What follows belongs to an exercise in optimizing a design on an open flow for small area and a short achievable clock period; a production flow would make more cautious choices.
RTL that was checked went through simulation tests only; none was proved equivalent to the original.
Some runs may be left out. An edit can pass the tests and still lose a function that they never use.
Only the layout flow was run in runs 1, 2 and 5 to 7; the RTL was not checked for function there.

**design/flow/config.mk**
```make
export PLATFORM = sky130hd
export DESIGN_NAME = fir_filter
export DESIGN_NICKNAME = fir_filter
export VERILOG_FILES = /design/flow/design.v
export SDC_FILE = /design/flow/constraint.sdc
export NUM_CORES = 4
export LEC_CHECK = 0
export CAP_MARGIN = 20
export CORE_MARGIN = 2
export CORE_UTILIZATION = 40
export SLEW_MARGIN = 20
```
**design/flow/run.sh**
```bash
#!/bin/bash
# synth_recipe.tcl (not shown) runs the flow's synth.tcl, then flattens the netlist and writes it again
# the make line also repeats each setting of config.mk as NAME=value (left out here)
make -C /OpenROAD-flow-scripts/flow DESIGN_CONFIG=/design/flow/config.mk WORK_HOME=/design/flow/orfs CLKGATE_MAP_FILE= SYNTH_SCRIPT=/design/flow/synth_recipe.tcl finish
```
**design/flow/design.v**
```verilog
module fir_fa (
    input wire a,
    input wire b,
    input wire ci,
    output wire s,
    output wire co
);
    assign s = a ^ b ^ ci;
    assign co = (a & b) | (a & ci) | (b & ci);
endmodule
module fir_ha (
    input wire a,
    input wire b,
    output wire s,
    output wire co
);
    assign s = a ^ b;
    assign co = a & b;
endmodule
module fir_filter (
    input wire clk,
    input wire rst,
    input wire valid_in,
    input wire load,
    input wire [63:0] coeff_in,
    input wire [15:0] signal_in,
    output reg valid_out,
    output reg [31:0] signal_out
);
    reg [15:0] c0, c1, c2, c3;
    reg [15:0] x0, x1, x2, x3;
    reg [120:0] mid;
    reg started;
    always @(posedge clk or posedge rst) begin
        if (rst) begin
            c0 <= 16'd0;
            c1 <= 16'd0;
            c2 <= 16'd0;
            c3 <= 16'd0;
        end else if (load) begin
            c0 <= coeff_in[15:0];
            c1 <= coeff_in[31:16];
            c2 <= coeff_in[47:32];
            c3 <= coeff_in[63:48];
        end
    end
    always @(posedge clk or posedge rst) begin
        if (rst) begin
            x0 <= 16'd0;
            x1 <= 16'd0;
            x2 <= 16'd0;
            x3 <= 16'd0;
            started <= 1'b0;
            valid_out <= 1'b0;
        end else begin
            if (valid_in) begin
                x0 <= signal_in;
                x1 <= x0;
                x2 <= x1;
                x3 <= x2;
                started <= 1'b1;
            end
            valid_out <= valid_in;
        end
    end
    wire [255:0] pp0, pp1, pp2, pp3;
    genvar ga, gb;
    generate
        for (ga = 0; ga < 16; ga = ga + 1) begin : g_a
            for (gb = 0; gb < 16; gb = gb + 1) begin : g_b
                assign pp0[ga*16+gb] = c0[ga] & x0[gb];
                assign pp1[ga*16+gb] = c1[ga] & x1[gb];
                assign pp2[ga*16+gb] = c2[ga] & x2[gb];
                assign pp3[ga*16+gb] = c3[ga] & x3[gb];
            end
        end
    endgenerate
    wire fs1, fc2;
    fir_fa u_fa1 (.a(pp0[0]), .b(pp1[0]), .ci(pp2[0]), .s(fs1), .co(fc2));
    wire fs3, fc4;
    fir_fa u_fa2 (.a(pp0[16]), .b(pp0[1]), .ci(pp1[16]), .s(fs3), .co(fc4));
    wire fs5, fc6;
    fir_fa u_fa3 (.a(pp1[1]), .b(pp2[16]), .ci(pp2[1]), .s(fs5), .co(fc6));
    wire fs7, fc8;
    fir_fa u_fa4 (.a(pp3[16]), .b(pp3[1]), .ci(fc2), .s(fs7), .co(fc8));
    wire hs9, hc10;
    fir_ha u_ha1 (.a(fs3), .b(fs5), .s(hs9), .co(hc10));
    wire fs11, fc12;
    fir_fa u_fa5 (.a(pp0[17]), .b(pp0[2]), .ci(pp0[32]), .s(fs11), .co(fc12));
    wire fs13, fc14;
    fir_fa u_fa6 (.a(pp1[17]), .b(pp1[2]), .ci(pp1[32]), .s(fs13), .co(fc14));
    wire fs15, fc16;
    fir_fa u_fa7 (.a(pp2[17]), .b(pp2[2]), .ci(pp2[32]), .s(fs15), .co(fc16));
    wire fs17, fc18;
    fir_fa u_fa8 (.a(pp3[17]), .b(pp3[2]), .ci(pp3[32]), .s(fs17), .co(fc18));
    wire fs19, fc20;
    fir_fa u_fa9 (.a(fc4), .b(fc6), .ci(fs11), .s(fs19), .co(fc20));
    wire fs21, fc22;
    fir_fa u_fa10 (.a(fs13), .b(fs15), .ci(fs17), .s(fs21), .co(fc22));
    wire fs23, fc24;
    fir_fa u_fa11 (.a(hc10), .b(fc8), .ci(fs19), .s(fs23), .co(fc24));
    wire fs25, fc26;
    fir_fa u_fa12 (.a(pp0[18]), .b(pp0[33]), .ci(pp0[3]), .s(fs25), .co(fc26));
    wire fs27, fc28;
    fir_fa u_fa13 (.a(pp0[48]), .b(pp1[18]), .ci(pp1[33]), .s(fs27), .co(fc28));
    wire fs29, fc30;
    fir_fa u_fa14 (.a(pp1[3]), .b(pp1[48]), .ci(pp2[18]), .s(fs29), .co(fc30));
    wire fs31, fc32;
    fir_fa u_fa15 (.a(pp2[33]), .b(pp2[3]), .ci(pp2[48]), .s(fs31), .co(fc32));
    wire fs33, fc34;
    fir_fa u_fa16 (.a(pp3[18]), .b(pp3[33]), .ci(pp3[3]), .s(fs33), .co(fc34));
    wire fs35, fc36;
    fir_fa u_fa17 (.a(pp3[48]), .b(fc12), .ci(fc14), .s(fs35), .co(fc36));
    wire fs37, fc38;
    fir_fa u_fa18 (.a(fc16), .b(fc18), .ci(fs25), .s(fs37), .co(fc38));
    wire fs39, fc40;
    fir_fa u_fa19 (.a(fs27), .b(fs29), .ci(fs31), .s(fs39), .co(fc40));
    wire fs41, fc42;
    fir_fa u_fa20 (.a(fs33), .b(fc20), .ci(fc22), .s(fs41), .co(fc42));
    wire fs43, fc44;
    fir_fa u_fa21 (.a(fs35), .b(fs37), .ci(fs39), .s(fs43), .co(fc44));
    wire hs45, hc46;
    fir_ha u_ha2 (.a(fc24), .b(fs41), .s(hs45), .co(hc46));
    wire fs47, fc48;
    fir_fa u_fa22 (.a(pp0[19]), .b(pp0[34]), .ci(pp0[49]), .s(fs47), .co(fc48));
    wire fs49, fc50;
    fir_fa u_fa23 (.a(pp0[4]), .b(pp0[64]), .ci(pp1[19]), .s(fs49), .co(fc50));
    wire fs51, fc52;
    fir_fa u_fa24 (.a(pp1[34]), .b(pp1[49]), .ci(pp1[4]), .s(fs51), .co(fc52));
    wire fs53, fc54;
    fir_fa u_fa25 (.a(pp1[64]), .b(pp2[19]), .ci(pp2[34]), .s(fs53), .co(fc54));
    wire fs55, fc56;
    fir_fa u_fa26 (.a(pp2[49]), .b(pp2[4]), .ci(pp2[64]), .s(fs55), .co(fc56));
    wire fs57, fc58;
    fir_fa u_fa27 (.a(pp3[19]), .b(pp3[34]), .ci(pp3[49]), .s(fs57), .co(fc58));
    wire fs59, fc60;
    fir_fa u_fa28 (.a(pp3[4]), .b(pp3[64]), .ci(fc26), .s(fs59), .co(fc60));
    wire fs61, fc62;
    fir_fa u_fa29 (.a(fc28), .b(fc30), .ci(fc32), .s(fs61), .co(fc62));
    wire fs63, fc64;
    fir_fa u_fa30 (.a(fc34), .b(fs47), .ci(fs49), .s(fs63), .co(fc64));
    wire fs65, fc66;
    fir_fa u_fa31 (.a(fs51), .b(fs53), .ci(fs55), .s(fs65), .co(fc66));
    wire fs67, fc68;
    fir_fa u_fa32 (.a(fs57), .b(fc36), .ci(fc38), .s(fs67), .co(fc68));
    wire fs69, fc70;
    fir_fa u_fa33 (.a(fc40), .b(fs59), .ci(fs61), .s(fs69), .co(fc70));
    wire fs71, fc72;
    fir_fa u_fa34 (.a(fs63), .b(fs65), .ci(fc42), .s(fs71), .co(fc72));
    wire fs73, fc74;
    fir_fa u_fa35 (.a(fc44), .b(fs67), .ci(fs69), .s(fs73), .co(fc74));
    wire hs75, hc76;
    fir_ha u_ha3 (.a(hc46), .b(fs71), .s(hs75), .co(hc76));
    wire fs77, fc78;
    fir_fa u_fa36 (.a(pp0[20]), .b(pp0[35]), .ci(pp0[50]), .s(fs77), .co(fc78));
    wire fs79, fc80;
    fir_fa u_fa37 (.a(pp0[5]), .b(pp0[65]), .ci(pp0[80]), .s(fs79), .co(fc80));
    wire fs81, fc82;
    fir_fa u_fa38 (.a(pp1[20]), .b(pp1[35]), .ci(pp1[50]), .s(fs81), .co(fc82));
    wire fs83, fc84;
    fir_fa u_fa39 (.a(pp1[5]), .b(pp1[65]), .ci(pp1[80]), .s(fs83), .co(fc84));
    wire fs85, fc86;
    fir_fa u_fa40 (.a(pp2[20]), .b(pp2[35]), .ci(pp2[50]), .s(fs85), .co(fc86));
    wire fs87, fc88;
    fir_fa u_fa41 (.a(pp2[5]), .b(pp2[65]), .ci(pp2[80]), .s(fs87), .co(fc88));
    wire fs89, fc90;
    fir_fa u_fa42 (.a(pp3[20]), .b(pp3[35]), .ci(pp3[50]), .s(fs89), .co(fc90));
    wire fs91, fc92;
    fir_fa u_fa43 (.a(pp3[5]), .b(pp3[65]), .ci(pp3[80]), .s(fs91), .co(fc92));
    wire fs93, fc94;
    fir_fa u_fa44 (.a(fc48), .b(fc50), .ci(fc52), .s(fs93), .co(fc94));
    wire fs95, fc96;
    fir_fa u_fa45 (.a(fc54), .b(fc56), .ci(fc58), .s(fs95), .co(fc96));
    wire fs97, fc98;
    fir_fa u_fa46 (.a(fs77), .b(fs79), .ci(fs81), .s(fs97), .co(fc98));
    wire fs99, fc100;
    fir_fa u_fa47 (.a(fs83), .b(fs85), .ci(fs87), .s(fs99), .co(fc100));
    wire fs101, fc102;
    fir_fa u_fa48 (.a(fs89), .b(fs91), .ci(fc60), .s(fs101), .co(fc102));
    wire fs103, fc104;
    fir_fa u_fa49 (.a(fc62), .b(fc64), .ci(fc66), .s(fs103), .co(fc104));
    wire fs105, fc106;
    fir_fa u_fa50 (.a(fs93), .b(fs95), .ci(fs97), .s(fs105), .co(fc106));
    wire fs107, fc108;
    fir_fa u_fa51 (.a(fs99), .b(fc68), .ci(fc70), .s(fs107), .co(fc108));
    wire fs109, fc110;
    fir_fa u_fa52 (.a(fs101), .b(fs103), .ci(fs105), .s(fs109), .co(fc110));
    wire fs111, fc112;
    fir_fa u_fa53 (.a(fc72), .b(fc74), .ci(fs107), .s(fs111), .co(fc112));
    wire hs113, hc114;
    fir_ha u_ha4 (.a(fs109), .b(hc76), .s(hs113), .co(hc114));
    wire fs115, fc116;
    fir_fa u_fa54 (.a(pp0[21]), .b(pp0[36]), .ci(pp0[51]), .s(fs115), .co(fc116));
    wire fs117, fc118;
    fir_fa u_fa55 (.a(pp0[66]), .b(pp0[6]), .ci(pp0[81]), .s(fs117), .co(fc118));
    wire fs119, fc120;
    fir_fa u_fa56 (.a(pp0[96]), .b(pp1[21]), .ci(pp1[36]), .s(fs119), .co(fc120));
    wire fs121, fc122;
    fir_fa u_fa57 (.a(pp1[51]), .b(pp1[66]), .ci(pp1[6]), .s(fs121), .co(fc122));
    wire fs123, fc124;
    fir_fa u_fa58 (.a(pp1[81]), .b(pp1[96]), .ci(pp2[21]), .s(fs123), .co(fc124));
    wire fs125, fc126;
    fir_fa u_fa59 (.a(pp2[36]), .b(pp2[51]), .ci(pp2[66]), .s(fs125), .co(fc126));
    wire fs127, fc128;
    fir_fa u_fa60 (.a(pp2[6]), .b(pp2[81]), .ci(pp2[96]), .s(fs127), .co(fc128));
    wire fs129, fc130;
    fir_fa u_fa61 (.a(pp3[21]), .b(pp3[36]), .ci(pp3[51]), .s(fs129), .co(fc130));
    wire fs131, fc132;
    fir_fa u_fa62 (.a(pp3[66]), .b(pp3[6]), .ci(pp3[81]), .s(fs131), .co(fc132));
    wire fs133, fc134;
    fir_fa u_fa63 (.a(pp3[96]), .b(fc78), .ci(fc80), .s(fs133), .co(fc134));
    wire fs135, fc136;
    fir_fa u_fa64 (.a(fc82), .b(fc84), .ci(fc86), .s(fs135), .co(fc136));
    wire fs137, fc138;
    fir_fa u_fa65 (.a(fc88), .b(fc90), .ci(fc92), .s(fs137), .co(fc138));
    wire fs139, fc140;
    fir_fa u_fa66 (.a(fs115), .b(fs117), .ci(fs119), .s(fs139), .co(fc140));
    wire fs141, fc142;
    fir_fa u_fa67 (.a(fs121), .b(fs123), .ci(fs125), .s(fs141), .co(fc142));
    wire fs143, fc144;
    fir_fa u_fa68 (.a(fs127), .b(fs129), .ci(fs131), .s(fs143), .co(fc144));
    wire fs145, fc146;
    fir_fa u_fa69 (.a(fc94), .b(fc96), .ci(fc100), .s(fs145), .co(fc146));
    wire fs147, fc148;
    fir_fa u_fa70 (.a(fc98), .b(fs133), .ci(fs135), .s(fs147), .co(fc148));
    wire fs149, fc150;
    fir_fa u_fa71 (.a(fs137), .b(fs139), .ci(fs141), .s(fs149), .co(fc150));
    wire fs151, fc152;
    fir_fa u_fa72 (.a(fs143), .b(fc102), .ci(fc104), .s(fs151), .co(fc152));
    wire fs153, fc154;
    fir_fa u_fa73 (.a(fc106), .b(fs145), .ci(fs147), .s(fs153), .co(fc154));
    wire fs155, fc156;
    fir_fa u_fa74 (.a(fs149), .b(fc108), .ci(fs151), .s(fs155), .co(fc156));
    wire fs157, fc158;
    fir_fa u_fa75 (.a(fc110), .b(fs153), .ci(fc112), .s(fs157), .co(fc158));
    wire fs159, fc160;
    fir_fa u_fa76 (.a(pp0[112]), .b(pp0[22]), .ci(pp0[37]), .s(fs159), .co(fc160));
    wire fs161, fc162;
    fir_fa u_fa77 (.a(pp0[52]), .b(pp0[67]), .ci(pp0[7]), .s(fs161), .co(fc162));
    wire fs163, fc164;
    fir_fa u_fa78 (.a(pp0[82]), .b(pp0[97]), .ci(pp1[112]), .s(fs163), .co(fc164));
    wire fs165, fc166;
    fir_fa u_fa79 (.a(pp1[22]), .b(pp1[37]), .ci(pp1[52]), .s(fs165), .co(fc166));
    wire fs167, fc168;
    fir_fa u_fa80 (.a(pp1[67]), .b(pp1[7]), .ci(pp1[82]), .s(fs167), .co(fc168));
    wire fs169, fc170;
    fir_fa u_fa81 (.a(pp1[97]), .b(pp2[112]), .ci(pp2[22]), .s(fs169), .co(fc170));
    wire fs171, fc172;
    fir_fa u_fa82 (.a(pp2[37]), .b(pp2[52]), .ci(pp2[67]), .s(fs171), .co(fc172));
    wire fs173, fc174;
    fir_fa u_fa83 (.a(pp2[7]), .b(pp2[82]), .ci(pp2[97]), .s(fs173), .co(fc174));
    wire fs175, fc176;
    fir_fa u_fa84 (.a(pp3[112]), .b(pp3[22]), .ci(pp3[37]), .s(fs175), .co(fc176));
    wire fs177, fc178;
    fir_fa u_fa85 (.a(pp3[52]), .b(pp3[67]), .ci(pp3[7]), .s(fs177), .co(fc178));
    wire fs179, fc180;
    fir_fa u_fa86 (.a(pp3[82]), .b(pp3[97]), .ci(fc116), .s(fs179), .co(fc180));
    wire fs181, fc182;
    fir_fa u_fa87 (.a(fc118), .b(fc120), .ci(fc122), .s(fs181), .co(fc182));
    wire fs183, fc184;
    fir_fa u_fa88 (.a(fc124), .b(fc126), .ci(fc128), .s(fs183), .co(fc184));
    wire fs185, fc186;
    fir_fa u_fa89 (.a(fc130), .b(fc132), .ci(fs159), .s(fs185), .co(fc186));
    wire fs187, fc188;
    fir_fa u_fa90 (.a(fs161), .b(fs163), .ci(fs165), .s(fs187), .co(fc188));
    wire fs189, fc190;
    fir_fa u_fa91 (.a(fs167), .b(fs169), .ci(fs171), .s(fs189), .co(fc190));
    wire fs191, fc192;
    fir_fa u_fa92 (.a(fs173), .b(fs175), .ci(fs177), .s(fs191), .co(fc192));
    wire fs193, fc194;
    fir_fa u_fa93 (.a(fc134), .b(fc136), .ci(fc138), .s(fs193), .co(fc194));
    wire fs195, fc196;
    fir_fa u_fa94 (.a(fc140), .b(fc142), .ci(fc144), .s(fs195), .co(fc196));
    wire fs197, fc198;
    fir_fa u_fa95 (.a(fs179), .b(fs181), .ci(fs183), .s(fs197), .co(fc198));
    wire fs199, fc200;
    fir_fa u_fa96 (.a(fs185), .b(fs187), .ci(fs189), .s(fs199), .co(fc200));
    wire fs201, fc202;
    fir_fa u_fa97 (.a(fs191), .b(fc146), .ci(fc148), .s(fs201), .co(fc202));
    wire fs203, fc204;
    fir_fa u_fa98 (.a(fs193), .b(fc150), .ci(fs195), .s(fs203), .co(fc204));
    wire fs205, fc206;
    fir_fa u_fa99 (.a(fs197), .b(fs199), .ci(fc152), .s(fs205), .co(fc206));
    wire fs207, fc208;
    fir_fa u_fa100 (.a(fc154), .b(fs201), .ci(fs203), .s(fs207), .co(fc208));
    wire fs209, fc210;
    fir_fa u_fa101 (.a(fs205), .b(fc156), .ci(fs207), .s(fs209), .co(fc210));
    wire fs211, fc212;
    fir_fa u_fa102 (.a(pp0[113]), .b(pp0[128]), .ci(pp0[23]), .s(fs211), .co(fc212));
    wire fs213, fc214;
    fir_fa u_fa103 (.a(pp0[38]), .b(pp0[53]), .ci(pp0[68]), .s(fs213), .co(fc214));
    wire fs215, fc216;
    fir_fa u_fa104 (.a(pp0[83]), .b(pp0[8]), .ci(pp0[98]), .s(fs215), .co(fc216));
    wire fs217, fc218;
    fir_fa u_fa105 (.a(pp1[113]), .b(pp1[128]), .ci(pp1[23]), .s(fs217), .co(fc218));
    wire fs219, fc220;
    fir_fa u_fa106 (.a(pp1[38]), .b(pp1[53]), .ci(pp1[68]), .s(fs219), .co(fc220));
    wire fs221, fc222;
    fir_fa u_fa107 (.a(pp1[83]), .b(pp1[8]), .ci(pp1[98]), .s(fs221), .co(fc222));
    wire fs223, fc224;
    fir_fa u_fa108 (.a(pp2[113]), .b(pp2[128]), .ci(pp2[23]), .s(fs223), .co(fc224));
    wire fs225, fc226;
    fir_fa u_fa109 (.a(pp2[38]), .b(pp2[53]), .ci(pp2[68]), .s(fs225), .co(fc226));
    wire fs227, fc228;
    fir_fa u_fa110 (.a(pp2[83]), .b(pp2[8]), .ci(pp2[98]), .s(fs227), .co(fc228));
    wire fs229, fc230;
    fir_fa u_fa111 (.a(pp3[113]), .b(pp3[128]), .ci(pp3[23]), .s(fs229), .co(fc230));
    wire fs231, fc232;
    fir_fa u_fa112 (.a(pp3[38]), .b(pp3[53]), .ci(pp3[68]), .s(fs231), .co(fc232));
    wire fs233, fc234;
    fir_fa u_fa113 (.a(pp3[83]), .b(pp3[8]), .ci(pp3[98]), .s(fs233), .co(fc234));
    wire fs235, fc236;
    fir_fa u_fa114 (.a(fc160), .b(fc162), .ci(fc164), .s(fs235), .co(fc236));
    wire fs237, fc238;
    fir_fa u_fa115 (.a(fc166), .b(fc168), .ci(fc170), .s(fs237), .co(fc238));
    wire fs239, fc240;
    fir_fa u_fa116 (.a(fc172), .b(fc174), .ci(fc176), .s(fs239), .co(fc240));
    wire fs241, fc242;
    fir_fa u_fa117 (.a(fc178), .b(fs211), .ci(fs213), .s(fs241), .co(fc242));
    wire fs243, fc244;
    fir_fa u_fa118 (.a(fs215), .b(fs217), .ci(fs219), .s(fs243), .co(fc244));
    wire fs245, fc246;
    fir_fa u_fa119 (.a(fs221), .b(fs223), .ci(fs225), .s(fs245), .co(fc246));
    wire fs247, fc248;
    fir_fa u_fa120 (.a(fs227), .b(fs229), .ci(fs231), .s(fs247), .co(fc248));
    wire fs249, fc250;
    fir_fa u_fa121 (.a(fs233), .b(fc180), .ci(fc182), .s(fs249), .co(fc250));
    wire fs251, fc252;
    fir_fa u_fa122 (.a(fc184), .b(fc186), .ci(fc188), .s(fs251), .co(fc252));
    wire fs253, fc254;
    fir_fa u_fa123 (.a(fc190), .b(fc192), .ci(fs235), .s(fs253), .co(fc254));
    wire fs255, fc256;
    fir_fa u_fa124 (.a(fs237), .b(fs239), .ci(fs241), .s(fs255), .co(fc256));
    wire fs257, fc258;
    fir_fa u_fa125 (.a(fs243), .b(fs245), .ci(fs247), .s(fs257), .co(fc258));
    wire fs259, fc260;
    fir_fa u_fa126 (.a(fc194), .b(fc196), .ci(fc198), .s(fs259), .co(fc260));
    wire fs261, fc262;
    fir_fa u_fa127 (.a(fs249), .b(fc200), .ci(fs251), .s(fs261), .co(fc262));
    wire fs263, fc264;
    fir_fa u_fa128 (.a(fs253), .b(fs255), .ci(fs257), .s(fs263), .co(fc264));
    wire fs265, fc266;
    fir_fa u_fa129 (.a(fc202), .b(fc204), .ci(fs259), .s(fs265), .co(fc266));
    wire fs267, fc268;
    fir_fa u_fa130 (.a(fs261), .b(fs263), .ci(fc206), .s(fs267), .co(fc268));
    wire fs269, fc270;
    fir_fa u_fa131 (.a(pp0[114]), .b(pp0[129]), .ci(pp0[144]), .s(fs269), .co(fc270));
    wire fs271, fc272;
    fir_fa u_fa132 (.a(pp0[24]), .b(pp0[39]), .ci(pp0[54]), .s(fs271), .co(fc272));
    wire fs273, fc274;
    fir_fa u_fa133 (.a(pp0[69]), .b(pp0[84]), .ci(pp0[99]), .s(fs273), .co(fc274));
    wire fs275, fc276;
    fir_fa u_fa134 (.a(pp0[9]), .b(pp1[114]), .ci(pp1[129]), .s(fs275), .co(fc276));
    wire fs277, fc278;
    fir_fa u_fa135 (.a(pp1[144]), .b(pp1[24]), .ci(pp1[39]), .s(fs277), .co(fc278));
    wire fs279, fc280;
    fir_fa u_fa136 (.a(pp1[54]), .b(pp1[69]), .ci(pp1[84]), .s(fs279), .co(fc280));
    wire fs281, fc282;
    fir_fa u_fa137 (.a(pp1[99]), .b(pp1[9]), .ci(pp2[114]), .s(fs281), .co(fc282));
    wire fs283, fc284;
    fir_fa u_fa138 (.a(pp2[129]), .b(pp2[144]), .ci(pp2[24]), .s(fs283), .co(fc284));
    wire fs285, fc286;
    fir_fa u_fa139 (.a(pp2[39]), .b(pp2[54]), .ci(pp2[69]), .s(fs285), .co(fc286));
    wire fs287, fc288;
    fir_fa u_fa140 (.a(pp2[84]), .b(pp2[99]), .ci(pp2[9]), .s(fs287), .co(fc288));
    wire fs289, fc290;
    fir_fa u_fa141 (.a(pp3[114]), .b(pp3[129]), .ci(pp3[144]), .s(fs289), .co(fc290));
    wire fs291, fc292;
    fir_fa u_fa142 (.a(pp3[24]), .b(pp3[39]), .ci(pp3[54]), .s(fs291), .co(fc292));
    wire fs293, fc294;
    fir_fa u_fa143 (.a(pp3[69]), .b(pp3[84]), .ci(pp3[99]), .s(fs293), .co(fc294));
    wire fs295, fc296;
    fir_fa u_fa144 (.a(pp3[9]), .b(fc212), .ci(fc214), .s(fs295), .co(fc296));
    wire fs297, fc298;
    fir_fa u_fa145 (.a(fc216), .b(fc218), .ci(fc220), .s(fs297), .co(fc298));
    wire fs299, fc300;
    fir_fa u_fa146 (.a(fc222), .b(fc224), .ci(fc226), .s(fs299), .co(fc300));
    wire fs301, fc302;
    fir_fa u_fa147 (.a(fc228), .b(fc230), .ci(fc232), .s(fs301), .co(fc302));
    wire fs303, fc304;
    fir_fa u_fa148 (.a(fc234), .b(fs269), .ci(fs271), .s(fs303), .co(fc304));
    wire fs305, fc306;
    fir_fa u_fa149 (.a(fs273), .b(fs275), .ci(fs277), .s(fs305), .co(fc306));
    wire fs307, fc308;
    fir_fa u_fa150 (.a(fs279), .b(fs281), .ci(fs283), .s(fs307), .co(fc308));
    wire fs309, fc310;
    fir_fa u_fa151 (.a(fs285), .b(fs287), .ci(fs289), .s(fs309), .co(fc310));
    wire fs311, fc312;
    fir_fa u_fa152 (.a(fs291), .b(fs293), .ci(fc236), .s(fs311), .co(fc312));
    wire fs313, fc314;
    fir_fa u_fa153 (.a(fc238), .b(fc240), .ci(fc242), .s(fs313), .co(fc314));
    wire fs315, fc316;
    fir_fa u_fa154 (.a(fc244), .b(fc246), .ci(fc248), .s(fs315), .co(fc316));
    wire fs317, fc318;
    fir_fa u_fa155 (.a(fs295), .b(fs297), .ci(fs299), .s(fs317), .co(fc318));
    wire fs319, fc320;
    fir_fa u_fa156 (.a(fs301), .b(fs303), .ci(fs305), .s(fs319), .co(fc320));
    wire fs321, fc322;
    fir_fa u_fa157 (.a(fs307), .b(fs309), .ci(fc250), .s(fs321), .co(fc322));
    wire fs323, fc324;
    fir_fa u_fa158 (.a(fc252), .b(fc254), .ci(fs311), .s(fs323), .co(fc324));
    wire fs325, fc326;
    fir_fa u_fa159 (.a(fc256), .b(fc258), .ci(fs313), .s(fs325), .co(fc326));
    wire fs327, fc328;
    fir_fa u_fa160 (.a(fs315), .b(fs317), .ci(fs319), .s(fs327), .co(fc328));
    wire fs329, fc330;
    fir_fa u_fa161 (.a(fc260), .b(fs321), .ci(fc262), .s(fs329), .co(fc330));
    wire fs331, fc332;
    fir_fa u_fa162 (.a(fs323), .b(fc264), .ci(fs325), .s(fs331), .co(fc332));
    wire fs333, fc334;
    fir_fa u_fa163 (.a(fs327), .b(fc266), .ci(fs329), .s(fs333), .co(fc334));
    wire fs335, fc336;
    fir_fa u_fa164 (.a(pp0[100]), .b(pp0[10]), .ci(pp0[115]), .s(fs335), .co(fc336));
    wire fs337, fc338;
    fir_fa u_fa165 (.a(pp0[130]), .b(pp0[145]), .ci(pp0[160]), .s(fs337), .co(fc338));
    wire fs339, fc340;
    fir_fa u_fa166 (.a(pp0[25]), .b(pp0[40]), .ci(pp0[55]), .s(fs339), .co(fc340));
    wire fs341, fc342;
    fir_fa u_fa167 (.a(pp0[70]), .b(pp0[85]), .ci(pp1[100]), .s(fs341), .co(fc342));
    wire fs343, fc344;
    fir_fa u_fa168 (.a(pp1[10]), .b(pp1[115]), .ci(pp1[130]), .s(fs343), .co(fc344));
    wire fs345, fc346;
    fir_fa u_fa169 (.a(pp1[145]), .b(pp1[160]), .ci(pp1[25]), .s(fs345), .co(fc346));
    wire fs347, fc348;
    fir_fa u_fa170 (.a(pp1[40]), .b(pp1[55]), .ci(pp1[70]), .s(fs347), .co(fc348));
    wire fs349, fc350;
    fir_fa u_fa171 (.a(pp1[85]), .b(pp2[100]), .ci(pp2[10]), .s(fs349), .co(fc350));
    wire fs351, fc352;
    fir_fa u_fa172 (.a(pp2[115]), .b(pp2[130]), .ci(pp2[145]), .s(fs351), .co(fc352));
    wire fs353, fc354;
    fir_fa u_fa173 (.a(pp2[160]), .b(pp2[25]), .ci(pp2[40]), .s(fs353), .co(fc354));
    wire fs355, fc356;
    fir_fa u_fa174 (.a(pp2[55]), .b(pp2[70]), .ci(pp2[85]), .s(fs355), .co(fc356));
    wire fs357, fc358;
    fir_fa u_fa175 (.a(pp3[100]), .b(pp3[10]), .ci(pp3[115]), .s(fs357), .co(fc358));
    wire fs359, fc360;
    fir_fa u_fa176 (.a(pp3[130]), .b(pp3[145]), .ci(pp3[160]), .s(fs359), .co(fc360));
    wire fs361, fc362;
    fir_fa u_fa177 (.a(pp3[25]), .b(pp3[40]), .ci(pp3[55]), .s(fs361), .co(fc362));
    wire fs363, fc364;
    fir_fa u_fa178 (.a(pp3[70]), .b(pp3[85]), .ci(fc270), .s(fs363), .co(fc364));
    wire fs365, fc366;
    fir_fa u_fa179 (.a(fc272), .b(fc274), .ci(fc276), .s(fs365), .co(fc366));
    wire fs367, fc368;
    fir_fa u_fa180 (.a(fc278), .b(fc280), .ci(fc282), .s(fs367), .co(fc368));
    wire fs369, fc370;
    fir_fa u_fa181 (.a(fc284), .b(fc286), .ci(fc288), .s(fs369), .co(fc370));
    wire fs371, fc372;
    fir_fa u_fa182 (.a(fc290), .b(fc292), .ci(fc294), .s(fs371), .co(fc372));
    wire fs373, fc374;
    fir_fa u_fa183 (.a(fs335), .b(fs337), .ci(fs339), .s(fs373), .co(fc374));
    wire fs375, fc376;
    fir_fa u_fa184 (.a(fs341), .b(fs343), .ci(fs345), .s(fs375), .co(fc376));
    wire fs377, fc378;
    fir_fa u_fa185 (.a(fs347), .b(fs349), .ci(fs351), .s(fs377), .co(fc378));
    wire fs379, fc380;
    fir_fa u_fa186 (.a(fs353), .b(fs355), .ci(fs357), .s(fs379), .co(fc380));
    wire fs381, fc382;
    fir_fa u_fa187 (.a(fs359), .b(fs361), .ci(fc296), .s(fs381), .co(fc382));
    wire fs383, fc384;
    fir_fa u_fa188 (.a(fc298), .b(fc300), .ci(fc302), .s(fs383), .co(fc384));
    wire fs385, fc386;
    fir_fa u_fa189 (.a(fc304), .b(fc306), .ci(fc308), .s(fs385), .co(fc386));
    wire fs387, fc388;
    fir_fa u_fa190 (.a(fc310), .b(fs363), .ci(fs365), .s(fs387), .co(fc388));
    wire fs389, fc390;
    fir_fa u_fa191 (.a(fs367), .b(fs369), .ci(fs371), .s(fs389), .co(fc390));
    wire fs391, fc392;
    fir_fa u_fa192 (.a(fs373), .b(fs375), .ci(fs377), .s(fs391), .co(fc392));
    wire fs393, fc394;
    fir_fa u_fa193 (.a(fs379), .b(fc312), .ci(fc314), .s(fs393), .co(fc394));
    wire fs395, fc396;
    fir_fa u_fa194 (.a(fc316), .b(fc318), .ci(fs381), .s(fs395), .co(fc396));
    wire fs397, fc398;
    fir_fa u_fa195 (.a(fs383), .b(fc320), .ci(fs385), .s(fs397), .co(fc398));
    wire fs399, fc400;
    fir_fa u_fa196 (.a(fs387), .b(fs389), .ci(fs391), .s(fs399), .co(fc400));
    wire fs401, fc402;
    fir_fa u_fa197 (.a(fc322), .b(fc324), .ci(fc326), .s(fs401), .co(fc402));
    wire fs403, fc404;
    fir_fa u_fa198 (.a(fs393), .b(fs395), .ci(fc328), .s(fs403), .co(fc404));
    wire fs405, fc406;
    fir_fa u_fa199 (.a(fs397), .b(fs399), .ci(fc330), .s(fs405), .co(fc406));
    wire fs407, fc408;
    fir_fa u_fa200 (.a(fc332), .b(fs401), .ci(fs403), .s(fs407), .co(fc408));
    wire fs409, fc410;
    fir_fa u_fa201 (.a(pp0[101]), .b(pp0[116]), .ci(pp0[11]), .s(fs409), .co(fc410));
    wire fs411, fc412;
    fir_fa u_fa202 (.a(pp0[131]), .b(pp0[146]), .ci(pp0[161]), .s(fs411), .co(fc412));
    wire fs413, fc414;
    fir_fa u_fa203 (.a(pp0[176]), .b(pp0[26]), .ci(pp0[41]), .s(fs413), .co(fc414));
    wire fs415, fc416;
    fir_fa u_fa204 (.a(pp0[56]), .b(pp0[71]), .ci(pp0[86]), .s(fs415), .co(fc416));
    wire fs417, fc418;
    fir_fa u_fa205 (.a(pp1[101]), .b(pp1[116]), .ci(pp1[11]), .s(fs417), .co(fc418));
    wire fs419, fc420;
    fir_fa u_fa206 (.a(pp1[131]), .b(pp1[146]), .ci(pp1[161]), .s(fs419), .co(fc420));
    wire fs421, fc422;
    fir_fa u_fa207 (.a(pp1[176]), .b(pp1[26]), .ci(pp1[41]), .s(fs421), .co(fc422));
    wire fs423, fc424;
    fir_fa u_fa208 (.a(pp1[56]), .b(pp1[71]), .ci(pp1[86]), .s(fs423), .co(fc424));
    wire fs425, fc426;
    fir_fa u_fa209 (.a(pp2[101]), .b(pp2[116]), .ci(pp2[11]), .s(fs425), .co(fc426));
    wire fs427, fc428;
    fir_fa u_fa210 (.a(pp2[131]), .b(pp2[146]), .ci(pp2[161]), .s(fs427), .co(fc428));
    wire fs429, fc430;
    fir_fa u_fa211 (.a(pp2[176]), .b(pp2[26]), .ci(pp2[41]), .s(fs429), .co(fc430));
    wire fs431, fc432;
    fir_fa u_fa212 (.a(pp2[56]), .b(pp2[71]), .ci(pp2[86]), .s(fs431), .co(fc432));
    wire fs433, fc434;
    fir_fa u_fa213 (.a(pp3[101]), .b(pp3[116]), .ci(pp3[11]), .s(fs433), .co(fc434));
    wire fs435, fc436;
    fir_fa u_fa214 (.a(pp3[131]), .b(pp3[146]), .ci(pp3[161]), .s(fs435), .co(fc436));
    wire fs437, fc438;
    fir_fa u_fa215 (.a(pp3[176]), .b(pp3[26]), .ci(pp3[41]), .s(fs437), .co(fc438));
    wire fs439, fc440;
    fir_fa u_fa216 (.a(pp3[56]), .b(pp3[71]), .ci(pp3[86]), .s(fs439), .co(fc440));
    wire fs441, fc442;
    fir_fa u_fa217 (.a(fc336), .b(fc338), .ci(fc340), .s(fs441), .co(fc442));
    wire fs443, fc444;
    fir_fa u_fa218 (.a(fc342), .b(fc344), .ci(fc346), .s(fs443), .co(fc444));
    wire fs445, fc446;
    fir_fa u_fa219 (.a(fc348), .b(fc350), .ci(fc352), .s(fs445), .co(fc446));
    wire fs447, fc448;
    fir_fa u_fa220 (.a(fc354), .b(fc356), .ci(fc358), .s(fs447), .co(fc448));
    wire fs449, fc450;
    fir_fa u_fa221 (.a(fc360), .b(fc362), .ci(fs409), .s(fs449), .co(fc450));
    wire fs451, fc452;
    fir_fa u_fa222 (.a(fs411), .b(fs413), .ci(fs415), .s(fs451), .co(fc452));
    wire fs453, fc454;
    fir_fa u_fa223 (.a(fs417), .b(fs419), .ci(fs421), .s(fs453), .co(fc454));
    wire fs455, fc456;
    fir_fa u_fa224 (.a(fs423), .b(fs425), .ci(fs427), .s(fs455), .co(fc456));
    wire fs457, fc458;
    fir_fa u_fa225 (.a(fs429), .b(fs431), .ci(fs433), .s(fs457), .co(fc458));
    wire fs459, fc460;
    fir_fa u_fa226 (.a(fs435), .b(fs437), .ci(fs439), .s(fs459), .co(fc460));
    wire fs461, fc462;
    fir_fa u_fa227 (.a(fc364), .b(fc366), .ci(fc368), .s(fs461), .co(fc462));
    wire fs463, fc464;
    fir_fa u_fa228 (.a(fc370), .b(fc372), .ci(fc374), .s(fs463), .co(fc464));
    wire fs465, fc466;
    fir_fa u_fa229 (.a(fc376), .b(fc378), .ci(fc380), .s(fs465), .co(fc466));
    wire fs467, fc468;
    fir_fa u_fa230 (.a(fs441), .b(fs443), .ci(fs445), .s(fs467), .co(fc468));
    wire fs469, fc470;
    fir_fa u_fa231 (.a(fs447), .b(fs449), .ci(fs451), .s(fs469), .co(fc470));
    wire fs471, fc472;
    fir_fa u_fa232 (.a(fs453), .b(fs455), .ci(fs457), .s(fs471), .co(fc472));
    wire fs473, fc474;
    fir_fa u_fa233 (.a(fs459), .b(fc382), .ci(fc384), .s(fs473), .co(fc474));
    wire fs475, fc476;
    fir_fa u_fa234 (.a(fc386), .b(fc388), .ci(fc390), .s(fs475), .co(fc476));
    wire fs477, fc478;
    fir_fa u_fa235 (.a(fs461), .b(fc392), .ci(fs463), .s(fs477), .co(fc478));
    wire fs479, fc480;
    fir_fa u_fa236 (.a(fs465), .b(fs467), .ci(fs469), .s(fs479), .co(fc480));
    wire fs481, fc482;
    fir_fa u_fa237 (.a(fs471), .b(fc394), .ci(fc396), .s(fs481), .co(fc482));
    wire fs483, fc484;
    fir_fa u_fa238 (.a(fs473), .b(fc398), .ci(fs475), .s(fs483), .co(fc484));
    wire fs485, fc486;
    fir_fa u_fa239 (.a(fc400), .b(fs477), .ci(fs479), .s(fs485), .co(fc486));
    wire fs487, fc488;
    fir_fa u_fa240 (.a(fs481), .b(fc402), .ci(fc404), .s(fs487), .co(fc488));
    wire fs489, fc490;
    fir_fa u_fa241 (.a(pp0[102]), .b(pp0[117]), .ci(pp0[12]), .s(fs489), .co(fc490));
    wire fs491, fc492;
    fir_fa u_fa242 (.a(pp0[132]), .b(pp0[147]), .ci(pp0[162]), .s(fs491), .co(fc492));
    wire fs493, fc494;
    fir_fa u_fa243 (.a(pp0[177]), .b(pp0[192]), .ci(pp0[27]), .s(fs493), .co(fc494));
    wire fs495, fc496;
    fir_fa u_fa244 (.a(pp0[42]), .b(pp0[57]), .ci(pp0[72]), .s(fs495), .co(fc496));
    wire fs497, fc498;
    fir_fa u_fa245 (.a(pp0[87]), .b(pp1[102]), .ci(pp1[117]), .s(fs497), .co(fc498));
    wire fs499, fc500;
    fir_fa u_fa246 (.a(pp1[12]), .b(pp1[132]), .ci(pp1[147]), .s(fs499), .co(fc500));
    wire fs501, fc502;
    fir_fa u_fa247 (.a(pp1[162]), .b(pp1[177]), .ci(pp1[192]), .s(fs501), .co(fc502));
    wire fs503, fc504;
    fir_fa u_fa248 (.a(pp1[27]), .b(pp1[42]), .ci(pp1[57]), .s(fs503), .co(fc504));
    wire fs505, fc506;
    fir_fa u_fa249 (.a(pp1[72]), .b(pp1[87]), .ci(pp2[102]), .s(fs505), .co(fc506));
    wire fs507, fc508;
    fir_fa u_fa250 (.a(pp2[117]), .b(pp2[12]), .ci(pp2[132]), .s(fs507), .co(fc508));
    wire fs509, fc510;
    fir_fa u_fa251 (.a(pp2[147]), .b(pp2[162]), .ci(pp2[177]), .s(fs509), .co(fc510));
    wire fs511, fc512;
    fir_fa u_fa252 (.a(pp2[192]), .b(pp2[27]), .ci(pp2[42]), .s(fs511), .co(fc512));
    wire fs513, fc514;
    fir_fa u_fa253 (.a(pp2[57]), .b(pp2[72]), .ci(pp2[87]), .s(fs513), .co(fc514));
    wire fs515, fc516;
    fir_fa u_fa254 (.a(pp3[102]), .b(pp3[117]), .ci(pp3[12]), .s(fs515), .co(fc516));
    wire fs517, fc518;
    fir_fa u_fa255 (.a(pp3[132]), .b(pp3[147]), .ci(pp3[162]), .s(fs517), .co(fc518));
    wire fs519, fc520;
    fir_fa u_fa256 (.a(pp3[177]), .b(pp3[192]), .ci(pp3[27]), .s(fs519), .co(fc520));
    wire fs521, fc522;
    fir_fa u_fa257 (.a(pp3[42]), .b(pp3[57]), .ci(pp3[72]), .s(fs521), .co(fc522));
    wire fs523, fc524;
    fir_fa u_fa258 (.a(pp3[87]), .b(fc410), .ci(fc412), .s(fs523), .co(fc524));
    wire fs525, fc526;
    fir_fa u_fa259 (.a(fc414), .b(fc416), .ci(fc418), .s(fs525), .co(fc526));
    wire fs527, fc528;
    fir_fa u_fa260 (.a(fc420), .b(fc422), .ci(fc424), .s(fs527), .co(fc528));
    wire fs529, fc530;
    fir_fa u_fa261 (.a(fc426), .b(fc428), .ci(fc430), .s(fs529), .co(fc530));
    wire fs531, fc532;
    fir_fa u_fa262 (.a(fc432), .b(fc434), .ci(fc436), .s(fs531), .co(fc532));
    wire fs533, fc534;
    fir_fa u_fa263 (.a(fc438), .b(fc440), .ci(fs489), .s(fs533), .co(fc534));
    wire fs535, fc536;
    fir_fa u_fa264 (.a(fs491), .b(fs493), .ci(fs495), .s(fs535), .co(fc536));
    wire fs537, fc538;
    fir_fa u_fa265 (.a(fs497), .b(fs499), .ci(fs501), .s(fs537), .co(fc538));
    wire fs539, fc540;
    fir_fa u_fa266 (.a(fs503), .b(fs505), .ci(fs507), .s(fs539), .co(fc540));
    wire fs541, fc542;
    fir_fa u_fa267 (.a(fs509), .b(fs511), .ci(fs513), .s(fs541), .co(fc542));
    wire fs543, fc544;
    fir_fa u_fa268 (.a(fs515), .b(fs517), .ci(fs519), .s(fs543), .co(fc544));
    wire fs545, fc546;
    fir_fa u_fa269 (.a(fs521), .b(fc442), .ci(fc444), .s(fs545), .co(fc546));
    wire fs547, fc548;
    fir_fa u_fa270 (.a(fc446), .b(fc448), .ci(fc450), .s(fs547), .co(fc548));
    wire fs549, fc550;
    fir_fa u_fa271 (.a(fc452), .b(fc454), .ci(fc456), .s(fs549), .co(fc550));
    wire fs551, fc552;
    fir_fa u_fa272 (.a(fc458), .b(fc460), .ci(fs523), .s(fs551), .co(fc552));
    wire fs553, fc554;
    fir_fa u_fa273 (.a(fs525), .b(fs527), .ci(fs529), .s(fs553), .co(fc554));
    wire fs555, fc556;
    fir_fa u_fa274 (.a(fs531), .b(fs533), .ci(fs535), .s(fs555), .co(fc556));
    wire fs557, fc558;
    fir_fa u_fa275 (.a(fs537), .b(fs539), .ci(fs541), .s(fs557), .co(fc558));
    wire fs559, fc560;
    fir_fa u_fa276 (.a(fs543), .b(fc462), .ci(fc464), .s(fs559), .co(fc560));
    wire fs561, fc562;
    fir_fa u_fa277 (.a(fc466), .b(fc468), .ci(fs545), .s(fs561), .co(fc562));
    wire fs563, fc564;
    fir_fa u_fa278 (.a(fc470), .b(fc472), .ci(fs547), .s(fs563), .co(fc564));
    wire fs565, fc566;
    fir_fa u_fa279 (.a(fs549), .b(fs551), .ci(fs553), .s(fs565), .co(fc566));
    wire fs567, fc568;
    fir_fa u_fa280 (.a(fs555), .b(fs557), .ci(fc474), .s(fs567), .co(fc568));
    wire fs569, fc570;
    fir_fa u_fa281 (.a(fc476), .b(fc478), .ci(fs559), .s(fs569), .co(fc570));
    wire fs571, fc572;
    fir_fa u_fa282 (.a(fs561), .b(fc480), .ci(fs563), .s(fs571), .co(fc572));
    wire fs573, fc574;
    fir_fa u_fa283 (.a(fs565), .b(fc482), .ci(fs567), .s(fs573), .co(fc574));
    wire fs575, fc576;
    fir_fa u_fa284 (.a(fc484), .b(fs569), .ci(fc486), .s(fs575), .co(fc576));
    wire fs577, fc578;
    fir_fa u_fa285 (.a(pp0[103]), .b(pp0[118]), .ci(pp0[133]), .s(fs577), .co(fc578));
    wire fs579, fc580;
    fir_fa u_fa286 (.a(pp0[13]), .b(pp0[148]), .ci(pp0[163]), .s(fs579), .co(fc580));
    wire fs581, fc582;
    fir_fa u_fa287 (.a(pp0[178]), .b(pp0[193]), .ci(pp0[208]), .s(fs581), .co(fc582));
    wire fs583, fc584;
    fir_fa u_fa288 (.a(pp0[28]), .b(pp0[43]), .ci(pp0[58]), .s(fs583), .co(fc584));
    wire fs585, fc586;
    fir_fa u_fa289 (.a(pp0[73]), .b(pp0[88]), .ci(pp1[103]), .s(fs585), .co(fc586));
    wire fs587, fc588;
    fir_fa u_fa290 (.a(pp1[118]), .b(pp1[133]), .ci(pp1[13]), .s(fs587), .co(fc588));
    wire fs589, fc590;
    fir_fa u_fa291 (.a(pp1[148]), .b(pp1[163]), .ci(pp1[178]), .s(fs589), .co(fc590));
    wire fs591, fc592;
    fir_fa u_fa292 (.a(pp1[193]), .b(pp1[208]), .ci(pp1[28]), .s(fs591), .co(fc592));
    wire fs593, fc594;
    fir_fa u_fa293 (.a(pp1[43]), .b(pp1[58]), .ci(pp1[73]), .s(fs593), .co(fc594));
    wire fs595, fc596;
    fir_fa u_fa294 (.a(pp1[88]), .b(pp2[103]), .ci(pp2[118]), .s(fs595), .co(fc596));
    wire fs597, fc598;
    fir_fa u_fa295 (.a(pp2[133]), .b(pp2[13]), .ci(pp2[148]), .s(fs597), .co(fc598));
    wire fs599, fc600;
    fir_fa u_fa296 (.a(pp2[163]), .b(pp2[178]), .ci(pp2[193]), .s(fs599), .co(fc600));
    wire fs601, fc602;
    fir_fa u_fa297 (.a(pp2[208]), .b(pp2[28]), .ci(pp2[43]), .s(fs601), .co(fc602));
    wire fs603, fc604;
    fir_fa u_fa298 (.a(pp2[58]), .b(pp2[73]), .ci(pp2[88]), .s(fs603), .co(fc604));
    wire fs605, fc606;
    fir_fa u_fa299 (.a(pp3[103]), .b(pp3[118]), .ci(pp3[133]), .s(fs605), .co(fc606));
    wire fs607, fc608;
    fir_fa u_fa300 (.a(pp3[13]), .b(pp3[148]), .ci(pp3[163]), .s(fs607), .co(fc608));
    wire fs609, fc610;
    fir_fa u_fa301 (.a(pp3[178]), .b(pp3[193]), .ci(pp3[208]), .s(fs609), .co(fc610));
    wire fs611, fc612;
    fir_fa u_fa302 (.a(pp3[28]), .b(pp3[43]), .ci(pp3[58]), .s(fs611), .co(fc612));
    wire fs613, fc614;
    fir_fa u_fa303 (.a(pp3[73]), .b(pp3[88]), .ci(fc490), .s(fs613), .co(fc614));
    wire fs615, fc616;
    fir_fa u_fa304 (.a(fc492), .b(fc494), .ci(fc496), .s(fs615), .co(fc616));
    wire fs617, fc618;
    fir_fa u_fa305 (.a(fc498), .b(fc500), .ci(fc502), .s(fs617), .co(fc618));
    wire fs619, fc620;
    fir_fa u_fa306 (.a(fc504), .b(fc506), .ci(fc508), .s(fs619), .co(fc620));
    wire fs621, fc622;
    fir_fa u_fa307 (.a(fc510), .b(fc512), .ci(fc514), .s(fs621), .co(fc622));
    wire fs623, fc624;
    fir_fa u_fa308 (.a(fc516), .b(fc518), .ci(fc520), .s(fs623), .co(fc624));
    wire fs625, fc626;
    fir_fa u_fa309 (.a(fc522), .b(fs577), .ci(fs579), .s(fs625), .co(fc626));
    wire fs627, fc628;
    fir_fa u_fa310 (.a(fs581), .b(fs583), .ci(fs585), .s(fs627), .co(fc628));
    wire fs629, fc630;
    fir_fa u_fa311 (.a(fs587), .b(fs589), .ci(fs591), .s(fs629), .co(fc630));
    wire fs631, fc632;
    fir_fa u_fa312 (.a(fs593), .b(fs595), .ci(fs597), .s(fs631), .co(fc632));
    wire fs633, fc634;
    fir_fa u_fa313 (.a(fs599), .b(fs601), .ci(fs603), .s(fs633), .co(fc634));
    wire fs635, fc636;
    fir_fa u_fa314 (.a(fs605), .b(fs607), .ci(fs609), .s(fs635), .co(fc636));
    wire fs637, fc638;
    fir_fa u_fa315 (.a(fs611), .b(fc524), .ci(fc526), .s(fs637), .co(fc638));
    wire fs639, fc640;
    fir_fa u_fa316 (.a(fc528), .b(fc530), .ci(fc532), .s(fs639), .co(fc640));
    wire fs641, fc642;
    fir_fa u_fa317 (.a(fc534), .b(fc536), .ci(fc538), .s(fs641), .co(fc642));
    wire fs643, fc644;
    fir_fa u_fa318 (.a(fc540), .b(fc542), .ci(fc544), .s(fs643), .co(fc644));
    wire fs645, fc646;
    fir_fa u_fa319 (.a(fs613), .b(fs615), .ci(fs617), .s(fs645), .co(fc646));
    wire fs647, fc648;
    fir_fa u_fa320 (.a(fs619), .b(fs621), .ci(fs623), .s(fs647), .co(fc648));
    wire fs649, fc650;
    fir_fa u_fa321 (.a(fs625), .b(fs627), .ci(fs629), .s(fs649), .co(fc650));
    wire fs651, fc652;
    fir_fa u_fa322 (.a(fs631), .b(fs633), .ci(fs635), .s(fs651), .co(fc652));
    wire fs653, fc654;
    fir_fa u_fa323 (.a(fc546), .b(fc548), .ci(fc550), .s(fs653), .co(fc654));
    wire fs655, fc656;
    fir_fa u_fa324 (.a(fc552), .b(fc554), .ci(fs637), .s(fs655), .co(fc656));
    wire fs657, fc658;
    fir_fa u_fa325 (.a(fs639), .b(fc556), .ci(fc558), .s(fs657), .co(fc658));
    wire fs659, fc660;
    fir_fa u_fa326 (.a(fs641), .b(fs643), .ci(fs645), .s(fs659), .co(fc660));
    wire fs661, fc662;
    fir_fa u_fa327 (.a(fs647), .b(fs649), .ci(fs651), .s(fs661), .co(fc662));
    wire fs663, fc664;
    fir_fa u_fa328 (.a(fc560), .b(fc562), .ci(fc564), .s(fs663), .co(fc664));
    wire fs665, fc666;
    fir_fa u_fa329 (.a(fc566), .b(fs653), .ci(fs655), .s(fs665), .co(fc666));
    wire fs667, fc668;
    fir_fa u_fa330 (.a(fs657), .b(fs659), .ci(fs661), .s(fs667), .co(fc668));
    wire fs669, fc670;
    fir_fa u_fa331 (.a(fc568), .b(fc570), .ci(fc572), .s(fs669), .co(fc670));
    wire fs671, fc672;
    fir_fa u_fa332 (.a(fs663), .b(fs665), .ci(fs667), .s(fs671), .co(fc672));
    wire fs673, fc674;
    fir_fa u_fa333 (.a(pp0[104]), .b(pp0[119]), .ci(pp0[134]), .s(fs673), .co(fc674));
    wire fs675, fc676;
    fir_fa u_fa334 (.a(pp0[149]), .b(pp0[14]), .ci(pp0[164]), .s(fs675), .co(fc676));
    wire fs677, fc678;
    fir_fa u_fa335 (.a(pp0[179]), .b(pp0[194]), .ci(pp0[209]), .s(fs677), .co(fc678));
    wire fs679, fc680;
    fir_fa u_fa336 (.a(pp0[224]), .b(pp0[29]), .ci(pp0[44]), .s(fs679), .co(fc680));
    wire fs681, fc682;
    fir_fa u_fa337 (.a(pp0[59]), .b(pp0[74]), .ci(pp0[89]), .s(fs681), .co(fc682));
    wire fs683, fc684;
    fir_fa u_fa338 (.a(pp1[104]), .b(pp1[119]), .ci(pp1[134]), .s(fs683), .co(fc684));
    wire fs685, fc686;
    fir_fa u_fa339 (.a(pp1[149]), .b(pp1[14]), .ci(pp1[164]), .s(fs685), .co(fc686));
    wire fs687, fc688;
    fir_fa u_fa340 (.a(pp1[179]), .b(pp1[194]), .ci(pp1[209]), .s(fs687), .co(fc688));
    wire fs689, fc690;
    fir_fa u_fa341 (.a(pp1[224]), .b(pp1[29]), .ci(pp1[44]), .s(fs689), .co(fc690));
    wire fs691, fc692;
    fir_fa u_fa342 (.a(pp1[59]), .b(pp1[74]), .ci(pp1[89]), .s(fs691), .co(fc692));
    wire fs693, fc694;
    fir_fa u_fa343 (.a(pp2[104]), .b(pp2[119]), .ci(pp2[134]), .s(fs693), .co(fc694));
    wire fs695, fc696;
    fir_fa u_fa344 (.a(pp2[149]), .b(pp2[14]), .ci(pp2[164]), .s(fs695), .co(fc696));
    wire fs697, fc698;
    fir_fa u_fa345 (.a(pp2[179]), .b(pp2[194]), .ci(pp2[209]), .s(fs697), .co(fc698));
    wire fs699, fc700;
    fir_fa u_fa346 (.a(pp2[224]), .b(pp2[29]), .ci(pp2[44]), .s(fs699), .co(fc700));
    wire fs701, fc702;
    fir_fa u_fa347 (.a(pp2[59]), .b(pp2[74]), .ci(pp2[89]), .s(fs701), .co(fc702));
    wire fs703, fc704;
    fir_fa u_fa348 (.a(pp3[104]), .b(pp3[119]), .ci(pp3[134]), .s(fs703), .co(fc704));
    wire fs705, fc706;
    fir_fa u_fa349 (.a(pp3[149]), .b(pp3[14]), .ci(pp3[164]), .s(fs705), .co(fc706));
    wire fs707, fc708;
    fir_fa u_fa350 (.a(pp3[179]), .b(pp3[194]), .ci(pp3[209]), .s(fs707), .co(fc708));
    wire fs709, fc710;
    fir_fa u_fa351 (.a(pp3[224]), .b(pp3[29]), .ci(pp3[44]), .s(fs709), .co(fc710));
    wire fs711, fc712;
    fir_fa u_fa352 (.a(pp3[59]), .b(pp3[74]), .ci(pp3[89]), .s(fs711), .co(fc712));
    wire fs713, fc714;
    fir_fa u_fa353 (.a(fc578), .b(fc580), .ci(fc582), .s(fs713), .co(fc714));
    wire fs715, fc716;
    fir_fa u_fa354 (.a(fc584), .b(fc586), .ci(fc588), .s(fs715), .co(fc716));
    wire fs717, fc718;
    fir_fa u_fa355 (.a(fc590), .b(fc592), .ci(fc594), .s(fs717), .co(fc718));
    wire fs719, fc720;
    fir_fa u_fa356 (.a(fc596), .b(fc598), .ci(fc600), .s(fs719), .co(fc720));
    wire fs721, fc722;
    fir_fa u_fa357 (.a(fc602), .b(fc604), .ci(fc606), .s(fs721), .co(fc722));
    wire fs723, fc724;
    fir_fa u_fa358 (.a(fc608), .b(fc610), .ci(fc612), .s(fs723), .co(fc724));
    wire fs725, fc726;
    fir_fa u_fa359 (.a(fs673), .b(fs675), .ci(fs677), .s(fs725), .co(fc726));
    wire fs727, fc728;
    fir_fa u_fa360 (.a(fs679), .b(fs681), .ci(fs683), .s(fs727), .co(fc728));
    wire fs729, fc730;
    fir_fa u_fa361 (.a(fs685), .b(fs687), .ci(fs689), .s(fs729), .co(fc730));
    wire fs731, fc732;
    fir_fa u_fa362 (.a(fs691), .b(fs693), .ci(fs695), .s(fs731), .co(fc732));
    wire fs733, fc734;
    fir_fa u_fa363 (.a(fs697), .b(fs699), .ci(fs701), .s(fs733), .co(fc734));
    wire fs735, fc736;
    fir_fa u_fa364 (.a(fs703), .b(fs705), .ci(fs707), .s(fs735), .co(fc736));
    wire fs737, fc738;
    fir_fa u_fa365 (.a(fs709), .b(fs711), .ci(fc614), .s(fs737), .co(fc738));
    wire fs739, fc740;
    fir_fa u_fa366 (.a(fc616), .b(fc618), .ci(fc620), .s(fs739), .co(fc740));
    wire fs741, fc742;
    fir_fa u_fa367 (.a(fc622), .b(fc624), .ci(fc626), .s(fs741), .co(fc742));
    wire fs743, fc744;
    fir_fa u_fa368 (.a(fc628), .b(fc630), .ci(fc632), .s(fs743), .co(fc744));
    wire fs745, fc746;
    fir_fa u_fa369 (.a(fc634), .b(fc636), .ci(fs713), .s(fs745), .co(fc746));
    wire fs747, fc748;
    fir_fa u_fa370 (.a(fs715), .b(fs717), .ci(fs719), .s(fs747), .co(fc748));
    wire fs749, fc750;
    fir_fa u_fa371 (.a(fs721), .b(fs723), .ci(fs725), .s(fs749), .co(fc750));
    wire fs751, fc752;
    fir_fa u_fa372 (.a(fs727), .b(fs729), .ci(fs731), .s(fs751), .co(fc752));
    wire fs753, fc754;
    fir_fa u_fa373 (.a(fs733), .b(fs735), .ci(fc638), .s(fs753), .co(fc754));
    wire fs755, fc756;
    fir_fa u_fa374 (.a(fc640), .b(fc642), .ci(fc644), .s(fs755), .co(fc756));
    wire fs757, fc758;
    fir_fa u_fa375 (.a(fc646), .b(fc648), .ci(fs737), .s(fs757), .co(fc758));
    wire fs759, fc760;
    fir_fa u_fa376 (.a(fs739), .b(fc650), .ci(fc652), .s(fs759), .co(fc760));
    wire fs761, fc762;
    fir_fa u_fa377 (.a(fs741), .b(fs743), .ci(fs745), .s(fs761), .co(fc762));
    wire fs763, fc764;
    fir_fa u_fa378 (.a(fs747), .b(fs749), .ci(fs751), .s(fs763), .co(fc764));
    wire fs765, fc766;
    fir_fa u_fa379 (.a(fc654), .b(fc656), .ci(fs753), .s(fs765), .co(fc766));
    wire fs767, fc768;
    fir_fa u_fa380 (.a(fc658), .b(fc660), .ci(fs755), .s(fs767), .co(fc768));
    wire fs769, fc770;
    fir_fa u_fa381 (.a(fs757), .b(fc662), .ci(fs759), .s(fs769), .co(fc770));
    wire fs771, fc772;
    fir_fa u_fa382 (.a(fs761), .b(fs763), .ci(fc664), .s(fs771), .co(fc772));
    wire fs773, fc774;
    fir_fa u_fa383 (.a(fc666), .b(fs765), .ci(fs767), .s(fs773), .co(fc774));
    wire fs775, fc776;
    fir_fa u_fa384 (.a(pp0[105]), .b(pp0[120]), .ci(pp0[135]), .s(fs775), .co(fc776));
    wire fs777, fc778;
    fir_fa u_fa385 (.a(pp0[150]), .b(pp0[15]), .ci(pp0[165]), .s(fs777), .co(fc778));
    wire fs779, fc780;
    fir_fa u_fa386 (.a(pp0[180]), .b(pp0[195]), .ci(pp0[210]), .s(fs779), .co(fc780));
    wire fs781, fc782;
    fir_fa u_fa387 (.a(pp0[225]), .b(pp0[240]), .ci(pp0[30]), .s(fs781), .co(fc782));
    wire fs783, fc784;
    fir_fa u_fa388 (.a(pp0[45]), .b(pp0[60]), .ci(pp0[75]), .s(fs783), .co(fc784));
    wire fs785, fc786;
    fir_fa u_fa389 (.a(pp0[90]), .b(pp1[105]), .ci(pp1[120]), .s(fs785), .co(fc786));
    wire fs787, fc788;
    fir_fa u_fa390 (.a(pp1[135]), .b(pp1[150]), .ci(pp1[15]), .s(fs787), .co(fc788));
    wire fs789, fc790;
    fir_fa u_fa391 (.a(pp1[165]), .b(pp1[180]), .ci(pp1[195]), .s(fs789), .co(fc790));
    wire fs791, fc792;
    fir_fa u_fa392 (.a(pp1[210]), .b(pp1[225]), .ci(pp1[240]), .s(fs791), .co(fc792));
    wire fs793, fc794;
    fir_fa u_fa393 (.a(pp1[30]), .b(pp1[45]), .ci(pp1[60]), .s(fs793), .co(fc794));
    wire fs795, fc796;
    fir_fa u_fa394 (.a(pp1[75]), .b(pp1[90]), .ci(pp2[105]), .s(fs795), .co(fc796));
    wire fs797, fc798;
    fir_fa u_fa395 (.a(pp2[120]), .b(pp2[135]), .ci(pp2[150]), .s(fs797), .co(fc798));
    wire fs799, fc800;
    fir_fa u_fa396 (.a(pp2[15]), .b(pp2[165]), .ci(pp2[180]), .s(fs799), .co(fc800));
    wire fs801, fc802;
    fir_fa u_fa397 (.a(pp2[195]), .b(pp2[210]), .ci(pp2[225]), .s(fs801), .co(fc802));
    wire fs803, fc804;
    fir_fa u_fa398 (.a(pp2[240]), .b(pp2[30]), .ci(pp2[45]), .s(fs803), .co(fc804));
    wire fs805, fc806;
    fir_fa u_fa399 (.a(pp2[60]), .b(pp2[75]), .ci(pp2[90]), .s(fs805), .co(fc806));
    wire fs807, fc808;
    fir_fa u_fa400 (.a(pp3[105]), .b(pp3[120]), .ci(pp3[135]), .s(fs807), .co(fc808));
    wire fs809, fc810;
    fir_fa u_fa401 (.a(pp3[150]), .b(pp3[15]), .ci(pp3[165]), .s(fs809), .co(fc810));
    wire fs811, fc812;
    fir_fa u_fa402 (.a(pp3[180]), .b(pp3[195]), .ci(pp3[210]), .s(fs811), .co(fc812));
    wire fs813, fc814;
    fir_fa u_fa403 (.a(pp3[225]), .b(pp3[240]), .ci(pp3[30]), .s(fs813), .co(fc814));
    wire fs815, fc816;
    fir_fa u_fa404 (.a(pp3[45]), .b(pp3[60]), .ci(pp3[75]), .s(fs815), .co(fc816));
    wire fs817, fc818;
    fir_fa u_fa405 (.a(pp3[90]), .b(fc674), .ci(fc676), .s(fs817), .co(fc818));
    wire fs819, fc820;
    fir_fa u_fa406 (.a(fc678), .b(fc680), .ci(fc682), .s(fs819), .co(fc820));
    wire fs821, fc822;
    fir_fa u_fa407 (.a(fc684), .b(fc686), .ci(fc688), .s(fs821), .co(fc822));
    wire fs823, fc824;
    fir_fa u_fa408 (.a(fc690), .b(fc692), .ci(fc694), .s(fs823), .co(fc824));
    wire fs825, fc826;
    fir_fa u_fa409 (.a(fc696), .b(fc698), .ci(fc700), .s(fs825), .co(fc826));
    wire fs827, fc828;
    fir_fa u_fa410 (.a(fc702), .b(fc704), .ci(fc706), .s(fs827), .co(fc828));
    wire fs829, fc830;
    fir_fa u_fa411 (.a(fc708), .b(fc710), .ci(fc712), .s(fs829), .co(fc830));
    wire fs831, fc832;
    fir_fa u_fa412 (.a(fs775), .b(fs777), .ci(fs779), .s(fs831), .co(fc832));
    wire fs833, fc834;
    fir_fa u_fa413 (.a(fs781), .b(fs783), .ci(fs785), .s(fs833), .co(fc834));
    wire fs835, fc836;
    fir_fa u_fa414 (.a(fs787), .b(fs789), .ci(fs791), .s(fs835), .co(fc836));
    wire fs837, fc838;
    fir_fa u_fa415 (.a(fs793), .b(fs795), .ci(fs797), .s(fs837), .co(fc838));
    wire fs839, fc840;
    fir_fa u_fa416 (.a(fs799), .b(fs801), .ci(fs803), .s(fs839), .co(fc840));
    wire fs841, fc842;
    fir_fa u_fa417 (.a(fs805), .b(fs807), .ci(fs809), .s(fs841), .co(fc842));
    wire fs843, fc844;
    fir_fa u_fa418 (.a(fs811), .b(fs813), .ci(fs815), .s(fs843), .co(fc844));
    wire fs845, fc846;
    fir_fa u_fa419 (.a(fc714), .b(fc716), .ci(fc718), .s(fs845), .co(fc846));
    wire fs847, fc848;
    fir_fa u_fa420 (.a(fc720), .b(fc722), .ci(fc724), .s(fs847), .co(fc848));
    wire fs849, fc850;
    fir_fa u_fa421 (.a(fc726), .b(fc728), .ci(fc730), .s(fs849), .co(fc850));
    wire fs851, fc852;
    fir_fa u_fa422 (.a(fc732), .b(fc734), .ci(fc736), .s(fs851), .co(fc852));
    wire fs853, fc854;
    fir_fa u_fa423 (.a(fs817), .b(fs819), .ci(fs821), .s(fs853), .co(fc854));
    wire fs855, fc856;
    fir_fa u_fa424 (.a(fs823), .b(fs825), .ci(fs827), .s(fs855), .co(fc856));
    wire fs857, fc858;
    fir_fa u_fa425 (.a(fs829), .b(fs831), .ci(fs833), .s(fs857), .co(fc858));
    wire fs859, fc860;
    fir_fa u_fa426 (.a(fs835), .b(fs837), .ci(fs839), .s(fs859), .co(fc860));
    wire fs861, fc862;
    fir_fa u_fa427 (.a(fs841), .b(fs843), .ci(fc738), .s(fs861), .co(fc862));
    wire fs863, fc864;
    fir_fa u_fa428 (.a(fc740), .b(fc742), .ci(fc744), .s(fs863), .co(fc864));
    wire fs865, fc866;
    fir_fa u_fa429 (.a(fc746), .b(fc748), .ci(fs845), .s(fs865), .co(fc866));
    wire fs867, fc868;
    fir_fa u_fa430 (.a(fs847), .b(fc750), .ci(fc752), .s(fs867), .co(fc868));
    wire fs869, fc870;
    fir_fa u_fa431 (.a(fs849), .b(fs851), .ci(fs853), .s(fs869), .co(fc870));
    wire fs871, fc872;
    fir_fa u_fa432 (.a(fs855), .b(fs857), .ci(fs859), .s(fs871), .co(fc872));
    wire fs873, fc874;
    fir_fa u_fa433 (.a(fc754), .b(fc756), .ci(fc758), .s(fs873), .co(fc874));
    wire fs875, fc876;
    fir_fa u_fa434 (.a(fs861), .b(fc760), .ci(fc762), .s(fs875), .co(fc876));
    wire fs877, fc878;
    fir_fa u_fa435 (.a(fs863), .b(fs865), .ci(fc764), .s(fs877), .co(fc878));
    wire fs879, fc880;
    fir_fa u_fa436 (.a(fs867), .b(fs869), .ci(fs871), .s(fs879), .co(fc880));
    wire fs881, fc882;
    fir_fa u_fa437 (.a(fc766), .b(fs873), .ci(fc768), .s(fs881), .co(fc882));
    wire fs883, fc884;
    fir_fa u_fa438 (.a(fc770), .b(fs875), .ci(fs877), .s(fs883), .co(fc884));
    wire fs885, fc886;
    fir_fa u_fa439 (.a(pp0[106]), .b(pp0[121]), .ci(pp0[136]), .s(fs885), .co(fc886));
    wire fs887, fc888;
    fir_fa u_fa440 (.a(pp0[151]), .b(pp0[166]), .ci(pp0[181]), .s(fs887), .co(fc888));
    wire fs889, fc890;
    fir_fa u_fa441 (.a(pp0[196]), .b(pp0[211]), .ci(pp0[226]), .s(fs889), .co(fc890));
    wire fs891, fc892;
    fir_fa u_fa442 (.a(pp0[241]), .b(pp0[31]), .ci(pp0[46]), .s(fs891), .co(fc892));
    wire fs893, fc894;
    fir_fa u_fa443 (.a(pp0[61]), .b(pp0[76]), .ci(pp0[91]), .s(fs893), .co(fc894));
    wire fs895, fc896;
    fir_fa u_fa444 (.a(pp1[106]), .b(pp1[121]), .ci(pp1[136]), .s(fs895), .co(fc896));
    wire fs897, fc898;
    fir_fa u_fa445 (.a(pp1[151]), .b(pp1[166]), .ci(pp1[181]), .s(fs897), .co(fc898));
    wire fs899, fc900;
    fir_fa u_fa446 (.a(pp1[196]), .b(pp1[211]), .ci(pp1[226]), .s(fs899), .co(fc900));
    wire fs901, fc902;
    fir_fa u_fa447 (.a(pp1[241]), .b(pp1[31]), .ci(pp1[46]), .s(fs901), .co(fc902));
    wire fs903, fc904;
    fir_fa u_fa448 (.a(pp1[61]), .b(pp1[76]), .ci(pp1[91]), .s(fs903), .co(fc904));
    wire fs905, fc906;
    fir_fa u_fa449 (.a(pp2[106]), .b(pp2[121]), .ci(pp2[136]), .s(fs905), .co(fc906));
    wire fs907, fc908;
    fir_fa u_fa450 (.a(pp2[151]), .b(pp2[166]), .ci(pp2[181]), .s(fs907), .co(fc908));
    wire fs909, fc910;
    fir_fa u_fa451 (.a(pp2[196]), .b(pp2[211]), .ci(pp2[226]), .s(fs909), .co(fc910));
    wire fs911, fc912;
    fir_fa u_fa452 (.a(pp2[241]), .b(pp2[31]), .ci(pp2[46]), .s(fs911), .co(fc912));
    wire fs913, fc914;
    fir_fa u_fa453 (.a(pp2[61]), .b(pp2[76]), .ci(pp2[91]), .s(fs913), .co(fc914));
    wire fs915, fc916;
    fir_fa u_fa454 (.a(pp3[106]), .b(pp3[121]), .ci(pp3[136]), .s(fs915), .co(fc916));
    wire fs917, fc918;
    fir_fa u_fa455 (.a(pp3[151]), .b(pp3[166]), .ci(pp3[181]), .s(fs917), .co(fc918));
    wire fs919, fc920;
    fir_fa u_fa456 (.a(pp3[196]), .b(pp3[211]), .ci(pp3[226]), .s(fs919), .co(fc920));
    wire fs921, fc922;
    fir_fa u_fa457 (.a(pp3[241]), .b(pp3[31]), .ci(pp3[46]), .s(fs921), .co(fc922));
    wire fs923, fc924;
    fir_fa u_fa458 (.a(pp3[61]), .b(pp3[76]), .ci(pp3[91]), .s(fs923), .co(fc924));
    wire fs925, fc926;
    fir_fa u_fa459 (.a(fc776), .b(fc778), .ci(fc780), .s(fs925), .co(fc926));
    wire fs927, fc928;
    fir_fa u_fa460 (.a(fc782), .b(fc784), .ci(fc786), .s(fs927), .co(fc928));
    wire fs929, fc930;
    fir_fa u_fa461 (.a(fc788), .b(fc790), .ci(fc792), .s(fs929), .co(fc930));
    wire fs931, fc932;
    fir_fa u_fa462 (.a(fc794), .b(fc796), .ci(fc798), .s(fs931), .co(fc932));
    wire fs933, fc934;
    fir_fa u_fa463 (.a(fc800), .b(fc802), .ci(fc804), .s(fs933), .co(fc934));
    wire fs935, fc936;
    fir_fa u_fa464 (.a(fc806), .b(fc808), .ci(fc810), .s(fs935), .co(fc936));
    wire fs937, fc938;
    fir_fa u_fa465 (.a(fc812), .b(fc814), .ci(fc816), .s(fs937), .co(fc938));
    wire fs939, fc940;
    fir_fa u_fa466 (.a(fs885), .b(fs887), .ci(fs889), .s(fs939), .co(fc940));
    wire fs941, fc942;
    fir_fa u_fa467 (.a(fs891), .b(fs893), .ci(fs895), .s(fs941), .co(fc942));
    wire fs943, fc944;
    fir_fa u_fa468 (.a(fs897), .b(fs899), .ci(fs901), .s(fs943), .co(fc944));
    wire fs945, fc946;
    fir_fa u_fa469 (.a(fs903), .b(fs905), .ci(fs907), .s(fs945), .co(fc946));
    wire fs947, fc948;
    fir_fa u_fa470 (.a(fs909), .b(fs911), .ci(fs913), .s(fs947), .co(fc948));
    wire fs949, fc950;
    fir_fa u_fa471 (.a(fs915), .b(fs917), .ci(fs919), .s(fs949), .co(fc950));
    wire fs951, fc952;
    fir_fa u_fa472 (.a(fs921), .b(fs923), .ci(fc818), .s(fs951), .co(fc952));
    wire fs953, fc954;
    fir_fa u_fa473 (.a(fc820), .b(fc822), .ci(fc824), .s(fs953), .co(fc954));
    wire fs955, fc956;
    fir_fa u_fa474 (.a(fc826), .b(fc828), .ci(fc830), .s(fs955), .co(fc956));
    wire fs957, fc958;
    fir_fa u_fa475 (.a(fc832), .b(fc834), .ci(fc836), .s(fs957), .co(fc958));
    wire fs959, fc960;
    fir_fa u_fa476 (.a(fc838), .b(fc840), .ci(fc842), .s(fs959), .co(fc960));
    wire fs961, fc962;
    fir_fa u_fa477 (.a(fc844), .b(fs925), .ci(fs927), .s(fs961), .co(fc962));
    wire fs963, fc964;
    fir_fa u_fa478 (.a(fs929), .b(fs931), .ci(fs933), .s(fs963), .co(fc964));
    wire fs965, fc966;
    fir_fa u_fa479 (.a(fs935), .b(fs937), .ci(fs939), .s(fs965), .co(fc966));
    wire fs967, fc968;
    fir_fa u_fa480 (.a(fs941), .b(fs943), .ci(fs945), .s(fs967), .co(fc968));
    wire fs969, fc970;
    fir_fa u_fa481 (.a(fs947), .b(fs949), .ci(fc846), .s(fs969), .co(fc970));
    wire fs971, fc972;
    fir_fa u_fa482 (.a(fc848), .b(fc850), .ci(fc852), .s(fs971), .co(fc972));
    wire fs973, fc974;
    fir_fa u_fa483 (.a(fc854), .b(fc856), .ci(fs951), .s(fs973), .co(fc974));
    wire fs975, fc976;
    fir_fa u_fa484 (.a(fs953), .b(fs955), .ci(fc858), .s(fs975), .co(fc976));
    wire fs977, fc978;
    fir_fa u_fa485 (.a(fc860), .b(fs957), .ci(fs959), .s(fs977), .co(fc978));
    wire fs979, fc980;
    fir_fa u_fa486 (.a(fs961), .b(fs963), .ci(fs965), .s(fs979), .co(fc980));
    wire fs981, fc982;
    fir_fa u_fa487 (.a(fs967), .b(fc862), .ci(fc864), .s(fs981), .co(fc982));
    wire fs983, fc984;
    fir_fa u_fa488 (.a(fc866), .b(fs969), .ci(fc868), .s(fs983), .co(fc984));
    wire fs985, fc986;
    fir_fa u_fa489 (.a(fc870), .b(fs971), .ci(fs973), .s(fs985), .co(fc986));
    wire fs987, fc988;
    fir_fa u_fa490 (.a(fc872), .b(fs975), .ci(fs977), .s(fs987), .co(fc988));
    wire fs989, fc990;
    fir_fa u_fa491 (.a(fs979), .b(fc874), .ci(fs981), .s(fs989), .co(fc990));
    wire fs991, fc992;
    fir_fa u_fa492 (.a(fc876), .b(fc878), .ci(fs983), .s(fs991), .co(fc992));
    wire fs993, fc994;
    fir_fa u_fa493 (.a(fs985), .b(fc880), .ci(fs987), .s(fs993), .co(fc994));
    wire fs995, fc996;
    fir_fa u_fa494 (.a(pp0[107]), .b(pp0[122]), .ci(pp0[137]), .s(fs995), .co(fc996));
    wire fs997, fc998;
    fir_fa u_fa495 (.a(pp0[152]), .b(pp0[167]), .ci(pp0[182]), .s(fs997), .co(fc998));
    wire fs999, fc1000;
    fir_fa u_fa496 (.a(pp0[197]), .b(pp0[212]), .ci(pp0[227]), .s(fs999), .co(fc1000));
    wire fs1001, fc1002;
    fir_fa u_fa497 (.a(pp0[242]), .b(pp0[47]), .ci(pp0[62]), .s(fs1001), .co(fc1002));
    wire fs1003, fc1004;
    fir_fa u_fa498 (.a(pp0[77]), .b(pp0[92]), .ci(pp1[107]), .s(fs1003), .co(fc1004));
    wire fs1005, fc1006;
    fir_fa u_fa499 (.a(pp1[122]), .b(pp1[137]), .ci(pp1[152]), .s(fs1005), .co(fc1006));
    wire fs1007, fc1008;
    fir_fa u_fa500 (.a(pp1[167]), .b(pp1[182]), .ci(pp1[197]), .s(fs1007), .co(fc1008));
    wire fs1009, fc1010;
    fir_fa u_fa501 (.a(pp1[212]), .b(pp1[227]), .ci(pp1[242]), .s(fs1009), .co(fc1010));
    wire fs1011, fc1012;
    fir_fa u_fa502 (.a(pp1[47]), .b(pp1[62]), .ci(pp1[77]), .s(fs1011), .co(fc1012));
    wire fs1013, fc1014;
    fir_fa u_fa503 (.a(pp1[92]), .b(pp2[107]), .ci(pp2[122]), .s(fs1013), .co(fc1014));
    wire fs1015, fc1016;
    fir_fa u_fa504 (.a(pp2[137]), .b(pp2[152]), .ci(pp2[167]), .s(fs1015), .co(fc1016));
    wire fs1017, fc1018;
    fir_fa u_fa505 (.a(pp2[182]), .b(pp2[197]), .ci(pp2[212]), .s(fs1017), .co(fc1018));
    wire fs1019, fc1020;
    fir_fa u_fa506 (.a(pp2[227]), .b(pp2[242]), .ci(pp2[47]), .s(fs1019), .co(fc1020));
    wire fs1021, fc1022;
    fir_fa u_fa507 (.a(pp2[62]), .b(pp2[77]), .ci(pp2[92]), .s(fs1021), .co(fc1022));
    wire fs1023, fc1024;
    fir_fa u_fa508 (.a(pp3[107]), .b(pp3[122]), .ci(pp3[137]), .s(fs1023), .co(fc1024));
    wire fs1025, fc1026;
    fir_fa u_fa509 (.a(pp3[152]), .b(pp3[167]), .ci(pp3[182]), .s(fs1025), .co(fc1026));
    wire fs1027, fc1028;
    fir_fa u_fa510 (.a(pp3[197]), .b(pp3[212]), .ci(pp3[227]), .s(fs1027), .co(fc1028));
    wire fs1029, fc1030;
    fir_fa u_fa511 (.a(pp3[242]), .b(pp3[47]), .ci(pp3[62]), .s(fs1029), .co(fc1030));
    wire fs1031, fc1032;
    fir_fa u_fa512 (.a(pp3[77]), .b(pp3[92]), .ci(fc886), .s(fs1031), .co(fc1032));
    wire fs1033, fc1034;
    fir_fa u_fa513 (.a(fc888), .b(fc890), .ci(fc892), .s(fs1033), .co(fc1034));
    wire fs1035, fc1036;
    fir_fa u_fa514 (.a(fc894), .b(fc896), .ci(fc898), .s(fs1035), .co(fc1036));
    wire fs1037, fc1038;
    fir_fa u_fa515 (.a(fc900), .b(fc902), .ci(fc904), .s(fs1037), .co(fc1038));
    wire fs1039, fc1040;
    fir_fa u_fa516 (.a(fc906), .b(fc908), .ci(fc910), .s(fs1039), .co(fc1040));
    wire fs1041, fc1042;
    fir_fa u_fa517 (.a(fc912), .b(fc914), .ci(fc916), .s(fs1041), .co(fc1042));
    wire fs1043, fc1044;
    fir_fa u_fa518 (.a(fc918), .b(fc920), .ci(fc922), .s(fs1043), .co(fc1044));
    wire fs1045, fc1046;
    fir_fa u_fa519 (.a(fc924), .b(fs1001), .ci(fs1003), .s(fs1045), .co(fc1046));
    wire fs1047, fc1048;
    fir_fa u_fa520 (.a(fs1005), .b(fs1007), .ci(fs1009), .s(fs1047), .co(fc1048));
    wire fs1049, fc1050;
    fir_fa u_fa521 (.a(fs1011), .b(fs1013), .ci(fs1015), .s(fs1049), .co(fc1050));
    wire fs1051, fc1052;
    fir_fa u_fa522 (.a(fs1017), .b(fs1019), .ci(fs1021), .s(fs1051), .co(fc1052));
    wire fs1053, fc1054;
    fir_fa u_fa523 (.a(fs1023), .b(fs1025), .ci(fs1027), .s(fs1053), .co(fc1054));
    wire fs1055, fc1056;
    fir_fa u_fa524 (.a(fs1029), .b(fs995), .ci(fs997), .s(fs1055), .co(fc1056));
    wire fs1057, fc1058;
    fir_fa u_fa525 (.a(fs999), .b(fc926), .ci(fc928), .s(fs1057), .co(fc1058));
    wire fs1059, fc1060;
    fir_fa u_fa526 (.a(fc930), .b(fc932), .ci(fc934), .s(fs1059), .co(fc1060));
    wire fs1061, fc1062;
    fir_fa u_fa527 (.a(fc936), .b(fc938), .ci(fc940), .s(fs1061), .co(fc1062));
    wire fs1063, fc1064;
    fir_fa u_fa528 (.a(fc942), .b(fc944), .ci(fc946), .s(fs1063), .co(fc1064));
    wire fs1065, fc1066;
    fir_fa u_fa529 (.a(fc948), .b(fc950), .ci(fs1031), .s(fs1065), .co(fc1066));
    wire fs1067, fc1068;
    fir_fa u_fa530 (.a(fs1033), .b(fs1035), .ci(fs1037), .s(fs1067), .co(fc1068));
    wire fs1069, fc1070;
    fir_fa u_fa531 (.a(fs1039), .b(fs1041), .ci(fs1043), .s(fs1069), .co(fc1070));
    wire fs1071, fc1072;
    fir_fa u_fa532 (.a(fs1045), .b(fs1047), .ci(fs1049), .s(fs1071), .co(fc1072));
    wire fs1073, fc1074;
    fir_fa u_fa533 (.a(fs1051), .b(fs1053), .ci(fs1055), .s(fs1073), .co(fc1074));
    wire fs1075, fc1076;
    fir_fa u_fa534 (.a(fc952), .b(fc954), .ci(fc956), .s(fs1075), .co(fc1076));
    wire fs1077, fc1078;
    fir_fa u_fa535 (.a(fc958), .b(fc960), .ci(fc962), .s(fs1077), .co(fc1078));
    wire fs1079, fc1080;
    fir_fa u_fa536 (.a(fc964), .b(fs1057), .ci(fs1059), .s(fs1079), .co(fc1080));
    wire fs1081, fc1082;
    fir_fa u_fa537 (.a(fc966), .b(fc968), .ci(fs1061), .s(fs1081), .co(fc1082));
    wire fs1083, fc1084;
    fir_fa u_fa538 (.a(fs1063), .b(fs1065), .ci(fs1067), .s(fs1083), .co(fc1084));
    wire fs1085, fc1086;
    fir_fa u_fa539 (.a(fs1069), .b(fs1071), .ci(fs1073), .s(fs1085), .co(fc1086));
    wire fs1087, fc1088;
    fir_fa u_fa540 (.a(fc970), .b(fc972), .ci(fc974), .s(fs1087), .co(fc1088));
    wire fs1089, fc1090;
    fir_fa u_fa541 (.a(fs1075), .b(fc976), .ci(fc978), .s(fs1089), .co(fc1090));
    wire fs1091, fc1092;
    fir_fa u_fa542 (.a(fs1077), .b(fs1079), .ci(fc980), .s(fs1091), .co(fc1092));
    wire fs1093, fc1094;
    fir_fa u_fa543 (.a(fs1081), .b(fs1083), .ci(fs1085), .s(fs1093), .co(fc1094));
    wire fs1095, fc1096;
    fir_fa u_fa544 (.a(fc982), .b(fs1087), .ci(fc984), .s(fs1095), .co(fc1096));
    wire fs1097, fc1098;
    fir_fa u_fa545 (.a(fc986), .b(fc988), .ci(fs1089), .s(fs1097), .co(fc1098));
    wire fs1099, fc1100;
    fir_fa u_fa546 (.a(pp0[108]), .b(pp0[123]), .ci(pp0[138]), .s(fs1099), .co(fc1100));
    wire fs1101, fc1102;
    fir_fa u_fa547 (.a(pp0[153]), .b(pp0[168]), .ci(pp0[183]), .s(fs1101), .co(fc1102));
    wire fs1103, fc1104;
    fir_fa u_fa548 (.a(pp0[198]), .b(pp0[213]), .ci(pp0[228]), .s(fs1103), .co(fc1104));
    wire fs1105, fc1106;
    fir_fa u_fa549 (.a(pp0[243]), .b(pp0[63]), .ci(pp0[78]), .s(fs1105), .co(fc1106));
    wire fs1107, fc1108;
    fir_fa u_fa550 (.a(pp0[93]), .b(pp1[108]), .ci(pp1[123]), .s(fs1107), .co(fc1108));
    wire fs1109, fc1110;
    fir_fa u_fa551 (.a(pp1[138]), .b(pp1[153]), .ci(pp1[168]), .s(fs1109), .co(fc1110));
    wire fs1111, fc1112;
    fir_fa u_fa552 (.a(pp1[183]), .b(pp1[198]), .ci(pp1[213]), .s(fs1111), .co(fc1112));
    wire fs1113, fc1114;
    fir_fa u_fa553 (.a(pp1[228]), .b(pp1[243]), .ci(pp1[63]), .s(fs1113), .co(fc1114));
    wire fs1115, fc1116;
    fir_fa u_fa554 (.a(pp1[78]), .b(pp1[93]), .ci(pp2[108]), .s(fs1115), .co(fc1116));
    wire fs1117, fc1118;
    fir_fa u_fa555 (.a(pp2[123]), .b(pp2[138]), .ci(pp2[153]), .s(fs1117), .co(fc1118));
    wire fs1119, fc1120;
    fir_fa u_fa556 (.a(pp2[168]), .b(pp2[183]), .ci(pp2[198]), .s(fs1119), .co(fc1120));
    wire fs1121, fc1122;
    fir_fa u_fa557 (.a(pp2[213]), .b(pp2[228]), .ci(pp2[243]), .s(fs1121), .co(fc1122));
    wire fs1123, fc1124;
    fir_fa u_fa558 (.a(pp2[63]), .b(pp2[78]), .ci(pp2[93]), .s(fs1123), .co(fc1124));
    wire fs1125, fc1126;
    fir_fa u_fa559 (.a(pp3[108]), .b(pp3[123]), .ci(pp3[138]), .s(fs1125), .co(fc1126));
    wire fs1127, fc1128;
    fir_fa u_fa560 (.a(pp3[153]), .b(pp3[168]), .ci(pp3[183]), .s(fs1127), .co(fc1128));
    wire fs1129, fc1130;
    fir_fa u_fa561 (.a(pp3[198]), .b(pp3[213]), .ci(pp3[228]), .s(fs1129), .co(fc1130));
    wire fs1131, fc1132;
    fir_fa u_fa562 (.a(pp3[243]), .b(pp3[63]), .ci(pp3[78]), .s(fs1131), .co(fc1132));
    wire fs1133, fc1134;
    fir_fa u_fa563 (.a(pp3[93]), .b(fc1000), .ci(fc1002), .s(fs1133), .co(fc1134));
    wire fs1135, fc1136;
    fir_fa u_fa564 (.a(fc1004), .b(fc1006), .ci(fc1008), .s(fs1135), .co(fc1136));
    wire fs1137, fc1138;
    fir_fa u_fa565 (.a(fc1010), .b(fc1012), .ci(fc1014), .s(fs1137), .co(fc1138));
    wire fs1139, fc1140;
    fir_fa u_fa566 (.a(fc1016), .b(fc1018), .ci(fc1020), .s(fs1139), .co(fc1140));
    wire fs1141, fc1142;
    fir_fa u_fa567 (.a(fc1022), .b(fc1024), .ci(fc1026), .s(fs1141), .co(fc1142));
    wire fs1143, fc1144;
    fir_fa u_fa568 (.a(fc1028), .b(fc1030), .ci(fc996), .s(fs1143), .co(fc1144));
    wire fs1145, fc1146;
    fir_fa u_fa569 (.a(fc998), .b(fs1099), .ci(fs1101), .s(fs1145), .co(fc1146));
    wire fs1147, fc1148;
    fir_fa u_fa570 (.a(fs1103), .b(fs1105), .ci(fs1107), .s(fs1147), .co(fc1148));
    wire fs1149, fc1150;
    fir_fa u_fa571 (.a(fs1109), .b(fs1111), .ci(fs1113), .s(fs1149), .co(fc1150));
    wire fs1151, fc1152;
    fir_fa u_fa572 (.a(fs1115), .b(fs1117), .ci(fs1119), .s(fs1151), .co(fc1152));
    wire fs1153, fc1154;
    fir_fa u_fa573 (.a(fs1121), .b(fs1123), .ci(fs1125), .s(fs1153), .co(fc1154));
    wire fs1155, fc1156;
    fir_fa u_fa574 (.a(fs1127), .b(fs1129), .ci(fs1131), .s(fs1155), .co(fc1156));
    wire fs1157, fc1158;
    fir_fa u_fa575 (.a(fc1032), .b(fc1034), .ci(fc1036), .s(fs1157), .co(fc1158));
    wire fs1159, fc1160;
    fir_fa u_fa576 (.a(fc1038), .b(fc1040), .ci(fc1042), .s(fs1159), .co(fc1160));
    wire fs1161, fc1162;
    fir_fa u_fa577 (.a(fc1044), .b(fc1046), .ci(fc1048), .s(fs1161), .co(fc1162));
    wire fs1163, fc1164;
    fir_fa u_fa578 (.a(fc1050), .b(fc1052), .ci(fc1054), .s(fs1163), .co(fc1164));
    wire fs1165, fc1166;
    fir_fa u_fa579 (.a(fc1056), .b(fs1133), .ci(fs1135), .s(fs1165), .co(fc1166));
    wire fs1167, fc1168;
    fir_fa u_fa580 (.a(fs1137), .b(fs1139), .ci(fs1141), .s(fs1167), .co(fc1168));
    wire fs1169, fc1170;
    fir_fa u_fa581 (.a(fs1143), .b(fs1145), .ci(fs1147), .s(fs1169), .co(fc1170));
    wire fs1171, fc1172;
    fir_fa u_fa582 (.a(fs1149), .b(fs1151), .ci(fs1153), .s(fs1171), .co(fc1172));
    wire fs1173, fc1174;
    fir_fa u_fa583 (.a(fs1155), .b(fc1058), .ci(fc1060), .s(fs1173), .co(fc1174));
    wire fs1175, fc1176;
    fir_fa u_fa584 (.a(fc1062), .b(fc1064), .ci(fc1066), .s(fs1175), .co(fc1176));
    wire fs1177, fc1178;
    fir_fa u_fa585 (.a(fc1068), .b(fc1070), .ci(fs1157), .s(fs1177), .co(fc1178));
    wire fs1179, fc1180;
    fir_fa u_fa586 (.a(fs1159), .b(fc1072), .ci(fc1074), .s(fs1179), .co(fc1180));
    wire fs1181, fc1182;
    fir_fa u_fa587 (.a(fs1161), .b(fs1163), .ci(fs1165), .s(fs1181), .co(fc1182));
    wire fs1183, fc1184;
    fir_fa u_fa588 (.a(fs1167), .b(fs1169), .ci(fs1171), .s(fs1183), .co(fc1184));
    wire fs1185, fc1186;
    fir_fa u_fa589 (.a(fc1076), .b(fc1078), .ci(fc1080), .s(fs1185), .co(fc1186));
    wire fs1187, fc1188;
    fir_fa u_fa590 (.a(fs1173), .b(fc1082), .ci(fc1084), .s(fs1187), .co(fc1188));
    wire fs1189, fc1190;
    fir_fa u_fa591 (.a(fs1175), .b(fs1177), .ci(fc1086), .s(fs1189), .co(fc1190));
    wire fs1191, fc1192;
    fir_fa u_fa592 (.a(fs1179), .b(fs1181), .ci(fs1183), .s(fs1191), .co(fc1192));
    wire fs1193, fc1194;
    fir_fa u_fa593 (.a(fc1088), .b(fs1185), .ci(fc1090), .s(fs1193), .co(fc1194));
    wire fs1195, fc1196;
    fir_fa u_fa594 (.a(fc1092), .b(fs1187), .ci(fc1094), .s(fs1195), .co(fc1196));
    wire fs1197, fc1198;
    fir_fa u_fa595 (.a(pp0[109]), .b(pp0[124]), .ci(pp0[139]), .s(fs1197), .co(fc1198));
    wire fs1199, fc1200;
    fir_fa u_fa596 (.a(pp0[154]), .b(pp0[169]), .ci(pp0[184]), .s(fs1199), .co(fc1200));
    wire fs1201, fc1202;
    fir_fa u_fa597 (.a(pp0[199]), .b(pp0[214]), .ci(pp0[229]), .s(fs1201), .co(fc1202));
    wire fs1203, fc1204;
    fir_fa u_fa598 (.a(pp0[244]), .b(pp0[79]), .ci(pp0[94]), .s(fs1203), .co(fc1204));
    wire fs1205, fc1206;
    fir_fa u_fa599 (.a(pp1[109]), .b(pp1[124]), .ci(pp1[139]), .s(fs1205), .co(fc1206));
    wire fs1207, fc1208;
    fir_fa u_fa600 (.a(pp1[154]), .b(pp1[169]), .ci(pp1[184]), .s(fs1207), .co(fc1208));
    wire fs1209, fc1210;
    fir_fa u_fa601 (.a(pp1[199]), .b(pp1[214]), .ci(pp1[229]), .s(fs1209), .co(fc1210));
    wire fs1211, fc1212;
    fir_fa u_fa602 (.a(pp1[244]), .b(pp1[79]), .ci(pp1[94]), .s(fs1211), .co(fc1212));
    wire fs1213, fc1214;
    fir_fa u_fa603 (.a(pp2[109]), .b(pp2[124]), .ci(pp2[139]), .s(fs1213), .co(fc1214));
    wire fs1215, fc1216;
    fir_fa u_fa604 (.a(pp2[154]), .b(pp2[169]), .ci(pp2[184]), .s(fs1215), .co(fc1216));
    wire fs1217, fc1218;
    fir_fa u_fa605 (.a(pp2[199]), .b(pp2[214]), .ci(pp2[229]), .s(fs1217), .co(fc1218));
    wire fs1219, fc1220;
    fir_fa u_fa606 (.a(pp2[244]), .b(pp2[79]), .ci(pp2[94]), .s(fs1219), .co(fc1220));
    wire fs1221, fc1222;
    fir_fa u_fa607 (.a(pp3[109]), .b(pp3[124]), .ci(pp3[139]), .s(fs1221), .co(fc1222));
    wire fs1223, fc1224;
    fir_fa u_fa608 (.a(pp3[154]), .b(pp3[169]), .ci(pp3[184]), .s(fs1223), .co(fc1224));
    wire fs1225, fc1226;
    fir_fa u_fa609 (.a(pp3[199]), .b(pp3[214]), .ci(pp3[229]), .s(fs1225), .co(fc1226));
    wire fs1227, fc1228;
    fir_fa u_fa610 (.a(pp3[244]), .b(pp3[79]), .ci(pp3[94]), .s(fs1227), .co(fc1228));
    wire fs1229, fc1230;
    fir_fa u_fa611 (.a(fc1100), .b(fc1102), .ci(fc1104), .s(fs1229), .co(fc1230));
    wire fs1231, fc1232;
    fir_fa u_fa612 (.a(fc1106), .b(fc1108), .ci(fc1110), .s(fs1231), .co(fc1232));
    wire fs1233, fc1234;
    fir_fa u_fa613 (.a(fc1112), .b(fc1114), .ci(fc1116), .s(fs1233), .co(fc1234));
    wire fs1235, fc1236;
    fir_fa u_fa614 (.a(fc1118), .b(fc1120), .ci(fc1122), .s(fs1235), .co(fc1236));
    wire fs1237, fc1238;
    fir_fa u_fa615 (.a(fc1124), .b(fc1126), .ci(fc1128), .s(fs1237), .co(fc1238));
    wire fs1239, fc1240;
    fir_fa u_fa616 (.a(fc1130), .b(fc1132), .ci(fs1197), .s(fs1239), .co(fc1240));
    wire fs1241, fc1242;
    fir_fa u_fa617 (.a(fs1199), .b(fs1201), .ci(fs1203), .s(fs1241), .co(fc1242));
    wire fs1243, fc1244;
    fir_fa u_fa618 (.a(fs1205), .b(fs1207), .ci(fs1209), .s(fs1243), .co(fc1244));
    wire fs1245, fc1246;
    fir_fa u_fa619 (.a(fs1211), .b(fs1213), .ci(fs1215), .s(fs1245), .co(fc1246));
    wire fs1247, fc1248;
    fir_fa u_fa620 (.a(fs1217), .b(fs1219), .ci(fs1221), .s(fs1247), .co(fc1248));
    wire fs1249, fc1250;
    fir_fa u_fa621 (.a(fs1223), .b(fs1225), .ci(fs1227), .s(fs1249), .co(fc1250));
    wire fs1251, fc1252;
    fir_fa u_fa622 (.a(fc1134), .b(fc1136), .ci(fc1138), .s(fs1251), .co(fc1252));
    wire fs1253, fc1254;
    fir_fa u_fa623 (.a(fc1140), .b(fc1142), .ci(fc1144), .s(fs1253), .co(fc1254));
    wire fs1255, fc1256;
    fir_fa u_fa624 (.a(fc1146), .b(fc1148), .ci(fc1150), .s(fs1255), .co(fc1256));
    wire fs1257, fc1258;
    fir_fa u_fa625 (.a(fc1152), .b(fc1154), .ci(fc1156), .s(fs1257), .co(fc1258));
    wire fs1259, fc1260;
    fir_fa u_fa626 (.a(fs1229), .b(fs1231), .ci(fs1233), .s(fs1259), .co(fc1260));
    wire fs1261, fc1262;
    fir_fa u_fa627 (.a(fs1235), .b(fs1237), .ci(fs1239), .s(fs1261), .co(fc1262));
    wire fs1263, fc1264;
    fir_fa u_fa628 (.a(fs1241), .b(fs1243), .ci(fs1245), .s(fs1263), .co(fc1264));
    wire fs1265, fc1266;
    fir_fa u_fa629 (.a(fs1247), .b(fs1249), .ci(fc1158), .s(fs1265), .co(fc1266));
    wire fs1267, fc1268;
    fir_fa u_fa630 (.a(fc1160), .b(fc1162), .ci(fc1164), .s(fs1267), .co(fc1268));
    wire fs1269, fc1270;
    fir_fa u_fa631 (.a(fc1166), .b(fc1168), .ci(fs1251), .s(fs1269), .co(fc1270));
    wire fs1271, fc1272;
    fir_fa u_fa632 (.a(fs1253), .b(fc1170), .ci(fc1172), .s(fs1271), .co(fc1272));
    wire fs1273, fc1274;
    fir_fa u_fa633 (.a(fs1255), .b(fs1257), .ci(fs1259), .s(fs1273), .co(fc1274));
    wire fs1275, fc1276;
    fir_fa u_fa634 (.a(fs1261), .b(fs1263), .ci(fc1174), .s(fs1275), .co(fc1276));
    wire fs1277, fc1278;
    fir_fa u_fa635 (.a(fc1176), .b(fc1178), .ci(fs1265), .s(fs1277), .co(fc1278));
    wire fs1279, fc1280;
    fir_fa u_fa636 (.a(fc1180), .b(fc1182), .ci(fs1267), .s(fs1279), .co(fc1280));
    wire fs1281, fc1282;
    fir_fa u_fa637 (.a(fs1269), .b(fc1184), .ci(fs1271), .s(fs1281), .co(fc1282));
    wire fs1283, fc1284;
    fir_fa u_fa638 (.a(fs1273), .b(fc1186), .ci(fs1275), .s(fs1283), .co(fc1284));
    wire fs1285, fc1286;
    fir_fa u_fa639 (.a(fc1188), .b(fs1277), .ci(fc1190), .s(fs1285), .co(fc1286));
    wire fs1287, fc1288;
    fir_fa u_fa640 (.a(fs1279), .b(fc1192), .ci(fs1281), .s(fs1287), .co(fc1288));
    wire fs1289, fc1290;
    fir_fa u_fa641 (.a(pp0[110]), .b(pp0[125]), .ci(pp0[140]), .s(fs1289), .co(fc1290));
    wire fs1291, fc1292;
    fir_fa u_fa642 (.a(pp0[155]), .b(pp0[170]), .ci(pp0[185]), .s(fs1291), .co(fc1292));
    wire fs1293, fc1294;
    fir_fa u_fa643 (.a(pp0[200]), .b(pp0[215]), .ci(pp0[230]), .s(fs1293), .co(fc1294));
    wire fs1295, fc1296;
    fir_fa u_fa644 (.a(pp0[245]), .b(pp0[95]), .ci(pp1[110]), .s(fs1295), .co(fc1296));
    wire fs1297, fc1298;
    fir_fa u_fa645 (.a(pp1[125]), .b(pp1[140]), .ci(pp1[155]), .s(fs1297), .co(fc1298));
    wire fs1299, fc1300;
    fir_fa u_fa646 (.a(pp1[170]), .b(pp1[185]), .ci(pp1[200]), .s(fs1299), .co(fc1300));
    wire fs1301, fc1302;
    fir_fa u_fa647 (.a(pp1[215]), .b(pp1[230]), .ci(pp1[245]), .s(fs1301), .co(fc1302));
    wire fs1303, fc1304;
    fir_fa u_fa648 (.a(pp1[95]), .b(pp2[110]), .ci(pp2[125]), .s(fs1303), .co(fc1304));
    wire fs1305, fc1306;
    fir_fa u_fa649 (.a(pp2[140]), .b(pp2[155]), .ci(pp2[170]), .s(fs1305), .co(fc1306));
    wire fs1307, fc1308;
    fir_fa u_fa650 (.a(pp2[185]), .b(pp2[200]), .ci(pp2[215]), .s(fs1307), .co(fc1308));
    wire fs1309, fc1310;
    fir_fa u_fa651 (.a(pp2[230]), .b(pp2[245]), .ci(pp2[95]), .s(fs1309), .co(fc1310));
    wire fs1311, fc1312;
    fir_fa u_fa652 (.a(pp3[110]), .b(pp3[125]), .ci(pp3[140]), .s(fs1311), .co(fc1312));
    wire fs1313, fc1314;
    fir_fa u_fa653 (.a(pp3[155]), .b(pp3[170]), .ci(pp3[185]), .s(fs1313), .co(fc1314));
    wire fs1315, fc1316;
    fir_fa u_fa654 (.a(pp3[200]), .b(pp3[215]), .ci(pp3[230]), .s(fs1315), .co(fc1316));
    wire fs1317, fc1318;
    fir_fa u_fa655 (.a(pp3[245]), .b(pp3[95]), .ci(fc1198), .s(fs1317), .co(fc1318));
    wire fs1319, fc1320;
    fir_fa u_fa656 (.a(fc1200), .b(fc1202), .ci(fc1204), .s(fs1319), .co(fc1320));
    wire fs1321, fc1322;
    fir_fa u_fa657 (.a(fc1206), .b(fc1208), .ci(fc1210), .s(fs1321), .co(fc1322));
    wire fs1323, fc1324;
    fir_fa u_fa658 (.a(fc1212), .b(fc1214), .ci(fc1216), .s(fs1323), .co(fc1324));
    wire fs1325, fc1326;
    fir_fa u_fa659 (.a(fc1218), .b(fc1220), .ci(fc1222), .s(fs1325), .co(fc1326));
    wire fs1327, fc1328;
    fir_fa u_fa660 (.a(fc1224), .b(fc1226), .ci(fc1228), .s(fs1327), .co(fc1328));
    wire fs1329, fc1330;
    fir_fa u_fa661 (.a(fs1289), .b(fs1291), .ci(fs1293), .s(fs1329), .co(fc1330));
    wire fs1331, fc1332;
    fir_fa u_fa662 (.a(fs1295), .b(fs1297), .ci(fs1299), .s(fs1331), .co(fc1332));
    wire fs1333, fc1334;
    fir_fa u_fa663 (.a(fs1301), .b(fs1303), .ci(fs1305), .s(fs1333), .co(fc1334));
    wire fs1335, fc1336;
    fir_fa u_fa664 (.a(fs1307), .b(fs1309), .ci(fs1311), .s(fs1335), .co(fc1336));
    wire fs1337, fc1338;
    fir_fa u_fa665 (.a(fs1313), .b(fs1315), .ci(fc1230), .s(fs1337), .co(fc1338));
    wire fs1339, fc1340;
    fir_fa u_fa666 (.a(fc1232), .b(fc1234), .ci(fc1236), .s(fs1339), .co(fc1340));
    wire fs1341, fc1342;
    fir_fa u_fa667 (.a(fc1238), .b(fc1240), .ci(fc1242), .s(fs1341), .co(fc1342));
    wire fs1343, fc1344;
    fir_fa u_fa668 (.a(fc1244), .b(fc1246), .ci(fc1248), .s(fs1343), .co(fc1344));
    wire fs1345, fc1346;
    fir_fa u_fa669 (.a(fc1250), .b(fs1317), .ci(fs1319), .s(fs1345), .co(fc1346));
    wire fs1347, fc1348;
    fir_fa u_fa670 (.a(fs1321), .b(fs1323), .ci(fs1325), .s(fs1347), .co(fc1348));
    wire fs1349, fc1350;
    fir_fa u_fa671 (.a(fs1327), .b(fs1329), .ci(fs1331), .s(fs1349), .co(fc1350));
    wire fs1351, fc1352;
    fir_fa u_fa672 (.a(fs1333), .b(fs1335), .ci(fc1252), .s(fs1351), .co(fc1352));
    wire fs1353, fc1354;
    fir_fa u_fa673 (.a(fc1254), .b(fc1256), .ci(fc1258), .s(fs1353), .co(fc1354));
    wire fs1355, fc1356;
    fir_fa u_fa674 (.a(fc1260), .b(fs1337), .ci(fs1339), .s(fs1355), .co(fc1356));
    wire fs1357, fc1358;
    fir_fa u_fa675 (.a(fc1262), .b(fc1264), .ci(fs1341), .s(fs1357), .co(fc1358));
    wire fs1359, fc1360;
    fir_fa u_fa676 (.a(fs1343), .b(fs1345), .ci(fs1347), .s(fs1359), .co(fc1360));
    wire fs1361, fc1362;
    fir_fa u_fa677 (.a(fs1349), .b(fc1266), .ci(fc1268), .s(fs1361), .co(fc1362));
    wire fs1363, fc1364;
    fir_fa u_fa678 (.a(fc1270), .b(fs1351), .ci(fc1272), .s(fs1363), .co(fc1364));
    wire fs1365, fc1366;
    fir_fa u_fa679 (.a(fc1274), .b(fs1353), .ci(fs1355), .s(fs1365), .co(fc1366));
    wire fs1367, fc1368;
    fir_fa u_fa680 (.a(fs1357), .b(fs1359), .ci(fc1276), .s(fs1367), .co(fc1368));
    wire fs1369, fc1370;
    fir_fa u_fa681 (.a(fc1278), .b(fs1361), .ci(fc1280), .s(fs1369), .co(fc1370));
    wire fs1371, fc1372;
    fir_fa u_fa682 (.a(fc1282), .b(fs1363), .ci(fs1365), .s(fs1371), .co(fc1372));
    wire fs1373, fc1374;
    fir_fa u_fa683 (.a(pp0[111]), .b(pp0[126]), .ci(pp0[141]), .s(fs1373), .co(fc1374));
    wire fs1375, fc1376;
    fir_fa u_fa684 (.a(pp0[156]), .b(pp0[171]), .ci(pp0[186]), .s(fs1375), .co(fc1376));
    wire fs1377, fc1378;
    fir_fa u_fa685 (.a(pp0[201]), .b(pp0[216]), .ci(pp0[231]), .s(fs1377), .co(fc1378));
    wire fs1379, fc1380;
    fir_fa u_fa686 (.a(pp0[246]), .b(pp1[111]), .ci(pp1[126]), .s(fs1379), .co(fc1380));
    wire fs1381, fc1382;
    fir_fa u_fa687 (.a(pp1[141]), .b(pp1[156]), .ci(pp1[171]), .s(fs1381), .co(fc1382));
    wire fs1383, fc1384;
    fir_fa u_fa688 (.a(pp1[186]), .b(pp1[201]), .ci(pp1[216]), .s(fs1383), .co(fc1384));
    wire fs1385, fc1386;
    fir_fa u_fa689 (.a(pp1[231]), .b(pp1[246]), .ci(pp2[111]), .s(fs1385), .co(fc1386));
    wire fs1387, fc1388;
    fir_fa u_fa690 (.a(pp2[126]), .b(pp2[141]), .ci(pp2[156]), .s(fs1387), .co(fc1388));
    wire fs1389, fc1390;
    fir_fa u_fa691 (.a(pp2[171]), .b(pp2[186]), .ci(pp2[201]), .s(fs1389), .co(fc1390));
    wire fs1391, fc1392;
    fir_fa u_fa692 (.a(pp2[216]), .b(pp2[231]), .ci(pp2[246]), .s(fs1391), .co(fc1392));
    wire fs1393, fc1394;
    fir_fa u_fa693 (.a(pp3[111]), .b(pp3[126]), .ci(pp3[141]), .s(fs1393), .co(fc1394));
    wire fs1395, fc1396;
    fir_fa u_fa694 (.a(pp3[156]), .b(pp3[171]), .ci(pp3[186]), .s(fs1395), .co(fc1396));
    wire fs1397, fc1398;
    fir_fa u_fa695 (.a(pp3[201]), .b(pp3[216]), .ci(pp3[231]), .s(fs1397), .co(fc1398));
    wire fs1399, fc1400;
    fir_fa u_fa696 (.a(pp3[246]), .b(fc1290), .ci(fc1292), .s(fs1399), .co(fc1400));
    wire fs1401, fc1402;
    fir_fa u_fa697 (.a(fc1294), .b(fc1296), .ci(fc1298), .s(fs1401), .co(fc1402));
    wire fs1403, fc1404;
    fir_fa u_fa698 (.a(fc1300), .b(fc1302), .ci(fc1304), .s(fs1403), .co(fc1404));
    wire fs1405, fc1406;
    fir_fa u_fa699 (.a(fc1306), .b(fc1308), .ci(fc1310), .s(fs1405), .co(fc1406));
    wire fs1407, fc1408;
    fir_fa u_fa700 (.a(fc1312), .b(fc1314), .ci(fc1316), .s(fs1407), .co(fc1408));
    wire fs1409, fc1410;
    fir_fa u_fa701 (.a(fs1373), .b(fs1375), .ci(fs1377), .s(fs1409), .co(fc1410));
    wire fs1411, fc1412;
    fir_fa u_fa702 (.a(fs1379), .b(fs1381), .ci(fs1383), .s(fs1411), .co(fc1412));
    wire fs1413, fc1414;
    fir_fa u_fa703 (.a(fs1385), .b(fs1387), .ci(fs1389), .s(fs1413), .co(fc1414));
    wire fs1415, fc1416;
    fir_fa u_fa704 (.a(fs1391), .b(fs1393), .ci(fs1395), .s(fs1415), .co(fc1416));
    wire fs1417, fc1418;
    fir_fa u_fa705 (.a(fs1397), .b(fc1318), .ci(fc1320), .s(fs1417), .co(fc1418));
    wire fs1419, fc1420;
    fir_fa u_fa706 (.a(fc1322), .b(fc1324), .ci(fc1326), .s(fs1419), .co(fc1420));
    wire fs1421, fc1422;
    fir_fa u_fa707 (.a(fc1328), .b(fc1330), .ci(fc1332), .s(fs1421), .co(fc1422));
    wire fs1423, fc1424;
    fir_fa u_fa708 (.a(fc1334), .b(fc1336), .ci(fs1399), .s(fs1423), .co(fc1424));
    wire fs1425, fc1426;
    fir_fa u_fa709 (.a(fs1401), .b(fs1403), .ci(fs1405), .s(fs1425), .co(fc1426));
    wire fs1427, fc1428;
    fir_fa u_fa710 (.a(fs1407), .b(fs1409), .ci(fs1411), .s(fs1427), .co(fc1428));
    wire fs1429, fc1430;
    fir_fa u_fa711 (.a(fs1413), .b(fs1415), .ci(fc1338), .s(fs1429), .co(fc1430));
    wire fs1431, fc1432;
    fir_fa u_fa712 (.a(fc1340), .b(fc1342), .ci(fc1344), .s(fs1431), .co(fc1432));
    wire fs1433, fc1434;
    fir_fa u_fa713 (.a(fc1346), .b(fc1348), .ci(fs1417), .s(fs1433), .co(fc1434));
    wire fs1435, fc1436;
    fir_fa u_fa714 (.a(fs1419), .b(fc1350), .ci(fs1421), .s(fs1435), .co(fc1436));
    wire fs1437, fc1438;
    fir_fa u_fa715 (.a(fs1423), .b(fs1425), .ci(fs1427), .s(fs1437), .co(fc1438));
    wire fs1439, fc1440;
    fir_fa u_fa716 (.a(fc1352), .b(fc1354), .ci(fc1356), .s(fs1439), .co(fc1440));
    wire fs1441, fc1442;
    fir_fa u_fa717 (.a(fs1429), .b(fc1358), .ci(fc1360), .s(fs1441), .co(fc1442));
    wire fs1443, fc1444;
    fir_fa u_fa718 (.a(fs1431), .b(fs1433), .ci(fs1435), .s(fs1443), .co(fc1444));
    wire fs1445, fc1446;
    fir_fa u_fa719 (.a(fs1437), .b(fc1362), .ci(fs1439), .s(fs1445), .co(fc1446));
    wire fs1447, fc1448;
    fir_fa u_fa720 (.a(fc1364), .b(fc1366), .ci(fs1441), .s(fs1447), .co(fc1448));
    wire fs1449, fc1450;
    fir_fa u_fa721 (.a(pp0[127]), .b(pp0[142]), .ci(pp0[157]), .s(fs1449), .co(fc1450));
    wire fs1451, fc1452;
    fir_fa u_fa722 (.a(pp0[172]), .b(pp0[187]), .ci(pp0[202]), .s(fs1451), .co(fc1452));
    wire fs1453, fc1454;
    fir_fa u_fa723 (.a(pp0[217]), .b(pp0[232]), .ci(pp0[247]), .s(fs1453), .co(fc1454));
    wire fs1455, fc1456;
    fir_fa u_fa724 (.a(pp1[127]), .b(pp1[142]), .ci(pp1[157]), .s(fs1455), .co(fc1456));
    wire fs1457, fc1458;
    fir_fa u_fa725 (.a(pp1[172]), .b(pp1[187]), .ci(pp1[202]), .s(fs1457), .co(fc1458));
    wire fs1459, fc1460;
    fir_fa u_fa726 (.a(pp1[217]), .b(pp1[232]), .ci(pp1[247]), .s(fs1459), .co(fc1460));
    wire fs1461, fc1462;
    fir_fa u_fa727 (.a(pp2[127]), .b(pp2[142]), .ci(pp2[157]), .s(fs1461), .co(fc1462));
    wire fs1463, fc1464;
    fir_fa u_fa728 (.a(pp2[172]), .b(pp2[187]), .ci(pp2[202]), .s(fs1463), .co(fc1464));
    wire fs1465, fc1466;
    fir_fa u_fa729 (.a(pp2[217]), .b(pp2[232]), .ci(pp2[247]), .s(fs1465), .co(fc1466));
    wire fs1467, fc1468;
    fir_fa u_fa730 (.a(pp3[127]), .b(pp3[142]), .ci(pp3[157]), .s(fs1467), .co(fc1468));
    wire fs1469, fc1470;
    fir_fa u_fa731 (.a(pp3[172]), .b(pp3[187]), .ci(pp3[202]), .s(fs1469), .co(fc1470));
    wire fs1471, fc1472;
    fir_fa u_fa732 (.a(pp3[217]), .b(pp3[232]), .ci(pp3[247]), .s(fs1471), .co(fc1472));
    wire fs1473, fc1474;
    fir_fa u_fa733 (.a(fc1374), .b(fc1376), .ci(fc1378), .s(fs1473), .co(fc1474));
    wire fs1475, fc1476;
    fir_fa u_fa734 (.a(fc1380), .b(fc1382), .ci(fc1384), .s(fs1475), .co(fc1476));
    wire fs1477, fc1478;
    fir_fa u_fa735 (.a(fc1386), .b(fc1388), .ci(fc1390), .s(fs1477), .co(fc1478));
    wire fs1479, fc1480;
    fir_fa u_fa736 (.a(fc1392), .b(fc1394), .ci(fc1396), .s(fs1479), .co(fc1480));
    wire fs1481, fc1482;
    fir_fa u_fa737 (.a(fc1398), .b(fs1449), .ci(fs1451), .s(fs1481), .co(fc1482));
    wire fs1483, fc1484;
    fir_fa u_fa738 (.a(fs1453), .b(fs1455), .ci(fs1457), .s(fs1483), .co(fc1484));
    wire fs1485, fc1486;
    fir_fa u_fa739 (.a(fs1459), .b(fs1461), .ci(fs1463), .s(fs1485), .co(fc1486));
    wire fs1487, fc1488;
    fir_fa u_fa740 (.a(fs1465), .b(fs1467), .ci(fs1469), .s(fs1487), .co(fc1488));
    wire fs1489, fc1490;
    fir_fa u_fa741 (.a(fs1471), .b(fc1400), .ci(fc1402), .s(fs1489), .co(fc1490));
    wire fs1491, fc1492;
    fir_fa u_fa742 (.a(fc1404), .b(fc1406), .ci(fc1408), .s(fs1491), .co(fc1492));
    wire fs1493, fc1494;
    fir_fa u_fa743 (.a(fc1410), .b(fc1412), .ci(fc1414), .s(fs1493), .co(fc1494));
    wire fs1495, fc1496;
    fir_fa u_fa744 (.a(fc1416), .b(fs1473), .ci(fs1475), .s(fs1495), .co(fc1496));
    wire fs1497, fc1498;
    fir_fa u_fa745 (.a(fs1477), .b(fs1479), .ci(fs1481), .s(fs1497), .co(fc1498));
    wire fs1499, fc1500;
    fir_fa u_fa746 (.a(fs1483), .b(fs1485), .ci(fs1487), .s(fs1499), .co(fc1500));
    wire fs1501, fc1502;
    fir_fa u_fa747 (.a(fc1418), .b(fc1420), .ci(fc1422), .s(fs1501), .co(fc1502));
    wire fs1503, fc1504;
    fir_fa u_fa748 (.a(fc1424), .b(fc1426), .ci(fs1489), .s(fs1503), .co(fc1504));
    wire fs1505, fc1506;
    fir_fa u_fa749 (.a(fs1491), .b(fc1428), .ci(fs1493), .s(fs1505), .co(fc1506));
    wire fs1507, fc1508;
    fir_fa u_fa750 (.a(fs1495), .b(fs1497), .ci(fs1499), .s(fs1507), .co(fc1508));
    wire fs1509, fc1510;
    fir_fa u_fa751 (.a(fc1430), .b(fc1432), .ci(fc1434), .s(fs1509), .co(fc1510));
    wire fs1511, fc1512;
    fir_fa u_fa752 (.a(fc1436), .b(fs1501), .ci(fs1503), .s(fs1511), .co(fc1512));
    wire fs1513, fc1514;
    fir_fa u_fa753 (.a(fc1438), .b(fs1505), .ci(fs1507), .s(fs1513), .co(fc1514));
    wire fs1515, fc1516;
    fir_fa u_fa754 (.a(fc1440), .b(fs1509), .ci(fc1442), .s(fs1515), .co(fc1516));
    wire fs1517, fc1518;
    fir_fa u_fa755 (.a(fc1444), .b(fs1511), .ci(fs1513), .s(fs1517), .co(fc1518));
    wire fs1519, fc1520;
    fir_fa u_fa756 (.a(pp0[143]), .b(pp0[158]), .ci(pp0[173]), .s(fs1519), .co(fc1520));
    wire fs1521, fc1522;
    fir_fa u_fa757 (.a(pp0[188]), .b(pp0[203]), .ci(pp0[218]), .s(fs1521), .co(fc1522));
    wire fs1523, fc1524;
    fir_fa u_fa758 (.a(pp0[233]), .b(pp0[248]), .ci(pp1[143]), .s(fs1523), .co(fc1524));
    wire fs1525, fc1526;
    fir_fa u_fa759 (.a(pp1[158]), .b(pp1[173]), .ci(pp1[188]), .s(fs1525), .co(fc1526));
    wire fs1527, fc1528;
    fir_fa u_fa760 (.a(pp1[203]), .b(pp1[218]), .ci(pp1[233]), .s(fs1527), .co(fc1528));
    wire fs1529, fc1530;
    fir_fa u_fa761 (.a(pp1[248]), .b(pp2[143]), .ci(pp2[158]), .s(fs1529), .co(fc1530));
    wire fs1531, fc1532;
    fir_fa u_fa762 (.a(pp2[173]), .b(pp2[188]), .ci(pp2[203]), .s(fs1531), .co(fc1532));
    wire fs1533, fc1534;
    fir_fa u_fa763 (.a(pp2[218]), .b(pp2[233]), .ci(pp2[248]), .s(fs1533), .co(fc1534));
    wire fs1535, fc1536;
    fir_fa u_fa764 (.a(pp3[143]), .b(pp3[158]), .ci(pp3[173]), .s(fs1535), .co(fc1536));
    wire fs1537, fc1538;
    fir_fa u_fa765 (.a(pp3[188]), .b(pp3[203]), .ci(pp3[218]), .s(fs1537), .co(fc1538));
    wire fs1539, fc1540;
    fir_fa u_fa766 (.a(pp3[233]), .b(pp3[248]), .ci(fc1450), .s(fs1539), .co(fc1540));
    wire fs1541, fc1542;
    fir_fa u_fa767 (.a(fc1452), .b(fc1454), .ci(fc1456), .s(fs1541), .co(fc1542));
    wire fs1543, fc1544;
    fir_fa u_fa768 (.a(fc1458), .b(fc1460), .ci(fc1462), .s(fs1543), .co(fc1544));
    wire fs1545, fc1546;
    fir_fa u_fa769 (.a(fc1464), .b(fc1466), .ci(fc1468), .s(fs1545), .co(fc1546));
    wire fs1547, fc1548;
    fir_fa u_fa770 (.a(fc1470), .b(fc1472), .ci(fs1519), .s(fs1547), .co(fc1548));
    wire fs1549, fc1550;
    fir_fa u_fa771 (.a(fs1521), .b(fs1523), .ci(fs1525), .s(fs1549), .co(fc1550));
    wire fs1551, fc1552;
    fir_fa u_fa772 (.a(fs1527), .b(fs1529), .ci(fs1531), .s(fs1551), .co(fc1552));
    wire fs1553, fc1554;
    fir_fa u_fa773 (.a(fs1533), .b(fs1535), .ci(fs1537), .s(fs1553), .co(fc1554));
    wire fs1555, fc1556;
    fir_fa u_fa774 (.a(fc1474), .b(fc1476), .ci(fc1478), .s(fs1555), .co(fc1556));
    wire fs1557, fc1558;
    fir_fa u_fa775 (.a(fc1480), .b(fc1482), .ci(fc1484), .s(fs1557), .co(fc1558));
    wire fs1559, fc1560;
    fir_fa u_fa776 (.a(fc1486), .b(fc1488), .ci(fs1539), .s(fs1559), .co(fc1560));
    wire fs1561, fc1562;
    fir_fa u_fa777 (.a(fs1541), .b(fs1543), .ci(fs1545), .s(fs1561), .co(fc1562));
    wire fs1563, fc1564;
    fir_fa u_fa778 (.a(fs1547), .b(fs1549), .ci(fs1551), .s(fs1563), .co(fc1564));
    wire fs1565, fc1566;
    fir_fa u_fa779 (.a(fs1553), .b(fc1490), .ci(fc1492), .s(fs1565), .co(fc1566));
    wire fs1567, fc1568;
    fir_fa u_fa780 (.a(fc1494), .b(fc1496), .ci(fs1555), .s(fs1567), .co(fc1568));
    wire fs1569, fc1570;
    fir_fa u_fa781 (.a(fc1498), .b(fc1500), .ci(fs1557), .s(fs1569), .co(fc1570));
    wire fs1571, fc1572;
    fir_fa u_fa782 (.a(fs1559), .b(fs1561), .ci(fs1563), .s(fs1571), .co(fc1572));
    wire fs1573, fc1574;
    fir_fa u_fa783 (.a(fc1502), .b(fc1504), .ci(fs1565), .s(fs1573), .co(fc1574));
    wire fs1575, fc1576;
    fir_fa u_fa784 (.a(fc1506), .b(fs1567), .ci(fc1508), .s(fs1575), .co(fc1576));
    wire fs1577, fc1578;
    fir_fa u_fa785 (.a(fs1569), .b(fs1571), .ci(fc1510), .s(fs1577), .co(fc1578));
    wire fs1579, fc1580;
    fir_fa u_fa786 (.a(fc1512), .b(fs1573), .ci(fc1514), .s(fs1579), .co(fc1580));
    wire fs1581, fc1582;
    fir_fa u_fa787 (.a(pp0[159]), .b(pp0[174]), .ci(pp0[189]), .s(fs1581), .co(fc1582));
    wire fs1583, fc1584;
    fir_fa u_fa788 (.a(pp0[204]), .b(pp0[219]), .ci(pp0[234]), .s(fs1583), .co(fc1584));
    wire fs1585, fc1586;
    fir_fa u_fa789 (.a(pp0[249]), .b(pp1[159]), .ci(pp1[174]), .s(fs1585), .co(fc1586));
    wire fs1587, fc1588;
    fir_fa u_fa790 (.a(pp1[189]), .b(pp1[204]), .ci(pp1[219]), .s(fs1587), .co(fc1588));
    wire fs1589, fc1590;
    fir_fa u_fa791 (.a(pp1[234]), .b(pp1[249]), .ci(pp2[159]), .s(fs1589), .co(fc1590));
    wire fs1591, fc1592;
    fir_fa u_fa792 (.a(pp2[174]), .b(pp2[189]), .ci(pp2[204]), .s(fs1591), .co(fc1592));
    wire fs1593, fc1594;
    fir_fa u_fa793 (.a(pp2[219]), .b(pp2[234]), .ci(pp2[249]), .s(fs1593), .co(fc1594));
    wire fs1595, fc1596;
    fir_fa u_fa794 (.a(pp3[159]), .b(pp3[174]), .ci(pp3[189]), .s(fs1595), .co(fc1596));
    wire fs1597, fc1598;
    fir_fa u_fa795 (.a(pp3[204]), .b(pp3[219]), .ci(pp3[234]), .s(fs1597), .co(fc1598));
    wire fs1599, fc1600;
    fir_fa u_fa796 (.a(pp3[249]), .b(fc1520), .ci(fc1522), .s(fs1599), .co(fc1600));
    wire fs1601, fc1602;
    fir_fa u_fa797 (.a(fc1524), .b(fc1526), .ci(fc1528), .s(fs1601), .co(fc1602));
    wire fs1603, fc1604;
    fir_fa u_fa798 (.a(fc1530), .b(fc1532), .ci(fc1534), .s(fs1603), .co(fc1604));
    wire fs1605, fc1606;
    fir_fa u_fa799 (.a(fc1536), .b(fc1538), .ci(fs1581), .s(fs1605), .co(fc1606));
    wire fs1607, fc1608;
    fir_fa u_fa800 (.a(fs1583), .b(fs1585), .ci(fs1587), .s(fs1607), .co(fc1608));
    wire fs1609, fc1610;
    fir_fa u_fa801 (.a(fs1589), .b(fs1591), .ci(fs1593), .s(fs1609), .co(fc1610));
    wire fs1611, fc1612;
    fir_fa u_fa802 (.a(fs1595), .b(fs1597), .ci(fc1540), .s(fs1611), .co(fc1612));
    wire fs1613, fc1614;
    fir_fa u_fa803 (.a(fc1542), .b(fc1544), .ci(fc1546), .s(fs1613), .co(fc1614));
    wire fs1615, fc1616;
    fir_fa u_fa804 (.a(fc1548), .b(fc1550), .ci(fc1552), .s(fs1615), .co(fc1616));
    wire fs1617, fc1618;
    fir_fa u_fa805 (.a(fc1554), .b(fs1599), .ci(fs1601), .s(fs1617), .co(fc1618));
    wire fs1619, fc1620;
    fir_fa u_fa806 (.a(fs1603), .b(fs1605), .ci(fs1607), .s(fs1619), .co(fc1620));
    wire fs1621, fc1622;
    fir_fa u_fa807 (.a(fs1609), .b(fc1556), .ci(fc1558), .s(fs1621), .co(fc1622));
    wire fs1623, fc1624;
    fir_fa u_fa808 (.a(fc1560), .b(fc1562), .ci(fs1611), .s(fs1623), .co(fc1624));
    wire fs1625, fc1626;
    fir_fa u_fa809 (.a(fs1613), .b(fc1564), .ci(fs1615), .s(fs1625), .co(fc1626));
    wire fs1627, fc1628;
    fir_fa u_fa810 (.a(fs1617), .b(fs1619), .ci(fc1566), .s(fs1627), .co(fc1628));
    wire fs1629, fc1630;
    fir_fa u_fa811 (.a(fc1568), .b(fc1570), .ci(fs1621), .s(fs1629), .co(fc1630));
    wire fs1631, fc1632;
    fir_fa u_fa812 (.a(fs1623), .b(fc1572), .ci(fs1625), .s(fs1631), .co(fc1632));
    wire fs1633, fc1634;
    fir_fa u_fa813 (.a(fs1627), .b(fc1574), .ci(fc1576), .s(fs1633), .co(fc1634));
    wire fs1635, fc1636;
    fir_fa u_fa814 (.a(pp0[175]), .b(pp0[190]), .ci(pp0[205]), .s(fs1635), .co(fc1636));
    wire fs1637, fc1638;
    fir_fa u_fa815 (.a(pp0[220]), .b(pp0[235]), .ci(pp0[250]), .s(fs1637), .co(fc1638));
    wire fs1639, fc1640;
    fir_fa u_fa816 (.a(pp1[175]), .b(pp1[190]), .ci(pp1[205]), .s(fs1639), .co(fc1640));
    wire fs1641, fc1642;
    fir_fa u_fa817 (.a(pp1[220]), .b(pp1[235]), .ci(pp1[250]), .s(fs1641), .co(fc1642));
    wire fs1643, fc1644;
    fir_fa u_fa818 (.a(pp2[175]), .b(pp2[190]), .ci(pp2[205]), .s(fs1643), .co(fc1644));
    wire fs1645, fc1646;
    fir_fa u_fa819 (.a(pp2[220]), .b(pp2[235]), .ci(pp2[250]), .s(fs1645), .co(fc1646));
    wire fs1647, fc1648;
    fir_fa u_fa820 (.a(pp3[175]), .b(pp3[190]), .ci(pp3[205]), .s(fs1647), .co(fc1648));
    wire fs1649, fc1650;
    fir_fa u_fa821 (.a(pp3[220]), .b(pp3[235]), .ci(pp3[250]), .s(fs1649), .co(fc1650));
    wire fs1651, fc1652;
    fir_fa u_fa822 (.a(fc1582), .b(fc1584), .ci(fc1586), .s(fs1651), .co(fc1652));
    wire fs1653, fc1654;
    fir_fa u_fa823 (.a(fc1588), .b(fc1590), .ci(fc1592), .s(fs1653), .co(fc1654));
    wire fs1655, fc1656;
    fir_fa u_fa824 (.a(fc1594), .b(fc1596), .ci(fc1598), .s(fs1655), .co(fc1656));
    wire fs1657, fc1658;
    fir_fa u_fa825 (.a(fs1635), .b(fs1637), .ci(fs1639), .s(fs1657), .co(fc1658));
    wire fs1659, fc1660;
    fir_fa u_fa826 (.a(fs1641), .b(fs1643), .ci(fs1645), .s(fs1659), .co(fc1660));
    wire fs1661, fc1662;
    fir_fa u_fa827 (.a(fs1647), .b(fs1649), .ci(fc1600), .s(fs1661), .co(fc1662));
    wire fs1663, fc1664;
    fir_fa u_fa828 (.a(fc1602), .b(fc1604), .ci(fc1606), .s(fs1663), .co(fc1664));
    wire fs1665, fc1666;
    fir_fa u_fa829 (.a(fc1608), .b(fc1610), .ci(fs1651), .s(fs1665), .co(fc1666));
    wire fs1667, fc1668;
    fir_fa u_fa830 (.a(fs1653), .b(fs1655), .ci(fs1657), .s(fs1667), .co(fc1668));
    wire fs1669, fc1670;
    fir_fa u_fa831 (.a(fs1659), .b(fc1612), .ci(fc1614), .s(fs1669), .co(fc1670));
    wire fs1671, fc1672;
    fir_fa u_fa832 (.a(fc1616), .b(fc1618), .ci(fs1661), .s(fs1671), .co(fc1672));
    wire fs1673, fc1674;
    fir_fa u_fa833 (.a(fc1620), .b(fs1663), .ci(fs1665), .s(fs1673), .co(fc1674));
    wire fs1675, fc1676;
    fir_fa u_fa834 (.a(fs1667), .b(fc1622), .ci(fc1624), .s(fs1675), .co(fc1676));
    wire fs1677, fc1678;
    fir_fa u_fa835 (.a(fs1669), .b(fc1626), .ci(fs1671), .s(fs1677), .co(fc1678));
    wire fs1679, fc1680;
    fir_fa u_fa836 (.a(fs1673), .b(fc1628), .ci(fs1675), .s(fs1679), .co(fc1680));
    wire fs1681, fc1682;
    fir_fa u_fa837 (.a(fc1630), .b(fc1632), .ci(fs1677), .s(fs1681), .co(fc1682));
    wire fs1683, fc1684;
    fir_fa u_fa838 (.a(pp0[191]), .b(pp0[206]), .ci(pp0[221]), .s(fs1683), .co(fc1684));
    wire fs1685, fc1686;
    fir_fa u_fa839 (.a(pp0[236]), .b(pp0[251]), .ci(pp1[191]), .s(fs1685), .co(fc1686));
    wire fs1687, fc1688;
    fir_fa u_fa840 (.a(pp1[206]), .b(pp1[221]), .ci(pp1[236]), .s(fs1687), .co(fc1688));
    wire fs1689, fc1690;
    fir_fa u_fa841 (.a(pp1[251]), .b(pp2[191]), .ci(pp2[206]), .s(fs1689), .co(fc1690));
    wire fs1691, fc1692;
    fir_fa u_fa842 (.a(pp2[221]), .b(pp2[236]), .ci(pp2[251]), .s(fs1691), .co(fc1692));
    wire fs1693, fc1694;
    fir_fa u_fa843 (.a(pp3[191]), .b(pp3[206]), .ci(pp3[221]), .s(fs1693), .co(fc1694));
    wire fs1695, fc1696;
    fir_fa u_fa844 (.a(pp3[236]), .b(pp3[251]), .ci(fc1636), .s(fs1695), .co(fc1696));
    wire fs1697, fc1698;
    fir_fa u_fa845 (.a(fc1638), .b(fc1640), .ci(fc1642), .s(fs1697), .co(fc1698));
    wire fs1699, fc1700;
    fir_fa u_fa846 (.a(fc1644), .b(fc1646), .ci(fc1648), .s(fs1699), .co(fc1700));
    wire fs1701, fc1702;
    fir_fa u_fa847 (.a(fc1650), .b(fs1683), .ci(fs1685), .s(fs1701), .co(fc1702));
    wire fs1703, fc1704;
    fir_fa u_fa848 (.a(fs1687), .b(fs1689), .ci(fs1691), .s(fs1703), .co(fc1704));
    wire fs1705, fc1706;
    fir_fa u_fa849 (.a(fs1693), .b(fc1652), .ci(fc1654), .s(fs1705), .co(fc1706));
    wire fs1707, fc1708;
    fir_fa u_fa850 (.a(fc1656), .b(fc1658), .ci(fc1660), .s(fs1707), .co(fc1708));
    wire fs1709, fc1710;
    fir_fa u_fa851 (.a(fs1695), .b(fs1697), .ci(fs1699), .s(fs1709), .co(fc1710));
    wire fs1711, fc1712;
    fir_fa u_fa852 (.a(fs1701), .b(fs1703), .ci(fc1662), .s(fs1711), .co(fc1712));
    wire fs1713, fc1714;
    fir_fa u_fa853 (.a(fc1664), .b(fc1666), .ci(fs1705), .s(fs1713), .co(fc1714));
    wire fs1715, fc1716;
    fir_fa u_fa854 (.a(fc1668), .b(fs1707), .ci(fs1709), .s(fs1715), .co(fc1716));
    wire fs1717, fc1718;
    fir_fa u_fa855 (.a(fc1670), .b(fc1672), .ci(fs1711), .s(fs1717), .co(fc1718));
    wire fs1719, fc1720;
    fir_fa u_fa856 (.a(fc1674), .b(fs1713), .ci(fs1715), .s(fs1719), .co(fc1720));
    wire fs1721, fc1722;
    fir_fa u_fa857 (.a(fc1676), .b(fc1678), .ci(fs1717), .s(fs1721), .co(fc1722));
    wire fs1723, fc1724;
    fir_fa u_fa858 (.a(pp0[207]), .b(pp0[222]), .ci(pp0[237]), .s(fs1723), .co(fc1724));
    wire fs1725, fc1726;
    fir_fa u_fa859 (.a(pp0[252]), .b(pp1[207]), .ci(pp1[222]), .s(fs1725), .co(fc1726));
    wire fs1727, fc1728;
    fir_fa u_fa860 (.a(pp1[237]), .b(pp1[252]), .ci(pp2[207]), .s(fs1727), .co(fc1728));
    wire fs1729, fc1730;
    fir_fa u_fa861 (.a(pp2[222]), .b(pp2[237]), .ci(pp2[252]), .s(fs1729), .co(fc1730));
    wire fs1731, fc1732;
    fir_fa u_fa862 (.a(pp3[207]), .b(pp3[222]), .ci(pp3[237]), .s(fs1731), .co(fc1732));
    wire fs1733, fc1734;
    fir_fa u_fa863 (.a(pp3[252]), .b(fc1684), .ci(fc1686), .s(fs1733), .co(fc1734));
    wire fs1735, fc1736;
    fir_fa u_fa864 (.a(fc1688), .b(fc1690), .ci(fc1692), .s(fs1735), .co(fc1736));
    wire fs1737, fc1738;
    fir_fa u_fa865 (.a(fc1694), .b(fs1723), .ci(fs1725), .s(fs1737), .co(fc1738));
    wire fs1739, fc1740;
    fir_fa u_fa866 (.a(fs1727), .b(fs1729), .ci(fs1731), .s(fs1739), .co(fc1740));
    wire fs1741, fc1742;
    fir_fa u_fa867 (.a(fc1696), .b(fc1698), .ci(fc1700), .s(fs1741), .co(fc1742));
    wire fs1743, fc1744;
    fir_fa u_fa868 (.a(fc1702), .b(fc1704), .ci(fs1733), .s(fs1743), .co(fc1744));
    wire fs1745, fc1746;
    fir_fa u_fa869 (.a(fs1735), .b(fs1737), .ci(fs1739), .s(fs1745), .co(fc1746));
    wire fs1747, fc1748;
    fir_fa u_fa870 (.a(fc1706), .b(fc1708), .ci(fc1710), .s(fs1747), .co(fc1748));
    wire fs1749, fc1750;
    fir_fa u_fa871 (.a(fs1741), .b(fs1743), .ci(fs1745), .s(fs1749), .co(fc1750));
    wire fs1751, fc1752;
    fir_fa u_fa872 (.a(fc1712), .b(fc1714), .ci(fc1716), .s(fs1751), .co(fc1752));
    wire fs1753, fc1754;
    fir_fa u_fa873 (.a(fs1747), .b(fs1749), .ci(fc1718), .s(fs1753), .co(fc1754));
    wire fs1755, fc1756;
    fir_fa u_fa874 (.a(pp0[223]), .b(pp0[238]), .ci(pp0[253]), .s(fs1755), .co(fc1756));
    wire fs1757, fc1758;
    fir_fa u_fa875 (.a(pp1[223]), .b(pp1[238]), .ci(pp1[253]), .s(fs1757), .co(fc1758));
    wire fs1759, fc1760;
    fir_fa u_fa876 (.a(pp2[223]), .b(pp2[238]), .ci(pp2[253]), .s(fs1759), .co(fc1760));
    wire fs1761, fc1762;
    fir_fa u_fa877 (.a(pp3[223]), .b(pp3[238]), .ci(pp3[253]), .s(fs1761), .co(fc1762));
    wire fs1763, fc1764;
    fir_fa u_fa878 (.a(fc1724), .b(fc1726), .ci(fc1728), .s(fs1763), .co(fc1764));
    wire fs1765, fc1766;
    fir_fa u_fa879 (.a(fc1730), .b(fc1732), .ci(fs1755), .s(fs1765), .co(fc1766));
    wire fs1767, fc1768;
    fir_fa u_fa880 (.a(fs1757), .b(fs1759), .ci(fs1761), .s(fs1767), .co(fc1768));
    wire fs1769, fc1770;
    fir_fa u_fa881 (.a(fc1734), .b(fc1736), .ci(fc1738), .s(fs1769), .co(fc1770));
    wire fs1771, fc1772;
    fir_fa u_fa882 (.a(fc1740), .b(fs1763), .ci(fs1765), .s(fs1771), .co(fc1772));
    wire fs1773, fc1774;
    fir_fa u_fa883 (.a(fs1767), .b(fc1742), .ci(fc1744), .s(fs1773), .co(fc1774));
    wire fs1775, fc1776;
    fir_fa u_fa884 (.a(fc1746), .b(fs1769), .ci(fs1771), .s(fs1775), .co(fc1776));
    wire fs1777, fc1778;
    fir_fa u_fa885 (.a(fc1748), .b(fs1773), .ci(fc1750), .s(fs1777), .co(fc1778));
    wire fs1779, fc1780;
    fir_fa u_fa886 (.a(fs1775), .b(fc1752), .ci(fs1777), .s(fs1779), .co(fc1780));
    wire fs1781, fc1782;
    fir_fa u_fa887 (.a(pp0[239]), .b(pp0[254]), .ci(pp1[239]), .s(fs1781), .co(fc1782));
    wire fs1783, fc1784;
    fir_fa u_fa888 (.a(pp1[254]), .b(pp2[239]), .ci(pp2[254]), .s(fs1783), .co(fc1784));
    wire fs1785, fc1786;
    fir_fa u_fa889 (.a(pp3[239]), .b(pp3[254]), .ci(fc1756), .s(fs1785), .co(fc1786));
    wire fs1787, fc1788;
    fir_fa u_fa890 (.a(fc1758), .b(fc1760), .ci(fc1762), .s(fs1787), .co(fc1788));
    wire fs1789, fc1790;
    fir_fa u_fa891 (.a(fs1781), .b(fs1783), .ci(fc1764), .s(fs1789), .co(fc1790));
    wire fs1791, fc1792;
    fir_fa u_fa892 (.a(fc1766), .b(fc1768), .ci(fs1785), .s(fs1791), .co(fc1792));
    wire fs1793, fc1794;
    fir_fa u_fa893 (.a(fs1787), .b(fc1770), .ci(fs1789), .s(fs1793), .co(fc1794));
    wire fs1795, fc1796;
    fir_fa u_fa894 (.a(fc1772), .b(fs1791), .ci(fc1774), .s(fs1795), .co(fc1796));
    wire fs1797, fc1798;
    fir_fa u_fa895 (.a(fs1793), .b(fc1776), .ci(fs1795), .s(fs1797), .co(fc1798));
    wire fs1799, fc1800;
    fir_fa u_fa896 (.a(pp0[255]), .b(pp1[255]), .ci(pp2[255]), .s(fs1799), .co(fc1800));
    wire fs1801, fc1802;
    fir_fa u_fa897 (.a(pp3[255]), .b(fc1782), .ci(fc1784), .s(fs1801), .co(fc1802));
    wire fs1803, fc1804;
    fir_fa u_fa898 (.a(fs1799), .b(fc1786), .ci(fc1788), .s(fs1803), .co(fc1804));
    wire fs1805, fc1806;
    fir_fa u_fa899 (.a(fs1801), .b(fc1790), .ci(fc1792), .s(fs1805), .co(fc1806));
    wire fs1807, fc1808;
    fir_fa u_fa900 (.a(fs1803), .b(fc1794), .ci(fs1805), .s(fs1807), .co(fc1808));
    wire fs1809, fc1810;
    fir_fa u_fa901 (.a(fc1800), .b(fc1802), .ci(fc1804), .s(fs1809), .co(fc1810));
    wire hs1811, hc1812;
    fir_ha u_ha5 (.a(fc1806), .b(fs1809), .s(hs1811), .co(hc1812));
    wire fs1813, fc1814;
    fir_fa u_fa902 (.a(mid[12]), .b(mid[13]), .ci(mid[14]), .s(fs1813), .co(fc1814));
    wire hs1815, hc1816;
    fir_ha u_ha6 (.a(mid[15]), .b(mid[16]), .s(hs1815), .co(hc1816));
    wire fs1817, fc1818;
    fir_fa u_fa903 (.a(mid[17]), .b(mid[18]), .ci(mid[19]), .s(fs1817), .co(fc1818));
    wire hs1819, hc1820;
    fir_ha u_ha7 (.a(mid[20]), .b(hc1816), .s(hs1819), .co(hc1820));
    wire fs1821, fc1822;
    fir_fa u_fa904 (.a(mid[21]), .b(mid[22]), .ci(mid[23]), .s(fs1821), .co(fc1822));
    wire hs1823, hc1824;
    fir_ha u_ha8 (.a(fc1818), .b(fs1821), .s(hs1823), .co(hc1824));
    wire fs1825, fc1826;
    fir_fa u_fa905 (.a(mid[24]), .b(mid[25]), .ci(mid[26]), .s(fs1825), .co(fc1826));
    wire hs1827, hc1828;
    fir_ha u_ha9 (.a(fc1822), .b(fs1825), .s(hs1827), .co(hc1828));
    wire fs1829, fc1830;
    fir_fa u_fa906 (.a(mid[27]), .b(mid[28]), .ci(mid[29]), .s(fs1829), .co(fc1830));
    wire fs1831, fc1832;
    fir_fa u_fa907 (.a(mid[30]), .b(mid[31]), .ci(fc1826), .s(fs1831), .co(fc1832));
    wire hs1833, hc1834;
    fir_ha u_ha10 (.a(fs1829), .b(hc1828), .s(hs1833), .co(hc1834));
    wire fs1835, fc1836;
    fir_fa u_fa908 (.a(mid[32]), .b(mid[33]), .ci(mid[34]), .s(fs1835), .co(fc1836));
    wire fs1837, fc1838;
    fir_fa u_fa909 (.a(mid[35]), .b(fc1830), .ci(fs1835), .s(fs1837), .co(fc1838));
    wire hs1839, hc1840;
    fir_ha u_ha11 (.a(fc1832), .b(fs1837), .s(hs1839), .co(hc1840));
    wire fs1841, fc1842;
    fir_fa u_fa910 (.a(mid[36]), .b(mid[37]), .ci(mid[38]), .s(fs1841), .co(fc1842));
    wire fs1843, fc1844;
    fir_fa u_fa911 (.a(mid[39]), .b(fc1836), .ci(fs1841), .s(fs1843), .co(fc1844));
    wire hs1845, hc1846;
    fir_ha u_ha12 (.a(fc1838), .b(fs1843), .s(hs1845), .co(hc1846));
    wire fs1847, fc1848;
    fir_fa u_fa912 (.a(mid[40]), .b(mid[41]), .ci(mid[42]), .s(fs1847), .co(fc1848));
    wire fs1849, fc1850;
    fir_fa u_fa913 (.a(mid[43]), .b(mid[44]), .ci(mid[45]), .s(fs1849), .co(fc1850));
    wire fs1851, fc1852;
    fir_fa u_fa914 (.a(fc1842), .b(fs1847), .ci(fs1849), .s(fs1851), .co(fc1852));
    wire hs1853, hc1854;
    fir_ha u_ha13 (.a(fc1844), .b(fs1851), .s(hs1853), .co(hc1854));
    wire fs1855, fc1856;
    fir_fa u_fa915 (.a(mid[46]), .b(mid[47]), .ci(mid[48]), .s(fs1855), .co(fc1856));
    wire fs1857, fc1858;
    fir_fa u_fa916 (.a(mid[49]), .b(mid[50]), .ci(fc1848), .s(fs1857), .co(fc1858));
    wire fs1859, fc1860;
    fir_fa u_fa917 (.a(fc1850), .b(fs1855), .ci(fc1852), .s(fs1859), .co(fc1860));
    wire hs1861, hc1862;
    fir_ha u_ha14 (.a(fs1857), .b(hc1854), .s(hs1861), .co(hc1862));
    wire fs1863, fc1864;
    fir_fa u_fa918 (.a(mid[51]), .b(mid[52]), .ci(mid[53]), .s(fs1863), .co(fc1864));
    wire fs1865, fc1866;
    fir_fa u_fa919 (.a(mid[54]), .b(mid[55]), .ci(fc1856), .s(fs1865), .co(fc1866));
    wire fs1867, fc1868;
    fir_fa u_fa920 (.a(fs1863), .b(fc1858), .ci(fs1865), .s(fs1867), .co(fc1868));
    wire hs1869, hc1870;
    fir_ha u_ha15 (.a(fc1860), .b(fs1867), .s(hs1869), .co(hc1870));
    wire fs1871, fc1872;
    fir_fa u_fa921 (.a(mid[56]), .b(mid[57]), .ci(mid[58]), .s(fs1871), .co(fc1872));
    wire fs1873, fc1874;
    fir_fa u_fa922 (.a(mid[59]), .b(mid[60]), .ci(mid[61]), .s(fs1873), .co(fc1874));
    wire fs1875, fc1876;
    fir_fa u_fa923 (.a(mid[62]), .b(fc1864), .ci(fs1871), .s(fs1875), .co(fc1876));
    wire fs1877, fc1878;
    fir_fa u_fa924 (.a(fs1873), .b(fc1866), .ci(fs1875), .s(fs1877), .co(fc1878));
    wire hs1879, hc1880;
    fir_ha u_ha16 (.a(fc1868), .b(fs1877), .s(hs1879), .co(hc1880));
    wire fs1881, fc1882;
    fir_fa u_fa925 (.a(mid[63]), .b(mid[64]), .ci(mid[65]), .s(fs1881), .co(fc1882));
    wire fs1883, fc1884;
    fir_fa u_fa926 (.a(mid[66]), .b(mid[67]), .ci(mid[68]), .s(fs1883), .co(fc1884));
    wire fs1885, fc1886;
    fir_fa u_fa927 (.a(fc1872), .b(fc1874), .ci(fs1881), .s(fs1885), .co(fc1886));
    wire fs1887, fc1888;
    fir_fa u_fa928 (.a(fs1883), .b(fc1876), .ci(fs1885), .s(fs1887), .co(fc1888));
    wire hs1889, hc1890;
    fir_ha u_ha17 (.a(fc1878), .b(fs1887), .s(hs1889), .co(hc1890));
    wire fs1891, fc1892;
    fir_fa u_fa929 (.a(mid[69]), .b(mid[70]), .ci(mid[71]), .s(fs1891), .co(fc1892));
    wire fs1893, fc1894;
    fir_fa u_fa930 (.a(mid[72]), .b(mid[73]), .ci(fc1882), .s(fs1893), .co(fc1894));
    wire fs1895, fc1896;
    fir_fa u_fa931 (.a(fc1884), .b(fs1891), .ci(fc1886), .s(fs1895), .co(fc1896));
    wire fs1897, fc1898;
    fir_fa u_fa932 (.a(fs1893), .b(fc1888), .ci(fs1895), .s(fs1897), .co(fc1898));
    wire fs1899, fc1900;
    fir_fa u_fa933 (.a(mid[74]), .b(mid[75]), .ci(mid[76]), .s(fs1899), .co(fc1900));
    wire fs1901, fc1902;
    fir_fa u_fa934 (.a(mid[77]), .b(mid[78]), .ci(mid[79]), .s(fs1901), .co(fc1902));
    wire fs1903, fc1904;
    fir_fa u_fa935 (.a(fc1892), .b(fs1899), .ci(fs1901), .s(fs1903), .co(fc1904));
    wire fs1905, fc1906;
    fir_fa u_fa936 (.a(fc1894), .b(fs1903), .ci(fc1896), .s(fs1905), .co(fc1906));
    wire fs1907, fc1908;
    fir_fa u_fa937 (.a(mid[80]), .b(mid[81]), .ci(mid[82]), .s(fs1907), .co(fc1908));
    wire fs1909, fc1910;
    fir_fa u_fa938 (.a(mid[83]), .b(mid[84]), .ci(mid[85]), .s(fs1909), .co(fc1910));
    wire fs1911, fc1912;
    fir_fa u_fa939 (.a(fc1900), .b(fc1902), .ci(fs1907), .s(fs1911), .co(fc1912));
    wire fs1913, fc1914;
    fir_fa u_fa940 (.a(fs1909), .b(fc1904), .ci(fs1911), .s(fs1913), .co(fc1914));
    wire fs1915, fc1916;
    fir_fa u_fa941 (.a(mid[86]), .b(mid[87]), .ci(mid[88]), .s(fs1915), .co(fc1916));
    wire fs1917, fc1918;
    fir_fa u_fa942 (.a(mid[89]), .b(fc1908), .ci(fc1910), .s(fs1917), .co(fc1918));
    wire fs1919, fc1920;
    fir_fa u_fa943 (.a(fs1915), .b(fc1912), .ci(fs1917), .s(fs1919), .co(fc1920));
    wire fs1921, fc1922;
    fir_fa u_fa944 (.a(mid[90]), .b(mid[91]), .ci(mid[92]), .s(fs1921), .co(fc1922));
    wire fs1923, fc1924;
    fir_fa u_fa945 (.a(mid[93]), .b(mid[94]), .ci(fc1916), .s(fs1923), .co(fc1924));
    wire fs1925, fc1926;
    fir_fa u_fa946 (.a(fs1921), .b(fc1918), .ci(fs1923), .s(fs1925), .co(fc1926));
    wire fs1927, fc1928;
    fir_fa u_fa947 (.a(mid[95]), .b(mid[96]), .ci(mid[97]), .s(fs1927), .co(fc1928));
    wire fs1929, fc1930;
    fir_fa u_fa948 (.a(mid[98]), .b(mid[99]), .ci(fc1922), .s(fs1929), .co(fc1930));
    wire fs1931, fc1932;
    fir_fa u_fa949 (.a(fs1927), .b(fc1924), .ci(fs1929), .s(fs1931), .co(fc1932));
    wire fs1933, fc1934;
    fir_fa u_fa950 (.a(mid[100]), .b(mid[101]), .ci(mid[102]), .s(fs1933), .co(fc1934));
    wire fs1935, fc1936;
    fir_fa u_fa951 (.a(fc1928), .b(fs1933), .ci(fc1930), .s(fs1935), .co(fc1936));
    wire fs1937, fc1938;
    fir_fa u_fa952 (.a(mid[103]), .b(mid[104]), .ci(mid[105]), .s(fs1937), .co(fc1938));
    wire fs1939, fc1940;
    fir_fa u_fa953 (.a(mid[106]), .b(fc1934), .ci(fs1937), .s(fs1939), .co(fc1940));
    wire fs1941, fc1942;
    fir_fa u_fa954 (.a(mid[107]), .b(mid[108]), .ci(mid[109]), .s(fs1941), .co(fc1942));
    wire fs1943, fc1944;
    fir_fa u_fa955 (.a(mid[110]), .b(fc1938), .ci(fs1941), .s(fs1943), .co(fc1944));
    wire fs1945, fc1946;
    fir_fa u_fa956 (.a(mid[111]), .b(mid[112]), .ci(fc1942), .s(fs1945), .co(fc1946));
    wire fs1947, fc1948;
    fir_fa u_fa957 (.a(mid[113]), .b(mid[114]), .ci(mid[115]), .s(fs1947), .co(fc1948));
    wire fs1949, fc1950;
    fir_fa u_fa958 (.a(mid[116]), .b(mid[117]), .ci(mid[118]), .s(fs1949), .co(fc1950));
    wire hs1951, hc1952;
    fir_ha u_ha18 (.a(mid[119]), .b(mid[120]), .s(hs1951), .co(hc1952));
    wire [120:0] mid_d = {fc1808, hs1811, fc1798, fs1807, fc1796, fc1780, fs1797, fc1778, fs1779, fc1754, fs1753, fc1722, fs1751, fc1720, fs1721, fc1682, fc1680, fs1719, fs1681, fc1634, fs1679, fc1580, fs1633, fc1578, fs1631, fs1629, fs1579, fc1518, fc1516, fs1577, fs1575, fs1517, fs1515, fc1448, fc1446, fs1447, fc1372, fs1445, fc1370, fc1368, fs1443, fc1288, fs1371, fs1369, fc1286, fs1367, fc1284, fs1287, fc1196, fs1285, fc1194, fs1283, fs1195, fs1193, fc1098, fc1096, fs1191, fs1189, fc994, fs1097, fs1095, fc992, fc990, fs1093, fs1091, fs993, fc884, fs991, fs989, fc882, fs883, fs881, fc774, fc772, fs879, fc672, fs773, fs771, fc670, fs769, fc668, fs671, fc576, fs669, fc574, fs575, fc488, fs573, fs571, fc408, fs487, fc406, fs485, fs483, fs407, fs405, fc334, fs333, fc268, fs331, fc210, fs267, fs265, fc208, fs209, fc158, fs157, hc114, fs155, hs113, fs111, hs75, fs73, hs45, fs43, fs23, fs21, fs7, hs9, fs1, pp3[0]};
    wire [31:0] row_a = {hs1951, fc1948, fs1947, fc1944, fc1940, fs1939, fc1932, fc1926, fc1920, fc1914, fs1913, fc1898, hc1890, hc1880, hc1870, hc1862, fs1859, hc1846, hc1840, hc1834, fs1831, hc1824, hc1820, fs1817, hs1815, fs1813, mid[10], mid[8], mid[6], mid[4], mid[2], mid[0]};
    wire [31:0] row_b = {fc1950, fs1949, fc1946, fs1945, fs1943, fc1936, fs1935, fs1931, fs1925, fs1919, fc1906, fs1905, fs1897, hs1889, hs1879, hs1869, hs1861, hs1853, hs1845, hs1839, hs1833, hs1827, hs1823, hs1819, fc1814, 1'b0, mid[11], mid[9], mid[7], mid[5], mid[3], mid[1]};
    wire [31:0] sum = row_a + row_b;
    always @(posedge clk) begin
        if (valid_in)
            mid <= mid_d;
    end
    always @(posedge clk) begin
        signal_out <= started ? sum : 32'd0;
    end
endmodule
```
**design/flow/constraint.sdc**
```tcl
create_clock -name core_clock -period 6.5 [get_ports {clk}]
set_input_delay 1.3000 -clock core_clock [delete_from_list [all_inputs] [get_ports {clk}]]
set_output_delay 1.3000 -clock core_clock [all_outputs]
set_load 0.01 [all_outputs]
```
==> flow_summary.toml, run 1 <==
[outcome]
run_status = "no timing/DRC/antenna violations"

[sta]
max-slew-margin-rel_pct = 24.37
rsz_0062_raised_after_global_routing = "no"
worst_slew_pin_slew_ps = 1134
period_share_pct = 74.45
final-max-slew-violation-count = 0

[final_layout]
top_regs = "mid x121, signal_out x32"
antenna_cells_inserted = 1
stdcell_area_um2 = 43210
max_flop_register = "mid"
clockBufferCount = 48
layout.cells.most_common_list = "sky130_fd_sc_hd__fa_1, sky130_fd_sc_hd__inv_1, sky130_fd_sc_hd__nand2_1, sky130_fd_sc_hd__and2_1, sky130_fd_sc_hd__dfrtp_1"
layout_commonest_cell = "sky130_fd_sc_hd__fa_1"
number_of_sequential_cells_in_the_layout = 283

[flow_run]
cap_violations = 0

[global_routing]
maximum_number_of_pins_on_one_net_before_global_route_repair = 103
global_route.peak_usage_layer = "met2"
grt_pass1_wl_um = 196500

[place]
dpl-instance-area_um2 = 42010
globalplace.congestion = 0.9485
dp_hpwl_um = 103200

[synth]
yosys_warnings = 1
synthSimpleGateAreaFrac_pct = 14.52
synthMuxAreaShare_pct = 3.891
ys_top_cells_by_area = "sky130_fd_sc_hd__fa_1, sky130_fd_sc_hd__edfxtp_1, sky130_fd_sc_hd__inv_1"
synth-compound-area-share_pct = 1.705
postSynthCellCount = 3821
share_of_the_yosys_chip_area_belonging_to_registers_pct = 19.00
synth.ff_latch_count = 283
async_reset_ff_share_pct = 45.94
post_synth_instance_area_um2 = 39620
synth_edf_count = 121
synth_top_family_by_area = "adder cells"
yosys-top-cells-count = "sky130_fd_sc_hd__fa_1, sky130_fd_sc_hd__inv_1, sky130_fd_sc_hd__nand2_1, sky130_fd_sc_hd__and2_1, sky130_fd_sc_hd__clkbuf_1"

[routing]
routed_wirelength_um = 130700
drt.antenna.violating_nets = 0
met3_wirelength_um = 16890
dr.max_layer_used = "met5"
num_vias = 26800
drt_first_iter_violations = 2547
drt-met1-wl_um = 52870
wl_met2_um = 56350

[clock_tree]
cts-htree-levels = 2
cts_hold_buf = 0
tritoncts = "done"

[floorplanning]
core.rowCount = 115
tapCellCount = 1287
area_inside_the_core_boundary_um2 = 98280
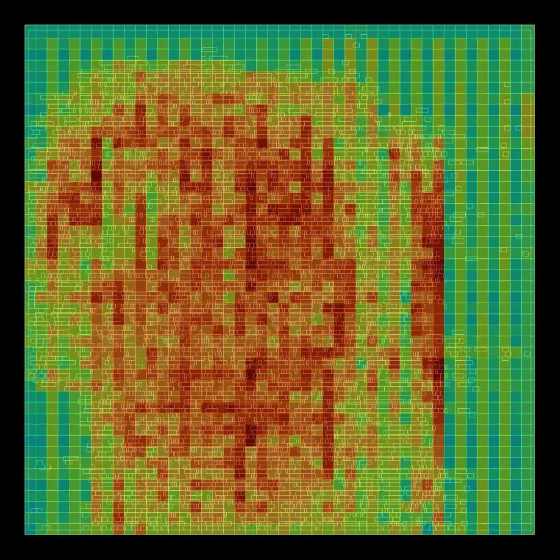
(run_1/final_congestion.png)
grt met2 use: 39.90%
global router's overall resource usage: 26.65%
met3 track demand over resource in global routing: 9.438%
grt met1 use: 36.46%

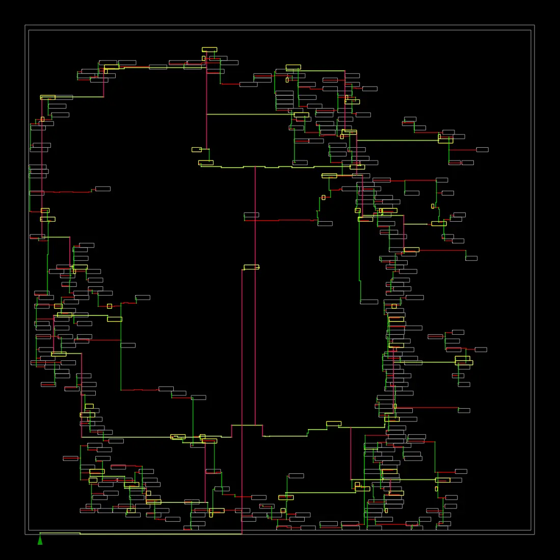
(run_1/final_clocks.png)
source-to-sink clock delay at the later pin of the worst-skew pair: 590 ps
TritonCTS buffer count: 38

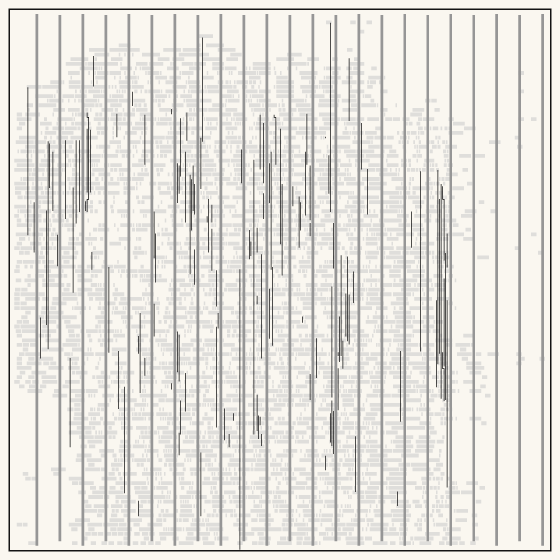
(run_1/met4.png)
Supply wires on this layer in grey.
main direction	vertical
nets with wire on the layer	92

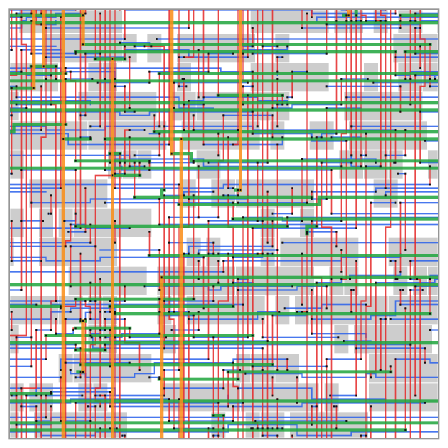
(run_1/zoom.png)
Window x 139 to 179, y 139 to 179 µm. Cells in grey, sequential cells in the stronger grey; small squares are vias.
colour	layer
red	met2
orange	met4
blue	met1
green	met3
most frequent	fa_1 (33), nand2_1 (30), inv_1 (18)
sequential cells in the window	0
cells with their middle in the window	99

==> run 2: a larger rewrite; changed files in full <==
==> design/flow/design.v <==
module fir_filter (
    input wire clk,
    input wire rst,
    input wire valid_in,
    input wire load,               
    input wire [63:0] coeff_in,    
    input wire [15:0] signal_in,   
    output reg valid_out,          
    output reg [31:0] signal_out   
);
    reg [15:0] coeffs [3:0];
    reg [15:0] signal_pipeline [3:0];
    reg [31:0] tap_out [3:0];
    always @(posedge clk or posedge rst) begin
        if (rst) begin
            coeffs[0] <= 16'd0;
            coeffs[1] <= 16'd0;
            coeffs[2] <= 16'd0;
            coeffs[3] <= 16'd0;
        end else if (load) begin
            coeffs[0] <= coeff_in[15:0];
            coeffs[1] <= coeff_in[31:16];
            coeffs[2] <= coeff_in[47:32];
            coeffs[3] <= coeff_in[63:48];
        end
    end
    always @(posedge clk or posedge rst) begin
        if (rst) begin
            signal_pipeline[0] <= 16'd0;
            signal_pipeline[1] <= 16'd0;
            signal_pipeline[2] <= 16'd0;
            signal_pipeline[3] <= 16'd0;
            tap_out[0] <= 32'd0;
            tap_out[1] <= 32'd0;
            tap_out[2] <= 32'd0;
            tap_out[3] <= 32'd0;
        end else if (valid_in) begin
            signal_pipeline[0] <= signal_in;
            signal_pipeline[1] <= signal_pipeline[0];
            signal_pipeline[2] <= signal_pipeline[1];
            signal_pipeline[3] <= signal_pipeline[2];
            tap_out[0] <= coeffs[0] * signal_pipeline[0];
            tap_out[1] <= coeffs[1] * signal_pipeline[1];
            tap_out[2] <= coeffs[2] * signal_pipeline[2];
            tap_out[3] <= coeffs[3] * signal_pipeline[3];
        end
    end
    always @(posedge clk or posedge rst) begin
        if (rst) begin
            signal_out <= 32'd0;
            valid_out <= 1'b0;
        end else if (valid_in) begin
            signal_out <= tap_out[0] + tap_out[1] + tap_out[2] + tap_out[3];
            valid_out <= 1'b1;
        end else begin
            valid_out <= 1'b0;
        end
    end
endmodule
==> run 2 against run 1 <==
  * Still clean
  * First-iteration DRC count decreased by 26%
  * Setup slack got worse by 1500 ps
  * Final area increased by 21%
  * Fmax decreased by 23%
  * Via count increased by 24%
  * Wire length decreased by 6.1%
  * Synthesized area increased by 19%
  * Highest routed layer is now met4
==> flow_summary.toml, run 2 <==
[routing]
drt-met1-wl_um = 54860
met3_wirelength_um = 5061
dr.max_layer_used = "met4"
drt.antenna.violating_nets = 0
wl_met2_um = 60460

[final_layout]
stdcell_area_um2 = 52320
number_of_sequential_cells_in_the_layout = 289
max_flop_register = "tap_out"
layout_commonest_cell = "sky130_fd_sc_hd__inv_1"
antenna_cells_inserted = 0
layout.cells.most_common_list = "sky130_fd_sc_hd__inv_1, sky130_fd_sc_hd__fa_1, sky130_fd_sc_hd__nand2_1, sky130_fd_sc_hd__and2_1, sky130_fd_sc_hd__ha_1"
top_regs = "tap_out x128, coeffs x64, signal_pipeline x64"

[critical_path]
crit_type = "flip-flop to flip-flop"
wp_data_required_ps = 6980

[clock_tree]
cts_hold_buf = 0
cts-htree-levels = 2
clk-insertion-delay-late_ps = 640
tritoncts = "done"

[global_routing]
grt_use_met2_pct = 36.04
maximum_number_of_pins_on_one_net_before_global_route_repair = 102
grt_pass1_wl_um = 200900
globalRoute.totalOverflow = 0

[place]
portBuffers = 116
dpl-instance-area_um2 = 50750
dp_hpwl_um = 101800
globalplace.congestion = 0.8835

[sta]
whs_ps = 484.6
max-slew-margin-rel_pct = 37.59
worst_slew_pin_slew_ps = 936.2
final-max-slew-violation-count = 0
hold_viol = 0
period_share_pct = 96.79

[synth]
share_of_the_yosys_chip_area_belonging_to_registers_pct = 15.39
postSynthCellCount = 4832
ys_top_cells_by_area = "sky130_fd_sc_hd__fa_1, sky130_fd_sc_hd__dfrtp_1, sky130_fd_sc_hd__ha_1"
synth.ff_latch_count = 289
yosys-top-cells-count = "sky130_fd_sc_hd__inv_1, sky130_fd_sc_hd__fa_1, sky130_fd_sc_hd__nand2_1, sky130_fd_sc_hd__and2_1, sky130_fd_sc_hd__ha_1"
synth-compound-area-share_pct = 5.966
yosys_warnings = 4
synthSimpleGateAreaFrac_pct = 13.77
synth_edf_count = 0
synthMuxAreaShare_pct = 5.918
post_synth_instance_area_um2 = 46980
async_reset_ff_share_pct = 100.0

[floorplanning]
area_inside_the_core_boundary_um2 = 116400
tapCellCount = 1524
initial_core_utilization_pct = 40.37
ioPinCount = 117
core.rowCount = 125

[outcome]
run_status = "no timing/DRC/antenna violations"

[flow_run]
cap_violations = 0
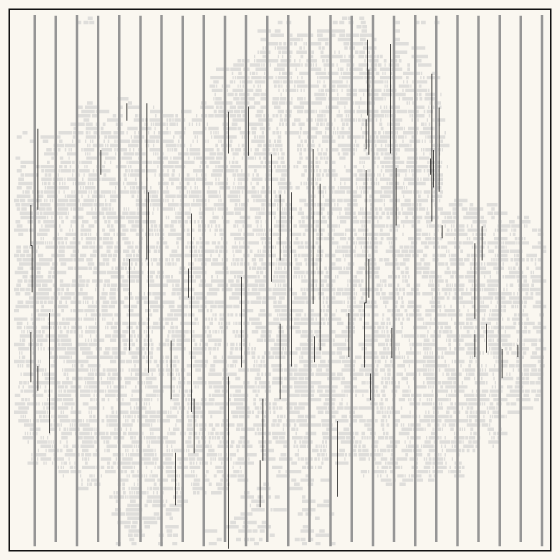
(run_2/met4.png)
Supply wires on this layer in grey.
share of all routed wire	2.0%
wire length on this layer	2400 µm
main direction	vertical
via count: 33191
total wirelength of the detailed-routed design: 122800 µm

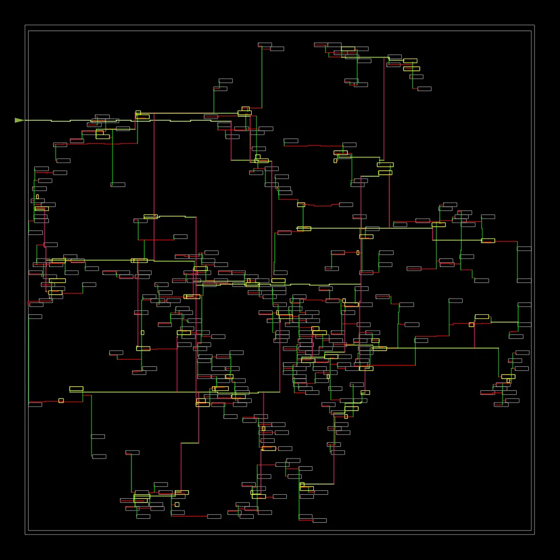
(run_2/final_clocks.png)
number of sinks handled by clock tree synthesis: 289
Layout clock buffers: 53
TritonCTS buffer count: 42

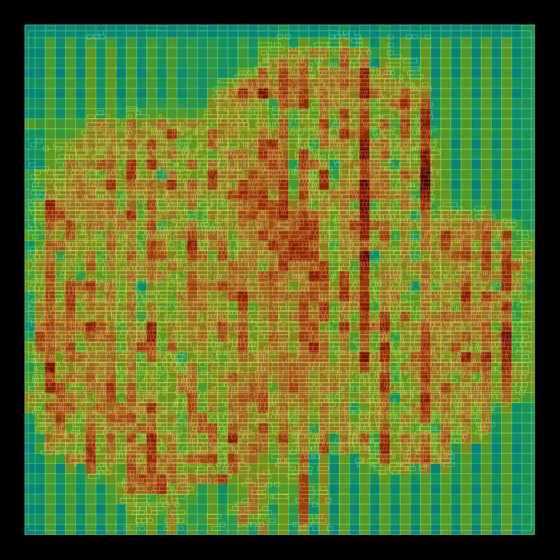
(run_2/final_congestion.png)
Most Used Layer, Global Route: met2
Util after Layout: 44.97%
global router's overall resource usage: 21.09%
grt met1 use: 29.02%
met3 track demand over resource in global routing: 2.127%

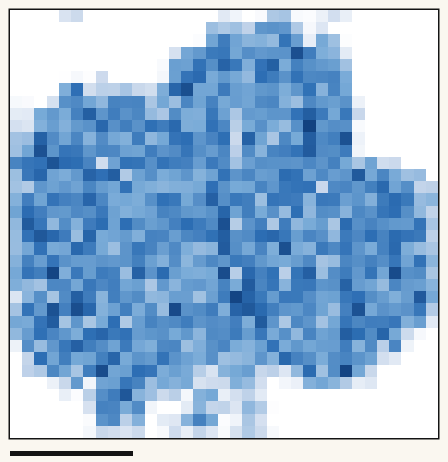
(run_2/density.png)
Bar = 100 µm. 35 x 35 tiles, from white (low) to dark blue (high), 0 to 100% covered.
tiles over 75% full	7.1%
emptiest ninth of the die	top right
fullest tile	93%
mean over tiles	42%

--- run 3: outline of the changes from run 2 ---
design/flow/design.v: 59 -> 1213 lines; modules unchanged: 0
  fir_fa: new, 10 lines
  fir_dec: new, 10 lines
  fir_filter: edited, 59 -> 1193 lines
==> module fir_dec as of run 3 <==
module fir_dec (
    input wire [1:0] d,
    output wire one,
    output wire two,
    output wire three
);
    assign one = d[0] & ~d[1];
    assign two = d[1] & ~d[0];
    assign three = d[1] & d[0];
endmodule
==> module fir_fa as of run 3 <==
module fir_fa (
    input wire a,
    input wire b,
    input wire ci,
    output wire s,
    output wire co
);
    assign s = a ^ b ^ ci;
    assign co = (a & b) | (a & ci) | (b & ci);
endmodule
==> design/flow/flow/run.sh (new file) <==
#!/bin/bash
# Own layout flow: the standard layout (standard.sh), with smaller port
# buffers and stronger drivers on the registers that feed the partial products.
set -euo pipefail
here=$(pwd)
export FIX_FANOUT=6
export FIX_MARGIN=2.3
bash standard.sh finish \
  "BUFFER_PORTS_ARGS=-buffer_cell sky130_fd_sc_hd__buf_2" \
  "POST_RESIZE_TCL=$here/flow/post_resize.tcl" \
  "SETUP_SLACK_MARGIN=2.3" "SETUP_MOVE_SEQUENCE=sizeup,swap" \
  > "$here/standard.log" 2>&1
==> design/flow/flow/post_resize.tcl (new file) <==
# Give the registers that drive the partial products (16 or more loads each)
# a stronger output: a larger flip-flop where the library has one, else a buffer.
set nfix 0
foreach inst [get_cells *] {
  set ref [get_property $inst ref_name]
  if {![string match "sky130_fd_sc_hd__*df*" $ref]} { continue }
  set q [get_pins -quiet [get_full_name $inst]/Q]
  if {[llength $q] == 0} { continue }
  set net [get_nets -of_objects $q]
  set loads [get_pins -of_objects $net -filter "direction==input"]
  if {[llength $loads] < $::env(FIX_FANOUT)} { continue }
  if {$ref eq "sky130_fd_sc_hd__dfrtp_1"} {
    replace_cell $inst sky130_fd_sc_hd__dfrtp_4
  } elseif {$ref eq "sky130_fd_sc_hd__dfxtp_1"} {
    replace_cell $inst sky130_fd_sc_hd__dfxtp_4
  } else {
    insert_buffer -buffer_cell sky130_fd_sc_hd__buf_4 -net [get_full_name $net]
  }
  incr nfix
}
puts "post_resize: strengthened $nfix register outputs"
if {[info exists ::env(FIX_MARGIN)]} {
  estimate_parasitics -placement
  repair_timing -setup -setup_margin $::env(FIX_MARGIN) -sequence "sizeup,swap" -skip_buffering -match_cell_footprint -verbose
}
==> design/flow/standard.sh (new file) <==
#!/bin/bash
# synth_recipe.tcl (not shown) runs the flow's synth.tcl, then flattens the netlist and writes it again
# the make line also repeats each setting of config.mk as NAME=value (left out here)
make -C /OpenROAD-flow-scripts/flow DESIGN_CONFIG=/design/flow/config.mk WORK_HOME=/design/flow/orfs CLKGATE_MAP_FILE= SYNTH_SCRIPT=/design/flow/synth_recipe.tcl "${@:-finish}"
--- a/design/flow/config.mk
+++ b/design/flow/config.mk
@@ -10,2 +10,3 @@
 export CORE_UTILIZATION = 40
 export SLEW_MARGIN = 20
+export SYNTH_HIERARCHICAL = 1
removed: design/flow/run.sh
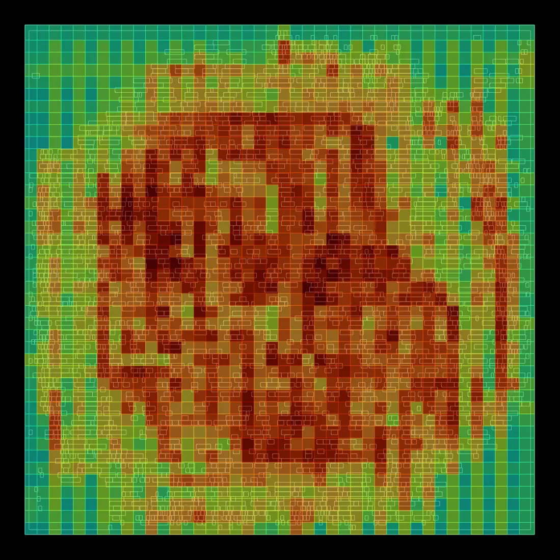
(run_3/final_congestion.png)
Util after Layout: 44.80%
grt met2 use: 48.82%
global router's overall resource usage: 32.26%
grt met1 use: 41.61%

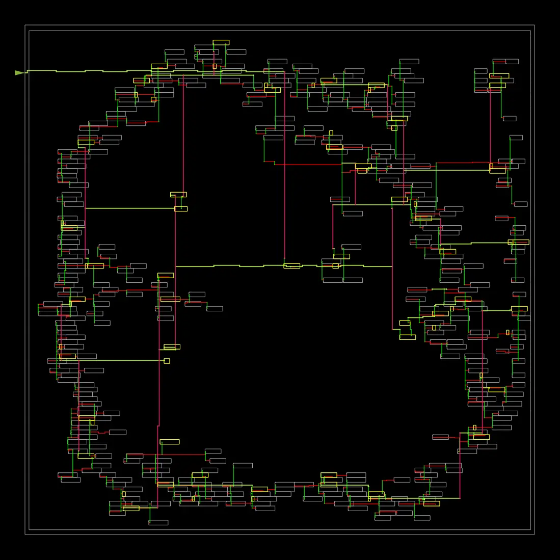
(run_3/final_clocks.png)
number of sequential cells in the layout: 345
TritonCTS buffer count: 40
source-to-sink clock delay at the later pin of the worst-skew pair: 610 ps

==> run 3 against run 2 <==
  * Critical path depth fell by 14
  * Sequential share of layout area up 13 points
  * Clock skew down 6.7 ps
  * Synthesized area shrank 30%
  * Critical path type unchanged
  * Still clean on timing, DRC and antenna
==> flow_summary.toml, run 3 <==
[global_routing]
grt_pass1_wl_um = 199700
globalRoute.totalOverflow = 0
global_route.peak_usage_layer = "met2"
maximum_number_of_pins_on_one_net_before_global_route_repair = 79
global_route.usage.met3_pct = 7.809

[floorplanning]
initial_core_utilization_pct = 40.35
tapCellCount = 1070
area_inside_the_core_boundary_um2 = 81980
ioPinCount = 117
core.rowCount = 105

[sta]
max-slew-margin-rel_pct = 24.15
worst_slew_pin_slew_ps = 1134
hold_viol = 0
final-max-slew-violation-count = 0

[synth]
post_synth_instance_area_um2 = 33080
share_of_the_yosys_chip_area_belonging_to_registers_pct = 29.34
synth_edf_count = 246
yosys-top-cells-count = "sky130_fd_sc_hd__fa_1, sky130_fd_sc_hd__a222oi_1, sky130_fd_sc_hd__edfxtp_1, sky130_fd_sc_hd__clkbuf_1, sky130_fd_sc_hd__ha_1"
synthMuxAreaShare_pct = 2.481
synth-compound-area-share_pct = 20.83
synthSimpleGateAreaFrac_pct = 6.014

[place]
dpl-instance-area_um2 = 35290
portBuffers = 116
globalplace.congestion = 1.057
dp_hpwl_um = 106500

[clock_tree]
cts-htree-levels = 2
clock_sinks = 345
cts_hold_buf = 0
tritoncts = "done"

[final_layout]
stdcell_area_um2 = 36720
clockBufferCount = 50
layout_commonest_cell = "sky130_fd_sc_hd__fa_1"
layout.cells.most_common_list = "sky130_fd_sc_hd__fa_1, sky130_fd_sc_hd__a222oi_1, sky130_fd_sc_hd__edfxtp_1, sky130_fd_sc_hd__buf_4, sky130_fd_sc_hd__buf_2"

[critical_path]
crit_type = "flip-flop to flip-flop"

[routing]
met3_wirelength_um = 16760
drt-met1-wl_um = 50350
drt.antenna.violating_nets = 0

[outcome]
run_status = "no timing/DRC/antenna violations"
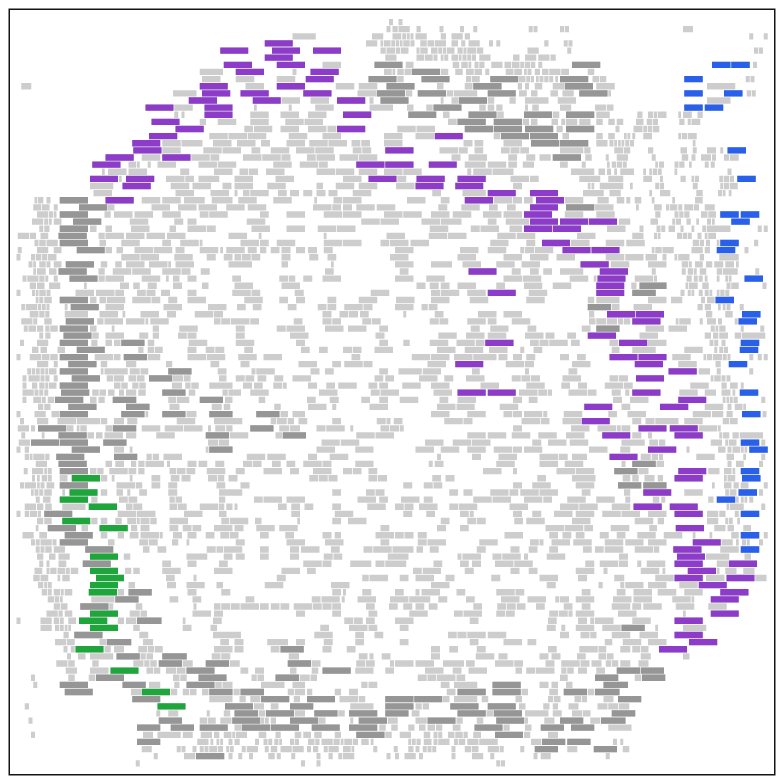
(run_3/registers.png)
colour	name in the netlist	placed flops
blue	signal_out	32
purple	mid	114
green	t0	18
not coloured	181

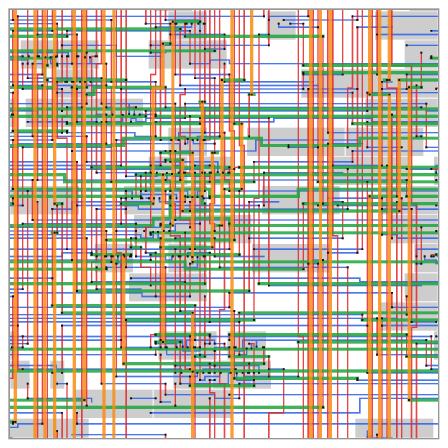
(run_3/zoom.png)
Window x 126 to 166, y 126 to 166 µm. Cells in grey, sequential cells in the stronger grey; small squares are vias.
colour	layer
orange	met4
red	met2
green	met3
blue	met1
sequential cells in the window	0
most frequent	fa_1 (20), a222oi_1 (18), o21ai_0 (2)
cells with their middle in the window	43

==> run 4, diff against run 3 <==
--- a/design/flow/flow/run.sh
+++ b/design/flow/flow/run.sh
@@ -1,4 +1,11 @@
 #!/bin/bash
-# Own layout flow: the standard layout (standard.sh), with smaller port
-# buffers and stronger drivers on the registers that feed the partial products.
+# Own layout flow: the standard layout (standard.sh), with three changes:
+# - the ports get sky130_fd_sc_hd__buf_2 buffers (the standard flow picks a
+#   slow delay cell for them);
+# - after placement resizing (post_resize.tcl), the registers that drive the
+#   partial products get a larger flip-flop or a buffer, and cells on paths
+#   with less than FIX_MARGIN ns of slack are sized up;
+# - the timing repairs after clock-tree synthesis and global routing only
+#   size cells and swap pins, aiming at 2.3 ns of slack.
+# make's output goes to standard.log; each tool's log is under orfs/logs.
 set -euo pipefail
--- a/design/flow/flow/post_resize.tcl
+++ b/design/flow/flow/post_resize.tcl
@@ -1,2 +1,3 @@
-# Give the registers that drive the partial products (16 or more loads each)
+# Give the registers that drive many loads (FIX_FANOUT or more: those that feed
+# the partial products)
 # a stronger output: a larger flip-flop where the library has one, else a buffer.
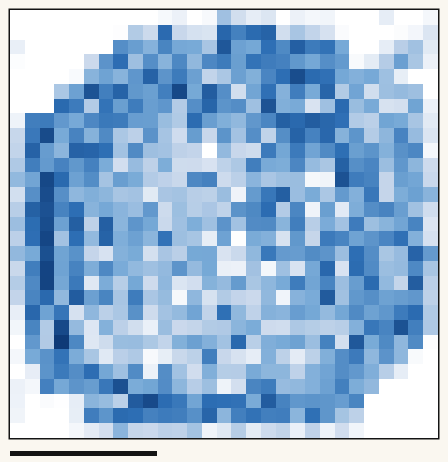
(run_4/density.png)
Bar = 100 µm. 29 x 29 tiles, from white (low) to dark blue (high), 0 to 100% covered.
nearly empty tiles	11%
tiles over 75% full	8.8%
mean over tiles	42%
area inside the core boundary: 81980 µm²
initial core utilization: 40.35%

==> run 4 against run 3 <==
  * Utilization stayed put
  * Wire length did not move
  * Synthesized cell count stayed put
  * Fmax unchanged
  * Final area is the same
  * Non-clock buffer count did not move
  * Count of clock-buffer cells in the layout stayed put
  * Cell count is the same
  * Highest routed layer unchanged
==> flow_summary.toml, run 4 <==
[clock_tree]
clk-insertion-delay-late_ps = 610
tritoncts_buffer_count = 40
clock_sinks = 345

[floorplanning]
tapCellCount = 1070
ioPinCount = 117

[routing]
drt-met1-wl_um = 50350
met3_wirelength_um = 16760
drt.antenna.violating_nets = 0

[sta]
worst_slew_pin_slew_ps = 1134
timing.final.crit_period_ps = 4212
final-max-slew-violation-count = 0
max-slew-margin-rel_pct = 24.15
hold_viol = 0

[synth]
synthMuxAreaShare_pct = 2.481
synth-compound-area-share_pct = 20.83
synthDistinctLibCells = 72
yosys-top-cells-count = "sky130_fd_sc_hd__fa_1, sky130_fd_sc_hd__a222oi_1, sky130_fd_sc_hd__edfxtp_1, sky130_fd_sc_hd__clkbuf_1, sky130_fd_sc_hd__ha_1"
share_of_the_yosys_chip_area_belonging_to_registers_pct = 29.34
post_synth_instance_area_um2 = 33080
synth_edf_count = 246
synthSimpleGateAreaFrac_pct = 6.014
yosys.area.top_type = "sky130_fd_sc_hd__fa_1"

[worst_hold_path]
whs_endpoint = "loaded"

[global_routing]
globalRouteMet1Util_pct = 41.61
globalRoute.totalOverflow = 0
grtUsageTotal_pct = 32.26
global_route.peak_usage_layer = "met2"
grt_pass1_wl_um = 199700
grt_use_met2_pct = 48.82
maximum_number_of_pins_on_one_net_before_global_route_repair = 79

[outcome]
run_status = "no timing/DRC/antenna violations"

[final_layout]
layout.cells.most_common_list = "sky130_fd_sc_hd__fa_1, sky130_fd_sc_hd__a222oi_1, sky130_fd_sc_hd__edfxtp_1, sky130_fd_sc_hd__buf_4, sky130_fd_sc_hd__buf_2"
util_after_layout_pct = 44.80
number_of_sequential_cells_in_the_layout = 345
clockBufferCount = 50
stdcell_area_um2 = 36720
layout_commonest_cell = "sky130_fd_sc_hd__fa_1"

[place]
dpl-instance-area_um2 = 35290
portBuffers = 116
globalplace.congestion = 1.057

[critical_path]
crit_type = "flip-flop to flip-flop"
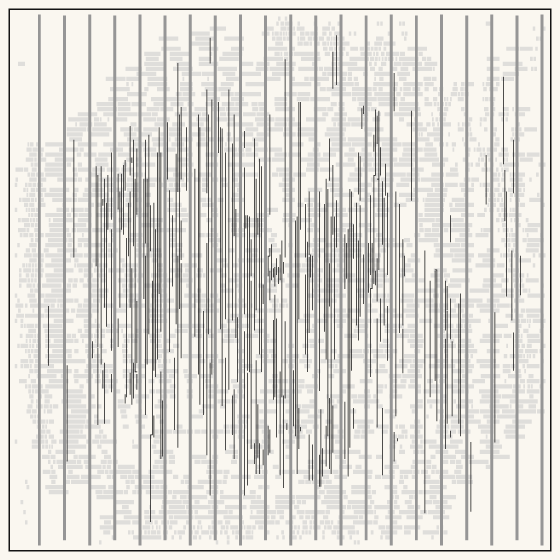
(run_4/met4.png)
Supply wires on this layer in grey.
main direction	vertical
wire length on this layer	11600 µm

==> run 5, diff against run 4 <==
--- a/design/flow/design.v
+++ b/design/flow/design.v
@@ -31,3 +31,3 @@
     reg [15:0] c0, c1, c2, c3;
-    reg [17:0] t0, t1, t2, t3;
+    reg [17:1] t0, t1, t2, t3;
     reg [15:0] x0, x1, x2, x3;
@@ -41,6 +41,6 @@
             c3 <= coeff_in[63:48];
-            t0 <= {2'b00, coeff_in[15:0]} + {1'b0, coeff_in[15:0], 1'b0};
-            t1 <= {2'b00, coeff_in[31:16]} + {1'b0, coeff_in[31:16], 1'b0};
-            t2 <= {2'b00, coeff_in[47:32]} + {1'b0, coeff_in[47:32], 1'b0};
-            t3 <= {2'b00, coeff_in[63:48]} + {1'b0, coeff_in[63:48], 1'b0};
+            t0 <= coeff_in[15:1] + {1'b0, coeff_in[15:0]};
+            t1 <= coeff_in[31:17] + {1'b0, coeff_in[31:16]};
+            t2 <= coeff_in[47:33] + {1'b0, coeff_in[47:32]};
+            t3 <= coeff_in[63:49] + {1'b0, coeff_in[63:48]};
         end
@@ -84,65 +84,65 @@
     fir_dec u_dec0_0 (.d(x0[1:0]), .one(one0[0]), .two(two0[0]), .three(three0[0]));
-    assign pp0_0 = ~(({18{one0[0]}} & {2'b00, c0}) | ({18{two0[0]}} & {1'b0, c0, 1'b0}) | ({18{three0[0]}} & t0));
+    assign pp0_0 = ~(({18{one0[0]}} & {2'b00, c0}) | ({18{two0[0]}} & {1'b0, c0, 1'b0}) | ({18{three0[0]}} & {t0, c0[0]}));
     fir_dec u_dec0_1 (.d(x0[3:2]), .one(one0[1]), .two(two0[1]), .three(three0[1]));
-    assign pp0_1 = ~(({18{one0[1]}} & {2'b00, c0}) | ({18{two0[1]}} & {1'b0, c0, 1'b0}) | ({18{three0[1]}} & t0));
+    assign pp0_1 = ~(({18{one0[1]}} & {2'b00, c0}) | ({18{two0[1]}} & {1'b0, c0, 1'b0}) | ({18{three0[1]}} & {t0, c0[0]}));
     fir_dec u_dec0_2 (.d(x0[5:4]), .one(one0[2]), .two(two0[2]), .three(three0[2]));
-    assign pp0_2 = ~(({18{one0[2]}} & {2'b00, c0}) | ({18{two0[2]}} & {1'b0, c0, 1'b0}) | ({18{three0[2]}} & t0));
+    assign pp0_2 = ~(({18{one0[2]}} & {2'b00, c0}) | ({18{two0[2]}} & {1'b0, c0, 1'b0}) | ({18{three0[2]}} & {t0, c0[0]}));
     fir_dec u_dec0_3 (.d(x0[7:6]), .one(one0[3]), .two(two0[3]), .three(three0[3]));
-    assign pp0_3 = ~(({18{one0[3]}} & {2'b00, c0}) | ({18{two0[3]}} & {1'b0, c0, 1'b0}) | ({18{three0[3]}} & t0));
+    assign pp0_3 = ~(({18{one0[3]}} & {2'b00, c0}) | ({18{two0[3]}} & {1'b0, c0, 1'b0}) | ({18{three0[3]}} & {t0, c0[0]}));
     fir_dec u_dec0_4 (.d(x0[9:8]), .one(one0[4]), .two(two0[4]), .three(three0[4]));
-    assign pp0_4 = ~(({18{one0[4]}} & {2'b00, c0}) | ({18{two0[4]}} & {1'b0, c0, 1'b0}) | ({18{three0[4]}} & t0));
+    assign pp0_4 = ~(({18{one0[4]}} & {2'b00, c0}) | ({18{two0[4]}} & {1'b0, c0, 1'b0}) | ({18{three0[4]}} & {t0, c0[0]}));
     fir_dec u_dec0_5 (.d(x0[11:10]), .one(one0[5]), .two(two0[5]), .three(three0[5]));
-    assign pp0_5 = ~(({18{one0[5]}} & {2'b00, c0}) | ({18{two0[5]}} & {1'b0, c0, 1'b0}) | ({18{three0[5]}} & t0));
+    assign pp0_5 = ~(({18{one0[5]}} & {2'b00, c0}) | ({18{two0[5]}} & {1'b0, c0, 1'b0}) | ({18{three0[5]}} & {t0, c0[0]}));
     fir_dec u_dec0_6 (.d(x0[13:12]), .one(one0[6]), .two(two0[6]), .three(three0[6]));
-    assign pp0_6 = ~(({18{one0[6]}} & {2'b00, c0}) | ({18{two0[6]}} & {1'b0, c0, 1'b0}) | ({18{three0[6]}} & t0));
+    assign pp0_6 = ~(({18{one0[6]}} & {2'b00, c0}) | ({18{two0[6]}} & {1'b0, c0, 1'b0}) | ({18{three0[6]}} & {t0, c0[0]}));
     fir_dec u_dec0_7 (.d(x0[15:14]), .one(one0[7]), .two(two0[7]), .three(three0[7]));
-    assign pp0_7 = ~(({18{one0[7]}} & {2'b00, c0}) | ({18{two0[7]}} & {1'b0, c0, 1'b0}) | ({18{three0[7]}} & t0));
+    assign pp0_7 = ~(({18{one0[7]}} & {2'b00, c0}) | ({18{two0[7]}} & {1'b0, c0, 1'b0}) | ({18{three0[7]}} & {t0, c0[0]}));
     fir_dec u_dec1_0 (.d(x1[1:0]), .one(one1[0]), .two(two1[0]), .three(three1[0]));
-    assign pp1_0 = ~(({18{one1[0]}} & {2'b00, c1}) | ({18{two1[0]}} & {1'b0, c1, 1'b0}) | ({18{three1[0]}} & t1));
+    assign pp1_0 = ~(({18{one1[0]}} & {2'b00, c1}) | ({18{two1[0]}} & {1'b0, c1, 1'b0}) | ({18{three1[0]}} & {t1, c1[0]}));
     fir_dec u_dec1_1 (.d(x1[3:2]), .one(one1[1]), .two(two1[1]), .three(three1[1]));
-    assign pp1_1 = ~(({18{one1[1]}} & {2'b00, c1}) | ({18{two1[1]}} & {1'b0, c1, 1'b0}) | ({18{three1[1]}} & t1));
+    assign pp1_1 = ~(({18{one1[1]}} & {2'b00, c1}) | ({18{two1[1]}} & {1'b0, c1, 1'b0}) | ({18{three1[1]}} & {t1, c1[0]}));
     fir_dec u_dec1_2 (.d(x1[5:4]), .one(one1[2]), .two(two1[2]), .three(three1[2]));
-    assign pp1_2 = ~(({18{one1[2]}} & {2'b00, c1}) | ({18{two1[2]}} & {1'b0, c1, 1'b0}) | ({18{three1[2]}} & t1));
+    assign pp1_2 = ~(({18{one1[2]}} & {2'b00, c1}) | ({18{two1[2]}} & {1'b0, c1, 1'b0}) | ({18{three1[2]}} & {t1, c1[0]}));
     fir_dec u_dec1_3 (.d(x1[7:6]), .one(one1[3]), .two(two1[3]), .three(three1[3]));
-    assign pp1_3 = ~(({18{one1[3]}} & {2'b00, c1}) | ({18{two1[3]}} & {1'b0, c1, 1'b0}) | ({18{three1[3]}} & t1));
+    assign pp1_3 = ~(({18{one1[3]}} & {2'b00, c1}) | ({18{two1[3]}} & {1'b0, c1, 1'b0}) | ({18{three1[3]}} & {t1, c1[0]}));
     fir_dec u_dec1_4 (.d(x1[9:8]), .one(one1[4]), .two(two1[4]), .three(three1[4]));
-    assign pp1_4 = ~(({18{one1[4]}} & {2'b00, c1}) | ({18{two1[4]}} & {1'b0, c1, 1'b0}) | ({18{three1[4]}} & t1));
+    assign pp1_4 = ~(({18{one1[4]}} & {2'b00, c1}) | ({18{two1[4]}} & {1'b0, c1, 1'b0}) | ({18{three1[4]}} & {t1, c1[0]}));
     fir_dec u_dec1_5 (.d(x1[11:10]), .one(one1[5]), .two(two1[5]), .three(three1[5]));
-    assign pp1_5 = ~(({18{one1[5]}} & {2'b00, c1}) | ({18{two1[5]}} & {1'b0, c1, 1'b0}) | ({18{three1[5]}} & t1));
+    assign pp1_5 = ~(({18{one1[5]}} & {2'b00, c1}) | ({18{two1[5]}} & {1'b0, c1, 1'b0}) | ({18{three1[5]}} & {t1, c1[0]}));
     fir_dec u_dec1_6 (.d(x1[13:12]), .one(one1[6]), .two(two1[6]), .three(three1[6]));
-    assign pp1_6 = ~(({18{one1[6]}} & {2'b00, c1}) | ({18{two1[6]}} & {1'b0, c1, 1'b0}) | ({18{three1[6]}} & t1));
+    assign pp1_6 = ~(({18{one1[6]}} & {2'b00, c1}) | ({18{two1[6]}} & {1'b0, c1, 1'b0}) | ({18{three1[6]}} & {t1, c1[0]}));
     fir_dec u_dec1_7 (.d(x1[15:14]), .one(one1[7]), .two(two1[7]), .three(three1[7]));
-    assign pp1_7 = ~(({18{one1[7]}} & {2'b00, c1}) | ({18{two1[7]}} & {1'b0, c1, 1'b0}) | ({18{three1[7]}} & t1));
+    assign pp1_7 = ~(({18{one1[7]}} & {2'b00, c1}) | ({18{two1[7]}} & {1'b0, c1, 1'b0}) | ({18{three1[7]}} & {t1, c1[0]}));
     fir_dec u_dec2_0 (.d(x2[1:0]), .one(one2[0]), .two(two2[0]), .three(three2[0]));
-    assign pp2_0 = ~(({18{one2[0]}} & {2'b00, c2}) | ({18{two2[0]}} & {1'b0, c2, 1'b0}) | ({18{three2[0]}} & t2));
+    assign pp2_0 = ~(({18{one2[0]}} & {2'b00, c2}) | ({18{two2[0]}} & {1'b0, c2, 1'b0}) | ({18{three2[0]}} & {t2, c2[0]}));
     fir_dec u_dec2_1 (.d(x2[3:2]), .one(one2[1]), .two(two2[1]), .three(three2[1]));
-    assign pp2_1 = ~(({18{one2[1]}} & {2'b00, c2}) | ({18{two2[1]}} & {1'b0, c2, 1'b0}) | ({18{three2[1]}} & t2));
+    assign pp2_1 = ~(({18{one2[1]}} & {2'b00, c2}) | ({18{two2[1]}} & {1'b0, c2, 1'b0}) | ({18{three2[1]}} & {t2, c2[0]}));
     fir_dec u_dec2_2 (.d(x2[5:4]), .one(one2[2]), .two(two2[2]), .three(three2[2]));
-    assign pp2_2 = ~(({18{one2[2]}} & {2'b00, c2}) | ({18{two2[2]}} & {1'b0, c2, 1'b0}) | ({18{three2[2]}} & t2));
+    assign pp2_2 = ~(({18{one2[2]}} & {2'b00, c2}) | ({18{two2[2]}} & {1'b0, c2, 1'b0}) | ({18{three2[2]}} & {t2, c2[0]}));
     fir_dec u_dec2_3 (.d(x2[7:6]), .one(one2[3]), .two(two2[3]), .three(three2[3]));
-    assign pp2_3 = ~(({18{one2[3]}} & {2'b00, c2}) | ({18{two2[3]}} & {1'b0, c2, 1'b0}) | ({18{three2[3]}} & t2));
+    assign pp2_3 = ~(({18{one2[3]}} & {2'b00, c2}) | ({18{two2[3]}} & {1'b0, c2, 1'b0}) | ({18{three2[3]}} & {t2, c2[0]}));
     fir_dec u_dec2_4 (.d(x2[9:8]), .one(one2[4]), .two(two2[4]), .three(three2[4]));
-    assign pp2_4 = ~(({18{one2[4]}} & {2'b00, c2}) | ({18{two2[4]}} & {1'b0, c2, 1'b0}) | ({18{three2[4]}} & t2));
+    assign pp2_4 = ~(({18{one2[4]}} & {2'b00, c2}) | ({18{two2[4]}} & {1'b0, c2, 1'b0}) | ({18{three2[4]}} & {t2, c2[0]}));
     fir_dec u_dec2_5 (.d(x2[11:10]), .one(one2[5]), .two(two2[5]), .three(three2[5]));
-    assign pp2_5 = ~(({18{one2[5]}} & {2'b00, c2}) | ({18{two2[5]}} & {1'b0, c2, 1'b0}) | ({18{three2[5]}} & t2));
+    assign pp2_5 = ~(({18{one2[5]}} & {2'b00, c2}) | ({18{two2[5]}} & {1'b0, c2, 1'b0}) | ({18{three2[5]}} & {t2, c2[0]}));
     fir_dec u_dec2_6 (.d(x2[13:12]), .one(one2[6]), .two(two2[6]), .three(three2[6]));
-    assign pp2_6 = ~(({18{one2[6]}} & {2'b00, c2}) | ({18{two2[6]}} & {1'b0, c2, 1'b0}) | ({18{three2[6]}} & t2));
+    assign pp2_6 = ~(({18{one2[6]}} & {2'b00, c2}) | ({18{two2[6]}} & {1'b0, c2, 1'b0}) | ({18{three2[6]}} & {t2, c2[0]}));
     fir_dec u_dec2_7 (.d(x2[15:14]), .one(one2[7]), .two(two2[7]), .three(three2[7]));
-    assign pp2_7 = ~(({18{one2[7]}} & {2'b00, c2}) | ({18{two2[7]}} & {1'b0, c2, 1'b0}) | ({18{three2[7]}} & t2));
+    assign pp2_7 = ~(({18{one2[7]}} & {2'b00, c2}) | ({18{two2[7]}} & {1'b0, c2, 1'b0}) | ({18{three2[7]}} & {t2, c2[0]}));
     fir_dec u_dec3_0 (.d(x3[1:0]), .one(one3[0]), .two(two3[0]), .three(three3[0]));
-    assign pp3_0 = ~(({18{one3[0]}} & {2'b00, c3}) | ({18{two3[0]}} & {1'b0, c3, 1'b0}) | ({18{three3[0]}} & t3));
+    assign pp3_0 = ~(({18{one3[0]}} & {2'b00, c3}) | ({18{two3[0]}} & {1'b0, c3, 1'b0}) | ({18{three3[0]}} & {t3, c3[0]}));
     fir_dec u_dec3_1 (.d(x3[3:2]), .one(one3[1]), .two(two3[1]), .three(three3[1]));
-    assign pp3_1 = ~(({18{one3[1]}} & {2'b00, c3}) | ({18{two3[1]}} & {1'b0, c3, 1'b0}) | ({18{three3[1]}} & t3));
+    assign pp3_1 = ~(({18{one3[1]}} & {2'b00, c3}) | ({18{two3[1]}} & {1'b0, c3, 1'b0}) | ({18{three3[1]}} & {t3, c3[0]}));
     fir_dec u_dec3_2 (.d(x3[5:4]), .one(one3[2]), .two(two3[2]), .three(three3[2]));
-    assign pp3_2 = ~(({18{one3[2]}} & {2'b00, c3}) | ({18{two3[2]}} & {1'b0, c3, 1'b0}) | ({18{three3[2]}} & t3));
+    assign pp3_2 = ~(({18{one3[2]}} & {2'b00, c3}) | ({18{two3[2]}} & {1'b0, c3, 1'b0}) | ({18{three3[2]}} & {t3, c3[0]}));
     fir_dec u_dec3_3 (.d(x3[7:6]), .one(one3[3]), .two(two3[3]), .three(three3[3]));
-    assign pp3_3 = ~(({18{one3[3]}} & {2'b00, c3}) | ({18{two3[3]}} & {1'b0, c3, 1'b0}) | ({18{three3[3]}} & t3));
+    assign pp3_3 = ~(({18{one3[3]}} & {2'b00, c3}) | ({18{two3[3]}} & {1'b0, c3, 1'b0}) | ({18{three3[3]}} & {t3, c3[0]}));
     fir_dec u_dec3_4 (.d(x3[9:8]), .one(one3[4]), .two(two3[4]), .three(three3[4]));
-    assign pp3_4 = ~(({18{one3[4]}} & {2'b00, c3}) | ({18{two3[4]}} & {1'b0, c3, 1'b0}) | ({18{three3[4]}} & t3));
+    assign pp3_4 = ~(({18{one3[4]}} & {2'b00, c3}) | ({18{two3[4]}} & {1'b0, c3, 1'b0}) | ({18{three3[4]}} & {t3, c3[0]}));
     fir_dec u_dec3_5 (.d(x3[11:10]), .one(one3[5]), .two(two3[5]), .three(three3[5]));
-    assign pp3_5 = ~(({18{one3[5]}} & {2'b00, c3}) | ({18{two3[5]}} & {1'b0, c3, 1'b0}) | ({18{three3[5]}} & t3));
+    assign pp3_5 = ~(({18{one3[5]}} & {2'b00, c3}) | ({18{two3[5]}} & {1'b0, c3, 1'b0}) | ({18{three3[5]}} & {t3, c3[0]}));
     fir_dec u_dec3_6 (.d(x3[13:12]), .one(one3[6]), .two(two3[6]), .three(three3[6]));
-    assign pp3_6 = ~(({18{one3[6]}} & {2'b00, c3}) | ({18{two3[6]}} & {1'b0, c3, 1'b0}) | ({18{three3[6]}} & t3));
+    assign pp3_6 = ~(({18{one3[6]}} & {2'b00, c3}) | ({18{two3[6]}} & {1'b0, c3, 1'b0}) | ({18{three3[6]}} & {t3, c3[0]}));
     fir_dec u_dec3_7 (.d(x3[15:14]), .one(one3[7]), .two(two3[7]), .three(three3[7]));
-    assign pp3_7 = ~(({18{one3[7]}} & {2'b00, c3}) | ({18{two3[7]}} & {1'b0, c3, 1'b0}) | ({18{three3[7]}} & t3));
+    assign pp3_7 = ~(({18{one3[7]}} & {2'b00, c3}) | ({18{two3[7]}} & {1'b0, c3, 1'b0}) | ({18{three3[7]}} & {t3, c3[0]}));
     wire fs1, fc2;
==> design/flow/flow/run.sh (replaced) <==
#!/bin/bash
# Own layout flow: the standard layout (standard.sh), with smaller port
# buffers and stronger drivers on the registers that feed the partial products.
set -euo pipefail
here=$(pwd)
export FIX_FANOUT=6
export FIX_MARGIN=2.3
bash standard.sh finish \
  "BUFFER_PORTS_ARGS=-buffer_cell sky130_fd_sc_hd__buf_2" \
  "POST_RESIZE_TCL=$here/flow/post_resize.tcl" \
  "SETUP_SLACK_MARGIN=2.3" "SETUP_MOVE_SEQUENCE=sizeup,swap" \
  > "$here/standard.log" 2>&1
--- a/design/flow/flow/post_resize.tcl
+++ b/design/flow/flow/post_resize.tcl
@@ -1,3 +1,2 @@
-# Give the registers that drive many loads (FIX_FANOUT or more: those that feed
-# the partial products)
+# Give the registers that drive the partial products (16 or more loads each)
 # a stronger output: a larger flip-flop where the library has one, else a buffer.
--- a/design/flow/config.mk
+++ b/design/flow/config.mk
@@ -8,4 +8,7 @@
 export CAP_MARGIN = 20
+export CELL_PAD_IN_SITES_DETAIL_PLACEMENT = 1
+export CELL_PAD_IN_SITES_GLOBAL_PLACEMENT = 1
 export CORE_MARGIN = 2
 export CORE_UTILIZATION = 40
+export PLACE_DENSITY = 0.5
 export SLEW_MARGIN = 20
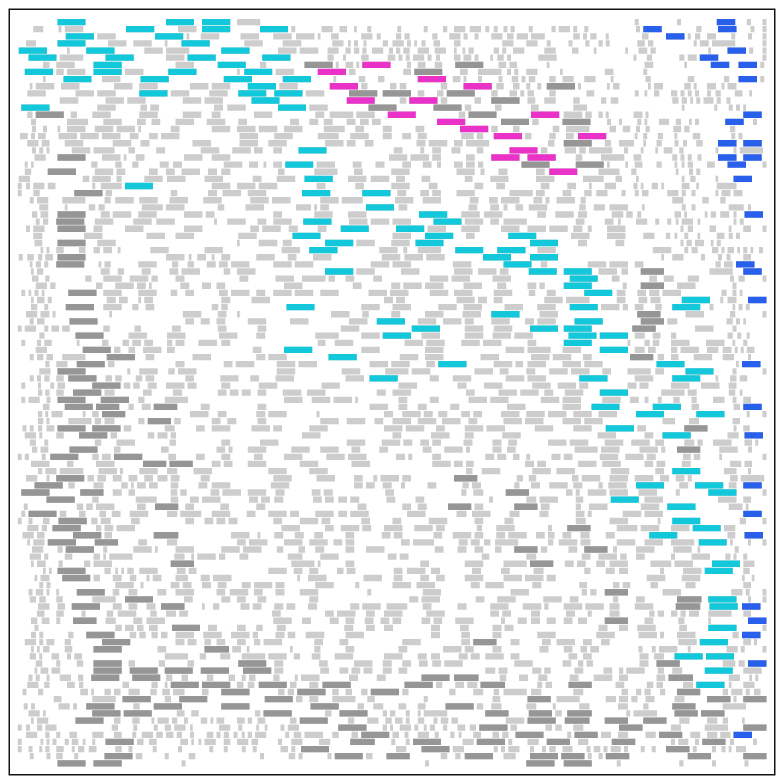
(run_5/registers.png)
colour	name in the netlist	placed flops
cyan	mid	114
magenta	t2	17
blue	signal_out	32
not coloured	182

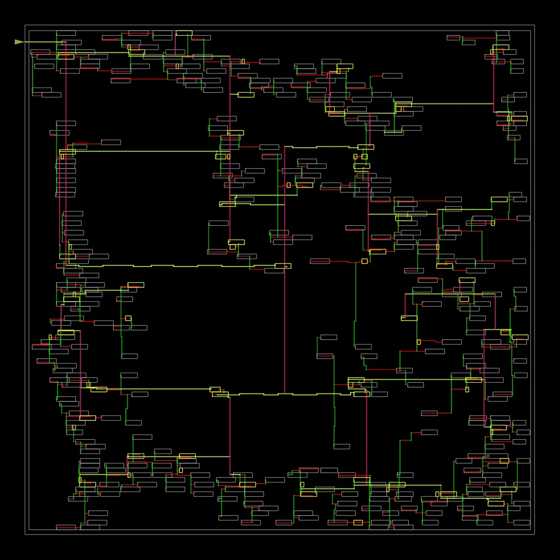
(run_5/final_clocks.png)
TritonCTS buffer count: 45
Layout clock buffers: 59
worst-case clock skew: 22.42 ps
number of sinks handled by clock tree synthesis: 345

==> run 5 against run 4 <==
  * Final area rose by 0.30%
  * Still clean on timing, DRC and antenna
  * Fmax fell by 1.5%
  * Critical path type unchanged
  * Cell count rose by 0.40%
  * Synthesized area did not move
  * Sequential share of layout area fell by 0.075 points
  * Synthesized cell count did not move
==> flow_summary.toml, run 5 <==
[sta]
postLayoutSetupSlackWorst_ps = 2222
final-max-slew-violation-count = 0
worst_slew_pin_slew_ps = 1211
whs_ps = 477.6
hold_viol = 0
timing.final.crit_period_ps = 4278
max-slew-margin-rel_pct = 19.28
timing.final.setup_violations = 0

[final_layout]
dominant-cell-class = "multi-input combinational cells"
largest_reg_flops = 114
util_after_layout_pct = 44.93
stdcell_area_um2 = 36830
number_of_sequential_cells_in_the_layout = 345
share_of_cell_area_taken_by_flip_flops_and_latches_pct = 26.38
layout.filler_cells = 8425
layout.cells.most_common_list = "sky130_fd_sc_hd__fa_1, sky130_fd_sc_hd__a222oi_1, sky130_fd_sc_hd__edfxtp_1, sky130_fd_sc_hd__buf_4, sky130_fd_sc_hd__buf_2"
multi_input_gate_area_in_the_final_layout_um2 = 22390
layout_commonest_cell = "sky130_fd_sc_hd__fa_1"

[critical_path]
crit_type = "flip-flop to flip-flop"
timing.critical_path.buf_inv = 0
timing.critical_path.cells = "and2b_4 -> a222oi_1 -> fa_1 -> fa_2 -> fa_1 -> fa_2 -> fa_1"
first_element_of_the_critical_path = "x1[15]"

[synth]
yosys.area.top_type = "sky130_fd_sc_hd__fa_1"
synthAdderAreaFrac_pct = 35.90
synth-compound-area-share_pct = 20.83
yosys-top-cells-count = "sky130_fd_sc_hd__fa_1, sky130_fd_sc_hd__a222oi_1, sky130_fd_sc_hd__edfxtp_1, sky130_fd_sc_hd__clkbuf_1, sky130_fd_sc_hd__ha_1"
synthSimpleGateAreaFrac_pct = 6.014
synthMuxAreaShare_pct = 2.481
synthDistinctLibCells = 72
post_synth_instance_area_um2 = 33080
synth-main-ff-cell = "sky130_fd_sc_hd__edfxtp_1"
synth_edf_count = 246
share_of_the_yosys_chip_area_belonging_to_registers_pct = 29.34

[routing]
drt-met1-wl_um = 51600
met3_wirelength_um = 13860
wl_met2_um = 66810
drt.antenna.violating_nets = 0
routed_wirelength_um = 144000

[clock_tree]
clk-insertion-delay-late_ps = 610

[floorplanning]
initial_core_utilization_pct = 40.35
tapCellCount = 1070
ioPinCount = 117
area_inside_the_core_boundary_um2 = 81980

[place]
portBuffers = 116
globalplace.congestion = 0.9397
dpl-instance-area_um2 = 35320

[worst_hold_path]
whs_endpoint = "loaded"

[global_routing]
globalRoute.totalOverflow = 0
global_route.peak_usage_layer = "met2"
maximum_number_of_pins_on_one_net_before_global_route_repair = 102
grt_pass1_wl_um = 209200

[outcome]
run_status = "no timing/DRC/antenna violations"
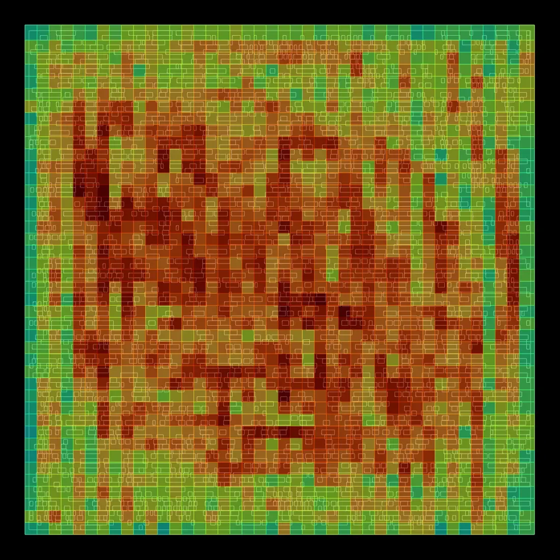
(run_5/final_congestion.png)
grt met2 use: 54.30%
grt met1 use: 42.37%
global router's overall resource usage: 33.89%
routed wirelength normalized by instance count: 38.25 µm

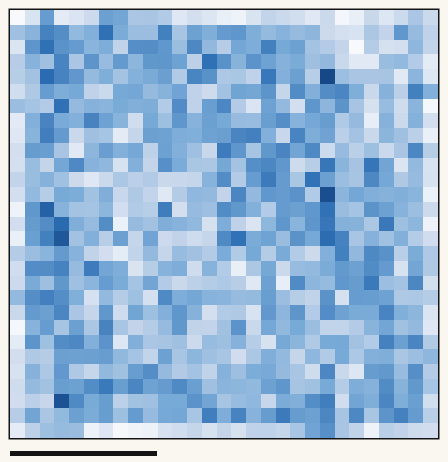
(run_5/density.png)
Bar = 100 µm. 29 x 29 tiles, from white (low) to dark blue (high), 0 to 100% covered.
tiles over 75% full	1.0%
fullest tile	90%
mean over tiles	42%
emptiest ninth of the die	top right

==> run_5/met4.png <==
Supply wires on this layer in grey.
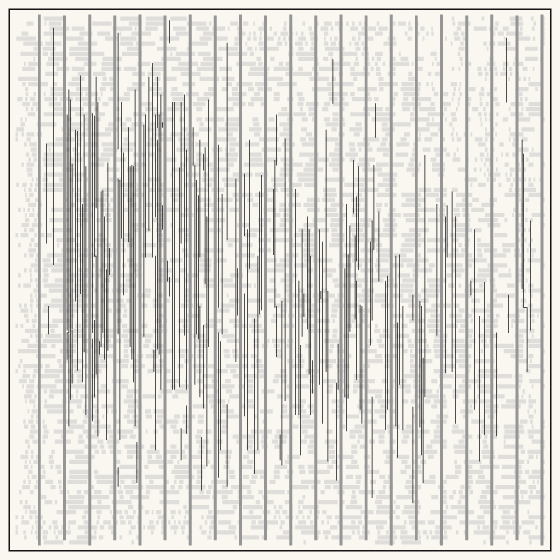

## Run 6: large edit since run 5, in outline
design/flow/design.v: 1213 -> 1215 lines; modules unchanged: 2
  fir_filter: edited, 1193 -> 1195 lines
--- a/design/flow/flow/run.sh
+++ b/design/flow/flow/run.sh
@@ -1,5 +1,12 @@
 #!/bin/bash
-# Own layout flow: the standard layout (standard.sh), with smaller port
-# buffers and stronger drivers on the registers that feed the partial products.
+# Own layout flow: the standard layout (standard.sh), with three changes:
+# - the ports get sky130_fd_sc_hd__buf_2 buffers (the standard flow picks a
+#   slow delay cell for them);
+# - after placement resizing (post_resize.tcl), the registers that drive the
+#   partial products get a larger flip-flop or a buffer, and cells on paths
+#   with less than FIX_MARGIN ns of slack are sized up;
+# - the timing repairs after clock-tree synthesis and global routing only
+#   size cells and swap pins, aiming at 2.3 ns of slack.
+# make's output goes to standard.log; each tool's log is under orfs/logs.
 set -euo pipefail
 here=$(pwd)
--- a/design/flow/flow/post_resize.tcl
+++ b/design/flow/flow/post_resize.tcl
@@ -1,3 +1,4 @@
-# Give the registers that drive the partial products (16 or more loads each)
+# Give the registers that drive many loads (FIX_FANOUT or more: those that feed
+# the partial products)
 # a stronger output: a larger flip-flop where the library has one, else a buffer.
 set nfix 0
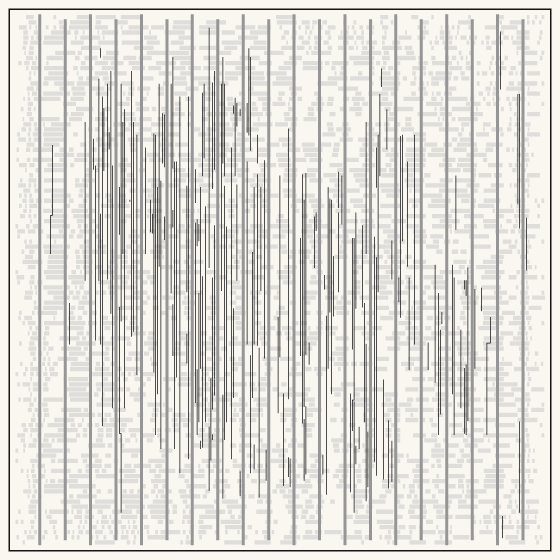
(run_6/met4.png)
Supply wires on this layer in grey.
longest straight run	201 µm
nets with wire on the layer	144
main direction	vertical
share of all routed wire	7.3%
via count: 26060
total wirelength of the detailed-routed design: 141300 µm

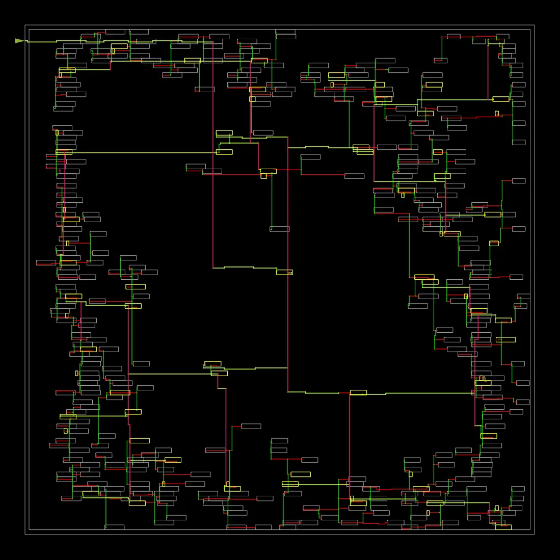
(run_6/final_clocks.png)
source-to-sink clock delay at the later pin of the worst-skew pair: 590 ps
Layout clock buffers: 58
worst-case clock skew: 28.48 ps

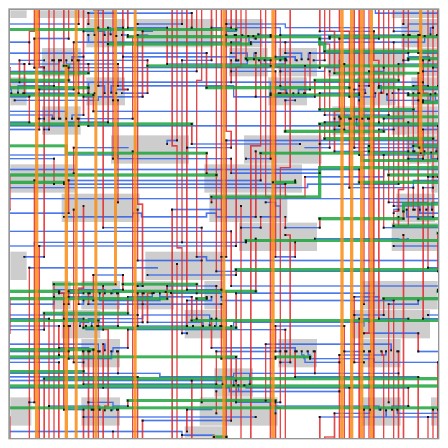
(run_6/zoom.png)
Window x 124 to 164, y 124 to 164 µm. Cells in grey, sequential cells in the stronger grey; small squares are vias.
colour	layer
green	met3
red	met2
blue	met1
orange	met4
sequential cells in the window	0
cells with their middle in the window	41
most frequent	a222oi_1 (24), fa_1 (14), o21ai_0 (2)

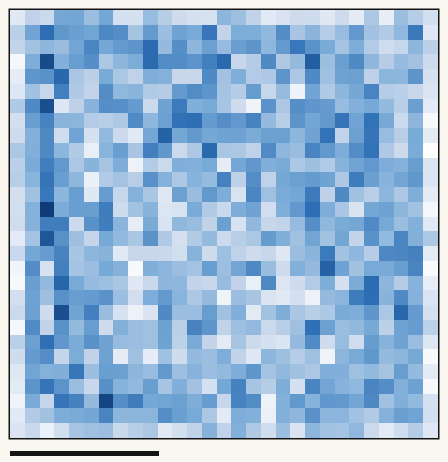
(run_6/density.png)
Bar = 100 µm. 29 x 29 tiles, from white (low) to dark blue (high), 0 to 100% covered.
tiles over 75% full	2.4%
fullest tile	95%
nearly empty tiles	0.10%
mean over tiles	42%
Util after Layout: 45.14%
initial core utilization: 40.27%
area inside the core boundary: 80160 µm²

==> run 6 against run 5 <==
  * First-iteration DRC count fell by 6.0%
  * Register-to-register slack got worse by 360 ps
  * Clock skew rose by 6.1 ps
  * Highest routed layer unchanged
==> flow_summary.toml, run 6 <==
[global_routing]
global_route.peak_usage_layer = "met2"
grtUsageTotal_pct = 34.12
grt_pass1_wl_um = 202500
maximum_number_of_pins_on_one_net_before_global_route_repair = 102
globalRouteMet1Util_pct = 44.16
grt_use_met2_pct = 54.12

[synth]
synth-compound-area-share_pct = 20.63
synthAdderAreaFrac_pct = 36.81
synthMuxAreaShare_pct = 2.263
synth_top_cell_area_share_pct = 33.05
synth_edf_count = 234
post_synth_instance_area_um2 = 32280

[clock_tree]
clock_sinks = 333
tritoncts_buffer_count = 42

[critical_path]
first_element_of_the_critical_path = "x0[7]"
timing.critical_path.buf_inv = 0
crit_type = "flip-flop to flip-flop"
timing.critical_path.cells = "and2b_4 -> a222oi_1 -> fa_2 -> fa_2 -> fa_2 -> fa_2 -> fa_2"

[outcome]
run_status = "no timing/DRC/antenna violations"

[routing]
routed_wire_length_per_instance_um = 38.60
drt-met1-wl_um = 53120
wl_met2_um = 64530
drt.antenna.violating_nets = 0

[floorplanning]
tapCellCount = 1060
ioPinCount = 117

[sta]
final-max-slew-violation-count = 0
postLayoutSetupSlackWorst_ps = 1863
timing.final.setup_violations = 0
timing.final.crit_period_ps = 4637
worst_slew_pin_slew_ps = 1137
whs_ps = 480.1
hold_viol = 0

[final_layout]
share_of_cell_area_taken_by_flip_flops_and_latches_pct = 25.88
dominant-cell-class = "multi-input combinational cells"
layout_commonest_cell = "sky130_fd_sc_hd__fa_1"
top_regs = "mid x102, signal_out x32"
largest_reg_flops = 102
layout.cells.most_common_list = "sky130_fd_sc_hd__fa_1, sky130_fd_sc_hd__a222oi_1, sky130_fd_sc_hd__edfxtp_1, sky130_fd_sc_hd__buf_4, sky130_fd_sc_hd__buf_2"
layout-drive-gt1-share_pct = 21.32
layout.filler_cells = 8186

[place]
portBuffers = 116
globalplace.congestion = 0.9673
post-place-ws_ps = 2013
cell_count_after_placement = 3582

[worst_hold_path]
whs_endpoint = "loaded"
==> run_6/registers.png <==
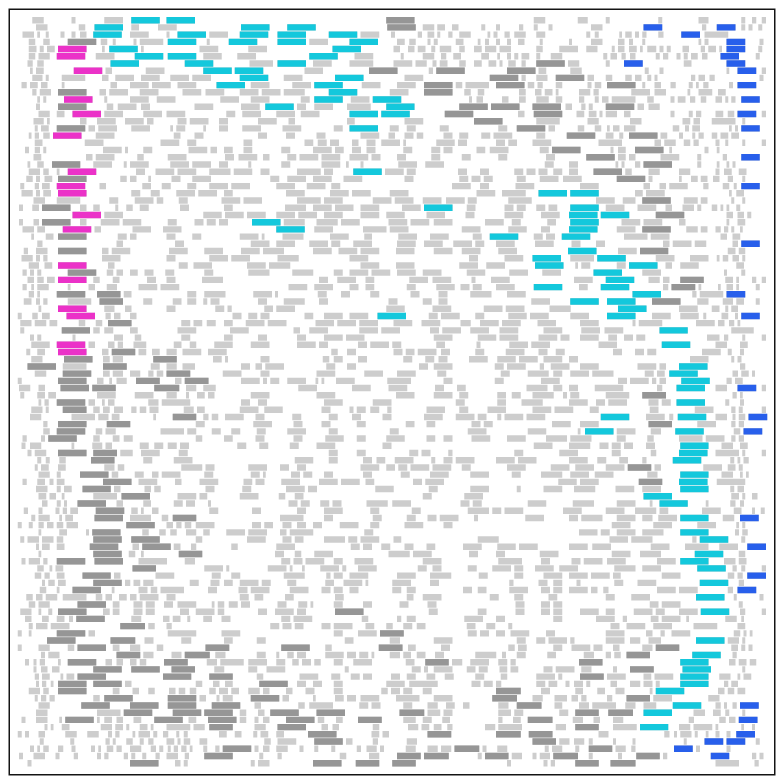

==> run 7: too many edits to list; what changed since run 6 <==
design/flow/design.v: 1215 -> 2038 lines; modules unchanged: 1
  fir_filter: edited, 1195 -> 2028 lines
  removed: fir_dec
==> design/flow/flow/run.sh (replaced) <==
#!/bin/bash
# Own layout flow: the standard layout (standard.sh), with smaller port
# buffers and stronger drivers on the registers that feed the partial products.
set -euo pipefail
here=$(pwd)
export FIX_FANOUT=6
export FIX_MARGIN=2.3
bash standard.sh finish \
  "BUFFER_PORTS_ARGS=-buffer_cell sky130_fd_sc_hd__buf_2" \
  "POST_RESIZE_TCL=$here/flow/post_resize.tcl" \
  > "$here/standard.log" 2>&1
--- a/design/flow/flow/post_resize.tcl
+++ b/design/flow/flow/post_resize.tcl
@@ -1,4 +1,3 @@
-# Give the registers that drive many loads (FIX_FANOUT or more: those that feed
-# the partial products)
+# Give the registers that drive the partial products (16 or more loads each)
 # a stronger output: a larger flip-flop where the library has one, else a buffer.
 set nfix 0
--- a/design/flow/config.mk
+++ b/design/flow/config.mk
@@ -7,9 +7,6 @@
 export LEC_CHECK = 0
 export CAP_MARGIN = 20
-export CELL_PAD_IN_SITES_DETAIL_PLACEMENT = 1
-export CELL_PAD_IN_SITES_GLOBAL_PLACEMENT = 1
 export CORE_MARGIN = 2
 export CORE_UTILIZATION = 40
-export PLACE_DENSITY = 0.5
 export SLEW_MARGIN = 20
 export SYNTH_HIERARCHICAL = 1
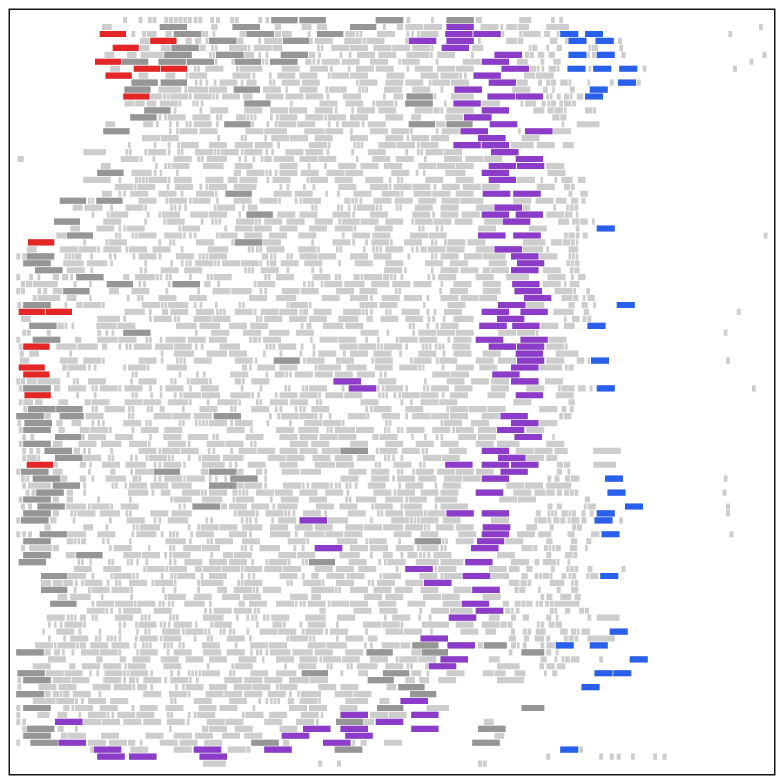
(run_7/registers.png)
colour	name in the netlist	placed flops
red	x0	16
blue	signal_out	32
purple	mid	112

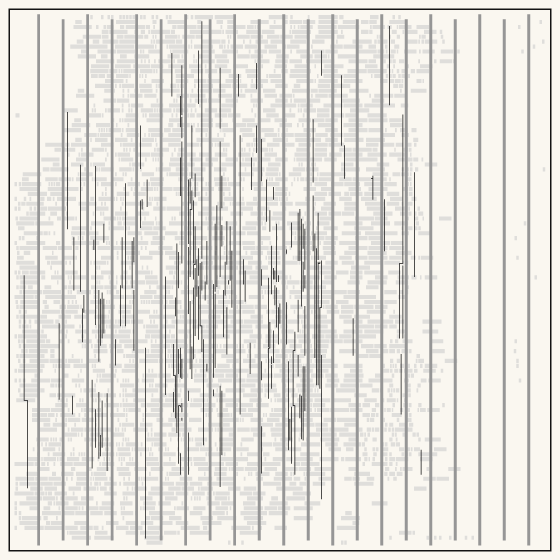
(run_7/met4.png)
Supply wires on this layer in grey.
nets with wire on the layer	92
longest straight run	154 µm

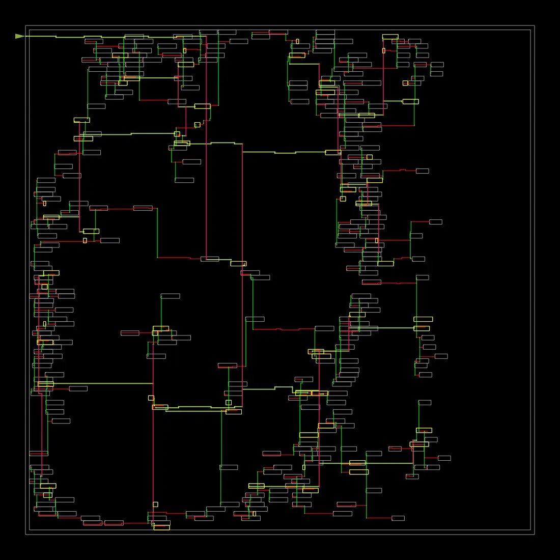
(run_7/final_clocks.png)
source-to-sink clock delay at the later pin of the worst-skew pair: 580 ps

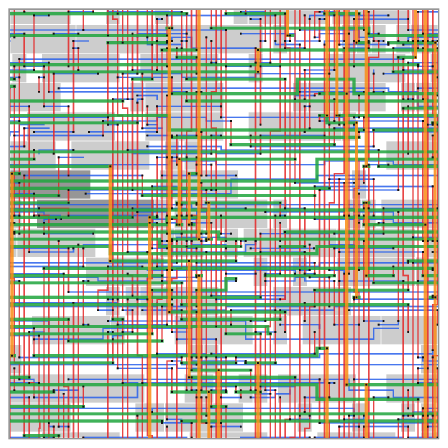
(run_7/zoom.png)
Window x 130 to 170, y 130 to 170 µm. Cells in grey, sequential cells in the stronger grey; small squares are vias.
colour	layer
blue	met1
green	met3
red	met2
orange	met4
cells with their middle in the window	89
sequential cells in the window	2
most frequent	nand2_1 (51), fa_1 (33)
netlist names of flops here include	mid (2)

==> run 7 against run 6 <==
  * Synthesized area grew 7.9%
  * Sequential share of layout area is 5.5 points lower
  * Register-to-register slack better by 300 ps
  * Worst hold slack worse by 3.8 ps
  * Wire length fell by 13%
  * Synthesized cell count increased by 16%
  * Largest cell class unchanged
  * Highest routed layer is now met5
==> flow_summary.toml, run 7 <==
[routing]
num_vias = 23896
routed_wire_length_per_instance_um = 30.11
routed_wirelength_um = 122900
drt-met1-wl_um = 46860
drt.antenna.violating_nets = 0
wl_met2_um = 51630

[place]
portBuffers = 116
post-place-ws_ps = 2168
globalplace.congestion = 0.9742
cell_count_after_placement = 4018

[global_routing]
maximum_number_of_pins_on_one_net_before_global_route_repair = 114
grt_use_met2_pct = 40.22
globalRouteMet1Util_pct = 38.16
global_route.peak_usage_layer = "met2"
grtUsageTotal_pct = 28.03
grt_pass1_wl_um = 179300

[synth]
synth-compound-area-share_pct = 2.407
synthAdderAreaFrac_pct = 57.33
async_reset_ff_share_pct = 24.36
post_synth_instance_area_um2 = 34820
postSynthCellCount = 2912
synth_edf_count = 176
synth_top_cell_area_share_pct = 56.22
synth-main-ff-cell = "sky130_fd_sc_hd__edfxtp_1"
synthMuxAreaShare_pct = 2.328

[critical_path]
timing.critical_path.buf_inv = 0
timing.critical_path.cells = "fa_1 -> fa_1 -> fa_1 -> fa_2 -> ha_1 -> nand2_1 -> nor2_1 -> nand4_1 -> o21ai_1 -> a21oi_1 -> mux2i_1"
crit_type = "flip-flop to flip-flop"
path_depth = 11
first_element_of_the_critical_path = "mid[41]"

[clock_tree]
clkTransAtPathRegs_ps = 60
tritoncts_buffer_count = 36
clock_sinks = 275

[sta]
hold_viol = 0
final-max-slew-violation-count = 0
timing.final.setup_violations = 0
worst_slew_pin_slew_ps = 1104
postLayoutSetupSlackWorst_ps = 2160

[floorplanning]
tapCellCount = 1155
area_inside_the_core_boundary_um2 = 86480
initial_core_utilization_pct = 40.27
ioPinCount = 117

[final_layout]
layout.cells.most_common_list = "sky130_fd_sc_hd__nand2_1, sky130_fd_sc_hd__fa_1, sky130_fd_sc_hd__edfxtp_1, sky130_fd_sc_hd__buf_2, sky130_fd_sc_hd__fa_2"
dominant-cell-class = "multi-input combinational cells"
layout_commonest_cell = "sky130_fd_sc_hd__nand2_1"
top_regs = "mid x112, signal_out x32"
clockBufferCount = 46
share_of_cell_area_taken_by_flip_flops_and_latches_pct = 20.38
layout.filler_cells = 7989
largest_reg_flops = 112
layout-drive-gt1-share_pct = 17.28

[outcome]
run_status = "no timing/DRC/antenna violations"

[afterwards: timing with drivers on the ports]
No port has a modelled driver above. Below, the same layouts with a new extraction and two added sets of constraints.
Step 1 (the two cells are an assumption about what drives the block):
set clk [get_ports {clk}]
set_driving_cell -lib_cell sky130_fd_sc_hd__clkbuf_16 $clk
set_driving_cell -lib_cell sky130_fd_sc_hd__buf_2 [delete_from_list [all_inputs] $clk]
Step 2 moves the port delays by t, midway between the first and last clock arrival at a register: inputs arrive t later, outputs are due t later. That takes back most of the time a late clock gives input paths.
a / b / c = ideal ports / drivers / drivers and shift; a / b = the first two.
| run | t, ns | slack for setup (ns) | clock arrival spread, ns | worst slew at a driven data input, ns |
|---|---|---|---|---|
| run 1 | 0.641 | 1.661 / 1.661 / 1.661 | 0.029 / 0.029 | 0.09 |
| run 2 | 0.688 | 0.209 / 0.209 / 0.209 | 0.051 / 0.051 | 0.05 |
| run 3 | 0.655 | 2.288 / 2.288 / 2.288 | 0.041 / 0.041 | 0.08 |
| run 4 | 0.655 | 2.288 / 2.288 / 2.288 | 0.041 / 0.041 | 0.08 |
| run 5 | 0.669 | 2.222 / 2.222 / 2.222 | 0.023 / 0.023 | 0.04 |
| run 6 | 0.647 | 1.863 / 1.863 / 1.863 | 0.028 / 0.029 | 0.06 |
| run 7 | 0.635 | 2.160 / 2.160 / 2.160 | 0.030 / 0.030 | 0.05 |
After both steps every run listed still meets setup and hold.
